Context: an optimization exercise on an open-source flow, tuned for small area. The choices shown serve that exercise and are no tape-out recipe. Where RTL was checked, it was by simulation tests only, not by an equivalence proof against the original. Some runs may be left out. An edit can pass the tests and still lose a function that they never use. Function not checked in runs 2 to 5: the RTL went through the layout flow alone.

==> flow/design.v <==
module mul_2bit #()
(
  input  logic [1:0] in1,
  input  logic [1:0] in2,
  output logic [3:0] out
);
assign out = in1*in2;
endmodule
module L1 (
	input logic [3:0] mant0,
	input logic [5:0] exp0,
	input logic sign0,
	input logic [3:0] mant1,
	input logic [5:0] exp1,
	input logic sign1,
	input logic [3:0] mant2,
	input logic [5:0] exp2,
	input logic sign2,
	input logic [3:0] mant3,
	input logic [5:0] exp3,
	input logic sign3,
	input logic [1:0] prec_mode,
	output logic [9:0] added_mant,  
	output logic [5:0] added_exp,  
	output logic added_sign
);
logic [10:0] added_mant_signed;
logic signed [8:0] mant0_signed_shifted;
logic signed [8:0] mant1_signed_shifted;
logic signed [8:0] mant2_signed_shifted;
logic signed [8:0] mant3_signed_shifted;
logic [0:3][2:0] exp_shift;
assign exp_shift[0] = exp0[2:0]-2;
assign exp_shift[1] = exp1[2:0]-2;
assign exp_shift[2] = exp2[2:0]-2;
assign exp_shift[3] = exp3[2:0]-2;  
logic [0:3][4:0] mant_shift;
assign mant_shift[0] = {1'b0,mant0};
assign mant_shift[1] = {1'b0,mant1};
assign mant_shift[2] = {1'b0,mant2};
assign mant_shift[3] = {1'b0,mant3};
always_comb begin
mant0_signed_shifted = '0; mant1_signed_shifted = '0; mant2_signed_shifted = '0; mant3_signed_shifted = '0; added_mant_signed = '0;
if (prec_mode == 2'b11) begin  
	mant0_signed_shifted = (sign0) ? (-(mant_shift[0] << exp_shift[0])):(mant_shift[0] << exp_shift[0]);
	mant1_signed_shifted = (sign1) ? (-(mant_shift[1] << exp_shift[1])):(mant_shift[1] << exp_shift[1]);
	mant2_signed_shifted = (sign2) ? (-(mant_shift[2] << exp_shift[2])):(mant_shift[2] << exp_shift[2]);
	mant3_signed_shifted = (sign3) ? (-(mant_shift[3] << exp_shift[3])):(mant_shift[3] << exp_shift[3]);
	added_mant_signed = mant0_signed_shifted + mant1_signed_shifted + mant2_signed_shifted + mant3_signed_shifted;
	added_mant = (added_mant_signed[10]) ? (-added_mant_signed):(added_mant_signed);
	added_sign = added_mant_signed[10];
	added_exp = '0;  
end else begin  
	added_mant = mant0 + (mant1 << 2) + (mant2 << 2) + (mant3 << 4);
	added_exp  = exp0;
	added_sign = sign0;  
end
end
endmodule
module L2_hybrid #(
	parameter M_out_width = 16
)
(
	input  logic [9:0] mant0,
	input  logic [5:0]  exp0,
	input  logic        sign0,
	input  logic [9:0] mant1,
	input  logic [5:0]  exp1,
	input  logic        sign1,
	input  logic [9:0] mant2,
	input  logic [5:0]  exp2,
	input  logic        sign2,
	input  logic [9:0] mant3,
	input  logic [5:0]  exp3,
	input  logic        sign3,
	input  logic [1:0]  prec_mode,
	input  logic [1:0]  FP_mode,
	input  logic [M_out_width-1+9:0] accum_FP32,
	input  logic [7:0] shared_exp_added,
	output logic [M_out_width-1:0] out_mant,
	output logic [7:0]  out_exp,
	output logic        out_sign
);
logic [0:3][9:0] mants;
always_comb begin
if ((prec_mode == 2'b01) & (FP_mode == 2'b11)) begin
	mants[0] = mant0 << 4; mants[1] = mant1 << 4; mants[2] = mant2 << 4; mants[3] = mant3 << 4; 
end
else begin
	mants[0] = mant0; mants[1] = mant1; mants[2] = mant2; mants[3] = mant3; 
end
end
logic [M_out_width+2:0] mant0_ext, mant1_ext, mant2_ext, mant3_ext;
extend_v1_EA #(.M_out_width(M_out_width)) extend0 (.mant0(mants[0]), .mant1(mants[1]), .mant2(mants[2]), .mant3(mants[3]), .sign0(sign0), .sign1(sign1), .sign2(sign2), .sign3(sign3), .prec_mode(prec_mode), .mant0_ext(mant0_ext), .mant1_ext(mant1_ext), .mant2_ext(mant2_ext), .mant3_ext(mant3_ext));
logic [7:0] big_exp;
logic [7:0] exp_diff0, exp_diff1, exp_diff2, exp_diff3;
high_exp_v1_EA #(.M_out_width(M_out_width)) high_exp0 (.exp0_e(exp0), .exp1(exp1), .exp2(exp2), .exp3(exp3), .big_exp(big_exp), .exp_diff0(exp_diff0), .exp_diff1(exp_diff1), .exp_diff2(exp_diff2), .exp_diff3(exp_diff3));
logic signed [M_out_width+4:0] mant_to_FP_add;
logic sign_to_FP_add;
mant_add_v1_EA #(.M_out_width(M_out_width)) mant_add0 (.mant0_ext(mant0_ext), .mant1_ext(mant1_ext), .mant2_ext(mant2_ext), .mant3_ext(mant3_ext), .exp_diff0(exp_diff0), .exp_diff1(exp_diff1), .exp_diff2(exp_diff2), .exp_diff3(exp_diff3), .sign0(sign0), .prec_mode(prec_mode), .mant_to_FP_add(mant_to_FP_add), .sign_to_FP_add(sign_to_FP_add));
logic [7:0] exp_fp32;
exp_bias_v5_EA #(.M_out_width(M_out_width)) exp_bias0 (.big_exp(big_exp), .prec_mode(prec_mode), .FP_mode(FP_mode), .exp_fp32(exp_fp32));
logic [M_out_width+4+1+M_out_width+1:0] mant_to_normalize;  
logic [7:0]  exp_to_normalize;
logic        sign_to_normalize;
logic        accum_is_out;
accum_add_EA #(.M_out_width(M_out_width)) accum_add_EA0 (.mant_in(mant_to_FP_add), .exp_in(exp_fp32), .sign_in(sign_to_FP_add), .mant_accum(accum_FP32[M_out_width-1:0]), .exp_accum(accum_FP32[M_out_width+7:M_out_width]), .sign_accum(accum_FP32[M_out_width+8]), 
.shared_exp_added(shared_exp_added), .mant_to_normalize(mant_to_normalize), .exp_to_normalize(exp_to_normalize), .sign_to_normalize(sign_to_normalize), .accum_is_out(accum_is_out));
logic [M_out_width-1:0] normalized_mant;
logic [7:0] output_exp;
normalize_v1_EA #(.M_out_width(M_out_width)) normalize0 (.mant_to_normalize(mant_to_normalize), .exp_to_normalize(exp_to_normalize), .normalized_mant_out(normalized_mant), .output_exp(output_exp));
assign out_exp = output_exp;  
assign out_mant = (accum_is_out) ? accum_FP32[M_out_width-1:0]:normalized_mant;
assign out_sign = sign_to_normalize;
endmodule
module extend_v1_EA #(
	parameter M_out_width = 16
)
(
	input  logic [9:0] mant0,
	input  logic [9:0] mant1,
	input  logic [9:0] mant2,
	input  logic [9:0] mant3,
	input  logic sign0,
	input  logic sign1,
	input  logic sign2,
	input  logic sign3,
	input  logic [1:0] prec_mode,
	output logic [M_out_width+2:0] mant0_ext,
	output logic [M_out_width+2:0] mant1_ext,
	output logic [M_out_width+2:0] mant2_ext,
	output logic [M_out_width+2:0] mant3_ext
);
always_comb begin
if (prec_mode == 2'b00) begin
	mant0_ext = {1'b0,mant0, {(M_out_width-8){1'b0}}} >> 8;
	mant1_ext = {1'b0,mant1, {(M_out_width-8){1'b0}}} >> 4;
	mant2_ext = {1'b0,mant2, {(M_out_width-8){1'b0}}} >> 4;
	mant3_ext = {1'b0,mant3, {(M_out_width-8){1'b0}}};
end else begin
	mant0_ext = (sign0) ? (-({1'b0,mant0, {(M_out_width-8){1'b0}}})):({1'b0,mant0, {(M_out_width-8){1'b0}}});
	mant1_ext = (sign1) ? (-({1'b0,mant1, {(M_out_width-8){1'b0}}})):({1'b0,mant1, {(M_out_width-8){1'b0}}});
	mant2_ext = (sign2) ? (-({1'b0,mant2, {(M_out_width-8){1'b0}}})):({1'b0,mant2, {(M_out_width-8){1'b0}}});
	mant3_ext = (sign3) ? (-({1'b0,mant3, {(M_out_width-8){1'b0}}})):({1'b0,mant3, {(M_out_width-8){1'b0}}});
end
end
endmodule
module high_exp_v1_EA #(
	parameter M_out_width = 16
)
(
	input logic [5:0] exp0_e,
	input logic [5:0] exp1,
	input logic [5:0] exp2,
	input logic [5:0] exp3,
	output logic [7:0] big_exp,
	output logic [7:0] exp_diff0,
	output logic [7:0] exp_diff1,
	output logic [7:0] exp_diff2,
	output logic [7:0] exp_diff3
);
always_comb begin
if ((exp0_e >= exp1) & (exp0_e >= exp2) & (exp0_e >= exp3)) begin
	big_exp = exp0_e;
end else if ((exp1 >= exp0_e) & (exp1 >= exp2) & (exp1 >= exp3)) begin
	big_exp = exp1;
end else if ((exp2 >= exp0_e) & (exp2 >= exp1) & (exp2 >= exp3)) begin
	big_exp = exp2;
end else begin
	big_exp = exp3;
end
exp_diff0 = big_exp - exp0_e;
exp_diff1 = big_exp - exp1;
exp_diff2 = big_exp - exp2;
exp_diff3 = big_exp - exp3;
end
endmodule
module mant_add_v1_EA #(
	parameter M_out_width = 16
)
(
	input logic signed [M_out_width+2:0] mant0_ext,
	input logic signed [M_out_width+2:0] mant1_ext,
	input logic signed [M_out_width+2:0] mant2_ext,
	input logic signed [M_out_width+2:0] mant3_ext,
	input logic signed [7:0] exp_diff0, 
	input logic signed [7:0] exp_diff1,
	input logic signed [7:0] exp_diff2,
	input logic signed [7:0] exp_diff3,
	input logic sign0,
	input logic [1:0] prec_mode,
	output logic [M_out_width+4:0] mant_to_FP_add,
	output logic sign_to_FP_add
);
logic [M_out_width+4:0] added_mant;  
logic signed [M_out_width+2:0] shifted_mant0, shifted_mant1, shifted_mant2, shifted_mant3;
assign shifted_mant0 = mant0_ext >>> exp_diff0;
assign shifted_mant1 = mant1_ext >>> exp_diff1;
assign shifted_mant2 = mant2_ext >>> exp_diff2;
assign shifted_mant3 = mant3_ext >>> exp_diff3;
assign added_mant = shifted_mant0 + shifted_mant1 + shifted_mant2 + shifted_mant3;
assign mant_to_FP_add = ((prec_mode==2'b00) & (sign0)) ? -added_mant:added_mant;
assign sign_to_FP_add = (prec_mode==2'b00) ? sign0:added_mant[M_out_width+4];
endmodule
module exp_bias_v5_EA #(
	parameter M_out_width = 16
)
(
	input logic [7:0] big_exp,
	input logic [1:0] prec_mode,
	input logic [1:0] FP_mode,
	output logic [7:0] exp_fp32
);
always_comb begin
casez({prec_mode,FP_mode})
	4'b00??: begin  
		exp_fp32 = 127-1+8;
	end
	4'b0110: begin  
		exp_fp32 = big_exp + 119-1;
	end
	4'b0101: begin  
		exp_fp32 = big_exp + 129-1;
	end
	4'b0111: begin  
		exp_fp32 = big_exp + 101-1;
	end
	4'b0100: begin  
		exp_fp32 = big_exp + 127-1;
	end
	4'b11??: begin  
		exp_fp32 = 135-1+2;
	end
	default: begin
		exp_fp32 = 127;
	end
endcase
end
endmodule
module accum_add_EA #(
	parameter M_out_width = 16
)
(
	input  logic signed [M_out_width+4:0] mant_in,
	input  logic [7:0]  exp_in,
	input  logic        sign_in,
	input  logic [M_out_width-1:0] mant_accum,
	input  logic [7:0]  exp_accum,
	input  logic        sign_accum,
	input  logic [7:0] shared_exp_added,
	output logic [M_out_width+4+1+M_out_width+1:0] mant_to_normalize,
	output logic [7:0]  exp_to_normalize,
	output logic        sign_to_normalize,
	output logic        accum_is_out
);
logic [7:0] exp_tot_in;
assign exp_tot_in = exp_in + shared_exp_added - 127;
logic [M_out_width:0] mant_accum_full;
logic signed [M_out_width+4:0] mant_accum_2_comp;
assign mant_accum_full = (exp_accum == '0) ? {1'b0, mant_accum}:{1'b1, mant_accum};
assign mant_accum_2_comp = (sign_accum) ? -{1'b0, mant_accum_full, 3'd0}:{1'b0, mant_accum_full, 3'd0};
logic signed [M_out_width+4+1+M_out_width+1:0] mant_accum_ext;
logic signed [M_out_width+4+1+M_out_width+1:0] mant_in_ext;
logic signed [M_out_width+4+1+M_out_width+1:0] added_mants;
logic signed [8:0] exp_diff;
assign exp_diff = exp_accum - exp_tot_in;
localparam int signed MAX = M_out_width+1;  
localparam int signed MIN = M_out_width+1+4 + M_out_width+2;
localparam int PADD = M_out_width+2;
logic signed [M_out_width+4+1+M_out_width+1:0] temp;
always_comb begin
  accum_is_out = 1'b0;
  mant_in_ext = '0;
  mant_accum_ext = '0;
  added_mants = '0;
  temp = '0;
  if ((~exp_diff[8]) & (exp_diff < MAX)) begin
    mant_in_ext = (sign_in) ? {{PADD{1'b1}}, mant_in}:{{PADD{1'b0}}, mant_in};
    mant_accum_ext = mant_accum_2_comp << exp_diff;
    added_mants = mant_in_ext + mant_accum_ext;
    mant_to_normalize = (added_mants[M_out_width+4+1+M_out_width+1]) ? -added_mants:added_mants;
    exp_to_normalize = exp_accum;  
    sign_to_normalize = added_mants[M_out_width+4+1+M_out_width+1];
  end
  else if ((~exp_diff[8]) & (exp_diff >= MAX)) begin
    accum_is_out = 1'b1;
    mant_to_normalize = '0;
    exp_to_normalize = '0;
    sign_to_normalize = '0;
  end
  else if ((exp_diff[8]) & ((-exp_diff) < MIN)) begin
    mant_in_ext = {mant_in, {PADD{1'b0}}};  
    temp = {mant_accum_2_comp, {PADD{1'b0}}};
    mant_accum_ext = temp >>> (-exp_diff);  
    added_mants = mant_in_ext + mant_accum_ext;
    mant_to_normalize = (added_mants[M_out_width+4+1+M_out_width+1]) ? -added_mants:added_mants;
    exp_to_normalize = exp_tot_in;
    sign_to_normalize = added_mants[M_out_width+4+1+M_out_width+1];
  end
  else begin  
    mant_to_normalize = (sign_in) ? ({-mant_in, {PADD{1'b0}}}):{mant_in, {PADD{1'b0}}};
    exp_to_normalize = exp_tot_in;
    sign_to_normalize = sign_in;
  end
end
endmodule
module normalize_v1_EA #(
	parameter M_out_width = 16
)
(
	input logic [M_out_width+4+1+M_out_width+1:0] mant_to_normalize,
	input logic [7:0] exp_to_normalize,
	output logic [M_out_width-1:0] normalized_mant_out,
	output logic [7:0] output_exp
);
logic [M_out_width+4+1+M_out_width+1:0] normalized_mant;
assign normalized_mant_out = normalized_mant[M_out_width+4+1+M_out_width+1:M_out_width+4+1+M_out_width+1 - M_out_width + 1];
logic [$clog2(M_out_width+4+1+M_out_width+1 - 2)-1:0] leading_zeros;
always_comb begin
	leading_zeros = 0;
	for (int i=0; i<=(M_out_width+4+1+M_out_width+1); i++) begin
		if (mant_to_normalize[i]==1'b1) begin
			leading_zeros = (M_out_width+4+1+M_out_width+1)-i;
		end
	end
	normalized_mant = mant_to_normalize << (leading_zeros+1);
	output_exp = exp_to_normalize-leading_zeros+1;
end
endmodule
module normalize_v5_EA #(
	parameter M_out_width = 16
)
(
	input logic [52:0] mant_to_normalize,
	input logic [7:0] exp_to_normalize,
	output logic [22:0] normalized_mant_out,
	output logic [7:0] output_exp
);
logic [52:0] normalized_mant;
assign normalized_mant_out = normalized_mant[52:30];
always_comb begin
casez(mant_to_normalize)
	    53'b1????????????????????????????????????????????????????: begin 
			normalized_mant = mant_to_normalize << 1;
			output_exp = exp_to_normalize+1;
	    end
	    53'b01???????????????????????????????????????????????????: begin 
			normalized_mant = mant_to_normalize << 2;
			output_exp = exp_to_normalize-1+1;
	    end
	    53'b001??????????????????????????????????????????????????: begin 
			normalized_mant = mant_to_normalize << 3;
			output_exp = exp_to_normalize-2+1;
	    end
	    53'b0001?????????????????????????????????????????????????: begin 
			normalized_mant = mant_to_normalize << 4;
			output_exp = exp_to_normalize-3+1;
	    end
	    53'b00001????????????????????????????????????????????????: begin 
			normalized_mant = mant_to_normalize << 5;
			output_exp = exp_to_normalize-4+1;
	    end
	    53'b000001???????????????????????????????????????????????: begin 
			normalized_mant = mant_to_normalize << 6;
			output_exp = exp_to_normalize-5+1;
	    end
	    53'b0000001??????????????????????????????????????????????: begin 
			normalized_mant = mant_to_normalize << 7;
			output_exp = exp_to_normalize-6+1;
	    end
	    53'b00000001?????????????????????????????????????????????: begin 
			normalized_mant = mant_to_normalize << 8;
			output_exp = exp_to_normalize-7+1;
	    end
	    53'b000000001????????????????????????????????????????????: begin 
			normalized_mant = mant_to_normalize << 9;
			output_exp = exp_to_normalize-8+1;
	    end
	    53'b0000000001???????????????????????????????????????????: begin 
			normalized_mant = mant_to_normalize << 10;
			output_exp = exp_to_normalize-9+1;
	    end
	    53'b00000000001??????????????????????????????????????????: begin 
			normalized_mant = mant_to_normalize << 11;
			output_exp = exp_to_normalize-10+1;
	    end
	    53'b000000000001?????????????????????????????????????????: begin 
			normalized_mant = mant_to_normalize << 12;
			output_exp = exp_to_normalize-11+1;
	    end
	    53'b0000000000001????????????????????????????????????????: begin 
			normalized_mant = mant_to_normalize << 13;
			output_exp = exp_to_normalize-12+1;
	    end
	    53'b00000000000001???????????????????????????????????????: begin 
			normalized_mant = mant_to_normalize << 14;
			output_exp = exp_to_normalize-13+1;
	    end
	    53'b000000000000001??????????????????????????????????????: begin 
			normalized_mant = mant_to_normalize << 15;
			output_exp = exp_to_normalize-14+1;
	    end
	    53'b0000000000000001?????????????????????????????????????: begin 
			normalized_mant = mant_to_normalize << 16;
			output_exp = exp_to_normalize-15+1;
	    end
	    53'b00000000000000001????????????????????????????????????: begin 
			normalized_mant = mant_to_normalize << 17;
			output_exp = exp_to_normalize-16+1;
	    end
	    53'b000000000000000001???????????????????????????????????: begin 
			normalized_mant = mant_to_normalize << 18;
			output_exp = exp_to_normalize-17+1;
	    end
	    53'b0000000000000000001??????????????????????????????????: begin 
			normalized_mant = mant_to_normalize << 19;
			output_exp = exp_to_normalize-18+1;
	    end
	    53'b00000000000000000001?????????????????????????????????: begin 
			normalized_mant = mant_to_normalize << 20;
			output_exp = exp_to_normalize-19+1;
	    end
	    53'b000000000000000000001????????????????????????????????: begin 
			normalized_mant = mant_to_normalize << 21;
			output_exp = exp_to_normalize-20+1;
	    end
	    53'b0000000000000000000001???????????????????????????????: begin 
			normalized_mant = mant_to_normalize << 22;
			output_exp = exp_to_normalize-21+1;
	    end
	    53'b00000000000000000000001??????????????????????????????: begin 
			normalized_mant = mant_to_normalize << 23;
			output_exp = exp_to_normalize-22+1;
	    end
	    53'b000000000000000000000001?????????????????????????????: begin 
			normalized_mant = mant_to_normalize << 24;
			output_exp = exp_to_normalize-23+1;
	    end
	    53'b0000000000000000000000001????????????????????????????: begin 
			normalized_mant = mant_to_normalize << 25;
			output_exp = exp_to_normalize-24+1;
	    end
	    53'b00000000000000000000000001???????????????????????????: begin 
			normalized_mant = mant_to_normalize << 26;
			output_exp = exp_to_normalize-25+1;
	    end
	    53'b000000000000000000000000001??????????????????????????: begin 
			normalized_mant = mant_to_normalize << 27;
			output_exp = exp_to_normalize-26+1;
	    end
	    53'b0000000000000000000000000001?????????????????????????: begin 
			normalized_mant = mant_to_normalize << 28;
			output_exp = exp_to_normalize-27+1;
	    end
	    53'b00000000000000000000000000001????????????????????????: begin 
			normalized_mant = mant_to_normalize << 29;
			output_exp = exp_to_normalize-28+1;
	    end
	    53'b000000000000000000000000000001???????????????????????: begin 
			normalized_mant = mant_to_normalize << 30;
			output_exp = exp_to_normalize-29+1;
	    end
	    53'b0000000000000000000000000000001??????????????????????: begin 
			normalized_mant = mant_to_normalize << 31;
			output_exp = exp_to_normalize-30+1;
	    end
	    53'b00000000000000000000000000000001?????????????????????: begin 
			normalized_mant = mant_to_normalize << 32;
			output_exp = exp_to_normalize-31+1;
	    end
	    53'b000000000000000000000000000000001????????????????????: begin 
			normalized_mant = mant_to_normalize << 33;
			output_exp = exp_to_normalize-32+1;
	    end
	    53'b0000000000000000000000000000000001???????????????????: begin 
			normalized_mant = mant_to_normalize << 34;
			output_exp = exp_to_normalize-33+1;
	    end
	    53'b00000000000000000000000000000000001??????????????????: begin 
			normalized_mant = mant_to_normalize << 35;
			output_exp = exp_to_normalize-34+1;
	    end
	    53'b000000000000000000000000000000000001?????????????????: begin 
			normalized_mant = mant_to_normalize << 36;
			output_exp = exp_to_normalize-35+1;
	    end
	    53'b0000000000000000000000000000000000001????????????????: begin 
			normalized_mant = mant_to_normalize << 37;
			output_exp = exp_to_normalize-36+1;
	    end
	    53'b00000000000000000000000000000000000001???????????????: begin 
			normalized_mant = mant_to_normalize << 38;
			output_exp = exp_to_normalize-37+1;
	    end
	    53'b000000000000000000000000000000000000001??????????????: begin 
			normalized_mant = mant_to_normalize << 39;
			output_exp = exp_to_normalize-38+1;
	    end
	    53'b0000000000000000000000000000000000000001?????????????: begin 
			normalized_mant = mant_to_normalize << 40;
			output_exp = exp_to_normalize-39+1;
	    end
	    53'b00000000000000000000000000000000000000001????????????: begin 
			normalized_mant = mant_to_normalize << 41;
			output_exp = exp_to_normalize-40+1;
	    end
	    53'b000000000000000000000000000000000000000001???????????: begin 
			normalized_mant = mant_to_normalize << 42;
			output_exp = exp_to_normalize-41+1;
	    end
	    53'b0000000000000000000000000000000000000000001??????????: begin 
			normalized_mant = mant_to_normalize << 43;
			output_exp = exp_to_normalize-42+1;
	    end
	    53'b00000000000000000000000000000000000000000001?????????: begin 
			normalized_mant = mant_to_normalize << 44;
			output_exp = exp_to_normalize-43+1;
	    end
	    53'b000000000000000000000000000000000000000000001???????: begin 
			normalized_mant = mant_to_normalize << 45;
			output_exp = exp_to_normalize-44+1;
	    end
	    53'b0000000000000000000000000000000000000000000001??????: begin 
			normalized_mant = mant_to_normalize << 46;
			output_exp = exp_to_normalize-45+1;
	    end
	    53'b00000000000000000000000000000000000000000000001?????: begin 
			normalized_mant = mant_to_normalize << 47;
			output_exp = exp_to_normalize-46+1;
	    end
	    53'b000000000000000000000000000000000000000000000001????: begin 
			normalized_mant = mant_to_normalize << 48;
			output_exp = exp_to_normalize-47+1;
	    end
	    53'b0000000000000000000000000000000000000000000000001???: begin 
			normalized_mant = mant_to_normalize << 49;
			output_exp = exp_to_normalize-48+1;
	    end
	    53'b00000000000000000000000000000000000000000000000001??: begin 
			normalized_mant = mant_to_normalize << 50;
			output_exp = exp_to_normalize-49+1;
	    end
	    53'b000000000000000000000000000000000000000000000000001?: begin 
			normalized_mant = mant_to_normalize << 51;
			output_exp = exp_to_normalize-50+1;
	    end
	    53'b0000000000000000000000000000000000000000000000000001: begin 
			normalized_mant = mant_to_normalize << 52;
			output_exp = exp_to_normalize-51+1;
	    end
	    default: begin
		normalized_mant = '0;
		output_exp = '0;
	    end
endcase
end
endmodule
module ST_mul_hybrid #(
  parameter M_out_width = 16
)
(
  input  logic [7:0]  a_mant0,
  input  logic [7:0]  a_mant1,
  input  logic [7:0]  a_mant2,
  input  logic [7:0]  a_mant3,
  input  logic [7:0]  b_mant0,
  input  logic [7:0]  b_mant1,
  input  logic [7:0]  b_mant2,
  input  logic [7:0]  b_mant3,
  input  logic [9:0]  a_exp_in0,  
  input  logic [9:0]  a_exp_in1,
  input  logic [9:0]  a_exp_in2,
  input  logic [9:0]  a_exp_in3,
  input  logic [9:0]  b_exp_in0,
  input  logic [9:0]  b_exp_in1,
  input  logic [9:0]  b_exp_in2,
  input  logic [9:0]  b_exp_in3,
  input  logic [3:0]  a_sign_in0,  
  input  logic [3:0]  a_sign_in1,
  input  logic [3:0]  a_sign_in2,
  input  logic [3:0]  a_sign_in3,
  input  logic [3:0]  b_sign_in0,
  input  logic [3:0]  b_sign_in1,
  input  logic [3:0]  b_sign_in2,
  input  logic [3:0]  b_sign_in3,
  input  logic [1:0]  prec_mode,  
  input  logic [1:0]  FP_mode,  
  input  logic [7:0] shared_exp_added,
  input  logic [M_out_width-1+9:0] accum_FP32,
  output logic [M_out_width-1:0] out_mant,
  output logic [7:0]  out_exp,
  output logic        out_sign
);
logic [0:3][0:3][1:0] a;
logic [0:3][0:3][1:0] b;
logic [0:3][0:3][4:0] a_exp;
logic [0:3][0:3][4:0] b_exp;
logic [0:3][0:3] a_sign;
logic [0:3][0:3] b_sign;
preprocessing preprocessing0 (.a_mant0(a_mant0), .a_mant1(a_mant1), .a_mant2(a_mant2), .a_mant3(a_mant3), .b_mant0(b_mant0), .b_mant1(b_mant1), .b_mant2(b_mant2), .b_mant3(b_mant3), .a_exp_in0(a_exp_in0), .a_exp_in1(a_exp_in1), 
.a_exp_in2(a_exp_in2), .a_exp_in3(a_exp_in3), .b_exp_in0(b_exp_in0), .b_exp_in1(b_exp_in1), .b_exp_in2(b_exp_in2), .b_exp_in3(b_exp_in3), .a_sign_in0(a_sign_in0), .a_sign_in1(a_sign_in1), .a_sign_in2(a_sign_in2), .a_sign_in3(a_sign_in3), 
.b_sign_in0(b_sign_in0), .b_sign_in1(b_sign_in1), .b_sign_in2(b_sign_in2), .b_sign_in3(b_sign_in3), .prec_mode(prec_mode), .FP_mode(FP_mode), .a(a), .b(b), .a_exp(a_exp), .b_exp(b_exp), .a_sign(a_sign), .b_sign(b_sign));
logic [3:0] m00_o, m01_o, m02_o, m03_o, m10_o, m11_o, m12_o, m13_o, m20_o, m21_o, m22_o, m23_o, m30_o, m31_o, m32_o, m33_o; 
logic [0:3][0:3][5:0] exp_interm;
logic [0:3][0:3] sign_interm;
multiplication multiplication0 (.a(a), .b(b), .m00_o(m00_o), .m01_o(m01_o), .m02_o(m02_o), .m03_o(m03_o), .m10_o(m10_o), .m11_o(m11_o), .m12_o(m12_o), .m13_o(m13_o), .m20_o(m20_o), .m21_o(m21_o), .m22_o(m22_o), .m23_o(m23_o), .m30_o(m30_o), .m31_o(m31_o), .m32_o(m32_o), .m33_o(m33_o), .a_exp(a_exp), .b_exp(b_exp), .a_sign(a_sign), .b_sign(b_sign), .exp_interm(exp_interm), .sign_interm(sign_interm));
logic [9:0] added_mant0, added_mant1, added_mant2, added_mant3;
logic [5:0] added_exp0, added_exp1, added_exp2, added_exp3;
logic added_sign0, added_sign1, added_sign2, added_sign3;
lvl1_adders lvl1_adders0 (.m00_o(m00_o), .m01_o(m01_o), .m02_o(m02_o), .m03_o(m03_o), .m10_o(m10_o), .m11_o(m11_o), .m12_o(m12_o), .m13_o(m13_o), .m20_o(m20_o), .m21_o(m21_o), .m22_o(m22_o), .m23_o(m23_o), .m30_o(m30_o), .m31_o(m31_o), .m32_o(m32_o), .m33_o(m33_o), .exp_interm(exp_interm), .sign_interm(sign_interm), .prec_mode(prec_mode), 
.added_mant0(added_mant0), .added_mant1(added_mant1), .added_mant2(added_mant2), .added_mant3(added_mant3), .added_exp0(added_exp0), .added_exp1(added_exp1), .added_exp2(added_exp2), .added_exp3(added_exp3), .added_sign0(added_sign0), .added_sign1(added_sign1), .added_sign2(added_sign2), .added_sign3(added_sign3));
L2_hybrid #(.M_out_width(M_out_width)) L2_EA_0 (.mant0(added_mant0), .exp0(added_exp0), .sign0(added_sign0), .mant1(added_mant1), .exp1(added_exp1), .sign1(added_sign1), .mant2(added_mant2), .exp2(added_exp2), .sign2(added_sign2), .mant3(added_mant3), .exp3(added_exp3), .sign3(added_sign3), .prec_mode(prec_mode), .FP_mode(FP_mode), .out_mant(out_mant), .out_exp(out_exp), .out_sign(out_sign), .accum_FP32(accum_FP32), .shared_exp_added(shared_exp_added));
endmodule
module preprocessing (
	input logic [7:0] a_mant0,
	input logic [7:0] a_mant1,
	input logic [7:0] a_mant2,
	input logic [7:0] a_mant3,
	input logic [7:0] b_mant0,
	input logic [7:0] b_mant1,
	input logic [7:0] b_mant2,
	input logic [7:0] b_mant3,
	input logic [9:0] a_exp_in0,
	input logic [9:0] a_exp_in1,
	input logic [9:0] a_exp_in2,
	input logic [9:0] a_exp_in3,
	input logic [9:0] b_exp_in0,
	input logic [9:0] b_exp_in1,
	input logic [9:0] b_exp_in2,
	input logic [9:0] b_exp_in3,
	input logic [3:0] a_sign_in0,
	input logic [3:0] a_sign_in1,
	input logic [3:0] a_sign_in2,
	input logic [3:0] a_sign_in3,
	input logic [3:0] b_sign_in0,
	input logic [3:0] b_sign_in1,
	input logic [3:0] b_sign_in2,
	input logic [3:0] b_sign_in3,
	input logic [1:0] prec_mode,
	input logic [1:0] FP_mode,
	output logic [0:3][0:3][1:0] a,
	output logic [0:3][0:3][1:0] b,
	output logic [0:3][0:3][4:0] a_exp,
	output logic [0:3][0:3][4:0] b_exp,
	output logic [0:3][0:3] a_sign,
	output logic [0:3][0:3] b_sign
);		
logic [0:3][7:0] a_mant;
assign a_mant[0] = a_mant0; assign a_mant[1] = a_mant1; assign a_mant[2] = a_mant2; assign a_mant[3] = a_mant3;
logic [0:3][7:0] b_mant;
assign b_mant[0] = b_mant0; assign b_mant[1] = b_mant1; assign b_mant[2] = b_mant2; assign b_mant[3] = b_mant3;
logic [0:3][9:0] a_exp_in;
assign a_exp_in[0] = a_exp_in0; assign a_exp_in[1] = a_exp_in1; assign a_exp_in[2] = a_exp_in2; assign a_exp_in[3] = a_exp_in3; 
logic [0:3][9:0] b_exp_in;
assign b_exp_in[0] = b_exp_in0; assign b_exp_in[1] = b_exp_in1; assign b_exp_in[2] = b_exp_in2; assign b_exp_in[3] = b_exp_in3; 
logic [0:3][3:0] a_sign_in;
assign a_sign_in[0] = a_sign_in0; assign a_sign_in[1] = a_sign_in1; assign a_sign_in[2] = a_sign_in2; assign a_sign_in[3] = a_sign_in3; 
logic [0:3][3:0] b_sign_in;
assign b_sign_in[0] = b_sign_in0; assign b_sign_in[1] = b_sign_in1; assign b_sign_in[2] = b_sign_in2; assign b_sign_in[3] = b_sign_in3;
logic [0:3][7:0] a_mant_;
logic [0:3][7:0] b_mant_;
logic [0:3][9:0] a_exp_in_;
logic [0:3][9:0] b_exp_in_;
logic [0:3][3:0] a_sign_in_;
logic [0:3][3:0] b_sign_in_;
always_comb begin
  case (prec_mode)
    2'b00: begin  
	a_mant_ = a_mant;
	b_mant_ = b_mant;
	a_exp_in_ = a_exp_in;
	b_exp_in_ = b_exp_in;
	a_sign_in_ = a_sign_in;
	b_sign_in_ = b_sign_in;
    end
    2'b01: begin  
	a_mant_ = a_mant;
	b_mant_ = b_mant;
	a_exp_in_ = a_exp_in;
	b_exp_in_ = b_exp_in;
	a_sign_in_ = a_sign_in;
	b_sign_in_ = b_sign_in;
    end
    2'b11: begin  
	a_mant_[0] = {4'd0,a_mant[0][3:0]}; a_exp_in_[0] = {6'd0,a_exp_in[0][3:0]}; a_sign_in_[0] = a_sign_in[0];
	a_mant_[1] = {4'd0,a_mant[1][3:0]}; a_exp_in_[1] = {6'd0,a_exp_in[1][3:0]}; a_sign_in_[1] = a_sign_in[1];
	a_mant_[2] = {a_mant[2][7:4],4'd0}; a_exp_in_[2] = {a_exp_in[2][9:4],4'd0}; a_sign_in_[2] = a_sign_in[2];
	a_mant_[3] = {a_mant[3][7:4],4'd0}; a_exp_in_[3] = {a_exp_in[3][9:4],4'd0}; a_sign_in_[3] = a_sign_in[3];
	b_mant_[0] = {4'd0,b_mant[0][3:0]}; b_exp_in_[0] = {6'd0,b_exp_in[0][3:0]}; b_sign_in_[0] = b_sign_in[0];
	b_mant_[1] = {4'd0,b_mant[1][3:0]}; b_exp_in_[1] = {6'd0,b_exp_in[1][3:0]}; b_sign_in_[1] = b_sign_in[1];
	b_mant_[2] = {b_mant[2][7:4],4'd0}; b_exp_in_[2] = {b_exp_in[2][9:4],4'd0}; b_sign_in_[2] = b_sign_in[2];
	b_mant_[3] = {b_mant[3][7:4],4'd0}; b_exp_in_[3] = {b_exp_in[3][9:4],4'd0}; b_sign_in_[3] = b_sign_in[3];
    end
    default: begin
	a_mant_[0] = '0; a_exp_in_[0] = '0; a_sign_in_[0] = '0;
	a_mant_[1] = '0; a_exp_in_[1] = '0; a_sign_in_[1] = '0;
	a_mant_[2] = '0; a_exp_in_[2] = '0; a_sign_in_[2] = '0;
	a_mant_[3] = '0; a_exp_in_[3] = '0; a_sign_in_[3] = '0;
	b_mant_[0] = '0; b_exp_in_[0] = '0; b_sign_in_[0] = '0;
	b_mant_[1] = '0; b_exp_in_[1] = '0; b_sign_in_[1] = '0;
	b_mant_[2] = '0; b_exp_in_[2] = '0; b_sign_in_[2] = '0;
	b_mant_[3] = '0; b_exp_in_[3] = '0; b_sign_in_[3] = '0;
    end
  endcase
end
integer i,j;
always_comb begin
	j = 0;
	if (prec_mode == 2'b00) begin  
		{a[0][3],a[0][2],a[0][1],a[0][0]} = (a_mant_[0][7]) ? (~a_mant_[0])+1:a_mant_[0];
		{a[1][3],a[1][2],a[1][1],a[1][0]} = (a_mant_[0][7]) ? (~a_mant_[0])+1:a_mant_[0];
		{a[2][3],a[2][2],a[2][1],a[2][0]} = (a_mant_[0][7]) ? (~a_mant_[0])+1:a_mant_[0];
		{a[3][3],a[3][2],a[3][1],a[3][0]} = (a_mant_[0][7]) ? (~a_mant_[0])+1:a_mant_[0];
		{b[0][3],b[0][2],b[0][1],b[0][0]} = (b_mant_[0][7]) ? (~b_mant_[0])+1:b_mant_[0];
		{b[1][3],b[1][2],b[1][1],b[1][0]} = (b_mant_[0][7]) ? (~b_mant_[0])+1:b_mant_[0];
		{b[2][3],b[2][2],b[2][1],b[2][0]} = (b_mant_[0][7]) ? (~b_mant_[0])+1:b_mant_[0];
		{b[3][3],b[3][2],b[3][1],b[3][0]} = (b_mant_[0][7]) ? (~b_mant_[0])+1:b_mant_[0];
		for (i=0;i<4;i=i+1) begin
		for (j=0;j<4;j=j+1) begin
			a_exp[i][j] = '0;
			b_exp[i][j] = '0;
			a_sign[i][j] = a_mant_[0][7];
			b_sign[i][j] = b_mant_[0][7];
		end
		end
	end else if (prec_mode == 2'b01) begin
    		if (FP_mode[0]) begin  
			for (i=0;i<2;i=i+1) begin
			for (j=0;j<2;j=j+1) begin
				{a[i][3],a[i][2]} = (a_exp_in_[0][9:5] == 0) ? {2'b00,a_mant_[0][5:4]}:{2'b01,a_mant_[0][5:4]};
				{a[i][1],a[i][0]} = (a_exp_in_[0][4:0] == 0) ? {2'b00,a_mant_[0][1:0]}:{2'b01,a_mant_[0][1:0]};
      				a_exp[i][j+2] = (a_exp_in_[0][9:5] == 0) ? 5'd1:a_exp_in_[0][9:5];
      				a_exp[i][j] = (a_exp_in_[0][4:0] == 0) ? 5'd1:a_exp_in_[0][4:0];
				a_sign[i][j+2] = a_sign_in_[0][1];
				a_sign[i][j] = a_sign_in_[0][0];
				{a[i+2][3],a[i+2][2]} = (a_exp_in_[1][9:5] == 0) ? {2'b00,a_mant_[1][5:4]}:{2'b01,a_mant_[1][5:4]};
				{a[i+2][1],a[i+2][0]} = (a_exp_in_[1][4:0] == 0) ? {2'b00,a_mant_[1][1:0]}:{2'b01,a_mant_[1][1:0]};
      				a_exp[i+2][j+2] = (a_exp_in_[1][9:5] == 0) ? 5'd1:a_exp_in_[1][9:5];
      				a_exp[i+2][j] = (a_exp_in_[1][4:0] == 0) ? 5'd1:a_exp_in_[1][4:0];
				a_sign[i+2][j+2] = a_sign_in_[1][1];
				a_sign[i+2][j] = a_sign_in_[1][0];
				{b[i][3],b[i][2]} = (b_exp_in_[0][9:5] == 0) ? {2'b00,b_mant_[0][5:4]}:{2'b01,b_mant_[0][5:4]};
				{b[i][1],b[i][0]} = (b_exp_in_[0][4:0] == 0) ? {2'b00,b_mant_[0][1:0]}:{2'b01,b_mant_[0][1:0]};
      				b_exp[i][j+2] = (b_exp_in_[0][9:5] == 0) ? 5'd1:b_exp_in_[0][9:5];
      				b_exp[i][j] = (b_exp_in_[0][4:0] == 0) ? 5'd1:b_exp_in_[0][4:0];
				b_sign[i][j+2] = b_sign_in_[0][1];
				b_sign[i][j] = b_sign_in_[0][0];
				{b[i+2][3],b[i+2][2]} = (b_exp_in_[1][9:5] == 0) ? {2'b00,b_mant_[1][5:4]}:{2'b01,b_mant_[1][5:4]};
				{b[i+2][1],b[i+2][0]} = (b_exp_in_[1][4:0] == 0) ? {2'b00,b_mant_[1][1:0]}:{2'b01,b_mant_[1][1:0]};
      				b_exp[i+2][j+2] = (b_exp_in_[1][9:5] == 0) ? 5'd1:b_exp_in_[1][9:5];
      				b_exp[i+2][j] = (b_exp_in_[1][4:0] == 0) ? 5'd1:b_exp_in_[1][4:0];
				b_sign[i+2][j+2] = b_sign_in_[1][1];
				b_sign[i+2][j] = b_sign_in_[1][0];
			end
			end
    		end else begin  
			for (i=0;i<2;i=i+1) begin
			for (j=0;j<2;j=j+1) begin
				{a[i][3],a[i][2]} = (a_exp_in_[0][9:5] == 0) ? {1'b0,a_mant_[0][6:4]}:{1'b1,a_mant_[0][6:4]};
				{a[i][1],a[i][0]} = (a_exp_in_[0][4:0] == 0) ? {1'b0,a_mant_[0][2:0]}:{1'b1,a_mant_[0][2:0]};
      				a_exp[i][j+2] = (a_exp_in_[0][9:5] == 0) ? 5'd1:a_exp_in_[0][9:5];
      				a_exp[i][j] = (a_exp_in_[0][4:0] == 0) ? 5'd1:a_exp_in_[0][4:0];
				a_sign[i][j+2] = a_sign_in_[0][1];
				a_sign[i][j] = a_sign_in_[0][0];
				{a[i+2][3],a[i+2][2]} = (a_exp_in_[1][9:5] == 0) ? {1'b0,a_mant_[1][6:4]}:{1'b1,a_mant_[1][6:4]};
				{a[i+2][1],a[i+2][0]} = (a_exp_in_[1][4:0] == 0) ? {1'b0,a_mant_[1][2:0]}:{1'b1,a_mant_[1][2:0]};
      				a_exp[i+2][j+2] = (a_exp_in_[1][9:5] == 0) ? 5'd1:a_exp_in_[1][9:5];
      				a_exp[i+2][j] = (a_exp_in_[1][4:0] == 0) ? 5'd1:a_exp_in_[1][4:0];
				a_sign[i+2][j+2] = a_sign_in_[1][1];
				a_sign[i+2][j] = a_sign_in_[1][0];
				{b[i][3],b[i][2]} = (b_exp_in_[0][9:5] == 0) ? {1'b0,b_mant_[0][6:4]}:{1'b1,b_mant_[0][6:4]};
				{b[i][1],b[i][0]} = (b_exp_in_[0][4:0] == 0) ? {1'b0,b_mant_[0][2:0]}:{1'b1,b_mant_[0][2:0]};
      				b_exp[i][j+2] = (b_exp_in_[0][9:5] == 0) ? 5'd1:b_exp_in_[0][9:5];
      				b_exp[i][j] = (b_exp_in_[0][4:0] == 0) ? 5'd1:b_exp_in_[0][4:0];
				b_sign[i][j+2] = b_sign_in_[0][1];
				b_sign[i][j] = b_sign_in_[0][0];
				{b[i+2][3],b[i+2][2]} = (b_exp_in_[1][9:5] == 0) ? {1'b0,b_mant_[1][6:4]}:{1'b1,b_mant_[1][6:4]};
				{b[i+2][1],b[i+2][0]} = (b_exp_in_[1][4:0] == 0) ? {1'b0,b_mant_[1][2:0]}:{1'b1,b_mant_[1][2:0]};
      				b_exp[i+2][j+2] = (b_exp_in_[1][9:5] == 0) ? 5'd1:b_exp_in_[1][9:5];
      				b_exp[i+2][j] = (b_exp_in_[1][4:0] == 0) ? 5'd1:b_exp_in_[1][4:0];
				b_sign[i+2][j+2] = b_sign_in_[1][1];
				b_sign[i+2][j] = b_sign_in_[1][0];
			end
			end
		end
	end else if (prec_mode == 2'b11) begin
		for (i=0;i<2;i=i+1) begin
    			a[i][3] = '0;
    			a[i][2] = '0;
    			a[i][1] = (a_exp_in_[i][3:2] == 0) ? {1'b0,a_mant_[i][2]}:{1'b1,a_mant_[i][2]};
    			a[i][0] = (a_exp_in_[i][1:0] == 0) ? {1'b0,a_mant_[i][0]}:{1'b1,a_mant_[i][0]};
    			a_exp[i][3] = '0;
    			a_exp[i][2] = '0;
    			a_exp[i][1] = (a_exp_in_[i][3:2] == 0) ? 2'd1:a_exp_in_[i][3:2];
    			a_exp[i][0] = (a_exp_in_[i][1:0] == 0) ? 2'd1:a_exp_in_[i][1:0];
			a_sign[i][3] = a_sign_in_[i][3]; 
			a_sign[i][2] = a_sign_in_[i][2]; 
			a_sign[i][1] = a_sign_in_[i][1];
			a_sign[i][0] = a_sign_in_[i][0];
    			a[i+2][3] = (a_exp_in_[i+2][7:6] == 0) ? {1'b0,a_mant_[i+2][6]}:{1'b1,a_mant_[i+2][6]};
    			a[i+2][2] = (a_exp_in_[i+2][5:4] == 0) ? {1'b0,a_mant_[i+2][4]}:{1'b1,a_mant_[i+2][4]};
    			a[i+2][1] = '0;
    			a[i+2][0] = '0;
    			a_exp[i+2][3] = (a_exp_in_[i+2][7:6] == 0) ? 2'd1:a_exp_in_[i+2][7:6];
    			a_exp[i+2][2] = (a_exp_in_[i+2][5:4] == 0) ? 2'd1:a_exp_in_[i+2][5:4];
    			a_exp[i+2][1] = '0;
    			a_exp[i+2][0] = '0;
			a_sign[i+2][3] = a_sign_in_[i+2][3];
			a_sign[i+2][2] = a_sign_in_[i+2][2];
			a_sign[i+2][1] = a_sign_in_[i+2][1]; 
			a_sign[i+2][0] = a_sign_in_[i+2][0]; 
    			b[i][3] = '0;
    			b[i][2] = '0;
    			b[i][1] = (b_exp_in_[i][3:2] == 0) ? {1'b0,b_mant_[i][2]}:{1'b1,b_mant_[i][2]};
    			b[i][0] = (b_exp_in_[i][1:0] == 0) ? {1'b0,b_mant_[i][0]}:{1'b1,b_mant_[i][0]};
    			b_exp[i][3] = '0;
    			b_exp[i][2] = '0;
    			b_exp[i][1] = (b_exp_in_[i][3:2] == 0) ? 2'd1:b_exp_in_[i][3:2];
    			b_exp[i][0] = (b_exp_in_[i][1:0] == 0) ? 2'd1:b_exp_in_[i][1:0];
			b_sign[i][3] = b_sign_in_[i][3]; 
			b_sign[i][2] = b_sign_in_[i][2]; 
			b_sign[i][1] = b_sign_in_[i][1];
			b_sign[i][0] = b_sign_in_[i][0];
    			b[i+2][3] = (b_exp_in_[i+2][7:6] == 0) ? {1'b0,b_mant_[i+2][6]}:{1'b1,b_mant_[i+2][6]};
    			b[i+2][2] = (b_exp_in_[i+2][5:4] == 0) ? {1'b0,b_mant_[i+2][4]}:{1'b1,b_mant_[i+2][4]};
    			b[i+2][1] = '0;
    			b[i+2][0] = '0;
    			b_exp[i+2][3] = (b_exp_in_[i+2][7:6] == 0) ? 2'd1:b_exp_in_[i+2][7:6];
    			b_exp[i+2][2] = (b_exp_in_[i+2][5:4] == 0) ? 2'd1:b_exp_in_[i+2][5:4];
    			b_exp[i+2][1] = '0;
    			b_exp[i+2][0] = '0;
			b_sign[i+2][3] = b_sign_in_[i+2][3];
			b_sign[i+2][2] = b_sign_in_[i+2][2];
			b_sign[i+2][1] = b_sign_in_[i+2][1]; 
			b_sign[i+2][0] = b_sign_in_[i+2][0]; 
		end
	end else begin  
		for (i=0;i<4;i=i+1) begin
		for (j=0;j<4;j=j+1) begin
			a[i][j] = '0;
			b[i][j] = '0;
			a_exp[i][j] = '0;
			b_exp[i][j] = '0;
			a_sign[i][j] = '0;
			b_sign[i][j] = '0;
		end
		end
	end
end
endmodule
module multiplication (
	input wire [0:3][0:3][1:0] a,
	input wire [0:3][0:3][1:0] b,
	output logic [3:0] m00_o,
	output logic [3:0] m01_o,
	output logic [3:0] m02_o,
	output logic [3:0] m03_o,
	output logic [3:0] m10_o,
	output logic [3:0] m11_o,
	output logic [3:0] m12_o,
	output logic [3:0] m13_o,
	output logic [3:0] m20_o,
	output logic [3:0] m21_o,
	output logic [3:0] m22_o,
	output logic [3:0] m23_o,
	output logic [3:0] m30_o,
	output logic [3:0] m31_o,
	output logic [3:0] m32_o,
	output logic [3:0] m33_o,
	input  wire [0:3][0:3][4:0] a_exp,
	input  wire [0:3][0:3][4:0] b_exp,
	input  wire [0:3][0:3] a_sign,
	input  wire [0:3][0:3] b_sign,
	output logic [0:3][0:3][5:0] exp_interm,
	output logic [0:3][0:3] sign_interm
);
mul_2bit m00 (.in1(a[0][0]), .in2(b[0][0]), .out(m00_o));
mul_2bit m01 (.in1(a[1][0]), .in2(b[0][1]), .out(m01_o));
mul_2bit m02 (.in1(a[2][0]), .in2(b[0][2]), .out(m02_o));
mul_2bit m03 (.in1(a[3][0]), .in2(b[0][3]), .out(m03_o));
mul_2bit m10 (.in1(a[0][1]), .in2(b[1][0]), .out(m10_o));
mul_2bit m11 (.in1(a[1][1]), .in2(b[1][1]), .out(m11_o));
mul_2bit m12 (.in1(a[2][1]), .in2(b[1][2]), .out(m12_o));
mul_2bit m13 (.in1(a[3][1]), .in2(b[1][3]), .out(m13_o));
mul_2bit m20 (.in1(a[0][2]), .in2(b[2][0]), .out(m20_o));
mul_2bit m21 (.in1(a[1][2]), .in2(b[2][1]), .out(m21_o));
mul_2bit m22 (.in1(a[2][2]), .in2(b[2][2]), .out(m22_o));
mul_2bit m23 (.in1(a[3][2]), .in2(b[2][3]), .out(m23_o));
mul_2bit m30 (.in1(a[0][3]), .in2(b[3][0]), .out(m30_o));
mul_2bit m31 (.in1(a[1][3]), .in2(b[3][1]), .out(m31_o));
mul_2bit m32 (.in1(a[2][3]), .in2(b[3][2]), .out(m32_o));
mul_2bit m33 (.in1(a[3][3]), .in2(b[3][3]), .out(m33_o));
integer i1,j1;
always_comb begin
	for (i1=0;i1<4;i1=i1+1) begin
	for (j1=0;j1<4;j1=j1+1) begin
		exp_interm[i1][j1] = a_exp[j1][i1]+b_exp[i1][j1];
		sign_interm[i1][j1] = a_sign[j1][i1]+b_sign[i1][j1];
	end
	end
end
endmodule
module lvl1_adders (
	input logic [3:0] m00_o, 
	input logic [3:0] m01_o, 
	input logic [3:0] m02_o, 
	input logic [3:0] m03_o, 
	input logic [3:0] m10_o, 
	input logic [3:0] m11_o, 
	input logic [3:0] m12_o, 
	input logic [3:0] m13_o, 
	input logic [3:0] m20_o, 
	input logic [3:0] m21_o, 
	input logic [3:0] m22_o, 
	input logic [3:0] m23_o, 
	input logic [3:0] m30_o, 
	input logic [3:0] m31_o, 
	input logic [3:0] m32_o, 
	input logic [3:0] m33_o,
	input wire [0:3][0:3][5:0] exp_interm,
	input wire [0:3][0:3] sign_interm,
	input logic [1:0] prec_mode,
	output logic [9:0] added_mant0,
	output logic [9:0] added_mant1,
	output logic [9:0] added_mant2,
	output logic [9:0] added_mant3,
	output logic [5:0] added_exp0,
	output logic [5:0] added_exp1,
	output logic [5:0] added_exp2,
	output logic [5:0] added_exp3,
	output logic       added_sign0,
	output logic       added_sign1,
	output logic       added_sign2,
	output logic       added_sign3
);
L1 L1_0 (.mant0(m00_o), .exp0(exp_interm[0][0]), .sign0(sign_interm[0][0]), .mant1(m01_o), .exp1(exp_interm[0][1]), .sign1(sign_interm[0][1]), 
		      .mant2(m10_o), .exp2(exp_interm[1][0]), .sign2(sign_interm[1][0]), .mant3(m11_o), .exp3(exp_interm[1][1]), .sign3(sign_interm[1][1]), 
		      .prec_mode(prec_mode), .added_mant(added_mant0), .added_exp(added_exp0), .added_sign(added_sign0));
L1 L1_1 (.mant0(m20_o), .exp0(exp_interm[2][0]), .sign0(sign_interm[2][0]), .mant1(m21_o), .exp1(exp_interm[2][1]), .sign1(sign_interm[2][1]), 
		      .mant2(m30_o), .exp2(exp_interm[3][0]), .sign2(sign_interm[3][0]), .mant3(m31_o), .exp3(exp_interm[3][1]), .sign3(sign_interm[3][1]), 
		      .prec_mode(prec_mode), .added_mant(added_mant1), .added_exp(added_exp1), .added_sign(added_sign1));
L1 L1_2 (.mant0(m02_o), .exp0(exp_interm[0][2]), .sign0(sign_interm[0][2]), .mant1(m03_o), .exp1(exp_interm[0][3]), .sign1(sign_interm[0][3]), 
		      .mant2(m12_o), .exp2(exp_interm[1][2]), .sign2(sign_interm[1][2]), .mant3(m13_o), .exp3(exp_interm[1][3]), .sign3(sign_interm[1][3]), 
		      .prec_mode(prec_mode), .added_mant(added_mant2), .added_exp(added_exp2), .added_sign(added_sign2));
L1 L1_3 (.mant0(m22_o), .exp0(exp_interm[2][2]), .sign0(sign_interm[2][2]), .mant1(m23_o), .exp1(exp_interm[2][3]), .sign1(sign_interm[2][3]), 
		      .mant2(m32_o), .exp2(exp_interm[3][2]), .sign2(sign_interm[3][2]), .mant3(m33_o), .exp3(exp_interm[3][3]), .sign3(sign_interm[3][3]), 
		      .prec_mode(prec_mode), .added_mant(added_mant3), .added_exp(added_exp3), .added_sign(added_sign3));
endmodule
module MX_MAC_hybrid_BPE #(
	parameter M_out_width = 16
)
(
  	input  logic        clk_i,
  	input  logic        rstn,
  	input  logic [7:0]  a_mant0,
  	input  logic [7:0]  a_mant1,
  	input  logic [7:0]  a_mant2,
 	input  logic [7:0]  a_mant3,
  	input  logic [7:0]  b_mant0,
  	input  logic [7:0]  b_mant1,
  	input  logic [7:0]  b_mant2,
  	input  logic [7:0]  b_mant3,
  	input  logic [9:0]  a_exp_in0,  
  	input  logic [9:0]  a_exp_in1,
  	input  logic [9:0]  a_exp_in2,
  	input  logic [9:0]  a_exp_in3,
  	input  logic [9:0]  b_exp_in0,
  	input  logic [9:0]  b_exp_in1,
  	input  logic [9:0]  b_exp_in2,
	input  logic [9:0]  b_exp_in3,
  	input  logic [3:0]  a_sign_in0,  
	input  logic [3:0]  a_sign_in1,
	input  logic [3:0]  a_sign_in2,
	input  logic [3:0]  a_sign_in3,
  	input  logic [3:0]  b_sign_in0,
	input  logic [3:0]  b_sign_in1,
	input  logic [3:0]  b_sign_in2,
	input  logic [3:0]  b_sign_in3,
	input  logic [1:0]  prec_mode,  
	input  logic [1:0]  FP_mode,
	input  logic [7:0]  shared_exp_added,
	input  logic        A_valid,
	input  logic        B_valid,
	output logic [M_out_width-1:0] MAC_mant_out,
	output logic [7:0] MAC_exp_out,
	output logic MAC_sign_out
);
logic [M_out_width-1:0] out_mant;
logic [7:0]  out_exp;
logic        out_sign;
logic [M_out_width-1:0] accum_mant;
logic [7:0]  accum_exp;
logic        accum_sign;
logic [M_out_width-1+9:0] accum_FP32;
assign accum_FP32 = {accum_sign, accum_exp, accum_mant};
ST_mul_hybrid #(.M_out_width(M_out_width)) ST_mul_EA_0 (.a_mant0(a_mant0), .a_mant1(a_mant1), .a_mant2(a_mant2), .a_mant3(a_mant3), .b_mant0(b_mant0), .b_mant1(b_mant1), .b_mant2(b_mant2), .b_mant3(b_mant3), 
.a_exp_in0(a_exp_in0), .a_exp_in1(a_exp_in1), .a_exp_in2(a_exp_in2), .a_exp_in3(a_exp_in3), .b_exp_in0(b_exp_in0), .b_exp_in1(b_exp_in1), .b_exp_in2(b_exp_in2), .b_exp_in3(b_exp_in3), 
.a_sign_in0(a_sign_in0), .a_sign_in1(a_sign_in1), .a_sign_in2(a_sign_in2), .a_sign_in3(a_sign_in3), .b_sign_in0(b_sign_in0), .b_sign_in1(b_sign_in1), .b_sign_in2(b_sign_in2), .b_sign_in3(b_sign_in3), 
.prec_mode(prec_mode), .FP_mode(FP_mode), .shared_exp_added(shared_exp_added), .accum_FP32(accum_FP32), .out_mant(out_mant), .out_exp(out_exp), .out_sign(out_sign));
assign MAC_mant_out = accum_mant;
assign MAC_exp_out = accum_exp;
assign MAC_sign_out = accum_sign;
register #(.M_out_width(M_out_width)) reg0 (.clk_i(clk_i), .rstn(rstn), .output_mant(out_mant), .output_exp(out_exp), .output_sign(out_sign), .accum_mant(accum_mant), .accum_exp(accum_exp), .accum_sign(accum_sign), .A_valid(A_valid), .B_valid(B_valid));
endmodule
module register #(
	parameter M_out_width = 16
)
(
	input logic clk_i,
	input logic rstn,
	input logic [M_out_width-1:0] output_mant,
	input logic [7:0] output_exp,
	input logic output_sign,
	input logic A_valid,
	input logic B_valid,
	output logic [M_out_width-1:0] accum_mant,
	output logic [7:0] accum_exp,
	output logic accum_sign
);
always @(posedge clk_i or negedge rstn) begin
	if (~rstn) begin
		accum_mant <= '0; accum_exp <= '0; accum_sign <= '0;
	end else if (A_valid & B_valid) begin
		accum_mant <= output_mant; accum_exp <= output_exp; accum_sign <= output_sign;
	end else begin
		accum_mant <= accum_mant; accum_exp <= accum_exp; accum_sign <= accum_sign;
	end
end
endmodule
==> flow/run.sh <==
#!/bin/bash
# synth_recipe.tcl (not shown) runs the flow's synth.tcl, then flattens the netlist and writes it again
# the make line also repeats each setting of config.mk as NAME=value (left out here)
make -C /OpenROAD-flow-scripts/flow DESIGN_CONFIG=/design/flow/config.mk WORK_HOME=/design/flow/orfs CLKGATE_MAP_FILE= SYNTH_SCRIPT=/design/flow/synth_recipe.tcl finish
==> flow/config.mk <==
export PLATFORM = sky130hd
export DESIGN_NAME = MX_MAC_hybrid_BPE
export DESIGN_NICKNAME = MX_MAC_hybrid_BPE
export VERILOG_FILES = /design/flow/design.v
export SDC_FILE = /design/flow/constraint.sdc
export NUM_CORES = 4
export LEC_CHECK = 0
export CAP_MARGIN = 20
export CORE_MARGIN = 2
export CORE_UTILIZATION = 40
export SLEW_MARGIN = 20
==> flow/constraint.sdc <==
create_clock -name core_clock -period 30.0 [get_ports {clk_i}]
set_input_delay 6.0000 -clock core_clock [delete_from_list [all_inputs] [get_ports {clk_i}]]
set_output_delay 6.0000 -clock core_clock [all_outputs]
set_load 0.01 [all_outputs]
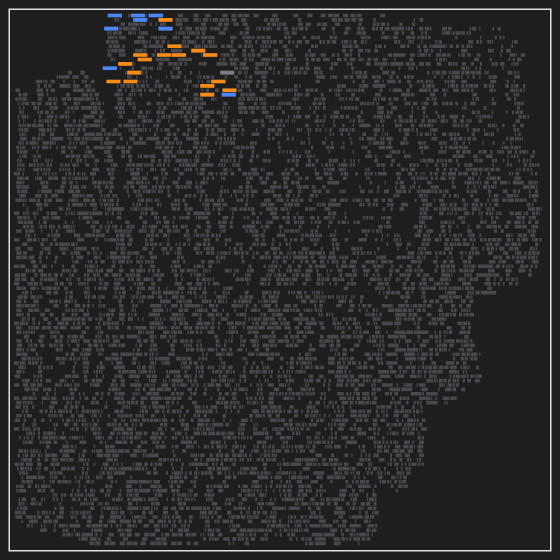
*Where the registers sit, run 1*
legend:
  blue:
    signal: reg0.accum_exp
    placed_flops: 8
    where: top left
  orange:
    signal: reg0.accum_mant
    placed_flops: 16
not coloured: 1

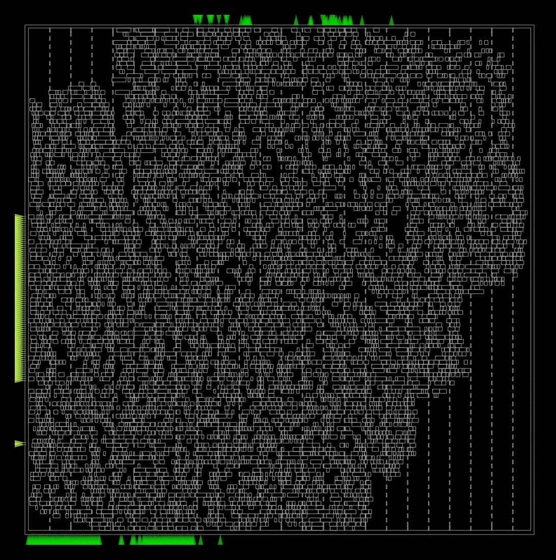
*Placed standard cells, run 1*
number of sequential cells: 25
Seq/total area: 1.31%

==> impl_metrics.py, run 1 <==
metrics = {
    "status": {
        "status": "timing/DRC/antenna clean",
    },
    "place": {
        "dp_slack_ns": -0.195,
        "placed_area_um2": 47000,
        "dp_hpwl_mm": 152,
        "dp_cells": 7998,
        "place_congestion": 1.03,
        "io_buffers": 164,
    },
    "worst_setup_path": {
        "worst-path-max-fanout": 16,
        "worstSetupPathDepth": 97,
        "worstSetupEndpointType": "flop",
        "path_buf_inv": 9,
        "path_common_cell": "a21oi_1",
        "critPathTopFamily": "compound AO/OA/AOI/OAI gates",
        "timing.rr.end": "reg0.accum_exp[7]$_DFFE_PN0P_",
        "r2r_cells": 47,
        "max_stage_delay_ns": 0.55,
        "crit_arrival_ns": 28.58,
        "critical_path.startpoint": "b_exp_in0[1]",
        "crit_path_start_kind": "input port",
        "cp.required_ns": 30.15,
        "regToRegStartpoint": "reg0.accum_exp[0]$_DFFE_PN0P_",
        "critPathCapture": "reg0.accum_mant[5]$_DFFE_PN0P_",
        "crit_slowest_cell": "fa_1",
        "rrSetupSlack_ns": 15.74,
        "criticalPathCategory": "input port to flop",
    },
    "synth": {
        "synth_top_family_by_area": "compound AO/OA/AOI/OAI gates",
        "synthTopCellsByCount": "nor2_1, nand2_1, a21oi_1, o21ai_0, ha_1",
        "synth_top_area_share_pct": 12.1,
        "synth_seq_cells": 25,
        "yosysTopAreaCell": "ha_1",
        "seq_area_frac_synth_pct": 1.44,
        "synthMuxAreaShare_pct": 6.77,
        "synthCells": 6592,
        "synth_compound_area_share_pct": 31.8,
        "ys.flop_type": "dfrtp_1",
        "synth_xor_area_share_pct": 9.93,
        "synthSimpleGateAreaFrac_pct": 26.6,
        "yosysMostFrequentCell": "nor2_1",
        "netlist_area_um2": 43500,
        "synthAdderAreaFrac_pct": 16.8,
        "async_flop_share_pct": 100,
        "synthTopCellsByArea": "ha_1, xnor2_1, a21oi_1, nor2_1, nand2_1",
        "synth_cell_types": 119,
        "ys_warn_count": 10,
        "syn_avg_cell_area_um2": 6.60,
        "synth-edff-count": 0,
        "synthesis.nets": 7308,
    },
    "die": {
        "die_x_um": 334,
        "die_y_um": 334,
        "nWellTaps": 1414,
        "dieArea_um2": 111000,
        "initial_core_util_pct": 40.1,
        "core_area_um2": 108000,
        "io_pins": 217,
        "rows": 121,
    },
    "timing": {
        "worst_slew_pin_slew_ns": 1.26,
        "rsz0062_at_grt": "false",
        "final.setup.worst_slack_ns": 1.57,
        "holdWs_ns": 0.637,
        "setup_viol": 0,
        "tns_ns": 0,
        "drv_slew": 0,
        "post-route-period-util_pct": 94.8,
        "fin_crit_ns": 28.43,
        "max_clock_freq_mhz": 35.2,
        "relSlewSlack_pct": 15.3,
        "skew_ns": 0.00436,
        "finalHoldViolCount": 0,
    },
    "global_routing": {
        "grt_pass1_vias": 46161,
        "grt_overflow": 0,
        "busiest_layer": "met2",
        "grt_pass1_wl_mm": 278,
        "use_met2_pct": 47.6,
        "grtUsageTotal_pct": 31.3,
        "grt_antenna_before_repair": 2,
        "use_met3_pct": 4.04,
        "grtUsageMet1_pct": 46.0,
        "grt_max_degree": 98,
    },
    "finish": {
        "fin_nets": 7320,
        "design_area_um2": 47700,
        "inv_count": 384,
        "multi_input_cells": 5825,
        "area_growth_pct": 9.50,
        "drive_above_1_share_pct": 7.48,
        "largest_reg_flops": 16,
        "finish.utilization_pct": 44.0,
        "layout_commonest_cell": "nor2_1",
        "final_cell_mix": "nor2_1, nand2_1, a21oi_1",
        "multi_input_area_um2": 40500,
        "fin_cells": 8019,
        "clockBufferCount": 3,
        "bufAreaShareNonClock_pct": 6.66,
        "fill_cells": 11511,
        "top_register": "reg0.accum_mant",
        "seqCellArea_um2": 626,
        "clk_share_pct": 0.173,
        "nNonClkBuffers": 365,
        "multi_input_area_share_pct": 85.1,
        "largest_cell_class": "multi-input combinational cells",
        "top_regs": "reg0.accum_mant x16, reg0.accum_exp x8, reg0.accum_sign x1",
        "antenna_cells": 2,
    },
    "drt": {
        "wl_per_cell_um": 22.8,
        "drt_iter0_markers": 5357,
        "finalWirelength_mm": 183,
        "met2_length_mm": 76.6,
        "routed.top_layer": "met4",
        "drt-met1-wl_mm": 85.0,
        "viasPerCell": 6.31,
        "drtAntennaViolNets": 0,
        "vias": 50630,
        "firstDrtPassIters": 6,
        "wl_met3_mm": 15.7,
        "drcViolationCount": 0,
    },
    "clocking": {
        "root_buffer": "clkbuf_16",
        "clk_latency_ns": 0.26,
        "cts_buffers": 3,
        "cts_setup_buffers": 0,
        "htree_levels": 1,
        "cts.sinks": 25,
        "path_clk_slew_ns": 0.07,
        "cts_hold_buf": 0,
        "cts-resized-gates": 0,
        "cts_tree": "done",
        "clock_path_buffers": 2,
    },
    "min_path": {
        "holdPathEnd": "reg0.accum_mant[7]$_DFFE_PN0P_",
        "worstHoldPathCells": 2,
        "min_from": "reg0.accum_mant[7]$_DFFE_PN0P_",
        "worstHoldPathType": "flop to flop",
    },
    "job": {
        "drv_cap": 0,
    },
}
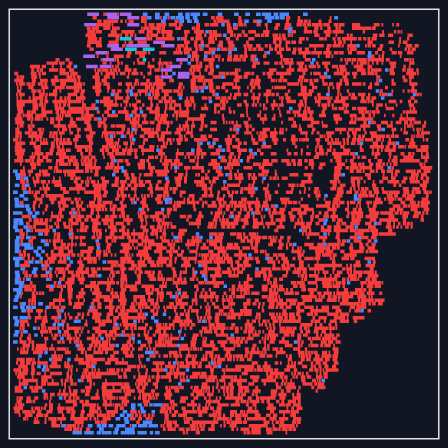
*Cells coloured by class, run 1*
legend:
  cyan:
    class: clock drivers and dummy loads
    cells: 4
  blue:
    class: remaining buffers and delay cells
    cells: 365
  purple:
    class: sequential cells
    cells: 25
  red:
    class: remaining logic cells
    cells: 6209

### Wire density map, run 1

Scale bar: 100 um. 33 x 33 tiles, from dark purple (low) to yellow (high), scaled to the fullest tile. Values are wire area over tile area, all layers added.
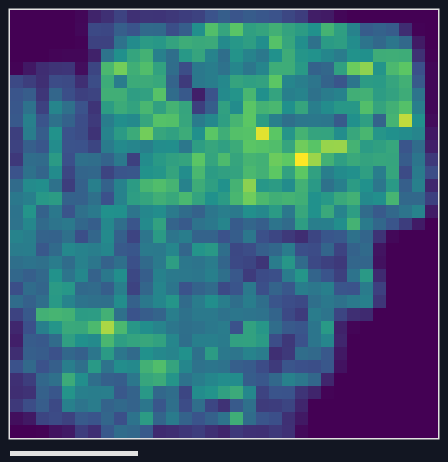

## Run 2: files that changed since run 1, shown whole
==> flow/design.v <==
module mul4x4 (
	input  logic [3:0] x,
	input  logic [3:0] y,
	output logic [7:0] p
);
logic [3:0] r0, r1, r2, r3;
assign r0 = x & {4{y[0]}};
assign r1 = x & {4{y[1]}};
assign r2 = x & {4{y[2]}};
assign r3 = x & {4{y[3]}};
logic [4:0] s1;
logic [3:0] c1;
assign s1[0] = r0[1] ^ r1[0];            assign c1[0] = r0[1] & r1[0];
assign s1[1] = r0[2] ^ r1[1] ^ c1[0];    assign c1[1] = (r0[2] & r1[1]) | (c1[0] & (r0[2] ^ r1[1]));
assign s1[2] = r0[3] ^ r1[2] ^ c1[1];    assign c1[2] = (r0[3] & r1[2]) | (c1[1] & (r0[3] ^ r1[2]));
assign s1[3] = r1[3] ^ c1[2];            assign c1[3] = r1[3] & c1[2];
assign s1[4] = c1[3];
logic [4:0] s2;
logic [3:0] c2;
assign s2[0] = s1[1] ^ r2[0];            assign c2[0] = s1[1] & r2[0];
assign s2[1] = s1[2] ^ r2[1] ^ c2[0];    assign c2[1] = (s1[2] & r2[1]) | (c2[0] & (s1[2] ^ r2[1]));
assign s2[2] = s1[3] ^ r2[2] ^ c2[1];    assign c2[2] = (s1[3] & r2[2]) | (c2[1] & (s1[3] ^ r2[2]));
assign s2[3] = s1[4] ^ r2[3] ^ c2[2];    assign c2[3] = (s1[4] & r2[3]) | (c2[2] & (s1[4] ^ r2[3]));
assign s2[4] = c2[3];
logic [4:0] s3;
logic [3:0] c3;
assign s3[0] = s2[1] ^ r3[0];            assign c3[0] = s2[1] & r3[0];
assign s3[1] = s2[2] ^ r3[1] ^ c3[0];    assign c3[1] = (s2[2] & r3[1]) | (c3[0] & (s2[2] ^ r3[1]));
assign s3[2] = s2[3] ^ r3[2] ^ c3[1];    assign c3[2] = (s2[3] & r3[2]) | (c3[1] & (s2[3] ^ r3[2]));
assign s3[3] = s2[4] ^ r3[3] ^ c3[2];    assign c3[3] = (s2[4] & r3[3]) | (c3[2] & (s2[4] ^ r3[3]));
assign s3[4] = c3[3];
assign p = {s3[4:0], s2[0], s1[0], r0[0]};
endmodule
module add_rc #(
	parameter W = 8
)
(
	input  logic [W-1:0] a,
	input  logic [W-1:0] b,
	input  logic         cin,
	output logic [W-1:0] s
);
logic [W:0] c;
assign c[0] = cin;
genvar i;
generate
	for (i = 0; i < W; i = i + 1) begin : g_bit
		assign s[i] = a[i] ^ b[i] ^ c[i];
		assign c[i+1] = (a[i] & b[i]) | (c[i] & (a[i] ^ b[i]));
	end
endgenerate
endmodule
module fp_lane (
	input  logic [3:0]  x,
	input  logic [3:0]  y,
	input  logic        s,
	input  logic [6:0]  d,
	output logic [18:0] term,
	output logic        cin
);
logic [7:0] p;
mul4x4 mul0 (.x(x), .y(y), .p(p));
logic [19:0] v, sh, mask;
assign v = {p, 12'd0};
assign sh = v >> d;
assign mask = ~({20{1'b1}} << d);
assign term = {~s, sh[17:0] ^ {18{s}}};
assign cin = s & ~(|(v & mask));
endmodule
module fp4_prod (
	input  logic       ma,
	input  logic [1:0] ea,
	input  logic       sa,
	input  logic       mb,
	input  logic [1:0] eb,
	input  logic       sb,
	output logic [7:0] mag,
	output logic       s
);
logic ha, hb;
assign ha = |ea;
assign hb = |eb;
logic [3:0] q;
assign q[0] = ma & mb;
assign q[1] = (ha & mb) ^ (ma & hb);
assign q[2] = (ha & hb) & ~(ma & mb);
assign q[3] = ha & hb & ma & mb;
logic [5:0] qa;
always_comb begin
	case (ea)
		2'd3: qa = {q, 2'b00};
		2'd2: qa = {1'b0, q, 1'b0};
		default: qa = {2'b00, q};
	endcase
	case (eb)
		2'd3: mag = {qa, 2'b00};
		2'd2: mag = {1'b0, qa, 1'b0};
		default: mag = {2'b00, qa};
	endcase
end
assign s = sa ^ sb;
endmodule
module front_end (
	input  logic [7:0]  a_mant0, a_mant1, a_mant2, a_mant3,
	input  logic [7:0]  b_mant0, b_mant1, b_mant2, b_mant3,
	input  logic [9:0]  a_exp_in0, a_exp_in1, a_exp_in2, a_exp_in3,
	input  logic [9:0]  b_exp_in0, b_exp_in1, b_exp_in2, b_exp_in3,
	input  logic [3:0]  a_sign_in0, a_sign_in1, a_sign_in2, a_sign_in3,
	input  logic [3:0]  b_sign_in0, b_sign_in1, b_sign_in2, b_sign_in3,
	input  logic [1:0]  prec_mode,
	input  logic [1:0]  FP_mode,
	input  logic [7:0]  shared_exp_added,
	output logic [20:0] x_sum,
	output logic        x_sign,
	output logic [7:0]  e_in
);
logic int8, fp8, fp4, m3, e5m2;
assign int8 = (prec_mode == 2'b00);
assign fp8  = (prec_mode == 2'b01);
assign fp4  = (prec_mode == 2'b11);
assign m3   = ~FP_mode[0];
assign e5m2 = (FP_mode == 2'b11);
logic [7:0] a_abs, b_abs;
logic s_int;
assign a_abs = a_mant0[7] ? (~a_mant0 + 8'd1) : a_mant0;
assign b_abs = b_mant0[7] ? (~b_mant0 + 8'd1) : b_mant0;
assign s_int = a_mant0[7] ^ b_mant0[7];
function automatic [3:0] f8m(input [2:0] bits, input [4:0] ef, input m3_);
	f8m = m3_ ? {|ef, bits} : {1'b0, |ef, bits[1:0]};
endfunction
function automatic [4:0] f8e(input [4:0] ef);
	f8e = {ef[4:1], ef[0] | ~(|ef[4:1])};
endfunction
function automatic [3:0] f4v(input m, input [1:0] ef);
	case (ef)
		2'd0: f4v = {3'b000, m};
		2'd1: f4v = {2'b00, 1'b1, m};
		2'd2: f4v = {1'b0, 1'b1, m, 1'b0};
		default: f4v = {1'b1, m, 2'b00};
	endcase
endfunction
logic [5:0] e0, e1, e2, e3;
assign e0 = f8e(a_exp_in0[4:0]) + f8e(b_exp_in0[4:0]);
assign e1 = f8e(a_exp_in0[9:5]) + f8e(b_exp_in1[4:0]);
assign e2 = f8e(a_exp_in1[4:0]) + f8e(b_exp_in0[9:5]);
assign e3 = f8e(a_exp_in1[9:5]) + f8e(b_exp_in1[9:5]);
logic [5:0] big01, big23, big;
assign big01 = (e0 >= e1) ? e0 : e1;
assign big23 = (e2 >= e3) ? e2 : e3;
assign big   = (big01 >= big23) ? big01 : big23;
logic [3:0] x0, x1, x2, x3, y0, y1, y2, y3;
logic s0, s1, s2, s3;
logic [6:0] d0, d1, d2, d3, bigp;
assign bigp = {1'b0, big} + {4'd0, ~e5m2, 2'b00};
always_comb begin
	x0 = '0; x1 = '0; x2 = '0; x3 = '0; y0 = '0; y1 = '0; y2 = '0; y3 = '0;
	s0 = 1'b0; s1 = 1'b0; s2 = 1'b0; s3 = 1'b0;
	d0 = 7'd4; d1 = 7'd4; d2 = 7'd4; d3 = 7'd4;
	if (int8) begin
		x0 = a_abs[3:0]; y0 = b_abs[3:0];
		x1 = a_abs[7:4]; y1 = b_abs[3:0];
		x2 = a_abs[3:0]; y2 = b_abs[7:4];
		x3 = a_abs[7:4]; y3 = b_abs[7:4];
		s0 = s_int; s1 = s_int; s2 = s_int; s3 = s_int;
		d0 = 7'd12; d1 = 7'd8; d2 = 7'd8; d3 = 7'd4;
	end else if (fp8) begin
		x0 = f8m(a_mant0[2:0], a_exp_in0[4:0], m3); y0 = f8m(b_mant0[2:0], b_exp_in0[4:0], m3);
		x1 = f8m(a_mant0[6:4], a_exp_in0[9:5], m3); y1 = f8m(b_mant1[2:0], b_exp_in1[4:0], m3);
		x2 = f8m(a_mant1[2:0], a_exp_in1[4:0], m3); y2 = f8m(b_mant0[6:4], b_exp_in0[9:5], m3);
		x3 = f8m(a_mant1[6:4], a_exp_in1[9:5], m3); y3 = f8m(b_mant1[6:4], b_exp_in1[9:5], m3);
		s0 = a_sign_in0[0] ^ b_sign_in0[0];
		s1 = a_sign_in0[1] ^ b_sign_in1[0];
		s2 = a_sign_in1[0] ^ b_sign_in0[1];
		s3 = a_sign_in1[1] ^ b_sign_in1[1];
		d0 = bigp - {1'b0, e0}; d1 = bigp - {1'b0, e1}; d2 = bigp - {1'b0, e2}; d3 = bigp - {1'b0, e3};
	end else if (fp4) begin
		x0 = f4v(a_mant0[0], a_exp_in0[1:0]); y0 = f4v(b_mant0[0], b_exp_in0[1:0]);
		x1 = f4v(a_mant1[0], a_exp_in1[1:0]); y1 = f4v(b_mant0[2], b_exp_in0[3:2]);
		x2 = f4v(a_mant0[2], a_exp_in0[3:2]); y2 = f4v(b_mant1[0], b_exp_in1[1:0]);
		x3 = f4v(a_mant1[2], a_exp_in1[3:2]); y3 = f4v(b_mant1[2], b_exp_in1[3:2]);
		s0 = a_sign_in0[0] ^ b_sign_in0[0];
		s1 = a_sign_in1[0] ^ b_sign_in0[1];
		s2 = a_sign_in0[1] ^ b_sign_in1[0];
		s3 = a_sign_in1[1] ^ b_sign_in1[1];
	end
end
logic [18:0] t0, t1, t2, t3;
logic c0, c1, c2, c3;
fp_lane ln0 (.x(x0), .y(y0), .s(s0), .d(d0), .term(t0), .cin(c0));
fp_lane ln1 (.x(x1), .y(y1), .s(s1), .d(d1), .term(t1), .cin(c1));
fp_lane ln2 (.x(x2), .y(y2), .s(s2), .d(d2), .term(t2), .cin(c2));
fp_lane ln3 (.x(x3), .y(y3), .s(s3), .d(d3), .term(t3), .cin(c3));
logic [7:0] u0, u1, u2, u3;
logic us0, us1, us2, us3;
fp4_prod fq0 (.ma(a_mant2[4]), .ea(a_exp_in2[5:4]), .sa(a_sign_in2[2]), .mb(b_mant2[4]), .eb(b_exp_in2[5:4]), .sb(b_sign_in2[2]), .mag(u0), .s(us0));
fp4_prod fq1 (.ma(a_mant3[4]), .ea(a_exp_in3[5:4]), .sa(a_sign_in3[2]), .mb(b_mant2[6]), .eb(b_exp_in2[7:6]), .sb(b_sign_in2[3]), .mag(u1), .s(us1));
fp4_prod fq2 (.ma(a_mant2[6]), .ea(a_exp_in2[7:6]), .sa(a_sign_in2[3]), .mb(b_mant3[4]), .eb(b_exp_in3[5:4]), .sb(b_sign_in3[2]), .mag(u2), .s(us2));
fp4_prod fq3 (.ma(a_mant3[6]), .ea(a_exp_in3[7:6]), .sa(a_sign_in3[3]), .mb(b_mant3[6]), .eb(b_exp_in3[7:6]), .sb(b_sign_in3[3]), .mag(u3), .s(us3));
logic [8:0] v0, v1, v2, v3;
assign v0 = {~(fp4 & us0), (u0 & {8{fp4}}) ^ {8{fp4 & us0}}};
assign v1 = {~(fp4 & us1), (u1 & {8{fp4}}) ^ {8{fp4 & us1}}};
assign v2 = {~(fp4 & us2), (u2 & {8{fp4}}) ^ {8{fp4 & us2}}};
assign v3 = {~(fp4 & us3), (u3 & {8{fp4}}) ^ {8{fp4 & us3}}};
logic [20:0] op [0:11];
assign op[0]  = {2'b00, t0};
assign op[1]  = {2'b00, t1};
assign op[2]  = {2'b00, t2};
assign op[3]  = {2'b00, t3};
assign op[4]  = {4'd0, v0, 8'd0};
assign op[5]  = {4'd0, v1, 8'd0};
assign op[6]  = {4'd0, v2, 8'd0};
assign op[7]  = {4'd0, v3, 8'd0};
assign op[8]  = {2'b01, 1'b1, 9'd0, fp4 & us0, 7'd0, c0};
assign op[9]  = {12'd0, fp4 & us1, 7'd0, c1};
assign op[10] = {12'd0, fp4 & us2, 7'd0, c2};
assign op[11] = {12'd0, fp4 & us3, 7'd0, c3};
function automatic [41:0] csa(input [20:0] a, input [20:0] b, input [20:0] c);
	logic [20:0] cy;
	cy = (a & b) | (a & c) | (b & c);
	csa = {a ^ b ^ c, cy[19:0], 1'b0};
endfunction
logic [20:0] l1 [0:7];
logic [20:0] l2 [0:5];
logic [20:0] l3 [0:3];
logic [20:0] l4 [0:2];
logic [20:0] l5 [0:1];
assign {l1[0], l1[1]} = csa(op[0], op[1], op[2]);
assign {l1[2], l1[3]} = csa(op[3], op[4], op[5]);
assign {l1[4], l1[5]} = csa(op[6], op[7], op[8]);
assign {l1[6], l1[7]} = csa(op[9], op[10], op[11]);
assign {l2[0], l2[1]} = csa(l1[0], l1[1], l1[2]);
assign {l2[2], l2[3]} = csa(l1[3], l1[4], l1[5]);
assign l2[4] = l1[6];
assign l2[5] = l1[7];
assign {l3[0], l3[1]} = csa(l2[0], l2[1], l2[2]);
assign {l3[2], l3[3]} = csa(l2[3], l2[4], l2[5]);
assign {l4[0], l4[1]} = csa(l3[0], l3[1], l3[2]);
assign l4[2] = l3[3];
assign {l5[0], l5[1]} = csa(l4[0], l4[1], l4[2]);
add_rc #(.W(21)) xadd (.a(l5[0]), .b(l5[1]), .cin(1'b0), .s(x_sum));
assign x_sign = int8 ? s_int : x_sum[20];
logic [7:0] ebias;
always_comb begin
	case (prec_mode)
		2'b00: ebias = 8'd7;
		2'b11: ebias = 8'd9;
		2'b10: ebias = 8'd0;
		default: case (FP_mode)
			2'b11: ebias = 8'd229;
			2'b10: ebias = 8'd247;
			2'b01: ebias = 8'd1;
			default: ebias = 8'd255;
		endcase
	endcase
end
assign e_in = shared_exp_added + ebias + (fp8 ? {2'b00, big} : 8'd0);
endmodule
module accum_norm (
	input  logic [20:0] x_sum,
	input  logic        x_sign,
	input  logic [7:0]  e_in,
	input  logic [24:0] accum_FP32,
	output logic [15:0] out_mant,
	output logic [7:0]  out_exp,
	output logic        out_sign
);
logic [15:0] ma;
logic [7:0]  ea;
logic        sa;
assign ma = accum_FP32[15:0];
assign ea = accum_FP32[23:16];
assign sa = accum_FP32[24];
logic [8:0] d;           
assign d = {1'b0, ea} - {1'b0, e_in};
logic dneg, case1, case2, case4;
assign dneg  = d[8];
assign case1 = ~dneg & (d[7:0] < 8'd17);
assign case2 = ~dneg & ~case1;
assign case4 = dneg & (d[7:0] <= 8'd217);    
logic [5:0] r;
assign r = (dneg ? 6'd2 : 6'd20) - d[5:0];
logic [39:0] fw, qs, qmask;
assign fw = {|ea, ma, 23'd0};
assign qs = fw >> r;
assign qmask = ~({40{1'b1}} << r);
logic q_sticky;
assign q_sticky = |(fw & qmask);
logic [38:0] q;
logic qcin;
assign q = case4 ? 39'd0 : (qs[38:0] ^ {39{sa}});
assign qcin = ~case4 & sa & ~q_sticky;
logic [38:0] p;
assign p = case1 ? {{18{x_sign}}, x_sum} : {x_sum, 18'd0};
logic [38:0] y, m;
add_rc #(.W(39)) yadd (.a(p), .b(q), .cin(qcin), .s(y));
assign m = (y ^ {39{y[38]}}) + {38'd0, y[38]};
logic [38:0] n1, n2, n3, n4, n5;
logic [5:0] lz;
always_comb begin
	lz = 6'd0;
	if (m[38:7]   == '0) begin n1 = m << 32;  lz[5] = 1'b1; end else n1 = m;
	if (n1[38:23] == '0) begin n2 = n1 << 16; lz[4] = 1'b1; end else n2 = n1;
	if (n2[38:31] == '0) begin n3 = n2 << 8;  lz[3] = 1'b1; end else n3 = n2;
	if (n3[38:35] == '0) begin n4 = n3 << 4;  lz[2] = 1'b1; end else n4 = n3;
	if (n4[38:37] == '0) begin n5 = n4 << 2;  lz[1] = 1'b1; end else n5 = n4;
	if (n5[38] == 1'b0)  begin lz[0] = 1'b1; end
end
logic [15:0] nm;
assign nm = lz[0] ? n5[36:21] : n5[37:22];
logic zero;
assign zero = ~(|m);
logic [7:0] en;
assign en = case1 ? ea : e_in;
always_comb begin
	if (case2) begin
		out_mant = ma; out_exp = 8'd1; out_sign = 1'b0;
	end else begin
		out_mant = nm;
		out_exp  = zero ? en + 8'd1 : en - {2'b00, lz} + 8'd1;
		out_sign = case4 ? x_sign : y[38];
	end
end
endmodule
module mac_core (
	input  logic [7:0]  a_mant0, a_mant1, a_mant2, a_mant3,
	input  logic [7:0]  b_mant0, b_mant1, b_mant2, b_mant3,
	input  logic [9:0]  a_exp_in0, a_exp_in1, a_exp_in2, a_exp_in3,
	input  logic [9:0]  b_exp_in0, b_exp_in1, b_exp_in2, b_exp_in3,
	input  logic [3:0]  a_sign_in0, a_sign_in1, a_sign_in2, a_sign_in3,
	input  logic [3:0]  b_sign_in0, b_sign_in1, b_sign_in2, b_sign_in3,
	input  logic [1:0]  prec_mode,
	input  logic [1:0]  FP_mode,
	input  logic [7:0]  shared_exp_added,
	input  logic [24:0] accum_FP32,
	output logic [15:0] out_mant,
	output logic [7:0]  out_exp,
	output logic        out_sign
);
logic [20:0] x_sum;    
logic        x_sign;   
logic [7:0]  e_in;     
front_end fe0 (.a_mant0(a_mant0), .a_mant1(a_mant1), .a_mant2(a_mant2), .a_mant3(a_mant3),
	.b_mant0(b_mant0), .b_mant1(b_mant1), .b_mant2(b_mant2), .b_mant3(b_mant3),
	.a_exp_in0(a_exp_in0), .a_exp_in1(a_exp_in1), .a_exp_in2(a_exp_in2), .a_exp_in3(a_exp_in3),
	.b_exp_in0(b_exp_in0), .b_exp_in1(b_exp_in1), .b_exp_in2(b_exp_in2), .b_exp_in3(b_exp_in3),
	.a_sign_in0(a_sign_in0), .a_sign_in1(a_sign_in1), .a_sign_in2(a_sign_in2), .a_sign_in3(a_sign_in3),
	.b_sign_in0(b_sign_in0), .b_sign_in1(b_sign_in1), .b_sign_in2(b_sign_in2), .b_sign_in3(b_sign_in3),
	.prec_mode(prec_mode), .FP_mode(FP_mode), .shared_exp_added(shared_exp_added),
	.x_sum(x_sum), .x_sign(x_sign), .e_in(e_in));
accum_norm an0 (.x_sum(x_sum), .x_sign(x_sign), .e_in(e_in),
	.accum_FP32(accum_FP32), .out_mant(out_mant), .out_exp(out_exp), .out_sign(out_sign));
endmodule
module MX_MAC_hybrid_BPE #(
	parameter M_out_width = 16
)
(
	input  logic        clk_i,
	input  logic        rstn,
	input  logic [7:0]  a_mant0,
	input  logic [7:0]  a_mant1,
	input  logic [7:0]  a_mant2,
	input  logic [7:0]  a_mant3,
	input  logic [7:0]  b_mant0,
	input  logic [7:0]  b_mant1,
	input  logic [7:0]  b_mant2,
	input  logic [7:0]  b_mant3,
	input  logic [9:0]  a_exp_in0,
	input  logic [9:0]  a_exp_in1,
	input  logic [9:0]  a_exp_in2,
	input  logic [9:0]  a_exp_in3,
	input  logic [9:0]  b_exp_in0,
	input  logic [9:0]  b_exp_in1,
	input  logic [9:0]  b_exp_in2,
	input  logic [9:0]  b_exp_in3,
	input  logic [3:0]  a_sign_in0,
	input  logic [3:0]  a_sign_in1,
	input  logic [3:0]  a_sign_in2,
	input  logic [3:0]  a_sign_in3,
	input  logic [3:0]  b_sign_in0,
	input  logic [3:0]  b_sign_in1,
	input  logic [3:0]  b_sign_in2,
	input  logic [3:0]  b_sign_in3,
	input  logic [1:0]  prec_mode,
	input  logic [1:0]  FP_mode,
	input  logic [7:0]  shared_exp_added,
	input  logic        A_valid,
	input  logic        B_valid,
	output logic [M_out_width-1:0] MAC_mant_out,
	output logic [7:0] MAC_exp_out,
	output logic MAC_sign_out
);
logic [15:0] accum_mant;
logic [7:0]  accum_exp;
logic        accum_sign;
logic [15:0] out_mant;
logic [7:0]  out_exp;
logic        out_sign;
mac_core core0 (.a_mant0(a_mant0), .a_mant1(a_mant1), .a_mant2(a_mant2), .a_mant3(a_mant3),
	.b_mant0(b_mant0), .b_mant1(b_mant1), .b_mant2(b_mant2), .b_mant3(b_mant3),
	.a_exp_in0(a_exp_in0), .a_exp_in1(a_exp_in1), .a_exp_in2(a_exp_in2), .a_exp_in3(a_exp_in3),
	.b_exp_in0(b_exp_in0), .b_exp_in1(b_exp_in1), .b_exp_in2(b_exp_in2), .b_exp_in3(b_exp_in3),
	.a_sign_in0(a_sign_in0), .a_sign_in1(a_sign_in1), .a_sign_in2(a_sign_in2), .a_sign_in3(a_sign_in3),
	.b_sign_in0(b_sign_in0), .b_sign_in1(b_sign_in1), .b_sign_in2(b_sign_in2), .b_sign_in3(b_sign_in3),
	.prec_mode(prec_mode), .FP_mode(FP_mode), .shared_exp_added(shared_exp_added),
	.accum_FP32({accum_sign, accum_exp, accum_mant}),
	.out_mant(out_mant), .out_exp(out_exp), .out_sign(out_sign));
always @(posedge clk_i or negedge rstn) begin
	if (~rstn) begin
		accum_mant <= '0; accum_exp <= '0; accum_sign <= '0;
	end else if (A_valid & B_valid) begin
		accum_mant <= out_mant; accum_exp <= out_exp; accum_sign <= out_sign;
	end
end
assign MAC_mant_out = accum_mant;
assign MAC_exp_out = accum_exp;
assign MAC_sign_out = accum_sign;
endmodule
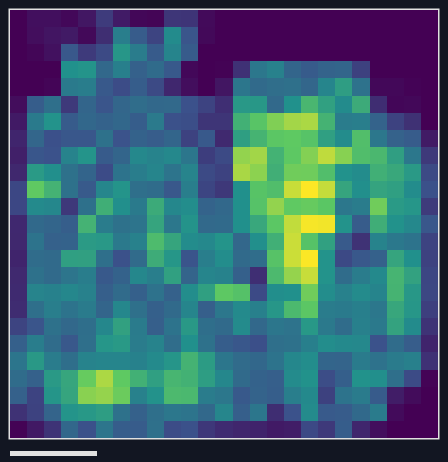
*Wire density map, run 2*
Scale bar: 50 um. 25 x 25 tiles, from dark purple (low) to yellow (high), scaled to the fullest tile. Values are wire area over tile area, all layers added.
nearly empty tiles: 12%
mean over tiles: 0.23
fullest tile: 0.65
tiles over half the peak: 23%

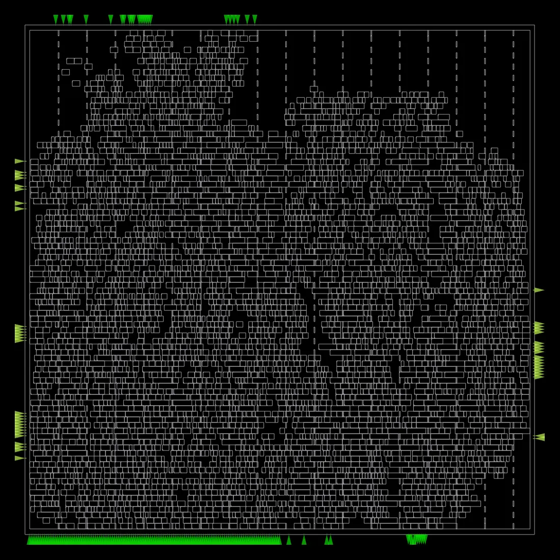
*Placed standard cells, run 2*
core area: 58800 um2
filler cell count: 5600
row cnt: 89

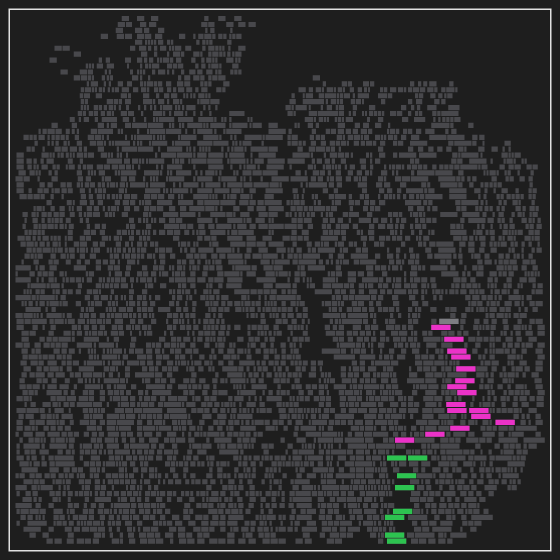
*Where the registers sit, run 2*
legend:
  magenta:
    signal: accum_mant
    placed_flops: 16
    where: bottom right
  green:
    signal: accum_exp
    placed_flops: 8
    where: bottom right
not coloured: 1

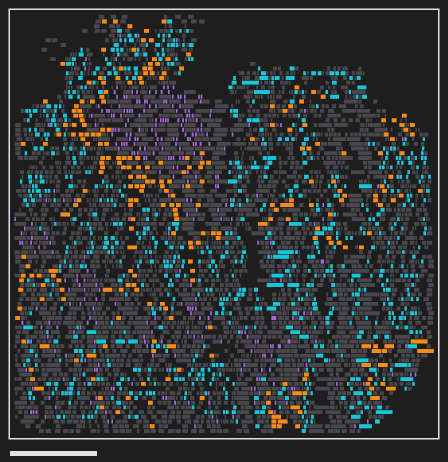
*Gate-type map, run 2*
Scale bar: 50 um.
legend:
  orange:
    family: xor and xnor cells
    cells: 265
    most_used: xnor2_1
    where: spread over the die
  purple:
    family: inv cells
    cells: 331
    most_used: inv_1
  cyan:
    family: aoi and oai cells
    cells: 735
    most_used: a21oi_1
    where: spread over the die

==> run 2 against run 1 <==
Against the previous run:
- critical path type unchanged
- synthesized area shrank 46%
- clock-buffer cell count is the same
- worst hold slack lost 0.062 ns
- die area shrank 45%
- final cell count shrank 37%
- critical path depth grew 25
- the layout now fails its checks (setup timing)
- synthesized cell count shrank 49%
- first-iteration DRC count shrank 63%
- setup slack lost 6.4 ns
==> impl_metrics.py, run 2 <==
metrics = {
    "timing": {
        "holdWs_ns": 0.575,
        "finalHoldViolCount": 0,
        "relSlewSlack_pct": 34.5,
        "final.setup.worst_slack_ns": -4.81,
        "max_clock_freq_mhz": 28.7,
        "post-route-period-util_pct": 116,
        "drv_slew": 0,
        "worst_slew_pin_slew_ns": 0.979,
        "fin_crit_ns": 34.81,
        "setup_viol": 24,
        "rsz0062_at_grt": "true",
    },
    "clocking": {
        "cts_setup_buffers": 65,
        "cts_buffers": 3,
        "cts.sinks": 25,
        "root_buffer": "clkbuf_16",
    },
    "finish": {
        "seqCellArea_um2": 626,
        "clockBufferCount": 3,
        "nNonClkBuffers": 1124,
        "multi_input_cells": 2811,
        "multi_input_area_um2": 22200,
        "bufAreaShareNonClock_pct": 26.1,
        "largest_reg_flops": 16,
        "largest_cell_class": "multi-input combinational cells",
        "seq_share_pct": 1.84,
        "layout_commonest_cell": "buf_4",
        "area_growth_pct": 43.8,
    },
    "global_routing": {
        "grt_max_degree": 43,
        "grt_antenna_before_repair": 1,
        "grt_pass1_vias": 26753,
        "use_met3_pct": 1.50,
        "grt_overflow": 0,
        "grtUsageMet1_pct": 37.2,
        "grtUsageTotal_pct": 28.5,
    },
    "worst_setup_path": {
        "max_stage_delay_ns": 0.58,
        "critPathCapture": "accum_exp[3]$_DFFE_PN0P_",
        "crit_slowest_cell": "or4b_4",
        "regToRegStartpoint": "accum_exp[0]$_DFFE_PN0P_",
        "worstSetupEndpointType": "flop",
        "worst-path-max-fanout": 6,
        "critPathTopFamily": "adder cells",
        "worstSetupPathDepth": 122,
        "crit_path_start_kind": "input port",
        "path_common_cell": "fa_2",
        "cp.required_ns": 30.12,
        "r2r_cells": 101,
    },
    "synth": {
        "syn_avg_cell_area_um2": 6.99,
        "synthCells": 3388,
        "synthSimpleGateAreaFrac_pct": 24.7,
        "yosysTopAreaCell": "fa_1",
        "synth_compound_area_share_pct": 24.0,
        "synth-edff-count": 0,
        "synth_seq_cells": 25,
        "synth_cell_types": 119,
        "synth_top_family_by_area": "simple AND/OR/NAND/NOR gates",
        "netlist_area_um2": 23700,
        "synthMuxAreaShare_pct": 5.26,
        "synthAdderAreaFrac_pct": 24.0,
    },
    "min_path": {
        "min_from": "accum_exp[3]$_DFFE_PN0P_",
        "worstHoldPathType": "flop to flop",
    },
    "die": {
        "die_x_um": 247,
        "initial_core_util_pct": 40.3,
        "die_y_um": 247,
        "dieArea_um2": 61200,
    },
    "drt": {
        "viasPerCell": 5.50,
        "finalWirelength_mm": 89.5,
        "wl_per_cell_um": 17.7,
        "drt_iter0_markers": 1965,
        "drtAntennaViolNets": 0,
    },
    "place": {
        "placed_area_um2": 32400,
        "dp_slack_ns": -5.99,
        "io_buffers": 148,
        "place_congestion": 1.03,
        "dp_cells": 4980,
    },
    "status": {
        "so.violations": "setup timing",
        "status": "failed layout checks",
    },
}
### Cells coloured by class, run 2

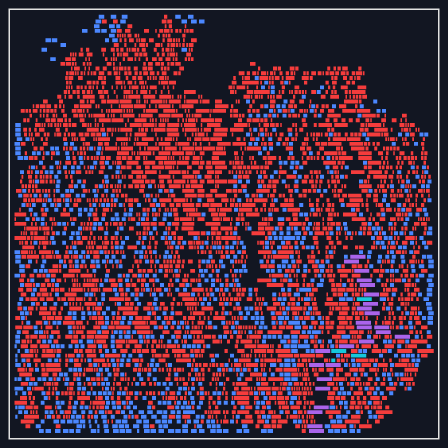

--- run 3 (diff from run 2) ---
--- a/flow/design.v
+++ b/flow/design.v
@@ -201,43 +201,9 @@
 assign v1 = {~(fp4 & us1), (u1 & {8{fp4}}) ^ {8{fp4 & us1}}};
 assign v2 = {~(fp4 & us2), (u2 & {8{fp4}}) ^ {8{fp4 & us2}}};
 assign v3 = {~(fp4 & us3), (u3 & {8{fp4}}) ^ {8{fp4 & us3}}};
-logic [20:0] op [0:11];
-assign op[0]  = {2'b00, t0};
-assign op[1]  = {2'b00, t1};
-assign op[2]  = {2'b00, t2};
-assign op[3]  = {2'b00, t3};
-assign op[4]  = {4'd0, v0, 8'd0};
-assign op[5]  = {4'd0, v1, 8'd0};
-assign op[6]  = {4'd0, v2, 8'd0};
-assign op[7]  = {4'd0, v3, 8'd0};
-assign op[8]  = {2'b01, 1'b1, 9'd0, fp4 & us0, 7'd0, c0};
-assign op[9]  = {12'd0, fp4 & us1, 7'd0, c1};
-assign op[10] = {12'd0, fp4 & us2, 7'd0, c2};
-assign op[11] = {12'd0, fp4 & us3, 7'd0, c3};
-function automatic [41:0] csa(input [20:0] a, input [20:0] b, input [20:0] c);
-	logic [20:0] cy;
-	cy = (a & b) | (a & c) | (b & c);
-	csa = {a ^ b ^ c, cy[19:0], 1'b0};
-endfunction
-logic [20:0] l1 [0:7];
-logic [20:0] l2 [0:5];
-logic [20:0] l3 [0:3];
-logic [20:0] l4 [0:2];
-logic [20:0] l5 [0:1];
-assign {l1[0], l1[1]} = csa(op[0], op[1], op[2]);
-assign {l1[2], l1[3]} = csa(op[3], op[4], op[5]);
-assign {l1[4], l1[5]} = csa(op[6], op[7], op[8]);
-assign {l1[6], l1[7]} = csa(op[9], op[10], op[11]);
-assign {l2[0], l2[1]} = csa(l1[0], l1[1], l1[2]);
-assign {l2[2], l2[3]} = csa(l1[3], l1[4], l1[5]);
-assign l2[4] = l1[6];
-assign l2[5] = l1[7];
-assign {l3[0], l3[1]} = csa(l2[0], l2[1], l2[2]);
-assign {l3[2], l3[3]} = csa(l2[3], l2[4], l2[5]);
-assign {l4[0], l4[1]} = csa(l3[0], l3[1], l3[2]);
-assign l4[2] = l3[3];
-assign {l5[0], l5[1]} = csa(l4[0], l4[1], l4[2]);
-add_rc #(.W(21)) xadd (.a(l5[0]), .b(l5[1]), .cin(1'b0), .s(x_sum));
+xsum xs0 (.t0(t0), .t1(t1), .t2(t2), .t3(t3), .v0(v0), .v1(v1), .v2(v2), .v3(v3),
+	.c0(c0), .c1(c1), .c2(c2), .c3(c3),
+	.u0(fp4 & us0), .u1(fp4 & us1), .u2(fp4 & us2), .u3(fp4 & us3), .s(x_sum));
 assign x_sign = int8 ? s_int : x_sum[20];
 logic [7:0] ebias;
 always_comb begin
@@ -255,6 +221,261 @@
 end
 assign e_in = shared_exp_added + ebias + (fp8 ? {2'b00, big} : 8'd0);
 endmodule
+module xsum (
+	input  logic [18:0] t0, t1, t2, t3,
+	input  logic [8:0]  v0, v1, v2, v3,
+	input  logic        c0, c1, c2, c3,
+	input  logic        u0, u1, u2, u3,
+	output logic [20:0] s
+);
+logic n1, n2, n3, n4, n5, n6, n7, n8, n9, n10, n11, n12, n13, n14, n15, n16, n17, n18, n19, n20, n21, n22, n23, n24, n25, n26, n27, n28, n29, n30, n31, n32, n33, n34, n35, n36, n37, n38, n39, n40, n41, n42, n43, n44, n45, n46, n47, n48, n49, n50, n51, n52, n53, n54, n55, n56, n57, n58, n59, n60, n61, n62, n63, n64, n65, n66, n67, n68, n69, n70, n71, n72, n73, n74, n75, n76, n77, n78, n79, n80, n81, n82, n83, n84, n85, n86, n87, n88, n89, n90, n91, n92, n93, n94, n95, n96, n97, n98, n99, n100, n101, n102, n103, n104, n105, n106, n107, n108, n109, n110, n111, n112, n113, n114, n115, n116, n117, n118, n119, n120, n121, n122, n123, n124, n125, n126, n127, n128, n129, n130, n131, n132, n133, n134, n135, n136, n137, n138, n139, n140, n141, n142, n143, n144, n145, n146, n147, n148, n149, n150, n151, n152, n153, n154, n155, n156, n157, n158, n159, n160, n161, n162, n163, n164, n165, n166, n167, n168, n169, n170, n171, n172, n173, n174, n175, n176, n177, n178, n179, n180, n181, n182, n183, n184, n185, n186, n187, n188, n189, n190, n191, n192, n193, n194, n195, n196, n197, n198, n199, n200, n201, n202;
+assign n1 = t0[8] ^ v0[0] ^ u0;
+assign n2 = (t0[8] & v0[0]) | (u0 & (t0[8] ^ v0[0]));
+assign n3 = t1[8] ^ v1[0];
+assign n4 = t1[8] & v1[0];
+assign n5 = t0[9] ^ v0[1];
+assign n6 = t0[9] & v0[1];
+assign n7 = t0[0] ^ c0 ^ t1[0];
+assign n8 = (t0[0] & c0) | (t1[0] & (t0[0] ^ c0));
+assign n9 = u1 ^ t2[8] ^ v2[0];
+assign n10 = (u1 & t2[8]) | (v2[0] & (u1 ^ t2[8]));
+assign n11 = u2 ^ t3[8];
+assign n12 = u2 & t3[8];
+assign n13 = t1[9] ^ v1[1] ^ t2[9];
+assign n14 = (t1[9] & v1[1]) | (t2[9] & (t1[9] ^ v1[1]));
+assign n15 = v2[1] ^ t3[9] ^ v3[1];
+assign n16 = (v2[1] & t3[9]) | (v3[1] & (v2[1] ^ t3[9]));
+assign n17 = n5 ^ n2;
+assign n18 = n5 & n2;
+assign n19 = t0[10] ^ v0[2] ^ t1[10];
+assign n20 = (t0[10] & v0[2]) | (t1[10] & (t0[10] ^ v0[2]));
+assign n21 = v1[2] ^ t2[10] ^ v2[2];
+assign n22 = (v1[2] & t2[10]) | (v2[2] & (v1[2] ^ t2[10]));
+assign n23 = t3[10] ^ v3[2] ^ n6;
+assign n24 = (t3[10] & v3[2]) | (n6 & (t3[10] ^ v3[2]));
+assign n25 = t0[11] ^ v0[3] ^ t1[11];
+assign n26 = (t0[11] & v0[3]) | (t1[11] & (t0[11] ^ v0[3]));
+assign n27 = v1[3] ^ t2[11] ^ v2[3];
+assign n28 = (v1[3] & t2[11]) | (v2[3] & (v1[3] ^ t2[11]));
+assign n29 = t3[11] ^ v3[3];
+assign n30 = t3[11] & v3[3];
+assign n31 = t0[12] ^ v0[4] ^ t1[12];
+assign n32 = (t0[12] & v0[4]) | (t1[12] & (t0[12] ^ v0[4]));
+assign n33 = v1[4] ^ t2[12] ^ v2[4];
+assign n34 = (v1[4] & t2[12]) | (v2[4] & (v1[4] ^ t2[12]));
+assign n35 = t3[12] ^ v3[4];
+assign n36 = t3[12] & v3[4];
+assign n37 = t0[13] ^ v0[5] ^ t1[13];
+assign n38 = (t0[13] & v0[5]) | (t1[13] & (t0[13] ^ v0[5]));
+assign n39 = v1[5] ^ t2[13] ^ v2[5];
+assign n40 = (v1[5] & t2[13]) | (v2[5] & (v1[5] ^ t2[13]));
+assign n41 = t3[13] ^ v3[5];
+assign n42 = t3[13] & v3[5];
+assign n43 = t0[14] ^ v0[6] ^ t1[14];
+assign n44 = (t0[14] & v0[6]) | (t1[14] & (t0[14] ^ v0[6]));
+assign n45 = v1[6] ^ t2[14] ^ v2[6];
+assign n46 = (v1[6] & t2[14]) | (v2[6] & (v1[6] ^ t2[14]));
+assign n47 = t3[14] ^ v3[6];
+assign n48 = t3[14] & v3[6];
+assign n49 = t0[15] ^ v0[7] ^ t1[15];
+assign n50 = (t0[15] & v0[7]) | (t1[15] & (t0[15] ^ v0[7]));
+assign n51 = v1[7] ^ t2[15] ^ v2[7];
+assign n52 = (v1[7] & t2[15]) | (v2[7] & (v1[7] ^ t2[15]));
+assign n53 = t3[15] ^ v3[7];
+assign n54 = t3[15] & v3[7];
+assign n55 = t0[16] ^ v0[8] ^ t1[16];
+assign n56 = (t0[16] & v0[8]) | (t1[16] & (t0[16] ^ v0[8]));
+assign n57 = v1[8] ^ t2[16] ^ v2[8];
+assign n58 = (v1[8] & t2[16]) | (v2[8] & (v1[8] ^ t2[16]));
+assign n59 = t3[16] ^ v3[8];
+assign n60 = t3[16] & v3[8];
+assign n61 = t0[17] ^ t1[17];
+assign n62 = t0[17] & t1[17];
+assign n63 = c1 ^ t2[0] ^ c2;
+assign n64 = (c1 & t2[0]) | (c2 & (c1 ^ t2[0]));
+assign n65 = t0[1] ^ t1[1] ^ t2[1];
+assign n66 = (t0[1] & t1[1]) | (t2[1] & (t0[1] ^ t1[1]));
+assign n67 = t0[2] ^ t1[2];
+assign n68 = t0[2] & t1[2];
+assign n69 = t0[3] ^ t1[3];
+assign n70 = t0[3] & t1[3];
+assign n71 = t0[4] ^ t1[4];
+assign n72 = t0[4] & t1[4];
+assign n73 = t0[5] ^ t1[5];
+assign n74 = t0[5] & t1[5];
+assign n75 = t0[6] ^ t1[6];
+assign n76 = t0[6] & t1[6];
+assign n77 = t0[7] ^ t1[7];
+assign n78 = t0[7] & t1[7];
+assign n79 = v3[0] ^ u3 ^ n1;
+assign n80 = (v3[0] & u3) | (n1 & (v3[0] ^ u3));
+assign n81 = n3 ^ n9;
+assign n82 = n3 & n9;
+assign n83 = n4 ^ n13 ^ n15;
+assign n84 = (n4 & n13) | (n15 & (n4 ^ n13));
+assign n85 = n17 ^ n10 ^ n12;
+assign n86 = (n17 & n10) | (n12 & (n17 ^ n10));
+assign n87 = n19 ^ n21 ^ n23;
+assign n88 = (n19 & n21) | (n23 & (n19 ^ n21));
+assign n89 = n14 ^ n16 ^ n18;
+assign n90 = (n14 & n16) | (n18 & (n14 ^ n16));
+assign n91 = n25 ^ n27 ^ n29;
+assign n92 = (n25 & n27) | (n29 & (n25 ^ n27));
+assign n93 = n20 ^ n22 ^ n24;
+assign n94 = (n20 & n22) | (n24 & (n20 ^ n22));
+assign n95 = n31 ^ n33 ^ n35;
+assign n96 = (n31 & n33) | (n35 & (n31 ^ n33));
+assign n97 = n26 ^ n28 ^ n30;
+assign n98 = (n26 & n28) | (n30 & (n26 ^ n28));
+assign n99 = n37 ^ n39 ^ n41;
+assign n100 = (n37 & n39) | (n41 & (n37 ^ n39));
+assign n101 = n32 ^ n34 ^ n36;
+assign n102 = (n32 & n34) | (n36 & (n32 ^ n34));
+assign n103 = n43 ^ n45 ^ n47;
+assign n104 = (n43 & n45) | (n47 & (n43 ^ n45));
+assign n105 = n38 ^ n40 ^ n42;
+assign n106 = (n38 & n40) | (n42 & (n38 ^ n40));
+assign n107 = n49 ^ n51 ^ n53;
+assign n108 = (n49 & n51) | (n53 & (n49 ^ n51));
+assign n109 = n44 ^ n46 ^ n48;
+assign n110 = (n44 & n46) | (n48 & (n44 ^ n46));
+assign n111 = n55 ^ n57 ^ n59;
+assign n112 = (n55 & n57) | (n59 & (n55 ^ n57));
+assign n113 = n50 ^ n52 ^ n54;
+assign n114 = (n50 & n52) | (n54 & (n50 ^ n52));
+assign n115 = t2[17] ^ t3[17] ^ n61;
+assign n116 = (t2[17] & t3[17]) | (n61 & (t2[17] ^ t3[17]));
+assign n117 = n56 ^ n58 ^ n60;
+assign n118 = (n56 & n58) | (n60 & (n56 ^ n58));
+assign n119 = t0[18] ^ t1[18] ^ t2[18];
+assign n120 = (t0[18] & t1[18]) | (t2[18] & (t0[18] ^ t1[18]));
+assign n121 = t3[18] ^ 1'b1 ^ n62;
+assign n122 = (t3[18] & 1'b1) | (n62 & (t3[18] ^ 1'b1));
+assign n123 = t3[0] ^ c3;
+assign n124 = t3[0] & c3;
+assign n125 = t3[1] ^ n8 ^ n65;
+assign n126 = (t3[1] & n8) | (n65 & (t3[1] ^ n8));
+assign n127 = t2[2] ^ t3[2] ^ n67;
+assign n128 = (t2[2] & t3[2]) | (n67 & (t2[2] ^ t3[2]));
+assign n129 = t2[3] ^ t3[3] ^ n69;
+assign n130 = (t2[3] & t3[3]) | (n69 & (t2[3] ^ t3[3]));
+assign n131 = t2[4] ^ t3[4] ^ n71;
+assign n132 = (t2[4] & t3[4]) | (n71 & (t2[4] ^ t3[4]));
+assign n133 = t2[5] ^ t3[5] ^ n73;
+assign n134 = (t2[5] & t3[5]) | (n73 & (t2[5] ^ t3[5]));
+assign n135 = t2[6] ^ t3[6] ^ n75;
+assign n136 = (t2[6] & t3[6]) | (n75 & (t2[6] ^ t3[6]));
+assign n137 = t2[7] ^ t3[7] ^ n77;
+assign n138 = (t2[7] & t3[7]) | (n77 & (t2[7] ^ t3[7]));
+assign n139 = n11 ^ n79 ^ n81;
+assign n140 = (n11 & n79) | (n81 & (n11 ^ n79));
+assign n141 = n83 ^ n85 ^ n80;
+assign n142 = (n83 & n85) | (n80 & (n83 ^ n85));
+assign n143 = n87 ^ n89 ^ n84;
+assign n144 = (n87 & n89) | (n84 & (n87 ^ n89));
+assign n145 = n91 ^ n93 ^ n88;
+assign n146 = (n91 & n93) | (n88 & (n91 ^ n93));
+assign n147 = n95 ^ n97 ^ n92;
+assign n148 = (n95 & n97) | (n92 & (n95 ^ n97));
+assign n149 = n99 ^ n101 ^ n96;
+assign n150 = (n99 & n101) | (n96 & (n99 ^ n101));
+assign n151 = n103 ^ n105 ^ n100;
+assign n152 = (n103 & n105) | (n100 & (n103 ^ n105));
+assign n153 = n107 ^ n109 ^ n104;
+assign n154 = (n107 & n109) | (n104 & (n107 ^ n109));
+assign n155 = n111 ^ n113 ^ n108;
+assign n156 = (n111 & n113) | (n108 & (n111 ^ n113));
+assign n157 = n115 ^ n117 ^ n112;
+assign n158 = (n115 & n117) | (n112 & (n115 ^ n117));
+assign n159 = n119 ^ n121 ^ n116;
+assign n160 = (n119 & n121) | (n116 & (n119 ^ n121));
+assign n161 = 1'b1 ^ n120;
+assign n162 = 1'b1 & n120;
+assign n163 = n7 ^ n63;
+assign n164 = n7 & n63;
+assign n165 = n64 ^ n125 ^ n124;
+assign n166 = (n64 & n125) | (n124 & (n64 ^ n125));
+assign n167 = n66 ^ n127 ^ n126;
+assign n168 = (n66 & n127) | (n126 & (n66 ^ n127));
+assign n169 = n68 ^ n129 ^ n128;
+assign n170 = (n68 & n129) | (n128 & (n68 ^ n129));
+assign n171 = n70 ^ n131 ^ n130;
+assign n172 = (n70 & n131) | (n130 & (n70 ^ n131));
+assign n173 = n72 ^ n133 ^ n132;
+assign n174 = (n72 & n133) | (n132 & (n72 ^ n133));
+assign n175 = n74 ^ n135 ^ n134;
+assign n176 = (n74 & n135) | (n134 & (n74 ^ n135));
+assign n177 = n76 ^ n137 ^ n136;
+assign n178 = (n76 & n137) | (n136 & (n76 ^ n137));
+assign n179 = n78 ^ n139 ^ n138;
+assign n180 = (n78 & n139) | (n138 & (n78 ^ n139));
+assign n181 = n82 ^ n141 ^ n140;
+assign n182 = (n82 & n141) | (n140 & (n82 ^ n141));
+assign n183 = n86 ^ n143 ^ n142;
+assign n184 = (n86 & n143) | (n142 & (n86 ^ n143));
+assign n185 = n90 ^ n145 ^ n144;
+assign n186 = (n90 & n145) | (n144 & (n90 ^ n145));
+assign n187 = n94 ^ n147 ^ n146;
+assign n188 = (n94 & n147) | (n146 & (n94 ^ n147));
+assign n189 = n98 ^ n149 ^ n148;
+assign n190 = (n98 & n149) | (n148 & (n98 ^ n149));
+assign n191 = n102 ^ n151 ^ n150;
+assign n192 = (n102 & n151) | (n150 & (n102 ^ n151));
+assign n193 = n106 ^ n153 ^ n152;
+assign n194 = (n106 & n153) | (n152 & (n106 ^ n153));
+assign n195 = n110 ^ n155 ^ n154;
+assign n196 = (n110 & n155) | (n154 & (n110 ^ n155));
+assign n197 = n114 ^ n157 ^ n156;
+assign n198 = (n114 & n157) | (n156 & (n114 ^ n157));
+assign n199 = n118 ^ n159 ^ n158;
+assign n200 = (n118 & n159) | (n158 & (n118 ^ n159));
+assign n201 = n122 ^ n161 ^ n160;
+assign n202 = (n122 & n161) | (n160 & (n122 ^ n161));
+logic [20:0] ra, rb;
+assign ra[0] = n123;
+assign rb[0] = n163;
+assign ra[1] = n165;
+assign rb[1] = n164;
+assign ra[2] = n167;
+assign rb[2] = n166;
+assign ra[3] = n169;
+assign rb[3] = n168;
+assign ra[4] = n171;
+assign rb[4] = n170;
+assign ra[5] = n173;
+assign rb[5] = n172;
+assign ra[6] = n175;
+assign rb[6] = n174;
+assign ra[7] = n177;
+assign rb[7] = n176;
+assign ra[8] = n179;
+assign rb[8] = n178;
+assign ra[9] = n181;
+assign rb[9] = n180;
+assign ra[10] = n183;
+assign rb[10] = n182;
+assign ra[11] = n185;
+assign rb[11] = n184;
+assign ra[12] = n187;
+assign rb[12] = n186;
+assign ra[13] = n189;
+assign rb[13] = n188;
+assign ra[14] = n191;
+assign rb[14] = n190;
+assign ra[15] = n193;
+assign rb[15] = n192;
+assign ra[16] = n195;
+assign rb[16] = n194;
+assign ra[17] = n197;
+assign rb[17] = n196;
+assign ra[18] = n199;
+assign rb[18] = n198;
+assign ra[19] = n201;
+assign rb[19] = n200;
+assign ra[20] = n162;
+assign rb[20] = n202;
+assign s = ra + rb;
+endmodule
 module accum_norm (
 	input  logic [20:0] x_sum,
 	input  logic        x_sign,
@@ -292,7 +513,9 @@
 logic [38:0] p;
 assign p = case1 ? {{18{x_sign}}, x_sum} : {x_sum, 18'd0};
 logic [38:0] y, m;
-add_rc #(.W(39)) yadd (.a(p), .b(q), .cin(qcin), .s(y));
+logic [39:0] yw;
+assign yw = {p, 1'b1} + {q, qcin};
+assign y = yw[39:1];
 assign m = (y ^ {39{y[38]}}) + {38'd0, y[38]};
 logic [38:0] n1, n2, n3, n4, n5;
 logic [5:0] lz;
--- a/flow/config.mk
+++ b/flow/config.mk
@@ -5,6 +5,7 @@
 export SDC_FILE = /design/flow/constraint.sdc
 export NUM_CORES = 4
 export LEC_CHECK = 0
+export ABC_CLOCK_PERIOD_IN_PS = 20000
 export CAP_MARGIN = 20
 export CORE_MARGIN = 2
 export CORE_UTILIZATION = 40
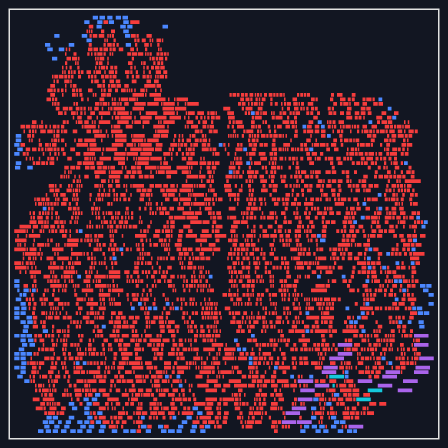
*Cells coloured by class, run 3*
legend:
  blue:
    class: remaining buffers and delay cells
    cells: 237
  red:
    class: remaining logic cells
    cells: 3525
  cyan:
    class: clock drivers and dummy loads
    cells: 4
  purple:
    class: sequential cells
    cells: 25

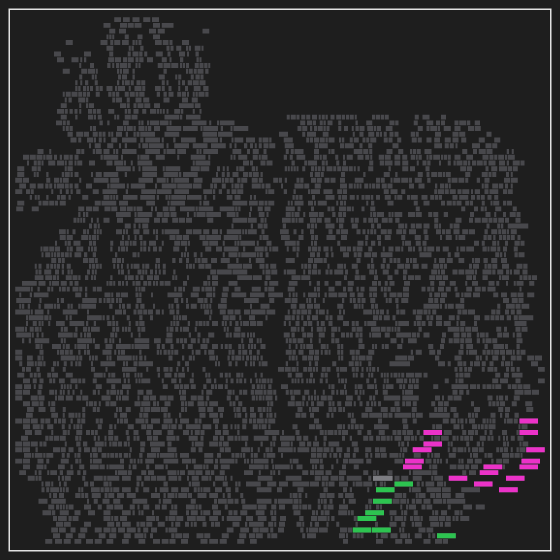
*Where the registers sit, run 3*
legend:
  magenta:
    signal: accum_mant
    placed_flops: 16
    where: bottom right
  green:
    signal: accum_exp
    placed_flops: 8
not coloured: 1

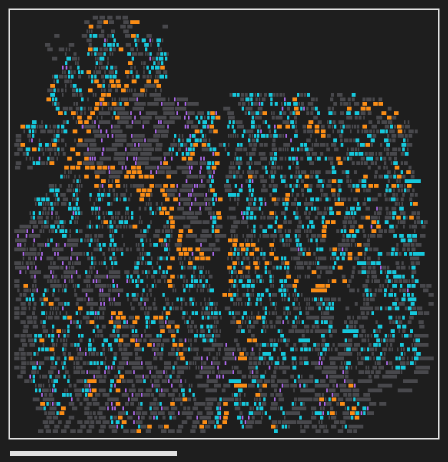
*Gate-type map, run 3*
Scale bar: 100 um.
legend:
  orange:
    family: xor and xnor cells
    cells: 320
    most_used: xnor2_1
    where: spread over the die
  purple:
    family: inv cells
    cells: 270
    most_used: inv_1
  cyan:
    family: aoi and oai cells
    cells: 915
    most_used: a21oi_1
    where: spread over the die

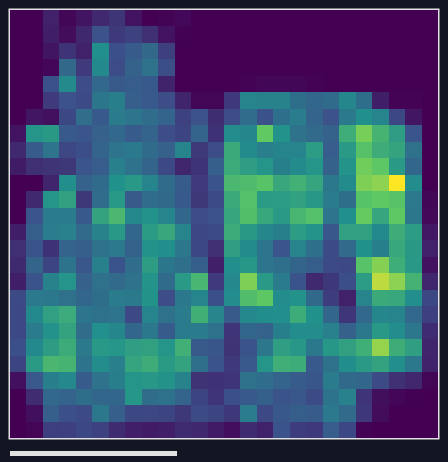
*Wire density map, run 3*
Scale bar: 100 um. 26 x 26 tiles, from dark purple (low) to yellow (high), scaled to the fullest tile. Values are wire area over tile area, all layers added.
nearly empty tiles: 19%
tiles over half the peak: 20%
mean over tiles: 0.22
densest ninth of the die: right middle

==> run 3 against run 2 <==
Against the previous run:
- final cell count shrank 8.5%
- setup slack gained 6.6 ns
- core utilization shrank 13 points
- now clean on timing, DRC and antenna
- worst hold slack gained 0.00080 ns
- non-clock buffer count shrank 887
- flip-flop and latch count is the same
- highest routed layer unchanged
- sequential share of layout area grew 0.40 points
- design area shrank 18%
==> impl_metrics.py, run 3 <==
metrics = {
    "status": {
        "status": "timing/DRC/antenna clean",
    },
    "synth": {
        "synth-edff-count": 0,
        "synth_top_family_by_area": "compound AO/OA/AOI/OAI gates",
        "yosysTopAreaCell": "fa_1",
        "synthAdderAreaFrac_pct": 19.8,
        "synth_seq_cells": 25,
        "syn_avg_cell_area_um2": 6.77,
        "netlist_area_um2": 25400,
        "synth_compound_area_share_pct": 28.4,
        "synth_cell_types": 112,
        "yosysMostFrequentCell": "nand2_1",
        "synthMuxAreaShare_pct": 4.34,
        "synthSimpleGateAreaFrac_pct": 26.7,
        "synthTopCellsByCount": "nand2_1, nor2_1, a21oi_1, inv_1, o21ai_0",
        "synthCells": 3757,
    },
    "finish": {
        "bufAreaShareNonClock_pct": 7.65,
        "seqCellArea_um2": 627,
        "largest_cell_class": "multi-input combinational cells",
        "seq_share_pct": 2.24,
        "design_area_um2": 28000,
        "multi_input_area_um2": 23100,
        "area_growth_pct": 10.1,
        "finish.utilization_pct": 44.5,
        "largest_reg_flops": 16,
        "layout_commonest_cell": "nand2_1",
        "multi_input_cells": 3255,
        "fill_cells": 6615,
        "fin_cells": 4637,
        "clockBufferCount": 3,
        "drive_above_1_share_pct": 5.99,
        "nNonClkBuffers": 237,
    },
    "worst_setup_path": {
        "r2r_cells": 50,
        "critPathCapture": "accum_exp[7]$_DFFE_PN0P_",
        "rrSetupSlack_ns": 15.21,
        "worstSetupEndpointType": "flop",
        "crit_path_start_kind": "input port",
        "max_stage_delay_ns": 0.62,
        "worst-path-max-fanout": 12,
        "regToRegStartpoint": "accum_exp[0]$_DFFE_PN0P_",
        "worstSetupPathDepth": 93,
        "crit_slowest_cell": "a2111oi_0",
        "critPathTopFamily": "compound AO/OA/AOI/OAI gates",
        "path_common_cell": "a21oi_1",
        "cp.required_ns": 30.11,
    },
    "min_path": {
        "min_from": "accum_exp[3]$_DFFE_PN0P_",
        "holdPathEnd": "accum_exp[3]$_DFFE_PN0P_",
        "worstHoldPathType": "flop to flop",
    },
    "timing": {
        "rsz0062_at_grt": "false",
        "holdWs_ns": 0.576,
        "max_clock_freq_mhz": 35.4,
        "final.setup.worst_slack_ns": 1.75,
        "fin_crit_ns": 28.25,
        "finalHoldViolCount": 0,
        "post-route-period-util_pct": 94.2,
        "setup_viol": 0,
        "relSlewSlack_pct": 33.5,
        "drv_slew": 0,
        "worst_slew_pin_slew_ns": 0.993,
    },
    "global_routing": {
        "grtUsageTotal_pct": 26.2,
        "grt_max_degree": 60,
        "grt_pass1_vias": 25777,
        "grt_overflow": 0,
        "use_met3_pct": 1.32,
        "grtUsageMet1_pct": 34.9,
        "grt_antenna_before_repair": 0,
    },
    "die": {
        "dieArea_um2": 65600,
        "rows": 92,
        "nWellTaps": 846,
        "core_area_um2": 63000,
        "initial_core_util_pct": 40.4,
        "die_x_um": 256,
        "die_y_um": 256,
    },
    "place": {
        "io_buffers": 148,
        "place_congestion": 0.987,
        "placed_area_um2": 27900,
        "dp_cells": 4633,
        "dp_slack_ns": 1.48,
    },
    "drt": {
        "wl_per_cell_um": 19.2,
        "drt_iter0_markers": 2471,
        "drtAntennaViolNets": 0,
        "finalWirelength_mm": 89.2,
        "drcViolationCount": 0,
        "viasPerCell": 5.96,
    },
    "clocking": {
        "clk_latency_ns": 0.26,
        "cts_hold_buf": 0,
        "htree_levels": 1,
        "cts_tree": "done",
        "cts_buffers": 3,
        "cts_setup_buffers": 0,
        "root_buffer": "clkbuf_16",
        "cts.sinks": 25,
    },
}
--- run 4 (diff from run 3) ---
--- a/flow/config.mk
+++ b/flow/config.mk
@@ -5,7 +5,6 @@
 export SDC_FILE = /design/flow/constraint.sdc
 export NUM_CORES = 4
 export LEC_CHECK = 0
-export ABC_CLOCK_PERIOD_IN_PS = 20000
 export CAP_MARGIN = 20
 export CORE_MARGIN = 2
 export CORE_UTILIZATION = 40
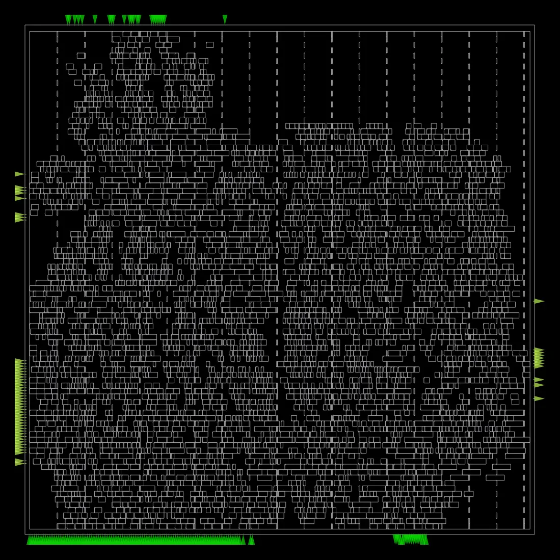
*Placed standard cells, run 4*
Finished Layout Cells: 4637
Seq/total area: 2.24%
core area: 63000 um2

==> run 4 against run 3 <==
Against the previous run:
- maximum frequency stayed put
- clock skew stayed put
- synthesized cell count stayed put
- clock-buffer cell count stayed put
- first-iteration DRC count stayed put
- worst hold slack stayed put
- global-route usage stayed put
- sequential share of layout area stayed put
- final cell count stayed put
- design area stayed put
- critical path depth stayed put
- die area stayed put
- critical path type unchanged
==> impl_metrics.py, run 4 <==
metrics = {
    "finish": {
        "nNonClkBuffers": 237,
        "layout_commonest_cell": "nand2_1",
        "multi_input_cells": 3255,
        "seq_cells": 25,
        "multi_input_area_share_pct": 82.4,
        "multi_input_area_um2": 23100,
        "fill_cells": 6615,
        "area_growth_pct": 10.1,
        "clockBufferCount": 3,
        "design_area_um2": 28000,
        "largest_cell_class": "multi-input combinational cells",
        "seqCellArea_um2": 627,
        "bufAreaShareNonClock_pct": 7.65,
        "inv_count": 270,
        "drive_above_1_share_pct": 5.99,
        "finish.utilization_pct": 44.5,
        "top_regs": "accum_mant x16, accum_exp x8, accum_sign x1",
        "largest_reg_flops": 16,
    },
    "worst_setup_path": {
        "crit_path_start_kind": "input port",
        "crit_slowest_cell": "a2111oi_0",
        "max_stage_delay_ns": 0.62,
        "rrSetupSlack_ns": 15.21,
        "path_common_cell": "a21oi_1",
        "worstSetupEndpointType": "flop",
        "r2r_cells": 50,
        "regToRegStartpoint": "accum_exp[0]$_DFFE_PN0P_",
        "worstSetupPathDepth": 93,
        "critPathCapture": "accum_exp[7]$_DFFE_PN0P_",
        "path_buf_inv": 12,
        "worst-path-max-fanout": 12,
        "cp.required_ns": 30.11,
        "critPathTopFamily": "compound AO/OA/AOI/OAI gates",
        "criticalPathCategory": "input port to flop",
    },
    "min_path": {
        "min_from": "accum_exp[3]$_DFFE_PN0P_",
        "worstHoldPathType": "flop to flop",
        "holdPathEnd": "accum_exp[3]$_DFFE_PN0P_",
    },
    "global_routing": {
        "grt_antenna_before_repair": 0,
        "grt_max_degree": 60,
        "grt_pass1_wl_mm": 142,
        "grt_overflow": 0,
        "grt_pass1_vias": 25777,
        "grtUsageTotal_pct": 26.2,
        "grtUsageMet1_pct": 34.9,
        "use_met3_pct": 1.32,
    },
    "clocking": {
        "cts-resized-gates": 0,
        "cts_buffers": 3,
        "cts.sinks": 25,
        "clock_path_buffers": 2,
        "htree_levels": 1,
        "cts_tree": "done",
        "root_buffer": "clkbuf_16",
        "cts_setup_buffers": 0,
        "cts_hold_buf": 0,
        "clk_latency_ns": 0.26,
    },
    "die": {
        "rows": 92,
        "dieArea_um2": 65600,
        "nWellTaps": 846,
        "die_x_um": 256,
        "initial_core_util_pct": 40.4,
        "die_y_um": 256,
    },
    "timing": {
        "max_clock_freq_mhz": 35.4,
        "setup_viol": 0,
        "final.setup.worst_slack_ns": 1.75,
        "fin_crit_ns": 28.25,
        "drv_slew": 0,
        "worst_slew_pin_slew_ns": 0.993,
        "tns_ns": 0,
        "holdWs_ns": 0.576,
        "rsz0062_at_grt": "false",
        "finalHoldViolCount": 0,
        "relSlewSlack_pct": 33.5,
        "post-route-period-util_pct": 94.2,
    },
    "synth": {
        "synthTopCellsByCount": "nand2_1, nor2_1, a21oi_1, inv_1, o21ai_0",
        "synthMuxAreaShare_pct": 4.34,
        "netlist_area_um2": 25400,
        "synthSimpleGateAreaFrac_pct": 26.7,
        "yosysTopAreaCell": "fa_1",
        "synth_seq_cells": 25,
        "yosysMostFrequentCell": "nand2_1",
        "synth_cell_types": 112,
        "syn_avg_cell_area_um2": 6.77,
        "synth_top_family_by_area": "compound AO/OA/AOI/OAI gates",
        "synth_compound_area_share_pct": 28.4,
        "synthAdderAreaFrac_pct": 19.8,
        "ys_warn_count": 4,
        "synth-edff-count": 0,
        "synthTopCellsByArea": "fa_1, ha_1, xnor2_1, nand2_1, nor2_1",
        "synthCells": 3757,
    },
    "place": {
        "place_congestion": 0.987,
        "dp_slack_ns": 1.48,
        "dp_cells": 4633,
        "placed_area_um2": 27900,
        "io_buffers": 148,
    },
    "drt": {
        "wl_per_cell_um": 19.2,
        "drt_iter0_markers": 2471,
        "wl_met3_mm": 4.71,
        "drtAntennaViolNets": 0,
        "viasPerCell": 5.96,
        "drcViolationCount": 0,
        "finalWirelength_mm": 89.2,
    },
    "status": {
        "status": "timing/DRC/antenna clean",
    },
}
--- run 5 (diff from run 4) ---
--- a/flow/config.mk
+++ b/flow/config.mk
@@ -5,6 +5,7 @@
 export SDC_FILE = /design/flow/constraint.sdc
 export NUM_CORES = 4
 export LEC_CHECK = 0
+export ABC_AREA = 1
 export CAP_MARGIN = 20
 export CORE_MARGIN = 2
 export CORE_UTILIZATION = 40
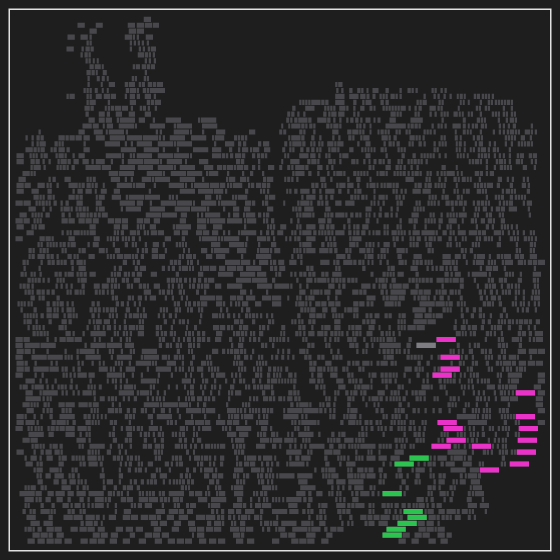
*Where the registers sit, run 5*
legend:
  magenta:
    signal: accum_mant
    placed_flops: 16
    where: bottom right
  green:
    signal: accum_exp
    placed_flops: 8
    where: bottom right
not coloured: 1

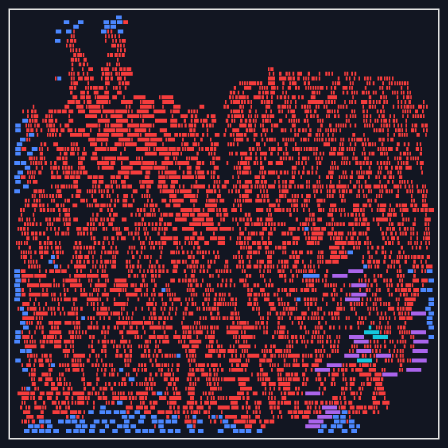
*Cells coloured by class, run 5*
legend:
  purple:
    class: sequential cells
    cells: 25
  blue:
    class: remaining buffers and delay cells
    cells: 168
  cyan:
    class: clock drivers and dummy loads
    cells: 4
  red:
    class: remaining logic cells
    cells: 3978

==> run 5 against run 4 <==
Against the previous run:
- final cell count is 6.7% higher
- clock skew is 0.0018 ns lower
- design area is 7.3% lower
- critical path depth is 29 higher
- via count is 6.1% lower
- worst hold slack better by 0.015 ns
- critical path type unchanged
- largest cell class unchanged
==> impl_metrics.py, run 5 <==
metrics = {
    "status": {
        "status": "timing/DRC/antenna clean",
    },
    "finish": {
        "seq_cells": 25,
        "clockBufferCount": 3,
        "multi_input_area_um2": 20000,
        "finish.utilization_pct": 44.1,
        "bufAreaShareNonClock_pct": 6.36,
        "multi_input_cells": 3278,
        "clk_share_pct": 0.309,
        "largest_cell_class": "multi-input combinational cells",
        "antenna_cells": 0,
        "multi_input_area_share_pct": 77.1,
        "area_growth_pct": 9.25,
        "design_area_um2": 26000,
        "largest_reg_flops": 16,
        "fill_cells": 6494,
        "top_regs": "accum_mant x16, accum_exp x8, accum_sign x1",
        "fin_nets": 4688,
        "top_register": "accum_mant",
        "drive_above_1_share_pct": 4.84,
        "nNonClkBuffers": 168,
        "final_cell_mix": "nand2_1, inv_1, nor2_1",
        "seqCellArea_um2": 626,
        "inv_count": 700,
        "fin_cells": 4948,
        "layout_commonest_cell": "nand2_1",
        "seq_share_pct": 2.41,
    },
    "synth": {
        "synthMuxAreaShare_pct": 0.758,
        "synthSimpleGateAreaFrac_pct": 35.6,
        "netlist_area_um2": 23800,
        "synthCells": 4110,
        "synth_compound_area_share_pct": 18.9,
        "yosysTopAreaCell": "nand2_1",
        "synth_xor_area_share_pct": 7.81,
        "yosysMostFrequentCell": "nand2_1",
        "ys_warn_count": 4,
        "synthTopCellsByArea": "nand2_1, fa_1, inv_1, ha_1, nor2_1",
        "async_flop_share_pct": 100,
        "synthTopCellsByCount": "nand2_1, inv_1, nor2_1, o21ai_0, nand3_1",
        "ys.flop_type": "dfrtp_1",
        "synthesis.nets": 4622,
        "synth_top_area_share_pct": 16.5,
        "synth_cell_types": 69,
        "seq_area_frac_synth_pct": 2.63,
        "synth_seq_cells": 25,
        "synthAdderAreaFrac_pct": 20.9,
        "syn_avg_cell_area_um2": 5.78,
        "synth-edff-count": 0,
        "synth_top_family_by_area": "simple AND/OR/NAND/NOR gates",
    },
    "drt": {
        "firstDrtPassIters": 8,
        "wl_met3_mm": 3.64,
        "drt_iter0_markers": 1828,
        "wl_per_cell_um": 16.0,
        "vias": 25938,
        "drcViolationCount": 0,
        "met2_length_mm": 37.6,
        "routed.top_layer": "met4",
        "drt-met1-wl_mm": 35.0,
        "finalWirelength_mm": 79.0,
        "drtAntennaViolNets": 0,
        "viasPerCell": 5.24,
    },
    "place": {
        "dp_hpwl_mm": 67.5,
        "dp_slack_ns": 1.52,
        "placed_area_um2": 25800,
        "dp_cells": 4943,
        "io_buffers": 148,
        "place_congestion": 0.937,
    },
    "clocking": {
        "path_clk_slew_ns": 0.07,
        "cts.sinks": 25,
        "cts_tree": "done",
        "clk_latency_ns": 0.26,
        "clock_path_buffers": 2,
        "cts_hold_buf": 0,
        "cts-resized-gates": 0,
        "cts_setup_buffers": 0,
        "htree_levels": 1,
        "root_buffer": "clkbuf_16",
        "cts_buffers": 3,
    },
    "global_routing": {
        "use_met3_pct": 1.10,
        "grtUsageTotal_pct": 25.5,
        "grt_pass1_wl_mm": 127,
        "grt_pass1_vias": 24593,
        "grt_antenna_before_repair": 0,
        "grt_max_degree": 44,
        "grtUsageMet1_pct": 32.6,
        "busiest_layer": "met2",
        "grt_overflow": 0,
        "use_met2_pct": 45.8,
    },
    "worst_setup_path": {
        "regToRegStartpoint": "accum_exp[0]$_DFFE_PN0P_",
        "r2r_cells": 78,
        "crit_arrival_ns": 28.13,
        "critical_path.startpoint": "a_exp_in1[6]",
        "worstSetupEndpointType": "flop",
        "timing.rr.end": "accum_exp[7]$_DFFE_PN0P_",
        "max_stage_delay_ns": 0.60,
        "crit_slowest_cell": "fa_1",
        "cp.required_ns": 30.14,
        "path_buf_inv": 14,
        "crit_path_start_kind": "input port",
        "criticalPathCategory": "input port to flop",
        "worst-path-max-fanout": 36,
        "critPathTopFamily": "simple AND/OR/NAND/NOR gates",
        "path_common_cell": "nand2_1",
        "rrSetupSlack_ns": 16.00,
        "critPathCapture": "accum_exp[7]$_DFFE_PN0P_",
        "worstSetupPathDepth": 122,
    },
    "timing": {
        "relSlewSlack_pct": 32.7,
        "fin_crit_ns": 27.99,
        "final.setup.worst_slack_ns": 2.01,
        "setup_viol": 0,
        "tns_ns": 0,
        "post-route-period-util_pct": 93.3,
        "finalHoldViolCount": 0,
        "max_clock_freq_mhz": 35.7,
        "drv_slew": 0,
        "holdWs_ns": 0.591,
        "worst_slew_pin_slew_ns": 0.984,
        "rsz0062_at_grt": "false",
        "skew_ns": 0.00557,
    },
    "die": {
        "io_pins": 217,
        "die_y_um": 248,
        "initial_core_util_pct": 40.3,
        "die_x_um": 248,
        "dieArea_um2": 61400,
        "rows": 89,
        "nWellTaps": 773,
        "core_area_um2": 58900,
    },
    "min_path": {
        "min_from": "accum_exp[0]$_DFFE_PN0P_",
        "holdPathEnd": "accum_exp[0]$_DFFE_PN0P_",
        "worstHoldPathCells": 2,
        "worstHoldPathType": "flop to flop",
    },
    "job": {
        "drv_cap": 0,
    },
}
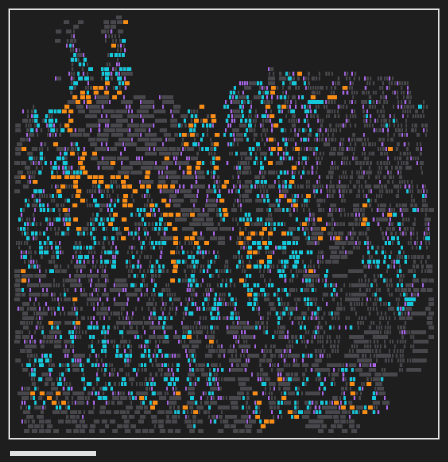
*Gate-type map, run 5*
Scale bar: 50 um.
legend:
  purple:
    family: inv cells
    cells: 700
    most_used: inv_1
    where: spread over the die
  orange:
    family: xor and xnor cells
    cells: 211
    most_used: xor2_1
  cyan:
    family: aoi and oai cells
    cells: 744
    most_used: o21ai_0
    where: spread over the die

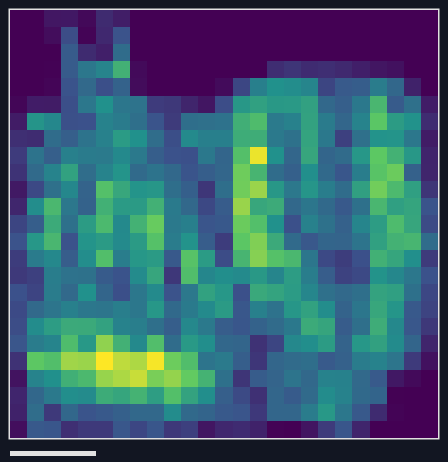
*Wire density map, run 5*
Scale bar: 50 um. 25 x 25 tiles, from dark purple (low) to yellow (high), scaled to the fullest tile. Values are wire area over tile area, all layers added.
tiles over half the peak: 24%
mean over tiles: 0.21
nearly empty tiles: 15%
fullest tile: 0.61

### Placed standard cells, run 5

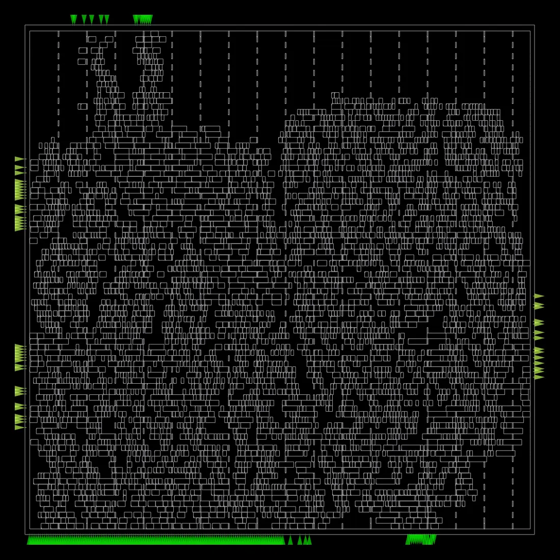

--- run 6 (diff from run 5) ---
--- a/flow/design.v
+++ b/flow/design.v
@@ -481,9 +481,10 @@
 	input  logic        x_sign,
 	input  logic [7:0]  e_in,
 	input  logic [24:0] accum_FP32,
-	output logic [15:0] out_mant,
+	output logic [15:0] out_mant,    
 	output logic [7:0]  out_exp,
-	output logic        out_sign
+	output logic        out_sign,
+	output logic        keep_mant    
 );
 logic [15:0] ma;
 logic [7:0]  ea;
@@ -534,11 +535,12 @@
 assign zero = ~(|m);
 logic [7:0] en;
 assign en = case1 ? ea : e_in;
+assign keep_mant = case2;
+assign out_mant = nm;
 always_comb begin
 	if (case2) begin
-		out_mant = ma; out_exp = 8'd1; out_sign = 1'b0;
+		out_exp = 8'd1; out_sign = 1'b0;
 	end else begin
-		out_mant = nm;
 		out_exp  = zero ? en + 8'd1 : en - {2'b00, lz} + 8'd1;
 		out_sign = case4 ? x_sign : y[38];
 	end
@@ -557,7 +559,8 @@
 	input  logic [24:0] accum_FP32,
 	output logic [15:0] out_mant,
 	output logic [7:0]  out_exp,
-	output logic        out_sign
+	output logic        out_sign,
+	output logic        keep_mant
 );
 logic [20:0] x_sum;    
 logic        x_sign;   
@@ -571,7 +574,7 @@
 	.prec_mode(prec_mode), .FP_mode(FP_mode), .shared_exp_added(shared_exp_added),
 	.x_sum(x_sum), .x_sign(x_sign), .e_in(e_in));
 accum_norm an0 (.x_sum(x_sum), .x_sign(x_sign), .e_in(e_in),
-	.accum_FP32(accum_FP32), .out_mant(out_mant), .out_exp(out_exp), .out_sign(out_sign));
+	.accum_FP32(accum_FP32), .out_mant(out_mant), .out_exp(out_exp), .out_sign(out_sign), .keep_mant(keep_mant));
 endmodule
 module MX_MAC_hybrid_BPE #(
 	parameter M_out_width = 16
@@ -618,6 +621,7 @@
 logic [15:0] out_mant;
 logic [7:0]  out_exp;
 logic        out_sign;
+logic        keep_mant;
 mac_core core0 (.a_mant0(a_mant0), .a_mant1(a_mant1), .a_mant2(a_mant2), .a_mant3(a_mant3),
 	.b_mant0(b_mant0), .b_mant1(b_mant1), .b_mant2(b_mant2), .b_mant3(b_mant3),
 	.a_exp_in0(a_exp_in0), .a_exp_in1(a_exp_in1), .a_exp_in2(a_exp_in2), .a_exp_in3(a_exp_in3),
@@ -626,12 +630,13 @@
 	.b_sign_in0(b_sign_in0), .b_sign_in1(b_sign_in1), .b_sign_in2(b_sign_in2), .b_sign_in3(b_sign_in3),
 	.prec_mode(prec_mode), .FP_mode(FP_mode), .shared_exp_added(shared_exp_added),
 	.accum_FP32({accum_sign, accum_exp, accum_mant}),
-	.out_mant(out_mant), .out_exp(out_exp), .out_sign(out_sign));
+	.out_mant(out_mant), .out_exp(out_exp), .out_sign(out_sign), .keep_mant(keep_mant));
 always @(posedge clk_i or negedge rstn) begin
 	if (~rstn) begin
 		accum_mant <= '0; accum_exp <= '0; accum_sign <= '0;
 	end else if (A_valid & B_valid) begin
-		accum_mant <= out_mant; accum_exp <= out_exp; accum_sign <= out_sign;
+		if (~keep_mant) accum_mant <= out_mant;
+		accum_exp <= out_exp; accum_sign <= out_sign;
 	end
 end
 assign MAC_mant_out = accum_mant;
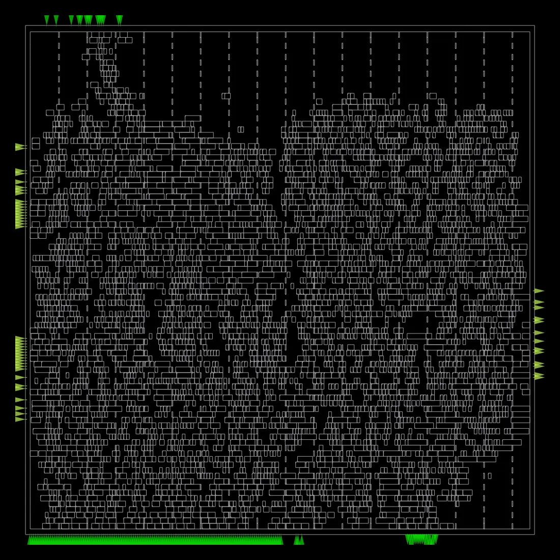
*Placed standard cells, run 6*
num tapcells: 773
post-layout util: 44.1%

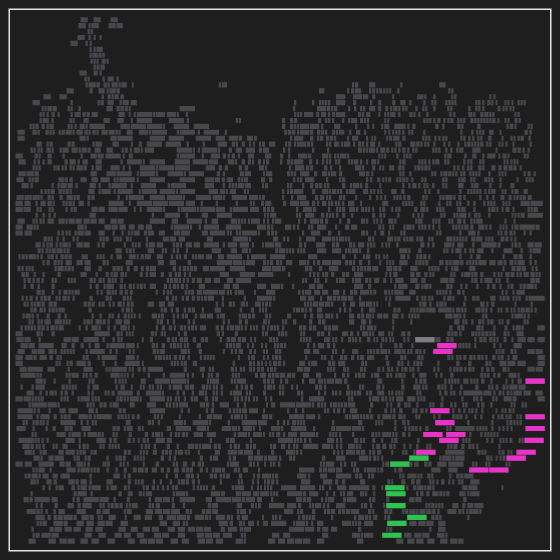
*Where the registers sit, run 6*
legend:
  magenta:
    signal: accum_mant
    placed_flops: 16
    where: bottom right
  green:
    signal: accum_exp
    placed_flops: 8
not coloured: 1

==> run 6 against run 5 <==
Against the previous run:
- critical path type unchanged
- global-route usage increased by 0.24 points
- worst hold slack got worse by 0.020 ns
- first-iteration DRC count rose by 9.8%
- setup slack better by 0.12 ns
- final cell count grew 0.55%
- design area about the same
- routed wire length grew 0.52%
- via count down 0.30%
- sequential share of layout area barely moved
- synthesized cell count is 0.63% higher
==> impl_metrics.py, run 6 <==
metrics = {
    "global_routing": {
        "grtUsageTotal_pct": 25.7,
        "grt_antenna_before_repair": 0,
        "grt_overflow": 0,
        "busiest_layer": "met2",
        "grtUsageMet1_pct": 33.8,
        "grt_pass1_vias": 24593,
        "grt_max_degree": 39,
        "use_met2_pct": 46.1,
    },
    "drt": {
        "drtAntennaViolNets": 0,
        "met2_length_mm": 38.0,
        "vias": 25860,
        "drcViolationCount": 0,
        "viasPerCell": 5.20,
        "drt-met1-wl_mm": 36.2,
        "firstDrtPassIters": 6,
        "finalWirelength_mm": 79.4,
        "drt_iter0_markers": 2007,
    },
    "worst_setup_path": {
        "r2r_cells": 73,
        "path_common_cell": "nand2_1",
        "worstSetupEndpointType": "flop",
        "rrSetupSlack_ns": 16.52,
        "critPathCapture": "accum_exp[7]$_DFFE_PN0P_",
        "max_stage_delay_ns": 0.55,
        "critical_path.startpoint": "a_exp_in1[6]",
        "crit_arrival_ns": 28.01,
        "regToRegStartpoint": "accum_exp[0]$_DFFE_PN0P_",
        "path_buf_inv": 16,
        "crit_slowest_cell": "nand2_2",
        "crit_path_start_kind": "input port",
        "worstSetupPathDepth": 120,
        "critPathTopFamily": "simple AND/OR/NAND/NOR gates",
    },
    "clocking": {
        "htree_levels": 1,
        "clk_latency_ns": 0.27,
        "cts_buffers": 3,
        "cts.sinks": 25,
        "root_buffer": "clkbuf_16",
        "path_clk_slew_ns": 0.07,
        "cts_setup_buffers": 0,
    },
    "finish": {
        "fin_nets": 4715,
        "largest_cell_class": "multi-input combinational cells",
        "area_growth_pct": 9.19,
        "drive_above_1_share_pct": 4.78,
        "design_area_um2": 26000,
        "fin_cells": 4975,
        "nNonClkBuffers": 167,
        "top_register": "accum_mant",
        "clockBufferCount": 3,
        "seq_share_pct": 2.41,
        "layout_commonest_cell": "nand2_1",
        "clk_share_pct": 0.318,
        "inv_count": 706,
        "multi_input_cells": 3300,
        "top_regs": "accum_mant x16, accum_exp x8, accum_sign x1",
        "seqCellArea_um2": 626,
    },
    "timing": {
        "holdWs_ns": 0.571,
        "finalHoldViolCount": 0,
        "post-route-period-util_pct": 92.9,
        "fin_crit_ns": 27.86,
        "skew_ns": 0.00367,
        "relSlewSlack_pct": 34.7,
        "rsz0062_at_grt": "false",
        "final.setup.worst_slack_ns": 2.14,
        "worst_slew_pin_slew_ns": 0.967,
        "drv_slew": 0,
        "setup_viol": 0,
        "max_clock_freq_mhz": 35.9,
    },
    "job": {
        "drv_cap": 0,
    },
    "synth": {
        "synthTopCellsByArea": "nand2_1, fa_1, inv_1, ha_1, nor2_1",
        "syn_avg_cell_area_um2": 5.75,
        "synth_top_family_by_area": "simple AND/OR/NAND/NOR gates",
        "yosysTopAreaCell": "nand2_1",
        "synth_top_area_share_pct": 17.0,
        "synth_compound_area_share_pct": 18.4,
        "synthSimpleGateAreaFrac_pct": 36.0,
        "synthMuxAreaShare_pct": 0.715,
        "seq_area_frac_synth_pct": 2.63,
        "synth_cell_types": 67,
        "synthTopCellsByCount": "nand2_1, inv_1, nor2_1, o21ai_0, xor2_1",
        "synth_seq_cells": 25,
        "ys.flop_type": "dfrtp_1",
        "netlist_area_um2": 23800,
        "yosysMostFrequentCell": "nand2_1",
        "synth-edff-count": 0,
        "async_flop_share_pct": 100,
        "synthCells": 4136,
        "ys_warn_count": 4,
    },
    "place": {
        "io_buffers": 148,
        "place_congestion": 0.930,
        "placed_area_um2": 25900,
        "dp_slack_ns": 1.76,
    },
    "die": {
        "dieArea_um2": 61500,
        "io_pins": 217,
        "initial_core_util_pct": 40.4,
        "core_area_um2": 58900,
        "die_y_um": 248,
    },
    "min_path": {
        "min_from": "accum_exp[0]$_DFFE_PN0P_",
        "holdPathEnd": "accum_exp[0]$_DFFE_PN0P_",
    },
    "status": {
        "status": "timing/DRC/antenna clean",
    },
}
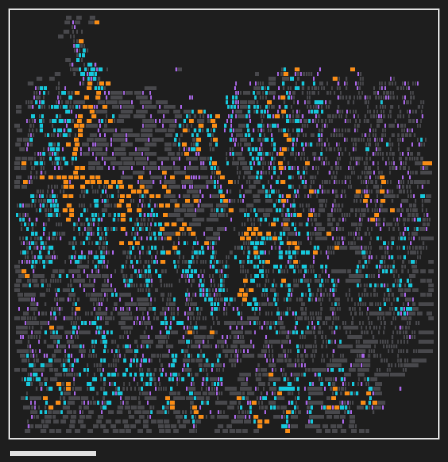
*Gate-type map, run 6*
Scale bar: 50 um.
legend:
  purple:
    family: inv cells
    cells: 706
    most_used: inv_1
    where: spread over the die
  cyan:
    family: aoi and oai cells
    cells: 726
    most_used: o21ai_0
    where: spread over the die
  orange:
    family: xor and xnor cells
    cells: 220
    most_used: xor2_1
    where: spread over the die

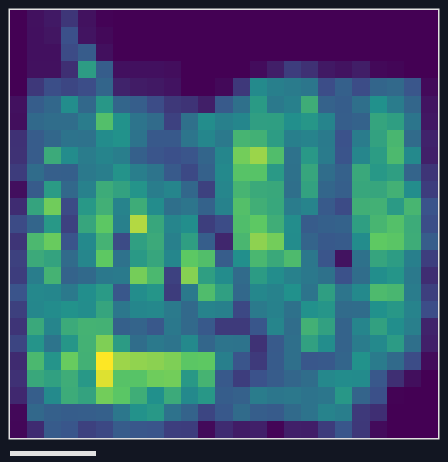
*Wire density map, run 6*
Scale bar: 50 um. 25 x 25 tiles, from dark purple (low) to yellow (high), scaled to the fullest tile. Values are wire area over tile area, all layers added.
nearly empty tiles: 13%
tiles over half the peak: 25%
fullest tile: 0.59
mean over tiles: 0.20

### Cells coloured by class, run 6

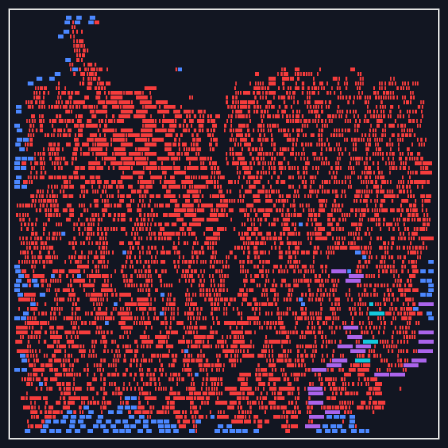

--- run 7 (diff from run 6) ---
--- a/flow/design.v
+++ b/flow/design.v
@@ -100,6 +100,54 @@
 end
 assign s = sa ^ sb;
 endmodule
+module add_bk #(
+	parameter W = 8
+)
+(
+	input  logic [W-1:0] a,
+	input  logic [W-1:0] b,
+	input  logic         cin,
+	output logic [W-1:0] s
+);
+logic [W-1:0] g, p, G, P;
+integer l, i;
+always_comb begin
+	g = a & b;
+	p = a ^ b;
+	G = g;
+	P = p;
+	G[0] = g[0] | (p[0] & cin);
+	for (l = 0; (1 << l) < W; l = l + 1)
+		for (i = (2 << l) - 1; i < W; i = i + (2 << l)) begin
+			G[i] = G[i] | (P[i] & G[i - (1 << l)]);
+			P[i] = P[i] & P[i - (1 << l)];
+		end
+	for (l = 5; l >= 0; l = l - 1)
+		for (i = (3 << l) - 1; i < W; i = i + (2 << l)) begin
+			G[i] = G[i] | (P[i] & G[i - (1 << l)]);
+			P[i] = P[i] & P[i - (1 << l)];
+		end
+end
+assign s = p ^ {G[W-2:0], cin};
+endmodule
+module prefix_or #(
+	parameter W = 8
+)
+(
+	input  logic [W-1:0] a,
+	output logic [W-1:0] o
+);
+integer l, i;
+always_comb begin
+	o = a;
+	for (l = 0; (1 << l) < W; l = l + 1)
+		for (i = (2 << l) - 1; i < W; i = i + (2 << l))
+			o[i] = o[i] | o[i - (1 << l)];
+	for (l = 5; l >= 0; l = l - 1)
+		for (i = (3 << l) - 1; i < W; i = i + (2 << l))
+			o[i] = o[i] | o[i - (1 << l)];
+end
+endmodule
 module front_end (
 	input  logic [7:0]  a_mant0, a_mant1, a_mant2, a_mant3,
 	input  logic [7:0]  b_mant0, b_mant1, b_mant2, b_mant3,
@@ -474,7 +522,7 @@
 assign rb[19] = n200;
 assign ra[20] = n162;
 assign rb[20] = n202;
-assign s = ra + rb;
+add_bk #(.W(21)) cpa (.a(ra), .b(rb), .cin(1'b0), .s(s));
 endmodule
 module accum_norm (
 	input  logic [20:0] x_sum,
@@ -514,10 +562,10 @@
 logic [38:0] p;
 assign p = case1 ? {{18{x_sign}}, x_sum} : {x_sum, 18'd0};
 logic [38:0] y, m;
-logic [39:0] yw;
-assign yw = {p, 1'b1} + {q, qcin};
-assign y = yw[39:1];
-assign m = (y ^ {39{y[38]}}) + {38'd0, y[38]};
+add_bk #(.W(39)) yadd (.a(p), .b(q), .cin(qcin), .s(y));
+logic [38:0] ylow;    
+prefix_or #(.W(39)) por (.a({y[37:0], 1'b0}), .o(ylow));
+assign m = y ^ (ylow & {39{y[38]}});
 logic [38:0] n1, n2, n3, n4, n5;
 logic [5:0] lz;
 always_comb begin
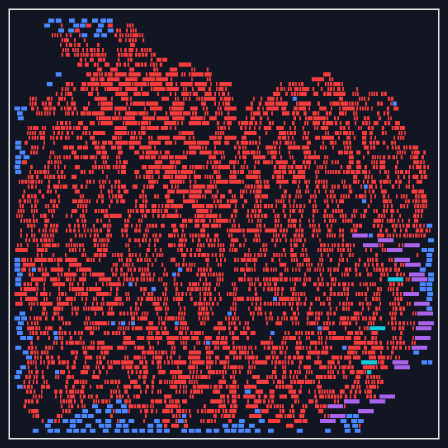
*Cells coloured by class, run 7*
legend:
  red:
    class: remaining logic cells
    cells: 3585
  cyan:
    class: clock drivers and dummy loads
    cells: 4
  blue:
    class: remaining buffers and delay cells
    cells: 173
  purple:
    class: sequential cells
    cells: 25

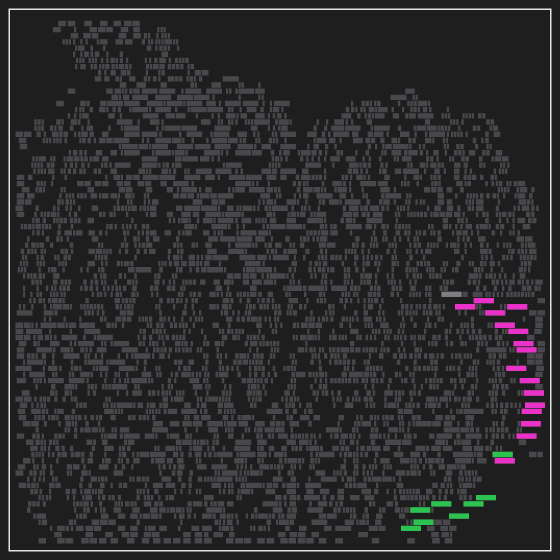
*Where the registers sit, run 7*
legend:
  green:
    signal: accum_exp
    placed_flops: 8
    where: bottom right
  magenta:
    signal: accum_mant
    placed_flops: 16
not coloured: 1

==> run 7 against run 6 <==
Against the previous run:
- still clean
- routed wire length is 10% lower
- sequential share of layout area is 0.18 points higher
- flip-flop and latch count stayed put
- final cell count is 9.9% lower
- design area is 7.1% lower
- clock-buffer cell count stayed put
- critical endpoint unchanged
- largest cell class unchanged
==> impl_metrics.py, run 7 <==
metrics = {
    "status": {
        "status": "timing/DRC/antenna clean",
    },
    "global_routing": {
        "grt_pass1_vias": 21621,
        "busiest_layer": "met2",
        "grtUsageTotal_pct": 24.7,
        "grtUsageMet1_pct": 33.3,
        "use_met2_pct": 43.2,
        "grt_max_degree": 56,
    },
    "finish": {
        "seq_share_pct": 2.59,
        "layout_commonest_cell": "nand2_1",
        "fin_nets": 4324,
        "nNonClkBuffers": 173,
        "drive_above_1_share_pct": 3.22,
        "design_area_um2": 24100,
        "top_register": "accum_mant",
        "multi_input_cells": 2942,
        "finish.utilization_pct": 44.6,
        "area_growth_pct": 9.72,
        "largest_cell_class": "multi-input combinational cells",
        "clockBufferCount": 3,
    },
    "clocking": {
        "htree_levels": 1,
        "clk_latency_ns": 0.27,
        "path_clk_slew_ns": 0.07,
        "cts_buffers": 3,
        "root_buffer": "clkbuf_16",
        "cts_setup_buffers": 0,
        "cts.sinks": 25,
    },
    "die": {
        "dieArea_um2": 56900,
        "io_pins": 217,
        "die_y_um": 239,
    },
    "timing": {
        "fin_crit_ns": 26.73,
        "setup_viol": 0,
        "drv_slew": 0,
        "relSlewSlack_pct": 36.9,
        "rsz0062_at_grt": "false",
        "skew_ns": 0.00301,
        "holdWs_ns": 0.534,
        "worst_slew_pin_slew_ns": 0.945,
        "post-route-period-util_pct": 89.1,
        "max_clock_freq_mhz": 37.4,
    },
    "synth": {
        "synth_top_family_by_area": "simple AND/OR/NAND/NOR gates",
        "synthSimpleGateAreaFrac_pct": 33.5,
        "netlist_area_um2": 22000,
        "seq_area_frac_synth_pct": 2.84,
        "async_flop_share_pct": 100,
        "yosysTopAreaCell": "nand2_1",
        "synth_cell_types": 65,
        "yosysMostFrequentCell": "nand2_1",
        "ys.flop_type": "dfrtp_1",
        "ys_warn_count": 7,
        "synthCells": 3712,
        "synth_compound_area_share_pct": 17.8,
        "syn_avg_cell_area_um2": 5.93,
        "synth_top_area_share_pct": 15.5,
        "synth_seq_cells": 25,
        "synthTopCellsByCount": "nand2_1, inv_1, nor2_1, o21ai_0, nand3_1",
        "synth-edff-count": 0,
        "synthTopCellsByArea": "nand2_1, fa_1, ha_1, inv_1, o21ai_0",
    },
    "place": {
        "place_congestion": 0.955,
        "io_buffers": 148,
        "dp_slack_ns": 3.16,
        "placed_area_um2": 24000,
    },
    "worst_setup_path": {
        "critPathTopFamily": "simple AND/OR/NAND/NOR gates",
        "crit_path_start_kind": "input port",
        "r2r_cells": 78,
        "worstSetupEndpointType": "flop",
        "critPathCapture": "accum_exp[7]$_DFFE_PN0P_",
        "crit_slowest_cell": "fa_1",
        "rrSetupSlack_ns": 16.41,
        "path_buf_inv": 14,
    },
    "drt": {
        "vias": 23681,
        "drt-met1-wl_mm": 32.5,
        "finalWirelength_mm": 71.3,
        "drcViolationCount": 0,
        "firstDrtPassIters": 6,
        "drt_iter0_markers": 1833,
    },
    "job": {
        "drv_cap": 0,
    },
    "min_path": {
        "holdPathEnd": "accum_mant[8]$_DFFE_PN0P_",
        "min_from": "accum_mant[8]$_DFFE_PN0P_",
    },
}
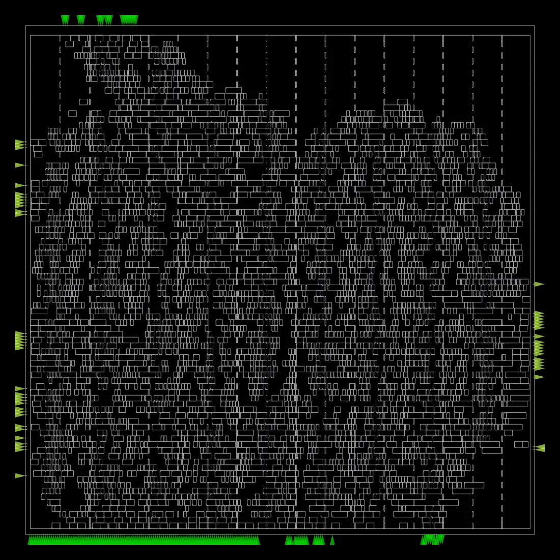
*Placed standard cells, run 7*
Finished Layout Cells: 4483
filler cell count: 5882
core area: 54100 um2
row cnt: 85
num tapcells: 696

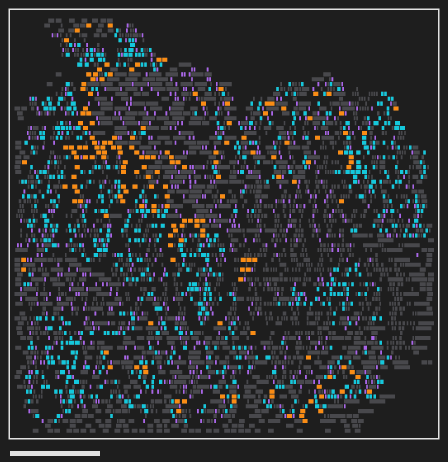
*Gate-type map, run 7*
Scale bar: 50 um.
legend:
  orange:
    family: xor and xnor cells
    cells: 171
    most_used: xor2_1
  purple:
    family: inv cells
    cells: 643
    most_used: inv_1
    where: spread over the die
  cyan:
    family: aoi and oai cells
    cells: 655
    most_used: o21ai_0
    where: spread over the die

### Wire density map, run 7

Scale bar: 50 um. 24 x 24 tiles, from dark purple (low) to yellow (high), scaled to the fullest tile. Values are wire area over tile area, all layers added.
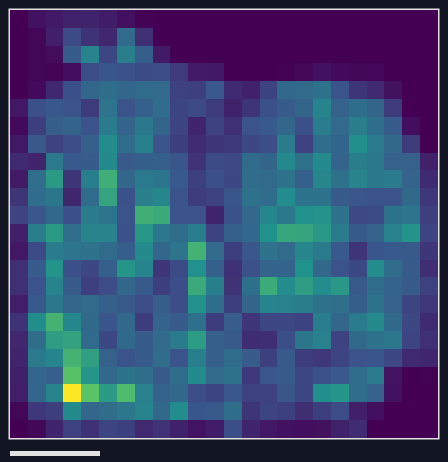

--- run 8 (diff from run 7) ---
--- a/flow/design.v
+++ b/flow/design.v
@@ -187,11 +187,15 @@
 		default: f4v = {1'b1, m, 2'b00};
 	endcase
 endfunction
-logic [5:0] e0, e1, e2, e3;
-assign e0 = f8e(a_exp_in0[4:0]) + f8e(b_exp_in0[4:0]);
-assign e1 = f8e(a_exp_in0[9:5]) + f8e(b_exp_in1[4:0]);
-assign e2 = f8e(a_exp_in1[4:0]) + f8e(b_exp_in0[9:5]);
-assign e3 = f8e(a_exp_in1[9:5]) + f8e(b_exp_in1[9:5]);
+logic [5:0] f0, f1, f2, f3, e0, e1, e2, e3;
+assign f0 = f8e(a_exp_in0[4:0]) + f8e(b_exp_in0[4:0]);
+assign f1 = f8e(a_exp_in0[9:5]) + f8e(b_exp_in1[4:0]);
+assign f2 = f8e(a_exp_in1[4:0]) + f8e(b_exp_in0[9:5]);
+assign f3 = f8e(a_exp_in1[9:5]) + f8e(b_exp_in1[9:5]);
+assign e0 = fp8 ? f0 : 6'd0;
+assign e1 = fp8 ? f1 : {3'd0, int8, 2'd0};
+assign e2 = fp8 ? f2 : {3'd0, int8, 2'd0};
+assign e3 = fp8 ? f3 : {2'd0, int8, 3'd0};
 logic [5:0] big01, big23, big;
 assign big01 = (e0 >= e1) ? e0 : e1;
 assign big23 = (e2 >= e3) ? e2 : e3;
@@ -199,18 +203,20 @@
 logic [3:0] x0, x1, x2, x3, y0, y1, y2, y3;
 logic s0, s1, s2, s3;
 logic [6:0] d0, d1, d2, d3, bigp;
-assign bigp = {1'b0, big} + {4'd0, ~e5m2, 2'b00};
+assign bigp = {1'b0, big} + {4'd0, ~(fp8 & e5m2), 2'b00};
+assign d0 = bigp - {1'b0, e0};
+assign d1 = bigp - {1'b0, e1};
+assign d2 = bigp - {1'b0, e2};
+assign d3 = bigp - {1'b0, e3};
 always_comb begin
 	x0 = '0; x1 = '0; x2 = '0; x3 = '0; y0 = '0; y1 = '0; y2 = '0; y3 = '0;
 	s0 = 1'b0; s1 = 1'b0; s2 = 1'b0; s3 = 1'b0;
-	d0 = 7'd4; d1 = 7'd4; d2 = 7'd4; d3 = 7'd4;
 	if (int8) begin
 		x0 = a_abs[3:0]; y0 = b_abs[3:0];
 		x1 = a_abs[7:4]; y1 = b_abs[3:0];
 		x2 = a_abs[3:0]; y2 = b_abs[7:4];
 		x3 = a_abs[7:4]; y3 = b_abs[7:4];
 		s0 = s_int; s1 = s_int; s2 = s_int; s3 = s_int;
-		d0 = 7'd12; d1 = 7'd8; d2 = 7'd8; d3 = 7'd4;
 	end else if (fp8) begin
 		x0 = f8m(a_mant0[2:0], a_exp_in0[4:0], m3); y0 = f8m(b_mant0[2:0], b_exp_in0[4:0], m3);
 		x1 = f8m(a_mant0[6:4], a_exp_in0[9:5], m3); y1 = f8m(b_mant1[2:0], b_exp_in1[4:0], m3);
@@ -220,7 +226,6 @@
 		s1 = a_sign_in0[1] ^ b_sign_in1[0];
 		s2 = a_sign_in1[0] ^ b_sign_in0[1];
 		s3 = a_sign_in1[1] ^ b_sign_in1[1];
-		d0 = bigp - {1'b0, e0}; d1 = bigp - {1'b0, e1}; d2 = bigp - {1'b0, e2}; d3 = bigp - {1'b0, e3};
 	end else if (fp4) begin
 		x0 = f4v(a_mant0[0], a_exp_in0[1:0]); y0 = f4v(b_mant0[0], b_exp_in0[1:0]);
 		x1 = f4v(a_mant1[0], a_exp_in1[1:0]); y1 = f4v(b_mant0[2], b_exp_in0[3:2]);
@@ -240,23 +245,23 @@
 fp_lane ln3 (.x(x3), .y(y3), .s(s3), .d(d3), .term(t3), .cin(c3));
 logic [7:0] u0, u1, u2, u3;
 logic us0, us1, us2, us3;
-fp4_prod fq0 (.ma(a_mant2[4]), .ea(a_exp_in2[5:4]), .sa(a_sign_in2[2]), .mb(b_mant2[4]), .eb(b_exp_in2[5:4]), .sb(b_sign_in2[2]), .mag(u0), .s(us0));
-fp4_prod fq1 (.ma(a_mant3[4]), .ea(a_exp_in3[5:4]), .sa(a_sign_in3[2]), .mb(b_mant2[6]), .eb(b_exp_in2[7:6]), .sb(b_sign_in2[3]), .mag(u1), .s(us1));
-fp4_prod fq2 (.ma(a_mant2[6]), .ea(a_exp_in2[7:6]), .sa(a_sign_in2[3]), .mb(b_mant3[4]), .eb(b_exp_in3[5:4]), .sb(b_sign_in3[2]), .mag(u2), .s(us2));
-fp4_prod fq3 (.ma(a_mant3[6]), .ea(a_exp_in3[7:6]), .sa(a_sign_in3[3]), .mb(b_mant3[6]), .eb(b_exp_in3[7:6]), .sb(b_sign_in3[3]), .mag(u3), .s(us3));
+fp4_prod fq0 (.ma(fp4 & a_mant2[4]), .ea(a_exp_in2[5:4] & {2{fp4}}), .sa(fp4 & a_sign_in2[2]), .mb(b_mant2[4]), .eb(b_exp_in2[5:4]), .sb(fp4 & b_sign_in2[2]), .mag(u0), .s(us0));
+fp4_prod fq1 (.ma(fp4 & a_mant3[4]), .ea(a_exp_in3[5:4] & {2{fp4}}), .sa(fp4 & a_sign_in3[2]), .mb(b_mant2[6]), .eb(b_exp_in2[7:6]), .sb(fp4 & b_sign_in2[3]), .mag(u1), .s(us1));
+fp4_prod fq2 (.ma(fp4 & a_mant2[6]), .ea(a_exp_in2[7:6] & {2{fp4}}), .sa(fp4 & a_sign_in2[3]), .mb(b_mant3[4]), .eb(b_exp_in3[5:4]), .sb(fp4 & b_sign_in3[2]), .mag(u2), .s(us2));
+fp4_prod fq3 (.ma(fp4 & a_mant3[6]), .ea(a_exp_in3[7:6] & {2{fp4}}), .sa(fp4 & a_sign_in3[3]), .mb(b_mant3[6]), .eb(b_exp_in3[7:6]), .sb(fp4 & b_sign_in3[3]), .mag(u3), .s(us3));
 logic [8:0] v0, v1, v2, v3;
-assign v0 = {~(fp4 & us0), (u0 & {8{fp4}}) ^ {8{fp4 & us0}}};
-assign v1 = {~(fp4 & us1), (u1 & {8{fp4}}) ^ {8{fp4 & us1}}};
-assign v2 = {~(fp4 & us2), (u2 & {8{fp4}}) ^ {8{fp4 & us2}}};
-assign v3 = {~(fp4 & us3), (u3 & {8{fp4}}) ^ {8{fp4 & us3}}};
+assign v0 = {~us0, u0 ^ {8{us0}}};
+assign v1 = {~us1, u1 ^ {8{us1}}};
+assign v2 = {~us2, u2 ^ {8{us2}}};
+assign v3 = {~us3, u3 ^ {8{us3}}};
 xsum xs0 (.t0(t0), .t1(t1), .t2(t2), .t3(t3), .v0(v0), .v1(v1), .v2(v2), .v3(v3),
 	.c0(c0), .c1(c1), .c2(c2), .c3(c3),
-	.u0(fp4 & us0), .u1(fp4 & us1), .u2(fp4 & us2), .u3(fp4 & us3), .s(x_sum));
+	.u0(us0), .u1(us1), .u2(us2), .u3(us3), .s(x_sum));
 assign x_sign = int8 ? s_int : x_sum[20];
 logic [7:0] ebias;
 always_comb begin
 	case (prec_mode)
-		2'b00: ebias = 8'd7;
+		2'b00: ebias = 8'd255;    
 		2'b11: ebias = 8'd9;
 		2'b10: ebias = 8'd0;
 		default: case (FP_mode)
@@ -267,7 +272,7 @@
 		endcase
 	endcase
 end
-assign e_in = shared_exp_added + ebias + (fp8 ? {2'b00, big} : 8'd0);
+assign e_in = shared_exp_added + ebias + {2'b00, big};
 endmodule
 module xsum (
 	input  logic [18:0] t0, t1, t2, t3,
==> flow/flow/run.sh (new file) <==
#!/bin/bash
# Standard layout (standard.sh) with two changes to how it is made:
#  - ABC's area script replaced by flow/abc_area.script (choice computation
#    and area-oriented mapping); synthesis is otherwise unchanged;
#  - port buffers made from the smallest buffer cell.
set -e
rm -rf scripts_mod
cp -r "$FLOW_HOME/scripts" scripts_mod
cp flow/abc_area.script scripts_mod/abc_area.script
export SCRIPTS_DIR="$PWD/scripts_mod"
export BUFFER_PORTS_ARGS="-buffer_cell sky130_fd_sc_hd__buf_1"
bash standard.sh > standard.log 2>&1
==> flow/flow/abc_area.script (new file) <==
strash
dch -f
map -a -B 0.9
topo
stime -c
buffer -c
upsize -c
dnsize -c
==> flow/standard.sh (new file) <==
#!/bin/bash
# synth_recipe.tcl (not shown) runs the flow's synth.tcl, then flattens the netlist and writes it again
# the make line also repeats each setting of config.mk as NAME=value (left out here)
make -C /OpenROAD-flow-scripts/flow DESIGN_CONFIG=/design/flow/config.mk WORK_HOME=/design/flow/orfs CLKGATE_MAP_FILE= SYNTH_SCRIPT=/design/flow/synth_recipe.tcl "${@:-finish}"
removed: flow/run.sh
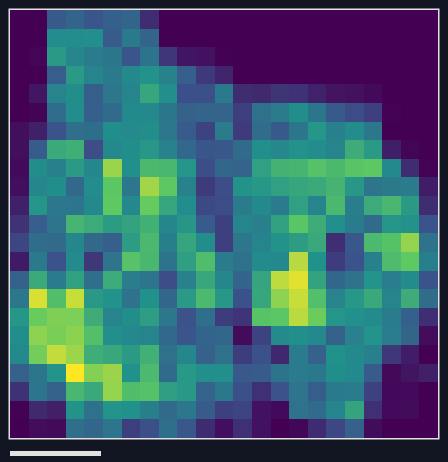
*Wire density map, run 8*
Scale bar: 50 um. 23 x 23 tiles, from dark purple (low) to yellow (high), scaled to the fullest tile. Values are wire area over tile area, all layers added.
emptiest ninth of the die: top right
densest ninth of the die: bottom left
mean over tiles: 0.19
tiles over half the peak: 26%
fullest tile: 0.54

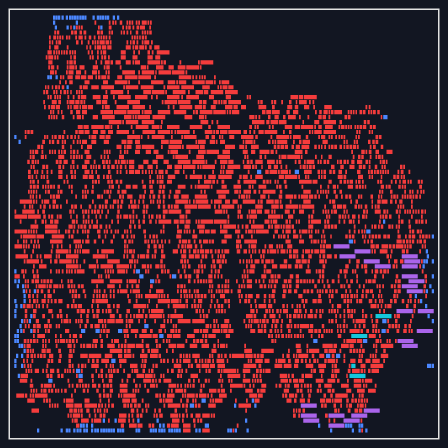
*Cells coloured by class, run 8*
legend:
  purple:
    class: sequential cells
    cells: 25
  cyan:
    class: clock drivers and dummy loads
    cells: 4
  blue:
    class: remaining buffers and delay cells
    cells: 176
  red:
    class: remaining logic cells
    cells: 3324

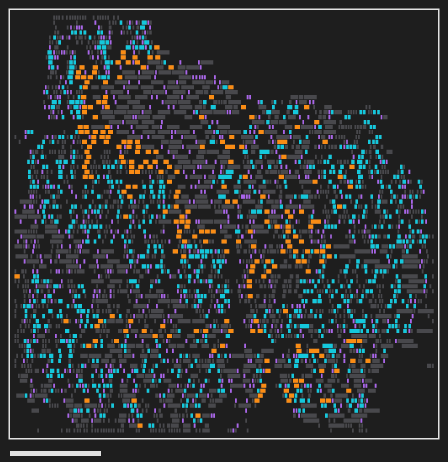
*Gate-type map, run 8*
Scale bar: 50 um.
legend:
  orange:
    family: xor and xnor cells
    cells: 224
    most_used: xor2_1
  purple:
    family: inv cells
    cells: 646
    most_used: inv_1
    where: spread over the die
  cyan:
    family: aoi and oai cells
    cells: 787
    most_used: o21ai_0
    where: spread over the die

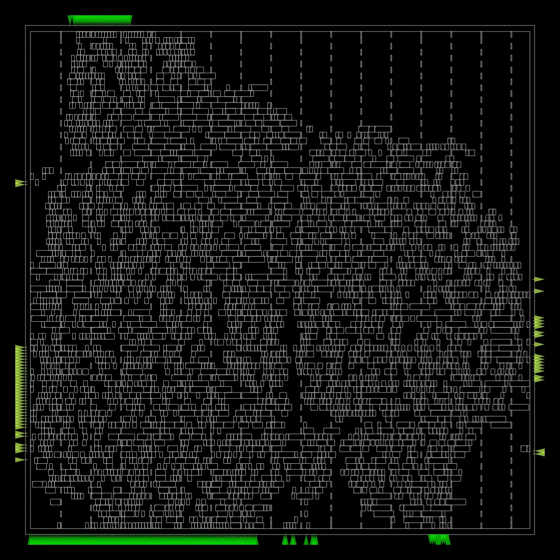
*Placed standard cells, run 8*
row cnt: 84
num tapcells: 688
filler cell count: 5805

==> run 8 against run 7 <==
Against the previous run:
- synthesized area down 3.8%
- clock skew increased by 0.0012 ns
- via count fell by 7.6%
==> impl_metrics.py, run 8 <==
metrics = {
    "worst_setup_path": {
        "crit_arrival_ns": 28.18,
        "crit_path_start_kind": "input port",
        "crit_slowest_cell": "fa_1",
        "critPathCapture": "accum_exp[7]$_DFFE_PN0P_",
        "critPathTopFamily": "compound AO/OA/AOI/OAI gates",
        "worstSetupEndpointType": "flop",
        "rrSetupSlack_ns": 13.67,
        "path_buf_inv": 17,
        "criticalPathCategory": "input port to flop",
        "cp.required_ns": 30.15,
        "max_stage_delay_ns": 0.54,
        "critical_path.startpoint": "b_exp_in1[1]",
        "path_common_cell": "nand2_1",
        "r2r_cells": 92,
        "timing.rr.end": "accum_exp[7]$_DFFE_PN0P_",
        "regToRegStartpoint": "accum_exp[0]$_DFFE_PN0P_",
    },
    "global_routing": {
        "use_met2_pct": 43.2,
        "grt_pass1_wl_mm": 106,
        "grt_max_degree": 58,
        "grtUsageMet1_pct": 31.7,
        "grtUsageTotal_pct": 23.9,
        "grt_antenna_before_repair": 0,
        "busiest_layer": "met2",
        "grt_pass1_vias": 20597,
    },
    "timing": {
        "rsz0062_at_grt": "false",
        "drv_slew": 0,
        "fin_crit_ns": 28.04,
        "setup_viol": 0,
        "skew_ns": 0.00418,
        "worst_slew_pin_slew_ns": 0.963,
        "relSlewSlack_pct": 35.3,
        "final.setup.worst_slack_ns": 1.96,
        "tns_ns": 0,
        "max_clock_freq_mhz": 35.7,
        "finalHoldViolCount": 0,
        "holdWs_ns": 0.617,
        "post-route-period-util_pct": 93.5,
    },
    "synth": {
        "synthAdderAreaFrac_pct": 26.5,
        "synth_top_area_share_pct": 14.9,
        "synthTopCellsByCount": "inv_1, nand2_1, nor2_1, o21ai_0, a21oi_1",
        "ys.flop_type": "dfrtp_1",
        "synthMuxAreaShare_pct": 0.284,
        "synthCells": 3456,
        "synth_top_family_by_area": "adder cells",
        "synth_cell_types": 72,
        "netlist_area_um2": 21200,
        "synth_seq_cells": 25,
        "synth-edff-count": 0,
        "syn_avg_cell_area_um2": 6.12,
        "synthTopCellsByArea": "fa_1, ha_1, inv_1, nand2_1, o21ai_0",
        "synthesis.nets": 4002,
        "ys_warn_count": 7,
        "yosysTopAreaCell": "fa_1",
        "synth_compound_area_share_pct": 22.2,
        "yosysMostFrequentCell": "inv_1",
        "async_flop_share_pct": 100,
        "seq_area_frac_synth_pct": 2.96,
        "synthSimpleGateAreaFrac_pct": 25.0,
    },
    "drt": {
        "drt-met1-wl_mm": 30.5,
        "firstDrtPassIters": 6,
        "drcViolationCount": 0,
        "drt_iter0_markers": 1650,
        "wl_met3_mm": 2.44,
        "finalWirelength_mm": 66.2,
        "drtAntennaViolNets": 0,
        "vias": 21872,
        "wl_per_cell_um": 15.7,
    },
    "die": {
        "io_pins": 217,
        "die_y_um": 234,
        "die_x_um": 234,
        "core_area_um2": 52400,
        "dieArea_um2": 54700,
    },
    "finish": {
        "layout_commonest_cell": "inv_1",
        "largest_reg_flops": 16,
        "top_regs": "accum_mant x16, accum_exp x8, accum_sign x1",
        "nNonClkBuffers": 176,
        "top_register": "accum_mant",
        "final_cell_mix": "inv_1, nand2_1, nor2_1",
        "seq_share_pct": 2.79,
        "fin_nets": 4076,
        "seqCellArea_um2": 626,
        "multi_input_cells": 2678,
        "drive_above_1_share_pct": 3.46,
        "finish.utilization_pct": 42.8,
        "multi_input_area_share_pct": 78.8,
        "design_area_um2": 22400,
        "area_growth_pct": 6.06,
        "clockBufferCount": 3,
        "largest_cell_class": "multi-input combinational cells",
        "fin_cells": 4217,
    },
    "min_path": {
        "worstHoldPathType": "flop to flop",
        "min_from": "accum_exp[4]$_DFFE_PN0P_",
        "holdPathEnd": "accum_exp[4]$_DFFE_PN0P_",
    },
    "place": {
        "placed_area_um2": 22300,
        "place_congestion": 0.934,
        "dp_slack_ns": 1.01,
        "dp_cells": 4209,
        "io_buffers": 148,
    },
    "status": {
        "status": "timing/DRC/antenna clean",
    },
    "clocking": {
        "path_clk_slew_ns": 0.07,
        "htree_levels": 1,
        "cts_setup_buffers": 0,
        "cts_buffers": 3,
        "cts.sinks": 25,
        "cts_tree": "done",
        "root_buffer": "clkbuf_16",
        "clk_latency_ns": 0.27,
        "cts_hold_buf": 0,
    },
    "job": {
        "drv_cap": 0,
    },
}
### Where the registers sit, run 8

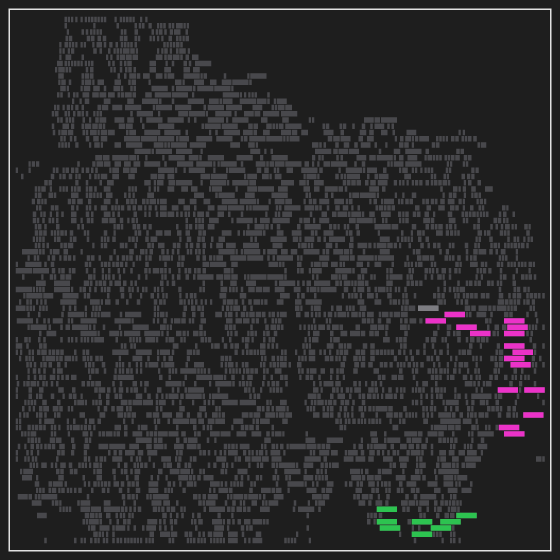

--- run 9 (diff from run 8) ---
==> flow/flow/abc_area.script (replaced) <==
strash
&get -n
&dch -f
&nf -R 1000 -p
&st
&dch -f
&nf -R 1000 -p
&put
topo
stime -c
buffer -c
upsize -c
dnsize -c
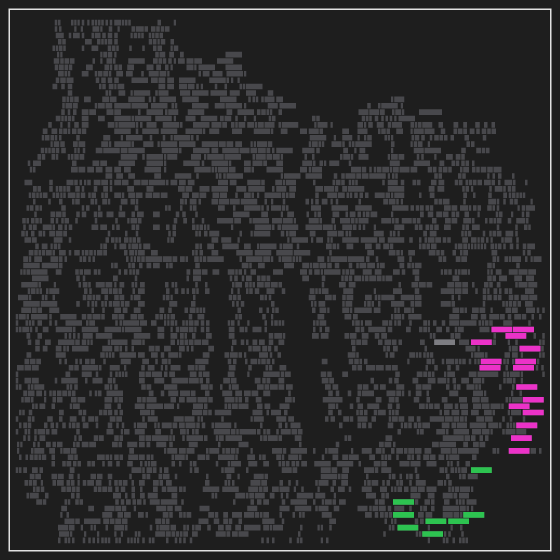
*Where the registers sit, run 9*
legend:
  magenta:
    signal: accum_mant
    placed_flops: 16
  green:
    signal: accum_exp
    placed_flops: 8
    where: bottom right

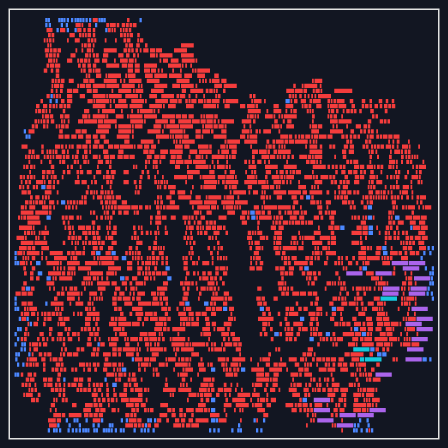
*Cells coloured by class, run 9*
legend:
  cyan:
    class: clock drivers and dummy loads
    cells: 4
  purple:
    class: sequential cells
    cells: 25
  red:
    class: remaining logic cells
    cells: 2771
  blue:
    class: remaining buffers and delay cells
    cells: 198

==> run 9 against run 8 <==
Against the previous run:
- largest cell class unchanged
- via count decreased by 4.9%
- worst hold slack worse by 0.036 ns
- critical path type unchanged
- design area is 2.3% lower
- non-clock buffer count up 22
- still clean on timing, DRC and antenna
==> impl_metrics.py, run 9 <==
metrics = {
    "worst_setup_path": {
        "crit_arrival_ns": 28.52,
        "r2r_cells": 75,
        "critPathTopFamily": "compound AO/OA/AOI/OAI gates",
        "crit_slowest_cell": "or4_1",
        "worst-path-max-fanout": 21,
        "path_common_cell": "ha_1",
        "critPathCapture": "accum_exp[7]$_DFFE_PN0P_",
        "regToRegStartpoint": "accum_exp[0]$_DFFE_PN0P_",
        "criticalPathCategory": "input port to flop",
        "path_buf_inv": 12,
        "max_stage_delay_ns": 0.64,
        "crit_path_start_kind": "input port",
        "worstSetupPathDepth": 104,
        "critical_path.startpoint": "b_exp_in1[1]",
        "rrSetupSlack_ns": 14.02,
        "timing.rr.end": "accum_exp[7]$_DFFE_PN0P_",
        "cp.required_ns": 30.16,
        "worstSetupEndpointType": "flop",
    },
    "clocking": {
        "cts.sinks": 25,
        "cts_buffers": 3,
        "cts_hold_buf": 0,
        "clock_path_buffers": 2,
        "path_clk_slew_ns": 0.07,
        "cts_setup_buffers": 0,
        "clk_latency_ns": 0.26,
        "root_buffer": "clkbuf_16",
        "cts_tree": "done",
        "cts-resized-gates": 0,
        "htree_levels": 1,
    },
    "synth": {
        "synthMuxAreaShare_pct": 3.72,
        "async_flop_share_pct": 100,
        "synth-edff-count": 0,
        "synth_compound_area_share_pct": 24.2,
        "ys.flop_type": "dfrtp_1",
        "synth_top_area_share_pct": 15.4,
        "synthesis.nets": 3459,
        "netlist_area_um2": 20400,
        "ys_warn_count": 7,
        "synthTopCellsByArea": "fa_1, ha_1, a21oi_1, xnor2_1, nor2_1",
        "synthCells": 2913,
        "yosysTopAreaCell": "fa_1",
        "synthSimpleGateAreaFrac_pct": 23.5,
        "syn_avg_cell_area_um2": 7.00,
        "synthAdderAreaFrac_pct": 27.6,
        "synth_seq_cells": 25,
        "synth_xor_area_share_pct": 10.8,
        "seq_area_frac_synth_pct": 3.07,
        "yosysMostFrequentCell": "nor2_1",
        "synth_top_family_by_area": "adder cells",
        "synth_cell_types": 95,
        "synthTopCellsByCount": "nor2_1, nand2_1, a21oi_1, inv_1, o21ai_0",
    },
    "global_routing": {
        "grt_pass1_wl_mm": 109,
        "use_met3_pct": 0.682,
        "grtUsageTotal_pct": 25.2,
        "grt_pass1_vias": 20328,
        "grt_max_degree": 53,
        "grtUsageMet1_pct": 32.6,
        "use_met2_pct": 46.6,
        "grt_overflow": 0,
        "busiest_layer": "met2",
        "grt_antenna_before_repair": 0,
    },
    "die": {
        "io_pins": 217,
        "die_y_um": 230,
        "die_x_um": 230,
        "rows": 82,
        "nWellTaps": 672,
        "dieArea_um2": 52800,
        "initial_core_util_pct": 40.6,
        "core_area_um2": 50300,
    },
    "min_path": {
        "worstHoldPathType": "flop to flop",
        "holdPathEnd": "accum_mant[12]$_DFFE_PN0P_",
        "min_from": "accum_mant[12]$_DFFE_PN0P_",
        "worstHoldPathCells": 2,
    },
    "place": {
        "dp_slack_ns": -0.130,
        "dp_cells": 3664,
        "place_congestion": 0.940,
        "dp_hpwl_mm": 58.1,
        "io_buffers": 148,
        "placed_area_um2": 21700,
    },
    "finish": {
        "layout_commonest_cell": "nor2_1",
        "design_area_um2": 21900,
        "top_register": "accum_mant",
        "multi_input_area_share_pct": 84.2,
        "multi_input_cells": 2509,
        "clockBufferCount": 3,
        "area_growth_pct": 7.54,
        "fill_cells": 5290,
        "largest_cell_class": "multi-input combinational cells",
        "final_cell_mix": "nor2_1, nand2_1, a21oi_1",
        "fin_nets": 3545,
        "top_regs": "accum_mant x16, accum_exp x8, accum_sign x1",
        "seq_share_pct": 2.85,
        "bufAreaShareNonClock_pct": 4.25,
        "clk_share_pct": 0.377,
        "seq_cells": 25,
        "largest_reg_flops": 16,
        "seqCellArea_um2": 626,
        "multi_input_area_um2": 18500,
        "inv_count": 262,
        "nNonClkBuffers": 198,
        "antenna_cells": 0,
        "drive_above_1_share_pct": 5.17,
    },
    "drt": {
        "finalWirelength_mm": 68.1,
        "routed.top_layer": "met4",
        "vias": 20803,
        "drt-met1-wl_mm": 30.5,
        "drtAntennaViolNets": 0,
        "drcViolationCount": 0,
        "wl_per_cell_um": 18.6,
        "wl_met3_mm": 2.30,
        "drt_iter0_markers": 1637,
        "viasPerCell": 5.67,
        "met2_length_mm": 33.7,
        "firstDrtPassIters": 5,
    },
    "timing": {
        "skew_ns": 0.00318,
        "rsz0062_at_grt": "false",
        "max_clock_freq_mhz": 35.3,
        "relSlewSlack_pct": 29.2,
        "finalHoldViolCount": 0,
        "drv_slew": 0,
        "tns_ns": 0,
        "holdWs_ns": 0.581,
        "worst_slew_pin_slew_ns": 1.06,
        "final.setup.worst_slack_ns": 1.64,
        "setup_viol": 0,
        "fin_crit_ns": 28.36,
        "post-route-period-util_pct": 94.5,
    },
    "status": {
        "status": "timing/DRC/antenna clean",
    },
    "job": {
        "drv_cap": 0,
    },
}
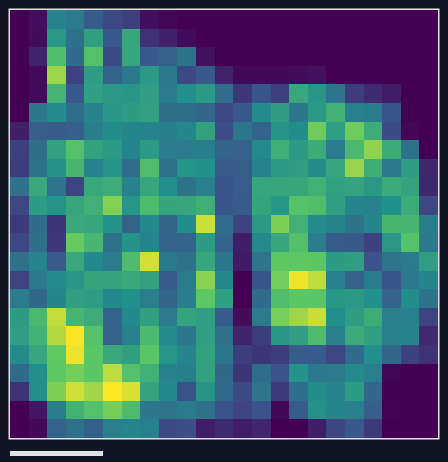
*Wire density map, run 9*
Scale bar: 50 um. 23 x 23 tiles, from dark purple (low) to yellow (high), scaled to the fullest tile. Values are wire area over tile area, all layers added.
fullest tile: 0.52
densest ninth of the die: bottom left
nearly empty tiles: 15%
emptiest ninth of the die: top right

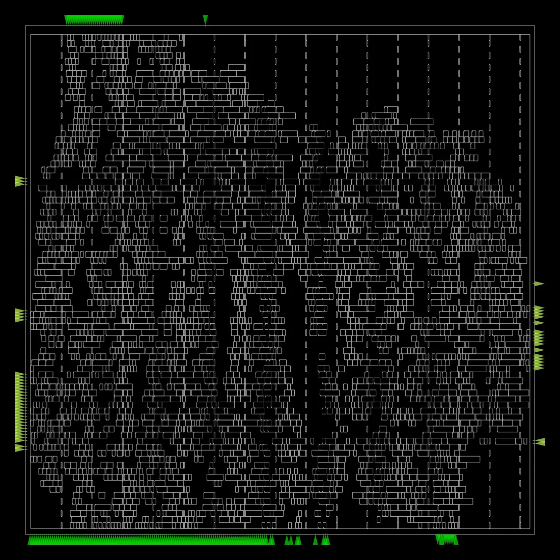
*Placed standard cells, run 9*
Finished Layout Cells: 3670
post-layout util: 43.6%

### Gate-type map, run 9

Scale bar: 50 um.
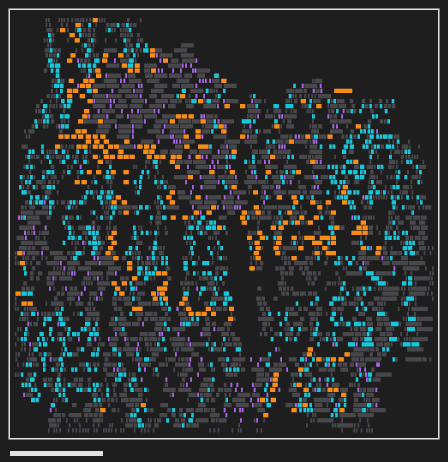

--- run 10 (diff from run 9) ---
==> flow/flow/run.sh (replaced) <==
#!/bin/bash
# Standard layout (standard.sh) with two changes to how it is made:
#  - ABC's area script replaced by flow/abc_area.script (choice computation
#    and area-oriented mapping); synthesis is otherwise unchanged;
#  - no full/half-adder cell extraction before ABC (ADDER_MAP_FILE empty);
#  - port buffers made from the smallest buffer cell.
set -e
rm -rf scripts_mod
cp -r "$FLOW_HOME/scripts" scripts_mod
cp flow/abc_area.script scripts_mod/abc_area.script
export SCRIPTS_DIR="$PWD/scripts_mod"
export ADDER_MAP_FILE=
export BUFFER_PORTS_ARGS="-buffer_cell sky130_fd_sc_hd__buf_1"
bash standard.sh > standard.log 2>&1
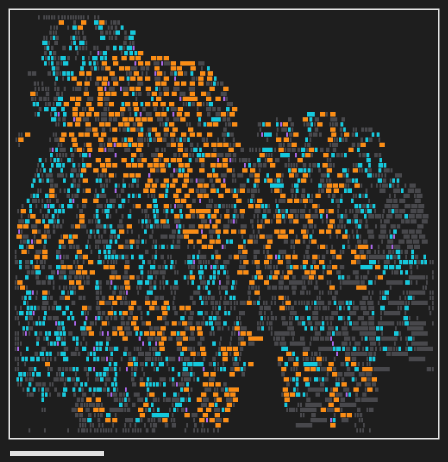
*Gate-type map, run 10*
Scale bar: 50 um.
legend:
  purple:
    family: inv cells
    cells: 86
    most_used: inv_1
  orange:
    family: xor and xnor cells
    cells: 611
    most_used: xnor2_1
  cyan:
    family: aoi and oai cells
    cells: 676
    most_used: a21oi_1
    where: spread over the die

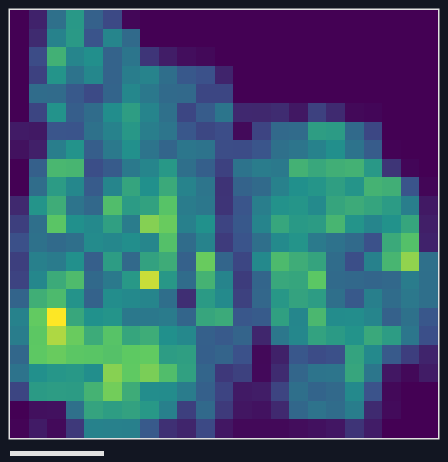
*Wire density map, run 10*
Scale bar: 50 um. 23 x 23 tiles, from dark purple (low) to yellow (high), scaled to the fullest tile. Values are wire area over tile area, all layers added.
fullest tile: 0.60
nearly empty tiles: 18%
emptiest ninth of the die: top right
densest ninth of the die: bottom left
mean over tiles: 0.19

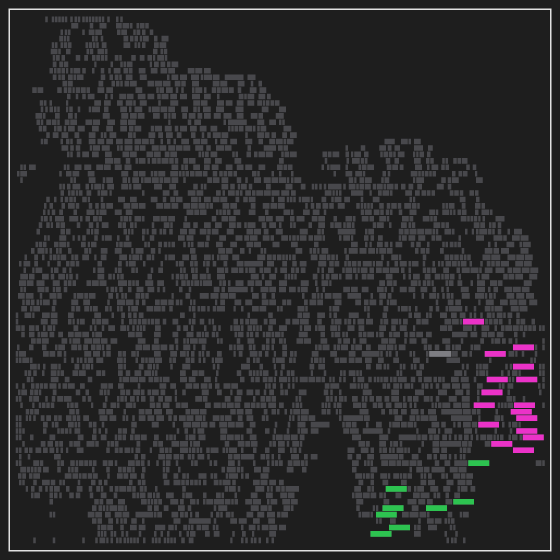
*Where the registers sit, run 10*
legend:
  green:
    signal: accum_exp
    placed_flops: 8
    where: bottom right
  magenta:
    signal: accum_mant
    placed_flops: 16
    where: bottom right

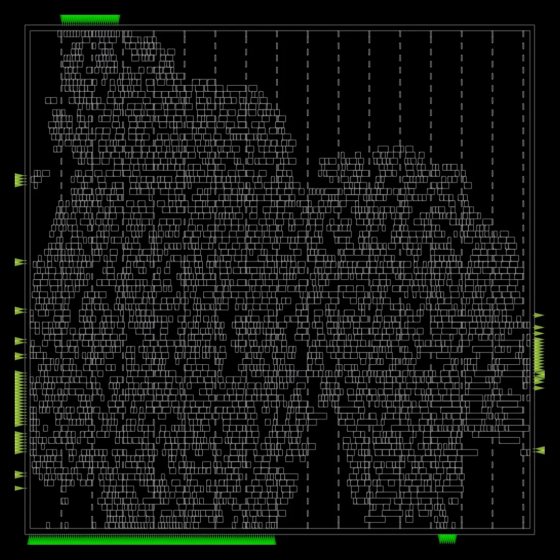
*Placed standard cells, run 10*
Seq/total area: 2.92%
post-layout util: 42.9%

==> run 10 against run 9 <==
Against the previous run:
- core utilization fell by 0.67 points
- routed wire length fell by 5.6%
- critical path depth fell by 2
- synthesized cell count rose by 8.6%
- register-to-register slack got worse by 1.8 ns
- first-iteration DRC count fell by 12%
- clock-buffer cell count did not move
- via count rose by 2.7%
- flip-flop and latch count did not move
- design area fell by 2.1%
- sequential share of layout area rose by 0.068 points
==> impl_metrics.py, run 10 <==
metrics = {
    "worst_setup_path": {
        "worstSetupEndpointType": "flop",
        "critPathCapture": "accum_exp[7]$_DFFE_PN0P_",
        "crit_arrival_ns": 28.32,
        "worst-path-max-fanout": 34,
        "rrSetupSlack_ns": 12.20,
        "worstSetupPathDepth": 102,
        "crit_path_start_kind": "input port",
        "max_stage_delay_ns": 0.59,
        "crit_slowest_cell": "or4_1",
        "r2r_cells": 80,
        "path_common_cell": "nor2_1",
        "criticalPathCategory": "input port to flop",
        "critPathTopFamily": "simple AND/OR/NAND/NOR gates",
        "timing.rr.end": "accum_exp[7]$_DFFE_PN0P_",
        "path_buf_inv": 6,
        "cp.required_ns": 30.20,
        "regToRegStartpoint": "accum_exp[0]$_DFFE_PN0P_",
        "critical_path.startpoint": "b_exp_in1[3]",
    },
    "finish": {
        "fill_cells": 5509,
        "multi_input_area_um2": 18600,
        "design_area_um2": 21500,
        "clk_share_pct": 0.385,
        "top_register": "accum_mant",
        "multi_input_area_share_pct": 86.7,
        "layout_commonest_cell": "nor2_1",
        "area_growth_pct": 6.58,
        "multi_input_cells": 2921,
        "largest_cell_class": "multi-input combinational cells",
        "top_regs": "accum_mant x16, accum_exp x8, accum_sign x1",
        "fin_cells": 3912,
        "final_cell_mix": "nor2_1, nand2_1, xnor2_1",
        "fin_nets": 3433,
        "bufAreaShareNonClock_pct": 4.55,
        "drive_above_1_share_pct": 5.34,
        "antenna_cells": 0,
        "seqCellArea_um2": 627,
        "inv_count": 86,
        "nNonClkBuffers": 204,
        "seq_cells": 25,
        "clockBufferCount": 3,
        "largest_reg_flops": 16,
    },
    "drt": {
        "viasPerCell": 5.46,
        "routed.top_layer": "met4",
        "drt_iter0_markers": 1448,
        "drtAntennaViolNets": 0,
        "wl_met3_mm": 2.71,
        "vias": 21374,
        "firstDrtPassIters": 5,
        "met2_length_mm": 30.2,
        "finalWirelength_mm": 64.3,
        "drcViolationCount": 0,
        "wl_per_cell_um": 16.4,
        "drt-met1-wl_mm": 29.8,
    },
    "synth": {
        "syn_avg_cell_area_um2": 6.37,
        "seq_area_frac_synth_pct": 3.11,
        "synthAdderAreaFrac_pct": 4.39,
        "ys.flop_type": "dfrtp_1",
        "async_flop_share_pct": 100,
        "synth_top_area_share_pct": 16.5,
        "synthesis.nets": 3355,
        "synth_xor_area_share_pct": 27.1,
        "synth_seq_cells": 25,
        "synthTopCellsByCount": "nor2_1, nand2_1, xnor2_1, a21oi_1, xor2_1",
        "ys_warn_count": 7,
        "synthCells": 3163,
        "synth-edff-count": 0,
        "synthSimpleGateAreaFrac_pct": 31.8,
        "netlist_area_um2": 20100,
        "synthMuxAreaShare_pct": 6.48,
        "yosysMostFrequentCell": "nor2_1",
        "synth_compound_area_share_pct": 22.5,
        "yosysTopAreaCell": "xnor2_1",
        "synth_top_family_by_area": "simple AND/OR/NAND/NOR gates",
        "synthTopCellsByArea": "xnor2_1, xor2_1, nor2_1, nand2_1, a21oi_1",
        "synth_cell_types": 105,
    },
    "clocking": {
        "cts.sinks": 25,
        "clock_path_buffers": 2,
        "cts_hold_buf": 0,
        "htree_levels": 1,
        "cts-resized-gates": 0,
        "cts_tree": "done",
        "clk_latency_ns": 0.26,
        "root_buffer": "clkbuf_16",
        "cts_setup_buffers": 0,
        "path_clk_slew_ns": 0.07,
        "cts_buffers": 3,
    },
    "timing": {
        "tns_ns": 0,
        "worst_slew_pin_slew_ns": 1.06,
        "drv_slew": 0,
        "relSlewSlack_pct": 28.7,
        "rsz0062_at_grt": "false",
        "post-route-period-util_pct": 93.7,
        "finalHoldViolCount": 0,
        "final.setup.worst_slack_ns": 1.88,
        "max_clock_freq_mhz": 35.6,
        "skew_ns": 0.00611,
        "setup_viol": 0,
        "holdWs_ns": 0.605,
        "fin_crit_ns": 28.12,
    },
    "status": {
        "status": "timing/DRC/antenna clean",
    },
    "min_path": {
        "worstHoldPathType": "flop to flop",
        "holdPathEnd": "accum_mant[11]$_DFFE_PN0P_",
        "worstHoldPathCells": 2,
        "min_from": "accum_mant[11]$_DFFE_PN0P_",
    },
    "global_routing": {
        "grtUsageTotal_pct": 23.8,
        "grt_antenna_before_repair": 0,
        "grt_pass1_vias": 19550,
        "use_met2_pct": 42.0,
        "grt_overflow": 0,
        "use_met3_pct": 0.936,
        "busiest_layer": "met2",
        "grtUsageMet1_pct": 31.9,
        "grt_max_degree": 61,
        "grt_pass1_wl_mm": 103,
    },
    "place": {
        "io_buffers": 148,
        "placed_area_um2": 21400,
        "dp_hpwl_mm": 54.0,
        "dp_slack_ns": 1.09,
        "place_congestion": 0.935,
        "dp_cells": 3907,
    },
    "die": {
        "die_x_um": 228,
        "io_pins": 217,
        "initial_core_util_pct": 40.3,
        "die_y_um": 228,
        "nWellTaps": 672,
        "rows": 82,
        "dieArea_um2": 52100,
        "core_area_um2": 50000,
    },
    "job": {
        "drv_cap": 0,
    },
}
### Cells coloured by class, run 10

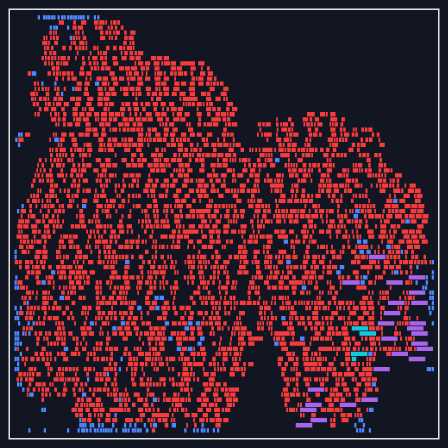

--- run 11 (diff from run 10) ---
--- a/flow/flow/run.sh
+++ b/flow/flow/run.sh
@@ -1,5 +1,5 @@
 #!/bin/bash
-# Standard layout (standard.sh) with two changes to how it is made:
+# Standard layout (standard.sh) with these changes to how it is made:
 #  - ABC's area script replaced by flow/abc_area.script (choice computation
 #    and area-oriented mapping); synthesis is otherwise unchanged;
 #  - no full/half-adder cell extraction before ABC (ADDER_MAP_FILE empty);
==> flow/flow/abc_area.script (replaced) <==
strash
&get -n
&dch -f
&nf -R 1000 -p
&st
&dch -f
&nf -R 1000 -p
&put
topo
stime -c
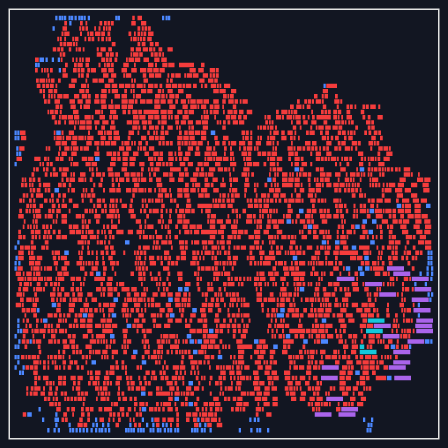
*Cells coloured by class, run 11*
legend:
  cyan:
    class: clock drivers and dummy loads
    cells: 4
  red:
    class: remaining logic cells
    cells: 3008
  blue:
    class: remaining buffers and delay cells
    cells: 220
  purple:
    class: sequential cells
    cells: 25

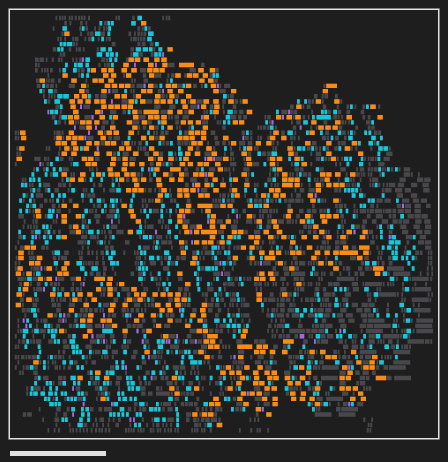
*Gate-type map, run 11*
Scale bar: 50 um.
legend:
  cyan:
    family: aoi and oai cells
    cells: 676
    most_used: o21ai_0
    where: spread over the die
  purple:
    family: inv cells
    cells: 86
    most_used: clkinv_1
  orange:
    family: xor and xnor cells
    cells: 611
    most_used: xnor2_1

==> run 11 against run 10 <==
Against the previous run:
- sequential share of layout area is essentially flat
- final cell count decreased by 1.0%
- global-route usage grew 0.78 points
- die area down 4.5%
- flip-flop and latch count unchanged
- core utilization increased by 2.1 points
- first-iteration DRC count increased by 5.1%
- clock-buffer cell count unchanged
- synthesized cell count is 4.1% lower
==> impl_metrics.py, run 11 <==
metrics = {
    "finish": {
        "largest_reg_flops": 16,
        "largest_cell_class": "multi-input combinational cells",
        "multi_input_area_share_pct": 86.4,
        "bufAreaShareNonClock_pct": 5.16,
        "top_register": "accum_mant",
        "fill_cells": 5183,
        "finish.utilization_pct": 45.0,
        "nNonClkBuffers": 220,
        "area_growth_pct": 11.4,
        "design_area_um2": 21400,
        "antenna_cells": 0,
        "fin_nets": 3450,
        "seq_share_pct": 2.93,
        "seqCellArea_um2": 627,
        "layout_commonest_cell": "nor2_1",
        "clk_share_pct": 0.386,
        "top_regs": "accum_mant x16, accum_exp x8, accum_sign x1",
        "seq_cells": 25,
        "final_cell_mix": "nor2_1, nand2_1, xnor2_1",
        "drive_above_1_share_pct": 3.44,
        "fin_cells": 3872,
        "multi_input_cells": 2922,
        "clockBufferCount": 3,
        "multi_input_area_um2": 18500,
    },
    "clocking": {
        "cts_hold_buf": 0,
        "htree_levels": 1,
        "root_buffer": "clkbuf_16",
        "clk_latency_ns": 0.26,
        "cts_buffers": 3,
        "cts_tree": "done",
        "cts-resized-gates": 0,
        "path_clk_slew_ns": 0.07,
        "clock_path_buffers": 2,
        "cts.sinks": 25,
    },
    "timing": {
        "tns_ns": 0,
        "max_clock_freq_mhz": 35.4,
        "fin_crit_ns": 28.23,
        "relSlewSlack_pct": 30.5,
        "post-route-period-util_pct": 94.1,
        "holdWs_ns": 0.487,
        "finalHoldViolCount": 0,
        "setup_viol": 0,
        "drv_slew": 0,
        "final.setup.worst_slack_ns": 1.77,
        "skew_ns": 0.00327,
        "worst_slew_pin_slew_ns": 1.04,
    },
    "drt": {
        "firstDrtPassIters": 5,
        "drtAntennaViolNets": 0,
        "vias": 21445,
        "wl_per_cell_um": 16.5,
        "finalWirelength_mm": 63.7,
        "met2_length_mm": 30.6,
        "drt-met1-wl_mm": 29.4,
        "wl_met3_mm": 2.40,
        "routed.top_layer": "met4",
        "drt_iter0_markers": 1522,
        "viasPerCell": 5.54,
        "drcViolationCount": 0,
    },
    "synth": {
        "yosysMostFrequentCell": "nor2_1",
        "synthTopCellsByCount": "nor2_1, nand2_1, xnor2_1, o21ai_0, a21oi_1",
        "synth-edff-count": 0,
        "synth_top_family_by_area": "simple AND/OR/NAND/NOR gates",
        "synth_xor_area_share_pct": 28.2,
        "synthSimpleGateAreaFrac_pct": 32.5,
        "synthTopCellsByArea": "xnor2_1, xor2_1, nor2_1, nand2_1, o21ai_0",
        "synth_seq_cells": 25,
        "synthMuxAreaShare_pct": 6.79,
        "synth_top_area_share_pct": 17.5,
        "synthesis.nets": 3224,
        "synthCells": 3032,
        "ys_warn_count": 7,
        "syn_avg_cell_area_um2": 6.34,
        "synth_compound_area_share_pct": 23.0,
        "async_flop_share_pct": 100,
        "yosysTopAreaCell": "xnor2_1",
        "synthAdderAreaFrac_pct": 4.53,
        "seq_area_frac_synth_pct": 3.26,
        "netlist_area_um2": 19200,
        "synth_cell_types": 62,
    },
    "global_routing": {
        "grtUsageMet1_pct": 32.6,
        "grt_antenna_before_repair": 1,
        "grt_max_degree": 60,
        "grt_overflow": 0,
        "grtUsageTotal_pct": 24.6,
        "grt_pass1_wl_mm": 101,
        "busiest_layer": "met2",
        "grt_pass1_vias": 19264,
        "use_met2_pct": 44.3,
        "use_met3_pct": 0.777,
    },
    "worst_setup_path": {
        "rrSetupSlack_ns": 11.85,
        "criticalPathCategory": "input port to flop",
        "regToRegStartpoint": "accum_exp[0]$_DFFE_PN0P_",
        "crit_path_start_kind": "input port",
        "max_stage_delay_ns": 0.55,
        "r2r_cells": 82,
        "worstSetupPathDepth": 107,
        "critPathCapture": "accum_exp[7]$_DFFE_PN0P_",
        "timing.rr.end": "accum_exp[7]$_DFFE_PN0P_",
        "crit_arrival_ns": 28.38,
        "worstSetupEndpointType": "flop",
        "critical_path.startpoint": "b_exp_in1[1]",
        "worst-path-max-fanout": 26,
        "crit_slowest_cell": "or4_1",
        "cp.required_ns": 30.15,
        "path_buf_inv": 11,
        "critPathTopFamily": "simple AND/OR/NAND/NOR gates",
    },
    "place": {
        "dp_slack_ns": 0.198,
        "dp_cells": 3862,
        "io_buffers": 148,
        "place_congestion": 0.947,
        "placed_area_um2": 21100,
        "dp_hpwl_mm": 53.1,
    },
    "die": {
        "rows": 80,
        "initial_core_util_pct": 40.4,
        "dieArea_um2": 49800,
        "die_x_um": 223,
        "nWellTaps": 615,
        "io_pins": 217,
        "core_area_um2": 47500,
        "die_y_um": 223,
    },
    "status": {
        "status": "timing/DRC/antenna clean",
    },
    "min_path": {
        "worstHoldPathType": "flop to flop",
        "holdPathEnd": "accum_sign$_DFFE_PN0P_",
        "min_from": "accum_sign$_DFFE_PN0P_",
        "worstHoldPathCells": 2,
    },
    "job": {
        "drv_cap": 0,
    },
}
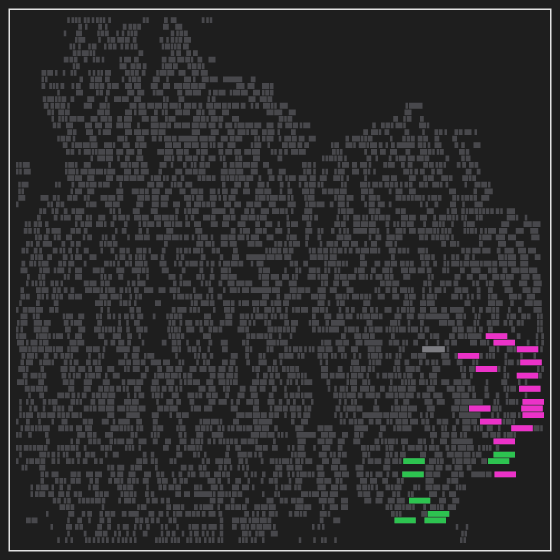
*Where the registers sit, run 11*
legend:
  magenta:
    signal: accum_mant
    placed_flops: 16
  green:
    signal: accum_exp
    placed_flops: 8
    where: bottom right

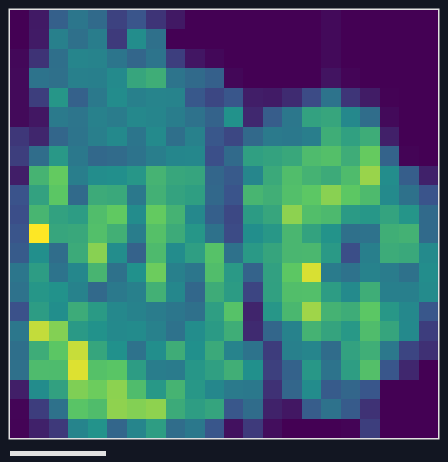
*Wire density map, run 11*
Scale bar: 50 um. 22 x 22 tiles, from dark purple (low) to yellow (high), scaled to the fullest tile. Values are wire area over tile area, all layers added.
mean over tiles: 0.20
fullest tile: 0.52
tiles over half the peak: 34%

### Placed standard cells, run 11

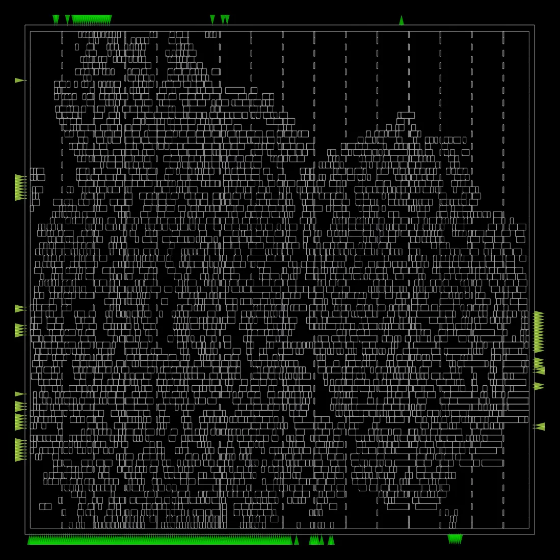

--- run 12 (diff from run 11) ---
--- a/flow/config.mk
+++ b/flow/config.mk
@@ -9,4 +9,5 @@
 export CAP_MARGIN = 20
 export CORE_MARGIN = 2
 export CORE_UTILIZATION = 40
+export GPL_TIMING_DRIVEN = 0
 export SLEW_MARGIN = 20
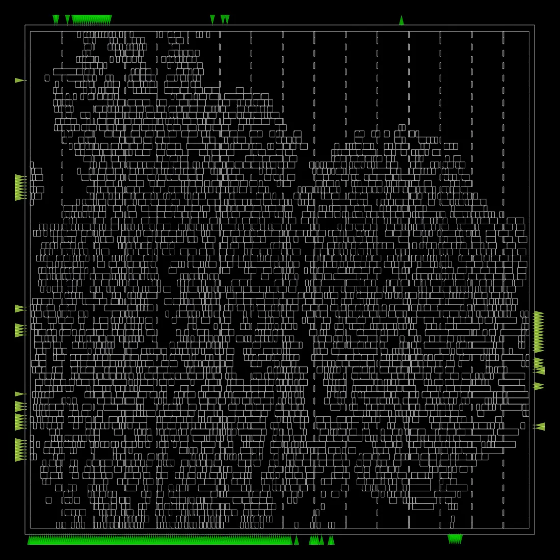
*Placed standard cells, run 12*
core area: 47500 um2
filler cell count: 5094
Seq/total area: 2.88%

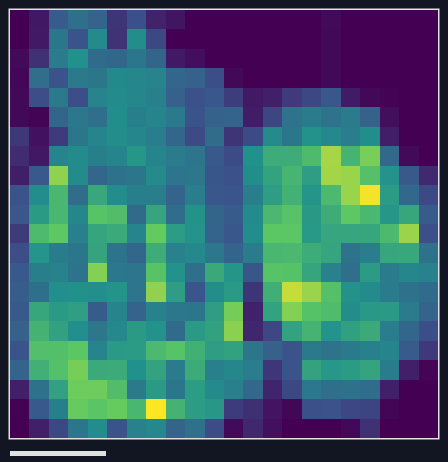
*Wire density map, run 12*
Scale bar: 50 um. 22 x 22 tiles, from dark purple (low) to yellow (high), scaled to the fullest tile. Values are wire area over tile area, all layers added.
fullest tile: 0.56
densest ninth of the die: right middle
tiles over half the peak: 29%
emptiest ninth of the die: top right

==> run 12 against run 11 <==
Against the previous run:
- still clean on timing, DRC and antenna
- highest routed layer unchanged
- critical path type unchanged
- design area is 1.6% higher
- worst hold slack improved by 0.13 ns
- sequential share of layout area is essentially flat
==> impl_metrics.py, run 12 <==
metrics = {
    "job": {
        "drv_cap": 0,
    },
    "min_path": {
        "worstHoldPathType": "flop to flop",
        "worstHoldPathCells": 1,
        "holdPathEnd": "accum_exp[7]$_DFFE_PN0P_",
        "min_from": "accum_exp[7]$_DFFE_PN0P_",
    },
    "timing": {
        "fin_crit_ns": 28.57,
        "final.setup.worst_slack_ns": 1.43,
        "skew_ns": 0.00454,
        "worst_slew_pin_slew_ns": 1.36,
        "holdWs_ns": 0.618,
        "post-route-period-util_pct": 95.2,
        "relSlewSlack_pct": 8.51,
        "drv_slew": 0,
        "tns_ns": 0,
    },
    "drt": {
        "routed.top_layer": "met4",
        "firstDrtPassIters": 6,
        "drt_iter0_markers": 1760,
        "wl_per_cell_um": 16.8,
        "met2_length_mm": 30.9,
        "finalWirelength_mm": 64.5,
    },
    "clocking": {
        "cts_tree": "done",
        "path_clk_slew_ns": 0.06,
        "clock_path_buffers": 2,
        "clk_latency_ns": 0.26,
        "cts.sinks": 25,
        "root_buffer": "clkbuf_16",
        "htree_levels": 1,
        "cts_hold_buf": 0,
    },
    "synth": {
        "synth_compound_area_share_pct": 23.0,
        "synth_top_family_by_area": "simple AND/OR/NAND/NOR gates",
        "syn_avg_cell_area_um2": 6.34,
        "synthTopCellsByCount": "nor2_1, nand2_1, xnor2_1, o21ai_0, a21oi_1",
        "synth_seq_cells": 25,
        "synthCells": 3032,
        "synthMuxAreaShare_pct": 6.79,
        "synthesis.nets": 3224,
        "synthTopCellsByArea": "xnor2_1, xor2_1, nor2_1, nand2_1, o21ai_0",
        "synthAdderAreaFrac_pct": 4.53,
        "synth_cell_types": 62,
        "ys_warn_count": 7,
        "synthSimpleGateAreaFrac_pct": 32.5,
        "async_flop_share_pct": 100,
        "yosysTopAreaCell": "xnor2_1",
        "synth-edff-count": 0,
        "synth_xor_area_share_pct": 28.2,
    },
    "die": {
        "dieArea_um2": 49800,
        "die_x_um": 223,
        "rows": 80,
        "io_pins": 217,
        "die_y_um": 223,
        "nWellTaps": 615,
    },
    "finish": {
        "final_cell_mix": "nor2_1, nand2_1, xnor2_1",
        "seq_cells": 25,
        "largest_cell_class": "multi-input combinational cells",
        "multi_input_area_share_pct": 87.3,
        "finish.utilization_pct": 45.7,
        "bufAreaShareNonClock_pct": 4.36,
        "top_register": "accum_mant",
        "fin_cells": 3844,
        "top_regs": "accum_mant x16, accum_exp x8, accum_sign x1",
        "multi_input_area_um2": 19000,
        "largest_reg_flops": 16,
        "nNonClkBuffers": 185,
        "multi_input_cells": 2928,
    },
    "place": {
        "dp_slack_ns": -5.08,
        "dp_cells": 3807,
        "place_congestion": 0.939,
        "dp_hpwl_mm": 52.5,
    },
    "worst_setup_path": {
        "critPathCapture": "accum_exp[7]$_DFFE_PN0P_",
        "worst-path-max-fanout": 27,
        "rrSetupSlack_ns": 11.66,
        "r2r_cells": 82,
        "worstSetupPathDepth": 103,
        "crit_path_start_kind": "input port",
        "cp.required_ns": 30.20,
        "timing.rr.end": "accum_exp[7]$_DFFE_PN0P_",
        "path_buf_inv": 8,
        "crit_arrival_ns": 28.77,
        "critical_path.startpoint": "prec_mode[0]",
        "regToRegStartpoint": "accum_exp[0]$_DFFE_PN0P_",
        "crit_slowest_cell": "or4_1",
        "worstSetupEndpointType": "flop",
        "max_stage_delay_ns": 0.55,
    },
    "global_routing": {
        "grtUsageMet1_pct": 32.8,
        "grtUsageTotal_pct": 24.6,
        "use_met3_pct": 0.553,
        "grt_antenna_before_repair": 0,
        "busiest_layer": "met2",
    },
    "status": {
        "status": "timing/DRC/antenna clean",
    },
}
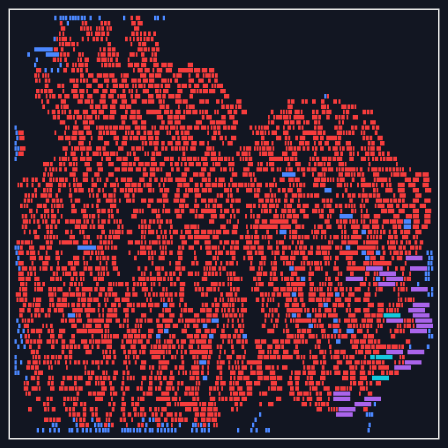
*Cells coloured by class, run 12*
legend:
  blue:
    class: remaining buffers and delay cells
    cells: 185
  cyan:
    class: clock drivers and dummy loads
    cells: 4
  purple:
    class: sequential cells
    cells: 25
  red:
    class: remaining logic cells
    cells: 3015

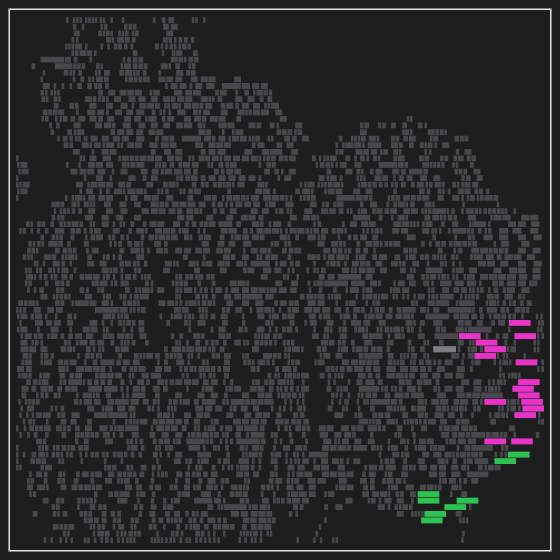
*Where the registers sit, run 12*
legend:
  green:
    signal: accum_exp
    placed_flops: 8
    where: bottom right
  magenta:
    signal: accum_mant
    placed_flops: 16

### Gate-type map, run 12

Scale bar: 50 um.
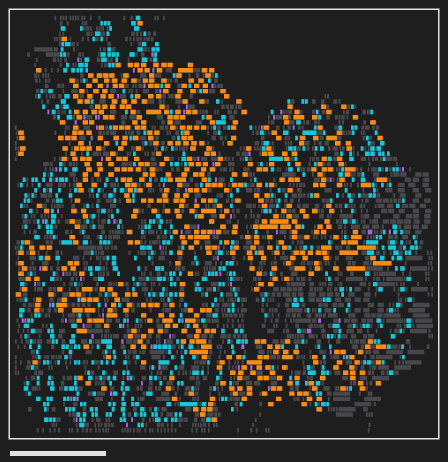

--- run 13 (diff from run 12) ---
==> flow/flow/abc_area.script (replaced) <==
strash
&get -n
&dch -f
&nf -R 30 -p
&st
&dch -f
&nf -R 30 -p
&put
topo
stime -c
--- a/flow/config.mk
+++ b/flow/config.mk
@@ -9,5 +9,4 @@
 export CAP_MARGIN = 20
 export CORE_MARGIN = 2
 export CORE_UTILIZATION = 40
-export GPL_TIMING_DRIVEN = 0
 export SLEW_MARGIN = 20
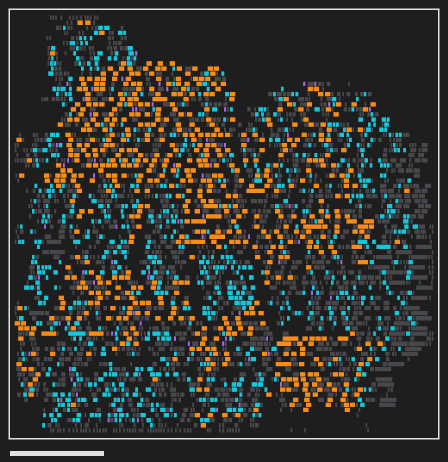
*Gate-type map, run 13*
Scale bar: 50 um.
legend:
  purple:
    family: inv cells
    cells: 70
    most_used: clkinv_1
  orange:
    family: xor and xnor cells
    cells: 626
    most_used: xnor2_1
  cyan:
    family: aoi and oai cells
    cells: 705
    most_used: a21oi_1
    where: spread over the die

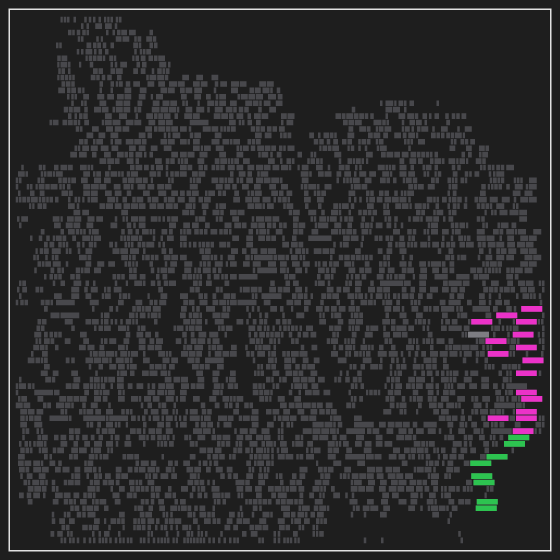
*Where the registers sit, run 13*
legend:
  magenta:
    signal: accum_mant
    placed_flops: 16
  green:
    signal: accum_exp
    placed_flops: 8
    where: bottom right
not coloured: 1

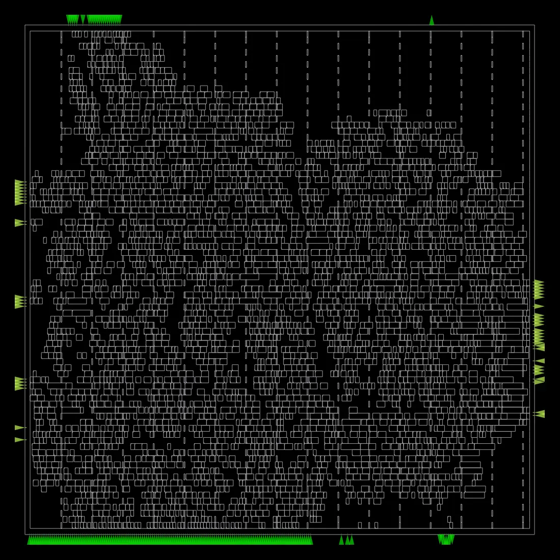
*Placed standard cells, run 13*
post-layout util: 44.8%
Seq/total area: 2.79%

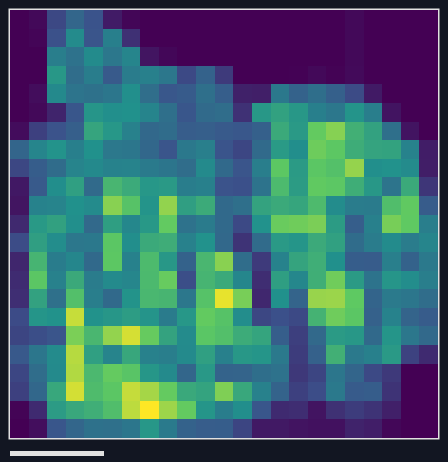
*Wire density map, run 13*
Scale bar: 50 um. 23 x 23 tiles, from dark purple (low) to yellow (high), scaled to the fullest tile. Values are wire area over tile area, all layers added.
mean over tiles: 0.21
fullest tile: 0.57
tiles over half the peak: 31%
nearly empty tiles: 15%

==> run 13 against run 12 <==
Against the previous run:
- core utilization down 0.90 points
- worst hold slack worse by 0.013 ns
- sequential share of layout area down 0.090 points
- via count up 4.4%
- still clean on timing, DRC and antenna
- synthesized cell count up 1.2%
- critical endpoint unchanged
- die area up 4.8%
==> impl_metrics.py, run 13 <==
metrics = {
    "global_routing": {
        "grtUsageTotal_pct": 25.6,
        "grt_antenna_before_repair": 0,
        "grtUsageMet1_pct": 34.6,
        "grt_max_degree": 43,
        "use_met3_pct": 1.07,
        "grt_pass1_wl_mm": 111,
        "grt_overflow": 0,
        "use_met2_pct": 44.7,
        "grt_pass1_vias": 20662,
        "busiest_layer": "met2",
    },
    "clocking": {
        "clk_latency_ns": 0.25,
        "cts_buffers": 3,
        "clock_path_buffers": 2,
        "cts-resized-gates": 0,
        "cts_tree": "done",
        "root_buffer": "clkbuf_16",
        "htree_levels": 1,
        "cts_setup_buffers": 0,
        "cts.sinks": 25,
        "cts_hold_buf": 0,
        "path_clk_slew_ns": 0.06,
    },
    "status": {
        "status": "timing/DRC/antenna clean",
    },
    "timing": {
        "final.setup.worst_slack_ns": 2.00,
        "holdWs_ns": 0.604,
        "post-route-period-util_pct": 93.3,
        "rsz0062_at_grt": "false",
        "skew_ns": 0.00404,
        "fin_crit_ns": 28.00,
        "setup_viol": 0,
        "relSlewSlack_pct": 30.4,
        "max_clock_freq_mhz": 35.7,
        "worst_slew_pin_slew_ns": 1.04,
        "finalHoldViolCount": 0,
        "drv_slew": 0,
        "tns_ns": 0,
    },
    "die": {
        "dieArea_um2": 52200,
        "core_area_um2": 50000,
        "die_y_um": 228,
        "nWellTaps": 672,
        "rows": 82,
        "die_x_um": 228,
        "initial_core_util_pct": 40.3,
        "io_pins": 217,
    },
    "synth": {
        "synth_compound_area_share_pct": 26.2,
        "yosysTopAreaCell": "xnor2_1",
        "synth_top_family_by_area": "simple AND/OR/NAND/NOR gates",
        "async_flop_share_pct": 100,
        "ys_warn_count": 7,
        "synthTopCellsByCount": "xnor2_1, nor2_1, nand2_1, xor2_1, a21oi_1",
        "seq_area_frac_synth_pct": 3.10,
        "synthMuxAreaShare_pct": 7.14,
        "netlist_area_um2": 20200,
        "yosysMostFrequentCell": "xnor2_1",
        "synth_xor_area_share_pct": 27.9,
        "synth_seq_cells": 25,
        "synthSimpleGateAreaFrac_pct": 30.5,
        "synthTopCellsByArea": "xnor2_1, xor2_1, nor2_1, nand2_1, mux2i_1",
        "synth-edff-count": 0,
        "ys.flop_type": "dfrtp_1",
        "syn_avg_cell_area_um2": 6.57,
        "synthCells": 3068,
        "synth_top_area_share_pct": 17.3,
        "synthAdderAreaFrac_pct": 3.77,
        "synth_cell_types": 71,
        "synthesis.nets": 3260,
    },
    "worst_setup_path": {
        "worstSetupPathDepth": 85,
        "r2r_cells": 71,
        "path_common_cell": "maj3_1",
        "regToRegStartpoint": "accum_exp[0]$_DFFE_PN0P_",
        "crit_slowest_cell": "or4_1",
        "worst-path-max-fanout": 26,
        "rrSetupSlack_ns": 11.95,
        "timing.rr.end": "accum_exp[7]$_DFFE_PN0P_",
        "critical_path.startpoint": "b_exp_in0[3]",
        "max_stage_delay_ns": 0.65,
        "criticalPathCategory": "input port to flop",
        "critPathCapture": "accum_exp[7]$_DFFE_PN0P_",
        "crit_arrival_ns": 28.14,
        "worstSetupEndpointType": "flop",
        "crit_path_start_kind": "input port",
        "critPathTopFamily": "compound AO/OA/AOI/OAI gates",
        "path_buf_inv": 6,
        "cp.required_ns": 30.14,
    },
    "place": {
        "io_buffers": 148,
        "dp_cells": 3961,
        "place_congestion": 0.961,
        "placed_area_um2": 22200,
        "dp_hpwl_mm": 58.2,
        "dp_slack_ns": 0.133,
    },
    "drt": {
        "firstDrtPassIters": 5,
        "wl_per_cell_um": 17.5,
        "drcViolationCount": 0,
        "drt-met1-wl_mm": 31.8,
        "finalWirelength_mm": 69.6,
        "vias": 22605,
        "drt_iter0_markers": 1468,
        "routed.top_layer": "met4",
        "viasPerCell": 5.69,
        "wl_met3_mm": 3.46,
        "met2_length_mm": 32.6,
        "drtAntennaViolNets": 0,
    },
    "finish": {
        "nNonClkBuffers": 225,
        "multi_input_area_share_pct": 86.9,
        "layout_commonest_cell": "xnor2_1",
        "top_regs": "accum_mant x16, accum_exp x8, accum_sign x1",
        "top_register": "accum_mant",
        "area_growth_pct": 11.1,
        "fill_cells": 5392,
        "multi_input_area_um2": 19500,
        "multi_input_cells": 2974,
        "seq_cells": 25,
        "drive_above_1_share_pct": 3.31,
        "antenna_cells": 0,
        "clockBufferCount": 3,
        "seqCellArea_um2": 626,
        "fin_nets": 3491,
        "final_cell_mix": "xnor2_1, nor2_1, nand2_1",
        "largest_reg_flops": 16,
        "largest_cell_class": "multi-input combinational cells",
        "clk_share_pct": 0.357,
        "inv_count": 70,
        "fin_cells": 3970,
        "bufAreaShareNonClock_pct": 5.06,
        "design_area_um2": 22400,
    },
    "min_path": {
        "holdPathEnd": "accum_mant[8]$_DFFE_PN0P_",
        "min_from": "accum_mant[8]$_DFFE_PN0P_",
        "worstHoldPathCells": 2,
        "worstHoldPathType": "flop to flop",
    },
    "job": {
        "drv_cap": 0,
    },
}
### Cells coloured by class, run 13

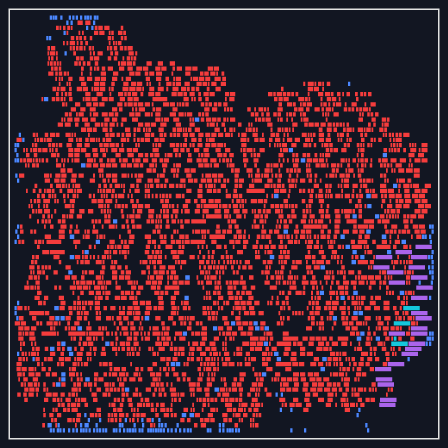

--- run 14 (diff from run 13) ---
==> flow/flow/abc_area.script (replaced) <==
strash
&get -n
&dch -f
&nf -R 60 -p
&st
&dch -f
&nf -R 60 -p
&put
topo
stime -c
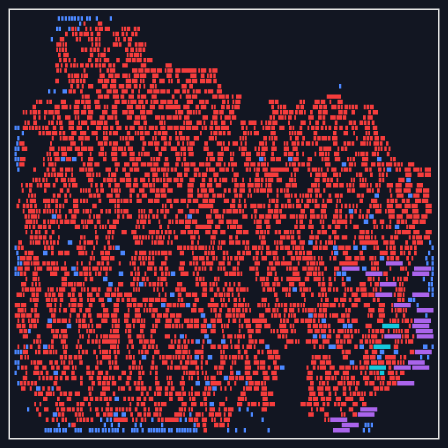
*Cells coloured by class, run 14*
legend:
  blue:
    class: remaining buffers and delay cells
    cells: 232
  purple:
    class: sequential cells
    cells: 25
  red:
    class: remaining logic cells
    cells: 3009
  cyan:
    class: clock drivers and dummy loads
    cells: 4

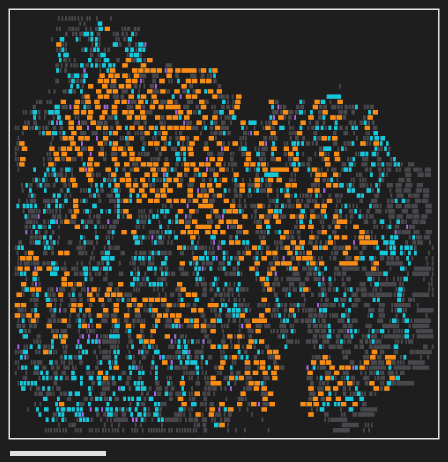
*Gate-type map, run 14*
Scale bar: 50 um.
legend:
  orange:
    family: xor and xnor cells
    cells: 610
    most_used: xnor2_1
  cyan:
    family: aoi and oai cells
    cells: 688
    most_used: o21ai_0
    where: spread over the die
  purple:
    family: inv cells
    cells: 86
    most_used: clkinv_1

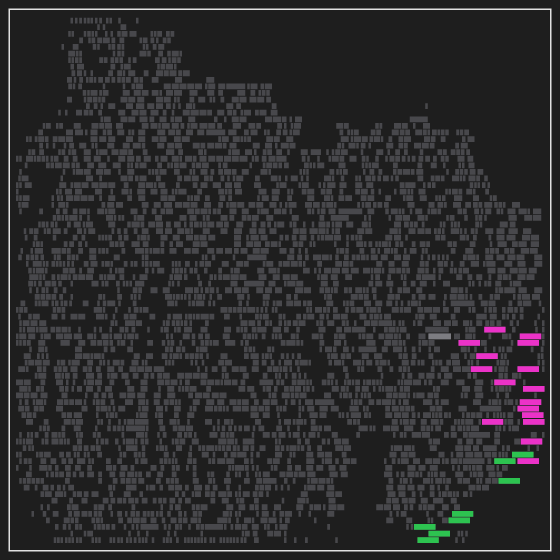
*Where the registers sit, run 14*
legend:
  green:
    signal: accum_exp
    placed_flops: 8
    where: bottom right
  magenta:
    signal: accum_mant
    placed_flops: 16

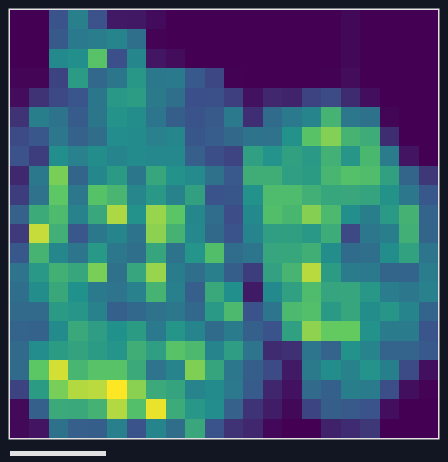
*Wire density map, run 14*
Scale bar: 50 um. 22 x 22 tiles, from dark purple (low) to yellow (high), scaled to the fullest tile. Values are wire area over tile area, all layers added.
emptiest ninth of the die: top right
mean over tiles: 0.20
nearly empty tiles: 15%
tiles over half the peak: 30%
fullest tile: 0.56

==> run 14 against run 13 <==
Against the previous run:
- sequential share of layout area up 0.11 points
- final cell count shrank 2.1%
- synthesized area fell by 4.5%
- critical path depth grew 20
- clock skew fell by 0.00055 ns
- non-clock buffer count up 7
- core utilization increased by 0.57 points
- flip-flop and latch count is the same
- setup slack lost 0.56 ns
- synthesized cell count decreased by 1.2%
- critical endpoint unchanged
==> impl_metrics.py, run 14 <==
metrics = {
    "clocking": {
        "cts-resized-gates": 2,
        "cts_hold_buf": 0,
        "clk_latency_ns": 0.26,
        "root_buffer": "clkbuf_16",
        "htree_levels": 1,
        "cts_tree": "done",
        "path_clk_slew_ns": 0.07,
        "cts_buffers": 3,
    },
    "job": {
        "drv_cap": 0,
    },
    "timing": {
        "worst_slew_pin_slew_ns": 1.01,
        "post-route-period-util_pct": 95.2,
        "fin_crit_ns": 28.56,
        "max_clock_freq_mhz": 35.0,
        "drv_slew": 0,
        "setup_viol": 0,
        "relSlewSlack_pct": 32.0,
    },
    "drt": {
        "drtAntennaViolNets": 0,
        "drt_iter0_markers": 1585,
        "vias": 21577,
        "wl_met3_mm": 2.69,
        "routed.top_layer": "met4",
    },
    "synth": {
        "synth_cell_types": 64,
        "synthTopCellsByArea": "xnor2_1, xor2_1, nor2_1, nand2_1, o21ai_0",
        "netlist_area_um2": 19200,
        "synth_compound_area_share_pct": 23.4,
        "seq_area_frac_synth_pct": 3.25,
        "synthCells": 3031,
        "ys_warn_count": 7,
        "synthMuxAreaShare_pct": 6.75,
        "synthTopCellsByCount": "nor2_1, nand2_1, xnor2_1, o21ai_0, a21oi_1",
    },
    "finish": {
        "seqCellArea_um2": 627,
        "multi_input_cells": 2923,
        "final_cell_mix": "nor2_1, nand2_1, xnor2_1",
        "drive_above_1_share_pct": 3.94,
        "nNonClkBuffers": 232,
        "fill_cells": 5239,
        "layout_commonest_cell": "nor2_1",
        "clk_share_pct": 0.382,
        "fin_nets": 3463,
        "seq_share_pct": 2.90,
        "inv_count": 86,
        "multi_input_area_um2": 18600,
        "multi_input_area_share_pct": 86.2,
        "area_growth_pct": 12.4,
        "largest_cell_class": "multi-input combinational cells",
        "bufAreaShareNonClock_pct": 5.51,
        "largest_reg_flops": 16,
        "top_register": "accum_mant",
    },
    "worst_setup_path": {
        "worstSetupPathDepth": 105,
        "critPathCapture": "accum_exp[7]$_DFFE_PN0P_",
        "worst-path-max-fanout": 29,
        "crit_path_start_kind": "input port",
        "worstSetupEndpointType": "flop",
        "critPathTopFamily": "simple AND/OR/NAND/NOR gates",
        "critical_path.startpoint": "a_exp_in0[9]",
        "regToRegStartpoint": "accum_exp[0]$_DFFE_PN0P_",
        "criticalPathCategory": "input port to flop",
        "path_common_cell": "maj3_1",
    },
    "global_routing": {
        "grt_pass1_wl_mm": 102,
        "grt_overflow": 0,
        "grt_max_degree": 61,
        "grt_pass1_vias": 19650,
        "grtUsageTotal_pct": 24.8,
        "busiest_layer": "met2",
        "use_met3_pct": 1.12,
        "grt_antenna_before_repair": 1,
    },
    "place": {
        "place_congestion": 0.975,
        "dp_hpwl_mm": 53.7,
        "dp_cells": 3873,
        "io_buffers": 148,
        "dp_slack_ns": -0.332,
        "placed_area_um2": 21300,
    },
    "die": {
        "die_y_um": 223,
        "dieArea_um2": 49900,
        "rows": 80,
        "initial_core_util_pct": 40.4,
        "die_x_um": 223,
    },
    "min_path": {
        "holdPathEnd": "accum_mant[12]$_DFFE_PN0P_",
    },
    "status": {
        "status": "timing/DRC/antenna clean",
    },
}
--- run 15 (diff from run 14) ---
==> flow/flow/abc_area.script (replaced) <==
strash
&get -n
&dch -f
&nf -R 1000 -p
&st
&dch -f
&nf -R 1000 -p
&put
topo
stime -c
buffer -c
upsize -c
dnsize -c
==> run 15 against run 14 <==
Against the previous run:
- worst hold slack got worse by 0.015 ns
- non-clock buffer count fell by 28
- core utilization fell by 2.5 points
- via count fell by 0.94%
- clock-buffer cell count did not move
- maximum frequency rose by 1.6%
- critical path type unchanged
- largest cell class unchanged
- highest routed layer unchanged
==> impl_metrics.py, run 15 <==
metrics = {
    "status": {
        "status": "timing/DRC/antenna clean",
    },
    "finish": {
        "clk_share_pct": 0.385,
        "multi_input_area_um2": 18600,
        "drive_above_1_share_pct": 5.34,
        "fill_cells": 5509,
        "inv_count": 86,
        "largest_cell_class": "multi-input combinational cells",
        "final_cell_mix": "nor2_1, nand2_1, xnor2_1",
        "nNonClkBuffers": 204,
        "area_growth_pct": 6.58,
        "fin_nets": 3433,
        "seq_share_pct": 2.92,
        "largest_reg_flops": 16,
        "seqCellArea_um2": 627,
        "multi_input_area_share_pct": 86.7,
        "multi_input_cells": 2921,
        "bufAreaShareNonClock_pct": 4.55,
        "clockBufferCount": 3,
        "layout_commonest_cell": "nor2_1",
        "top_register": "accum_mant",
    },
    "clocking": {
        "cts_tree": "done",
        "clk_latency_ns": 0.26,
        "cts_buffers": 3,
        "htree_levels": 1,
        "path_clk_slew_ns": 0.07,
        "cts-resized-gates": 0,
        "cts_hold_buf": 0,
        "root_buffer": "clkbuf_16",
    },
    "worst_setup_path": {
        "cp.required_ns": 30.20,
        "criticalPathCategory": "input port to flop",
        "worstSetupPathDepth": 102,
        "worstSetupEndpointType": "flop",
        "critical_path.startpoint": "b_exp_in1[3]",
        "critPathTopFamily": "simple AND/OR/NAND/NOR gates",
        "worst-path-max-fanout": 34,
        "path_common_cell": "nor2_1",
        "regToRegStartpoint": "accum_exp[0]$_DFFE_PN0P_",
        "timing.rr.end": "accum_exp[7]$_DFFE_PN0P_",
        "crit_path_start_kind": "input port",
        "critPathCapture": "accum_exp[7]$_DFFE_PN0P_",
    },
    "drt": {
        "drt_iter0_markers": 1448,
        "vias": 21374,
        "routed.top_layer": "met4",
        "wl_met3_mm": 2.71,
        "met2_length_mm": 30.2,
        "drcViolationCount": 0,
        "drt-met1-wl_mm": 29.8,
        "drtAntennaViolNets": 0,
        "wl_per_cell_um": 16.4,
    },
    "place": {
        "dp_hpwl_mm": 54.0,
        "placed_area_um2": 21400,
        "io_buffers": 148,
        "place_congestion": 0.935,
        "dp_slack_ns": 1.09,
        "dp_cells": 3907,
    },
    "synth": {
        "netlist_area_um2": 20100,
        "ys_warn_count": 7,
        "synthTopCellsByArea": "xnor2_1, xor2_1, nor2_1, nand2_1, a21oi_1",
        "synth_compound_area_share_pct": 22.5,
        "synth_cell_types": 105,
        "synthMuxAreaShare_pct": 6.48,
        "synth_seq_cells": 25,
        "synthCells": 3163,
        "seq_area_frac_synth_pct": 3.11,
        "synthTopCellsByCount": "nor2_1, nand2_1, xnor2_1, a21oi_1, xor2_1",
    },
    "timing": {
        "max_clock_freq_mhz": 35.6,
        "worst_slew_pin_slew_ns": 1.06,
        "fin_crit_ns": 28.12,
        "drv_slew": 0,
        "relSlewSlack_pct": 28.7,
        "post-route-period-util_pct": 93.7,
        "setup_viol": 0,
    },
    "global_routing": {
        "grt_antenna_before_repair": 0,
        "use_met2_pct": 42.0,
        "grt_overflow": 0,
        "grt_pass1_vias": 19550,
        "grt_pass1_wl_mm": 103,
        "grt_max_degree": 61,
        "use_met3_pct": 0.936,
        "grtUsageTotal_pct": 23.8,
        "busiest_layer": "met2",
    },
    "die": {
        "die_x_um": 228,
        "initial_core_util_pct": 40.3,
        "die_y_um": 228,
        "dieArea_um2": 52100,
        "rows": 82,
    },
    "job": {
        "drv_cap": 0,
    },
    "min_path": {
        "holdPathEnd": "accum_mant[11]$_DFFE_PN0P_",
    },
}
--- run 16 (diff from run 15) ---
--- a/flow/config.mk
+++ b/flow/config.mk
@@ -8,5 +8,5 @@
 export ABC_AREA = 1
 export CAP_MARGIN = 20
 export CORE_MARGIN = 2
-export CORE_UTILIZATION = 40
+export CORE_UTILIZATION = 65
 export SLEW_MARGIN = 20
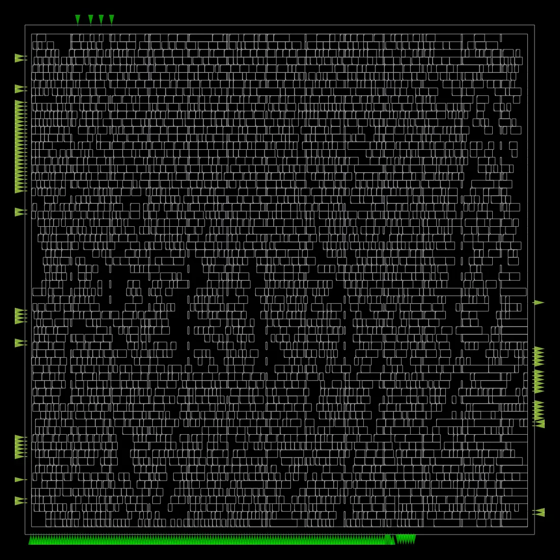
*Placed standard cells, run 16*
core area: 30500 um2
num tapcells: 396
Seq/total area: 2.97%
Finished Layout Cells: 3627
post-layout util: 69.1%

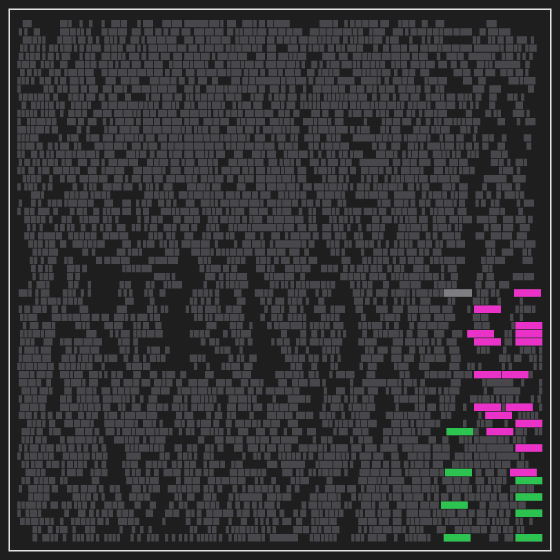
*Where the registers sit, run 16*
legend:
  magenta:
    signal: accum_mant
    placed_flops: 16
  green:
    signal: accum_exp
    placed_flops: 8
    where: bottom right
not coloured: 1

==> run 16 against run 15 <==
Against the previous run:
- via count rose by 6.5%
- synthesized area unchanged
- routed wire length is 0.54% higher
- flip-flop and latch count did not move
- non-clock buffer count decreased by 10
- first-iteration DRC count is 55% higher
- critical endpoint unchanged
- largest cell class unchanged
- highest routed layer unchanged
==> impl_metrics.py, run 16 <==
metrics = {
    "status": {
        "status": "timing/DRC/antenna clean",
    },
    "global_routing": {
        "grtUsageTotal_pct": 37.5,
        "grt_overflow": 0,
        "grt_pass1_vias": 20962,
        "busiest_layer": "met2",
        "grt_antenna_before_repair": 0,
        "use_met2_pct": 68.0,
        "grt_pass1_wl_mm": 102,
        "use_met3_pct": 2.21,
        "grt_max_degree": 61,
    },
    "finish": {
        "top_regs": "accum_mant x16, accum_exp x8, accum_sign x1",
        "layout_commonest_cell": "nor2_1",
        "drive_above_1_share_pct": 5.14,
        "final_cell_mix": "nor2_1, nand2_1, xnor2_1",
        "largest_cell_class": "multi-input combinational cells",
        "top_register": "accum_mant",
        "fill_cells": 2719,
        "multi_input_area_um2": 18700,
        "clk_share_pct": 0.374,
        "multi_input_area_share_pct": 88.4,
        "bufAreaShareNonClock_pct": 4.33,
        "largest_reg_flops": 16,
        "antenna_cells": 0,
        "seqCellArea_um2": 627,
        "fin_nets": 3424,
        "clockBufferCount": 4,
        "nNonClkBuffers": 194,
        "multi_input_cells": 2922,
        "area_growth_pct": 4.78,
        "inv_count": 86,
    },
    "synth": {
        "netlist_area_um2": 20100,
        "synth_cell_types": 105,
        "synth_top_family_by_area": "simple AND/OR/NAND/NOR gates",
        "synth_top_area_share_pct": 16.5,
        "ys_warn_count": 7,
        "synth_compound_area_share_pct": 22.5,
        "synth-edff-count": 0,
        "seq_area_frac_synth_pct": 3.11,
        "synthCells": 3163,
        "synth_seq_cells": 25,
        "synthMuxAreaShare_pct": 6.48,
        "synthTopCellsByCount": "nor2_1, nand2_1, xnor2_1, a21oi_1, xor2_1",
        "synthTopCellsByArea": "xnor2_1, xor2_1, nor2_1, nand2_1, a21oi_1",
        "ys.flop_type": "dfrtp_1",
    },
    "place": {
        "dp_hpwl_mm": 53.6,
        "io_buffers": 148,
        "placed_area_um2": 20900,
        "dp_cells": 3620,
        "place_congestion": 1.02,
        "dp_slack_ns": 0.631,
    },
    "clocking": {
        "cts-resized-gates": 0,
        "clk_latency_ns": 0.26,
        "cts_tree": "done",
        "path_clk_slew_ns": 0.06,
        "htree_levels": 1,
        "root_buffer": "clkbuf_16",
        "cts_hold_buf": 0,
        "cts_buffers": 3,
    },
    "timing": {
        "drv_slew": 0,
        "final.setup.worst_slack_ns": 1.61,
        "rsz0062_at_grt": "false",
        "post-route-period-util_pct": 94.6,
        "skew_ns": 0.00339,
        "relSlewSlack_pct": 30.9,
        "fin_crit_ns": 28.39,
        "worst_slew_pin_slew_ns": 1.03,
        "setup_viol": 0,
        "max_clock_freq_mhz": 35.2,
        "holdWs_ns": 0.610,
    },
    "drt": {
        "vias": 22753,
        "drcViolationCount": 0,
        "met2_length_mm": 31.2,
        "drtAntennaViolNets": 0,
        "wl_per_cell_um": 17.8,
        "viasPerCell": 6.27,
        "drt_iter0_markers": 2240,
        "wl_met3_mm": 4.36,
        "finalWirelength_mm": 64.6,
        "routed.top_layer": "met4",
        "drt-met1-wl_mm": 25.4,
    },
    "worst_setup_path": {
        "criticalPathCategory": "input port to flop",
        "worstSetupPathDepth": 108,
        "critical_path.startpoint": "b_exp_in1[3]",
        "timing.rr.end": "accum_exp[7]$_DFFE_PN0P_",
        "worstSetupEndpointType": "flop",
        "critPathTopFamily": "simple AND/OR/NAND/NOR gates",
        "crit_path_start_kind": "input port",
        "max_stage_delay_ns": 0.55,
        "regToRegStartpoint": "accum_exp[0]$_DFFE_PN0P_",
        "critPathCapture": "accum_exp[7]$_DFFE_PN0P_",
        "worst-path-max-fanout": 34,
        "cp.required_ns": 30.15,
    },
    "min_path": {
        "holdPathEnd": "accum_mant[11]$_DFFE_PN0P_",
    },
    "job": {
        "drv_cap": 0,
    },
    "die": {
        "initial_core_util_pct": 66.0,
        "dieArea_um2": 32400,
        "die_y_um": 180,
        "rows": 64,
        "die_x_um": 180,
    },
}
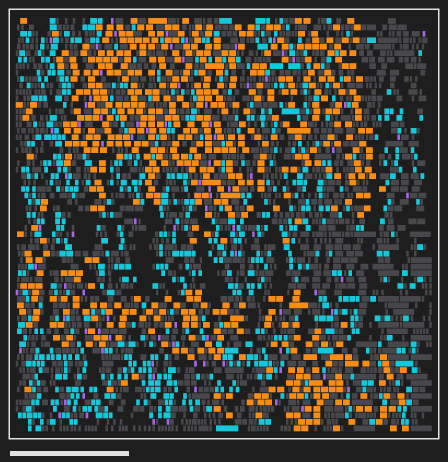
*Gate-type map, run 16*
Scale bar: 50 um.
legend:
  cyan:
    family: aoi and oai cells
    cells: 676
    most_used: a21oi_1
    where: spread over the die
  purple:
    family: inv cells
    cells: 86
    most_used: inv_1
  orange:
    family: xor and xnor cells
    cells: 611
    most_used: xnor2_1
    where: spread over the die

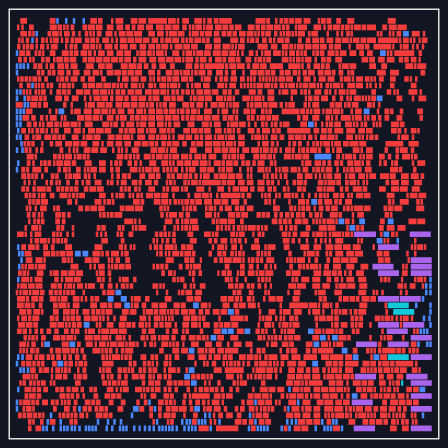
*Cells coloured by class, run 16*
legend:
  red:
    class: remaining logic cells
    cells: 3008
  purple:
    class: sequential cells
    cells: 25
  cyan:
    class: clock drivers and dummy loads
    cells: 4
  blue:
    class: remaining buffers and delay cells
    cells: 194

### Wire density map, run 16

Scale bar: 50 um. 36 x 36 tiles, from dark purple (low) to yellow (high), scaled to the fullest tile. Values are wire area over tile area, all layers added.
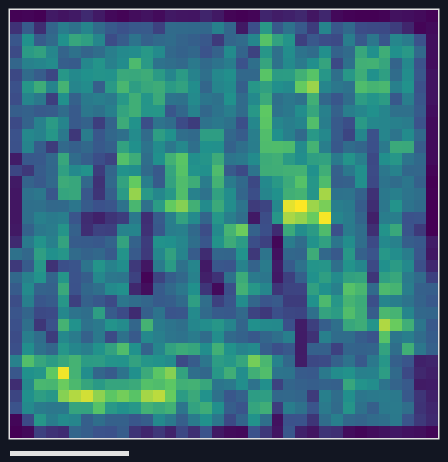

--- run 17 (diff from run 16) ---
--- a/flow/flow/run.sh
+++ b/flow/flow/run.sh
@@ -1,7 +1,8 @@
 #!/bin/bash
 # Standard layout (standard.sh) with these changes to how it is made:
-#  - ABC's area script replaced by flow/abc_area.script (choice computation
-#    and area-oriented mapping); synthesis is otherwise unchanged;
+#  - ABC's area script replaced by flow/abc_area.script (AIG optimisation
+#    with &deepsyn, choice computation and area-oriented mapping);
+#    synthesis is otherwise unchanged;
 #  - no full/half-adder cell extraction before ABC (ADDER_MAP_FILE empty);
 #  - port buffers made from the smallest buffer cell.
 set -e
==> flow/flow/abc_area.script (replaced) <==
strash
&get -n
&deepsyn -T 90
&dch -f
&nf -R 1000 -p
&st
&dch -f
&nf -R 1000 -p
&put
topo
stime -c
buffer -c
upsize -c
dnsize -c
--- a/flow/config.mk
+++ b/flow/config.mk
@@ -8,5 +8,5 @@
 export ABC_AREA = 1
 export CAP_MARGIN = 20
 export CORE_MARGIN = 2
-export CORE_UTILIZATION = 65
+export CORE_UTILIZATION = 40
 export SLEW_MARGIN = 20
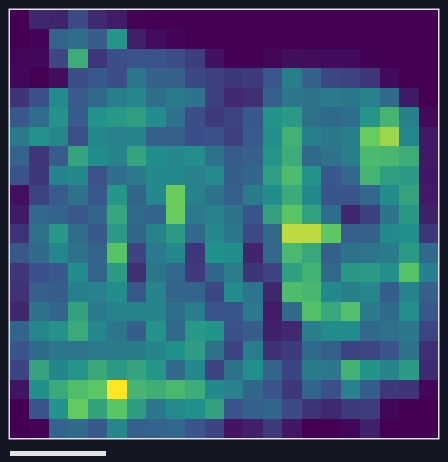
*Wire density map, run 17*
Scale bar: 50 um. 22 x 22 tiles, from dark purple (low) to yellow (high), scaled to the fullest tile. Values are wire area over tile area, all layers added.
fullest tile: 0.66
nearly empty tiles: 12%
tiles over half the peak: 19%

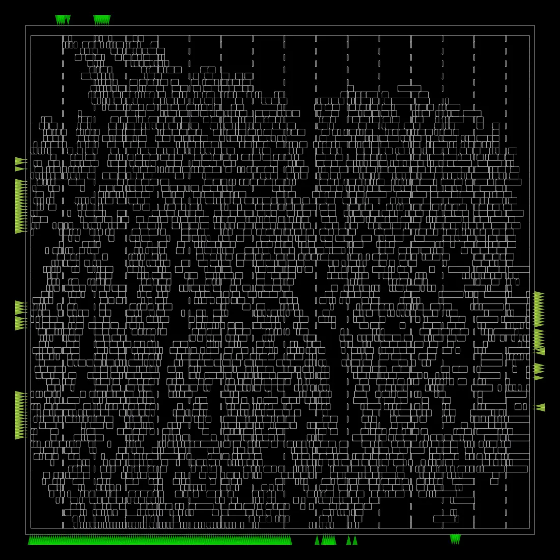
*Placed standard cells, run 17*
filler cell count: 4880
num tapcells: 607
Seq/total area: 2.82%

==> run 17 against run 16 <==
Against the previous run:
- routed wire length up 3.9%
- synthesized area down 5.6%
- first-iteration DRC count down 28%
- die area up 52%
- register-to-register slack worse by 1.8 ns
- final cell count up 3.0%
- design area up 5.2%
==> impl_metrics.py, run 17 <==
metrics = {
    "status": {
        "status": "timing/DRC/antenna clean",
    },
    "timing": {
        "relSlewSlack_pct": 31.4,
        "fin_crit_ns": 28.91,
        "skew_ns": 0.00569,
        "holdWs_ns": 0.616,
        "setup_viol": 0,
        "worst_slew_pin_slew_ns": 1.02,
        "drv_slew": 0,
        "max_clock_freq_mhz": 34.6,
        "tns_ns": 0,
        "post-route-period-util_pct": 96.4,
        "final.setup.worst_slack_ns": 1.09,
    },
    "global_routing": {
        "grt_pass1_wl_mm": 103,
        "use_met2_pct": 47.1,
        "busiest_layer": "met2",
        "grt_antenna_before_repair": 0,
        "grt_max_degree": 30,
        "grt_overflow": 0,
        "grtUsageTotal_pct": 25.4,
        "use_met3_pct": 0.928,
        "grt_pass1_vias": 19567,
    },
    "synth": {
        "synthTopCellsByArea": "xnor2_1, mux2i_1, xor2_1, nand2_1, o21ai_0",
        "synthAdderAreaFrac_pct": 4.76,
        "syn_avg_cell_area_um2": 6.57,
        "synthTopCellsByCount": "xnor2_1, nand2_1, nor2_1, o21ai_0, a21oi_1",
        "synth-edff-count": 0,
        "async_flop_share_pct": 100,
        "synth_seq_cells": 25,
        "synthCells": 2894,
        "netlist_area_um2": 19000,
        "synth_compound_area_share_pct": 23.4,
        "synth_top_family_by_area": "simple AND/OR/NAND/NOR gates",
        "synth_cell_types": 94,
        "synth_top_area_share_pct": 17.5,
        "synthMuxAreaShare_pct": 10.3,
        "ys_warn_count": 7,
        "yosysTopAreaCell": "xnor2_1",
        "synth_xor_area_share_pct": 26.5,
        "yosysMostFrequentCell": "xnor2_1",
        "seq_area_frac_synth_pct": 3.29,
        "ys.flop_type": "dfrtp_1",
    },
    "clocking": {
        "cts.sinks": 25,
        "cts_hold_buf": 0,
        "clk_latency_ns": 0.26,
        "cts_tree": "done",
        "htree_levels": 1,
        "path_clk_slew_ns": 0.07,
        "cts-resized-gates": 11,
        "root_buffer": "clkbuf_16",
        "cts_buffers": 3,
    },
    "place": {
        "placed_area_um2": 20900,
        "dp_hpwl_mm": 55.8,
        "dp_slack_ns": -0.561,
        "place_congestion": 0.988,
        "io_buffers": 148,
        "dp_cells": 3676,
    },
    "finish": {
        "fin_nets": 3321,
        "clk_share_pct": 0.361,
        "multi_input_area_share_pct": 82.3,
        "bufAreaShareNonClock_pct": 9.45,
        "multi_input_area_um2": 18300,
        "top_register": "accum_mant",
        "layout_commonest_cell": "xnor2_1",
        "inv_count": 95,
        "area_growth_pct": 16.8,
        "final_cell_mix": "xnor2_1, nand2_1, nor2_1",
        "largest_reg_flops": 16,
        "fin_cells": 3735,
        "largest_cell_class": "multi-input combinational cells",
        "multi_input_cells": 2656,
        "nNonClkBuffers": 348,
        "clockBufferCount": 3,
        "seq_cells": 25,
        "seqCellArea_um2": 626,
        "finish.utilization_pct": 47.5,
        "top_regs": "accum_mant x16, accum_exp x8, accum_sign x1",
        "design_area_um2": 22200,
        "drive_above_1_share_pct": 14.0,
        "antenna_cells": 0,
    },
    "min_path": {
        "holdPathEnd": "accum_mant[8]$_DFFE_PN0P_",
        "worstHoldPathType": "flop to flop",
    },
    "die": {
        "core_area_um2": 46800,
        "rows": 79,
        "initial_core_util_pct": 40.7,
        "die_x_um": 222,
        "die_y_um": 222,
        "dieArea_um2": 49300,
        "io_pins": 217,
    },
    "drt": {
        "viasPerCell": 5.65,
        "finalWirelength_mm": 67.1,
        "wl_met3_mm": 2.64,
        "met2_length_mm": 33.2,
        "wl_per_cell_um": 18.0,
        "drt_iter0_markers": 1620,
        "drt-met1-wl_mm": 29.2,
        "drcViolationCount": 0,
        "vias": 21090,
        "drtAntennaViolNets": 0,
        "routed.top_layer": "met4",
    },
    "worst_setup_path": {
        "path_buf_inv": 11,
        "crit_path_start_kind": "input port",
        "critPathCapture": "accum_exp[6]$_DFFE_PN0P_",
        "regToRegStartpoint": "accum_exp[0]$_DFFE_PN0P_",
        "crit_slowest_cell": "maj3_4",
        "worst-path-max-fanout": 7,
        "worstSetupEndpointType": "flop",
        "critPathTopFamily": "adder cells",
        "worstSetupPathDepth": 136,
        "crit_arrival_ns": 29.07,
        "criticalPathCategory": "input port to flop",
        "critical_path.startpoint": "a_exp_in0[1]",
        "timing.rr.end": "accum_exp[6]$_DFFE_PN0P_",
        "max_stage_delay_ns": 0.40,
        "cp.required_ns": 30.16,
    },
    "job": {
        "drv_cap": 0,
    },
}
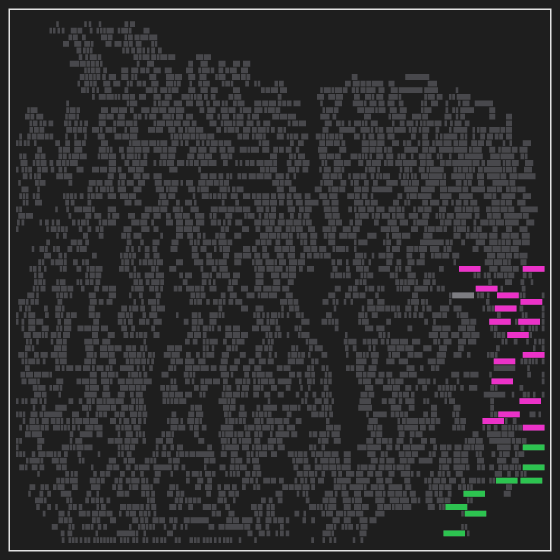
*Where the registers sit, run 17*
legend:
  green:
    signal: accum_exp
    placed_flops: 8
    where: bottom right
  magenta:
    signal: accum_mant
    placed_flops: 16
    where: right middle
not coloured: 1

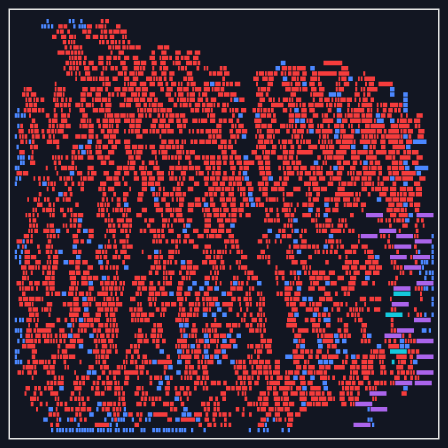
*Cells coloured by class, run 17*
legend:
  blue:
    class: remaining buffers and delay cells
    cells: 348
  cyan:
    class: clock drivers and dummy loads
    cells: 4
  purple:
    class: sequential cells
    cells: 25
  red:
    class: remaining logic cells
    cells: 2751

==> port drivers added, routing unchanged <==
Ports are ideal in the flow. The routed layouts listed here were re-timed in OpenROAD. Step 1 (the two cells are an assumption about what drives the block):
set clk [get_ports {clk_i}]
set_driving_cell -lib_cell sky130_fd_sc_hd__clkbuf_16 $clk
set_driving_cell -lib_cell sky130_fd_sc_hd__buf_2 [delete_from_list [all_inputs] $clk]
Step 2, shift: input delay + t, output delay - t, t = (earliest + latest rising clock arrival at the registers) / 2. This alone moves slack from input paths to output paths. a / b / c = ideal ports / drivers / drivers and shift; a / b = the first two.
| run | t, ns | setup slack, ns | worst setup path after step 2 |
|---|---|---|---|
| run 1 | 0.309 | 1.567 / 1.575 / 1.265 | input to register |
| run 2 | 0.291 | -4.809 / -4.810 / -5.101 | input to register |
| run 3 | 0.284 | 1.747 / 1.751 / 1.467 | input to register |
| run 4 | 0.284 | 1.747 / 1.751 / 1.467 | input to register |
| run 5 | 0.291 | 2.014 / 2.025 / 1.734 | input to register |
| run 6 | 0.299 | 2.139 / 2.147 / 1.848 | input to register |
| run 7 | 0.295 | 3.271 / 3.269 / 2.973 | input to register |
| run 8 | 0.297 | 1.964 / 1.974 / 1.677 | input to register |
| run 9 | 0.292 | 1.636 / 1.643 / 1.351 | input to register |
| run 10 | 0.294 | 1.883 / 1.886 / 1.592 | input to register |
| run 11 | 0.287 | 1.770 / 1.776 / 1.488 | input to register |
| run 12 | 0.286 | 1.431 / 1.435 / 1.148 | input to register |
| run 13 | 0.276 | 1.998 / 2.004 / 1.728 | input to register |
| run 14 | 0.284 | 1.440 / 1.448 / 1.163 | input to register |
| run 15 | 0.294 | 1.883 / 1.886 / 1.592 | input to register |
| run 16 | 0.291 | 1.610 / 1.616 / 1.325 | input to register |
| run 17 | 0.289 | 1.088 / 1.094 / 0.805 | input to register |
For run 1, which loses most, drivers alone change the setup slack by +0.008 ns; drivers and shift together by -0.302 ns.
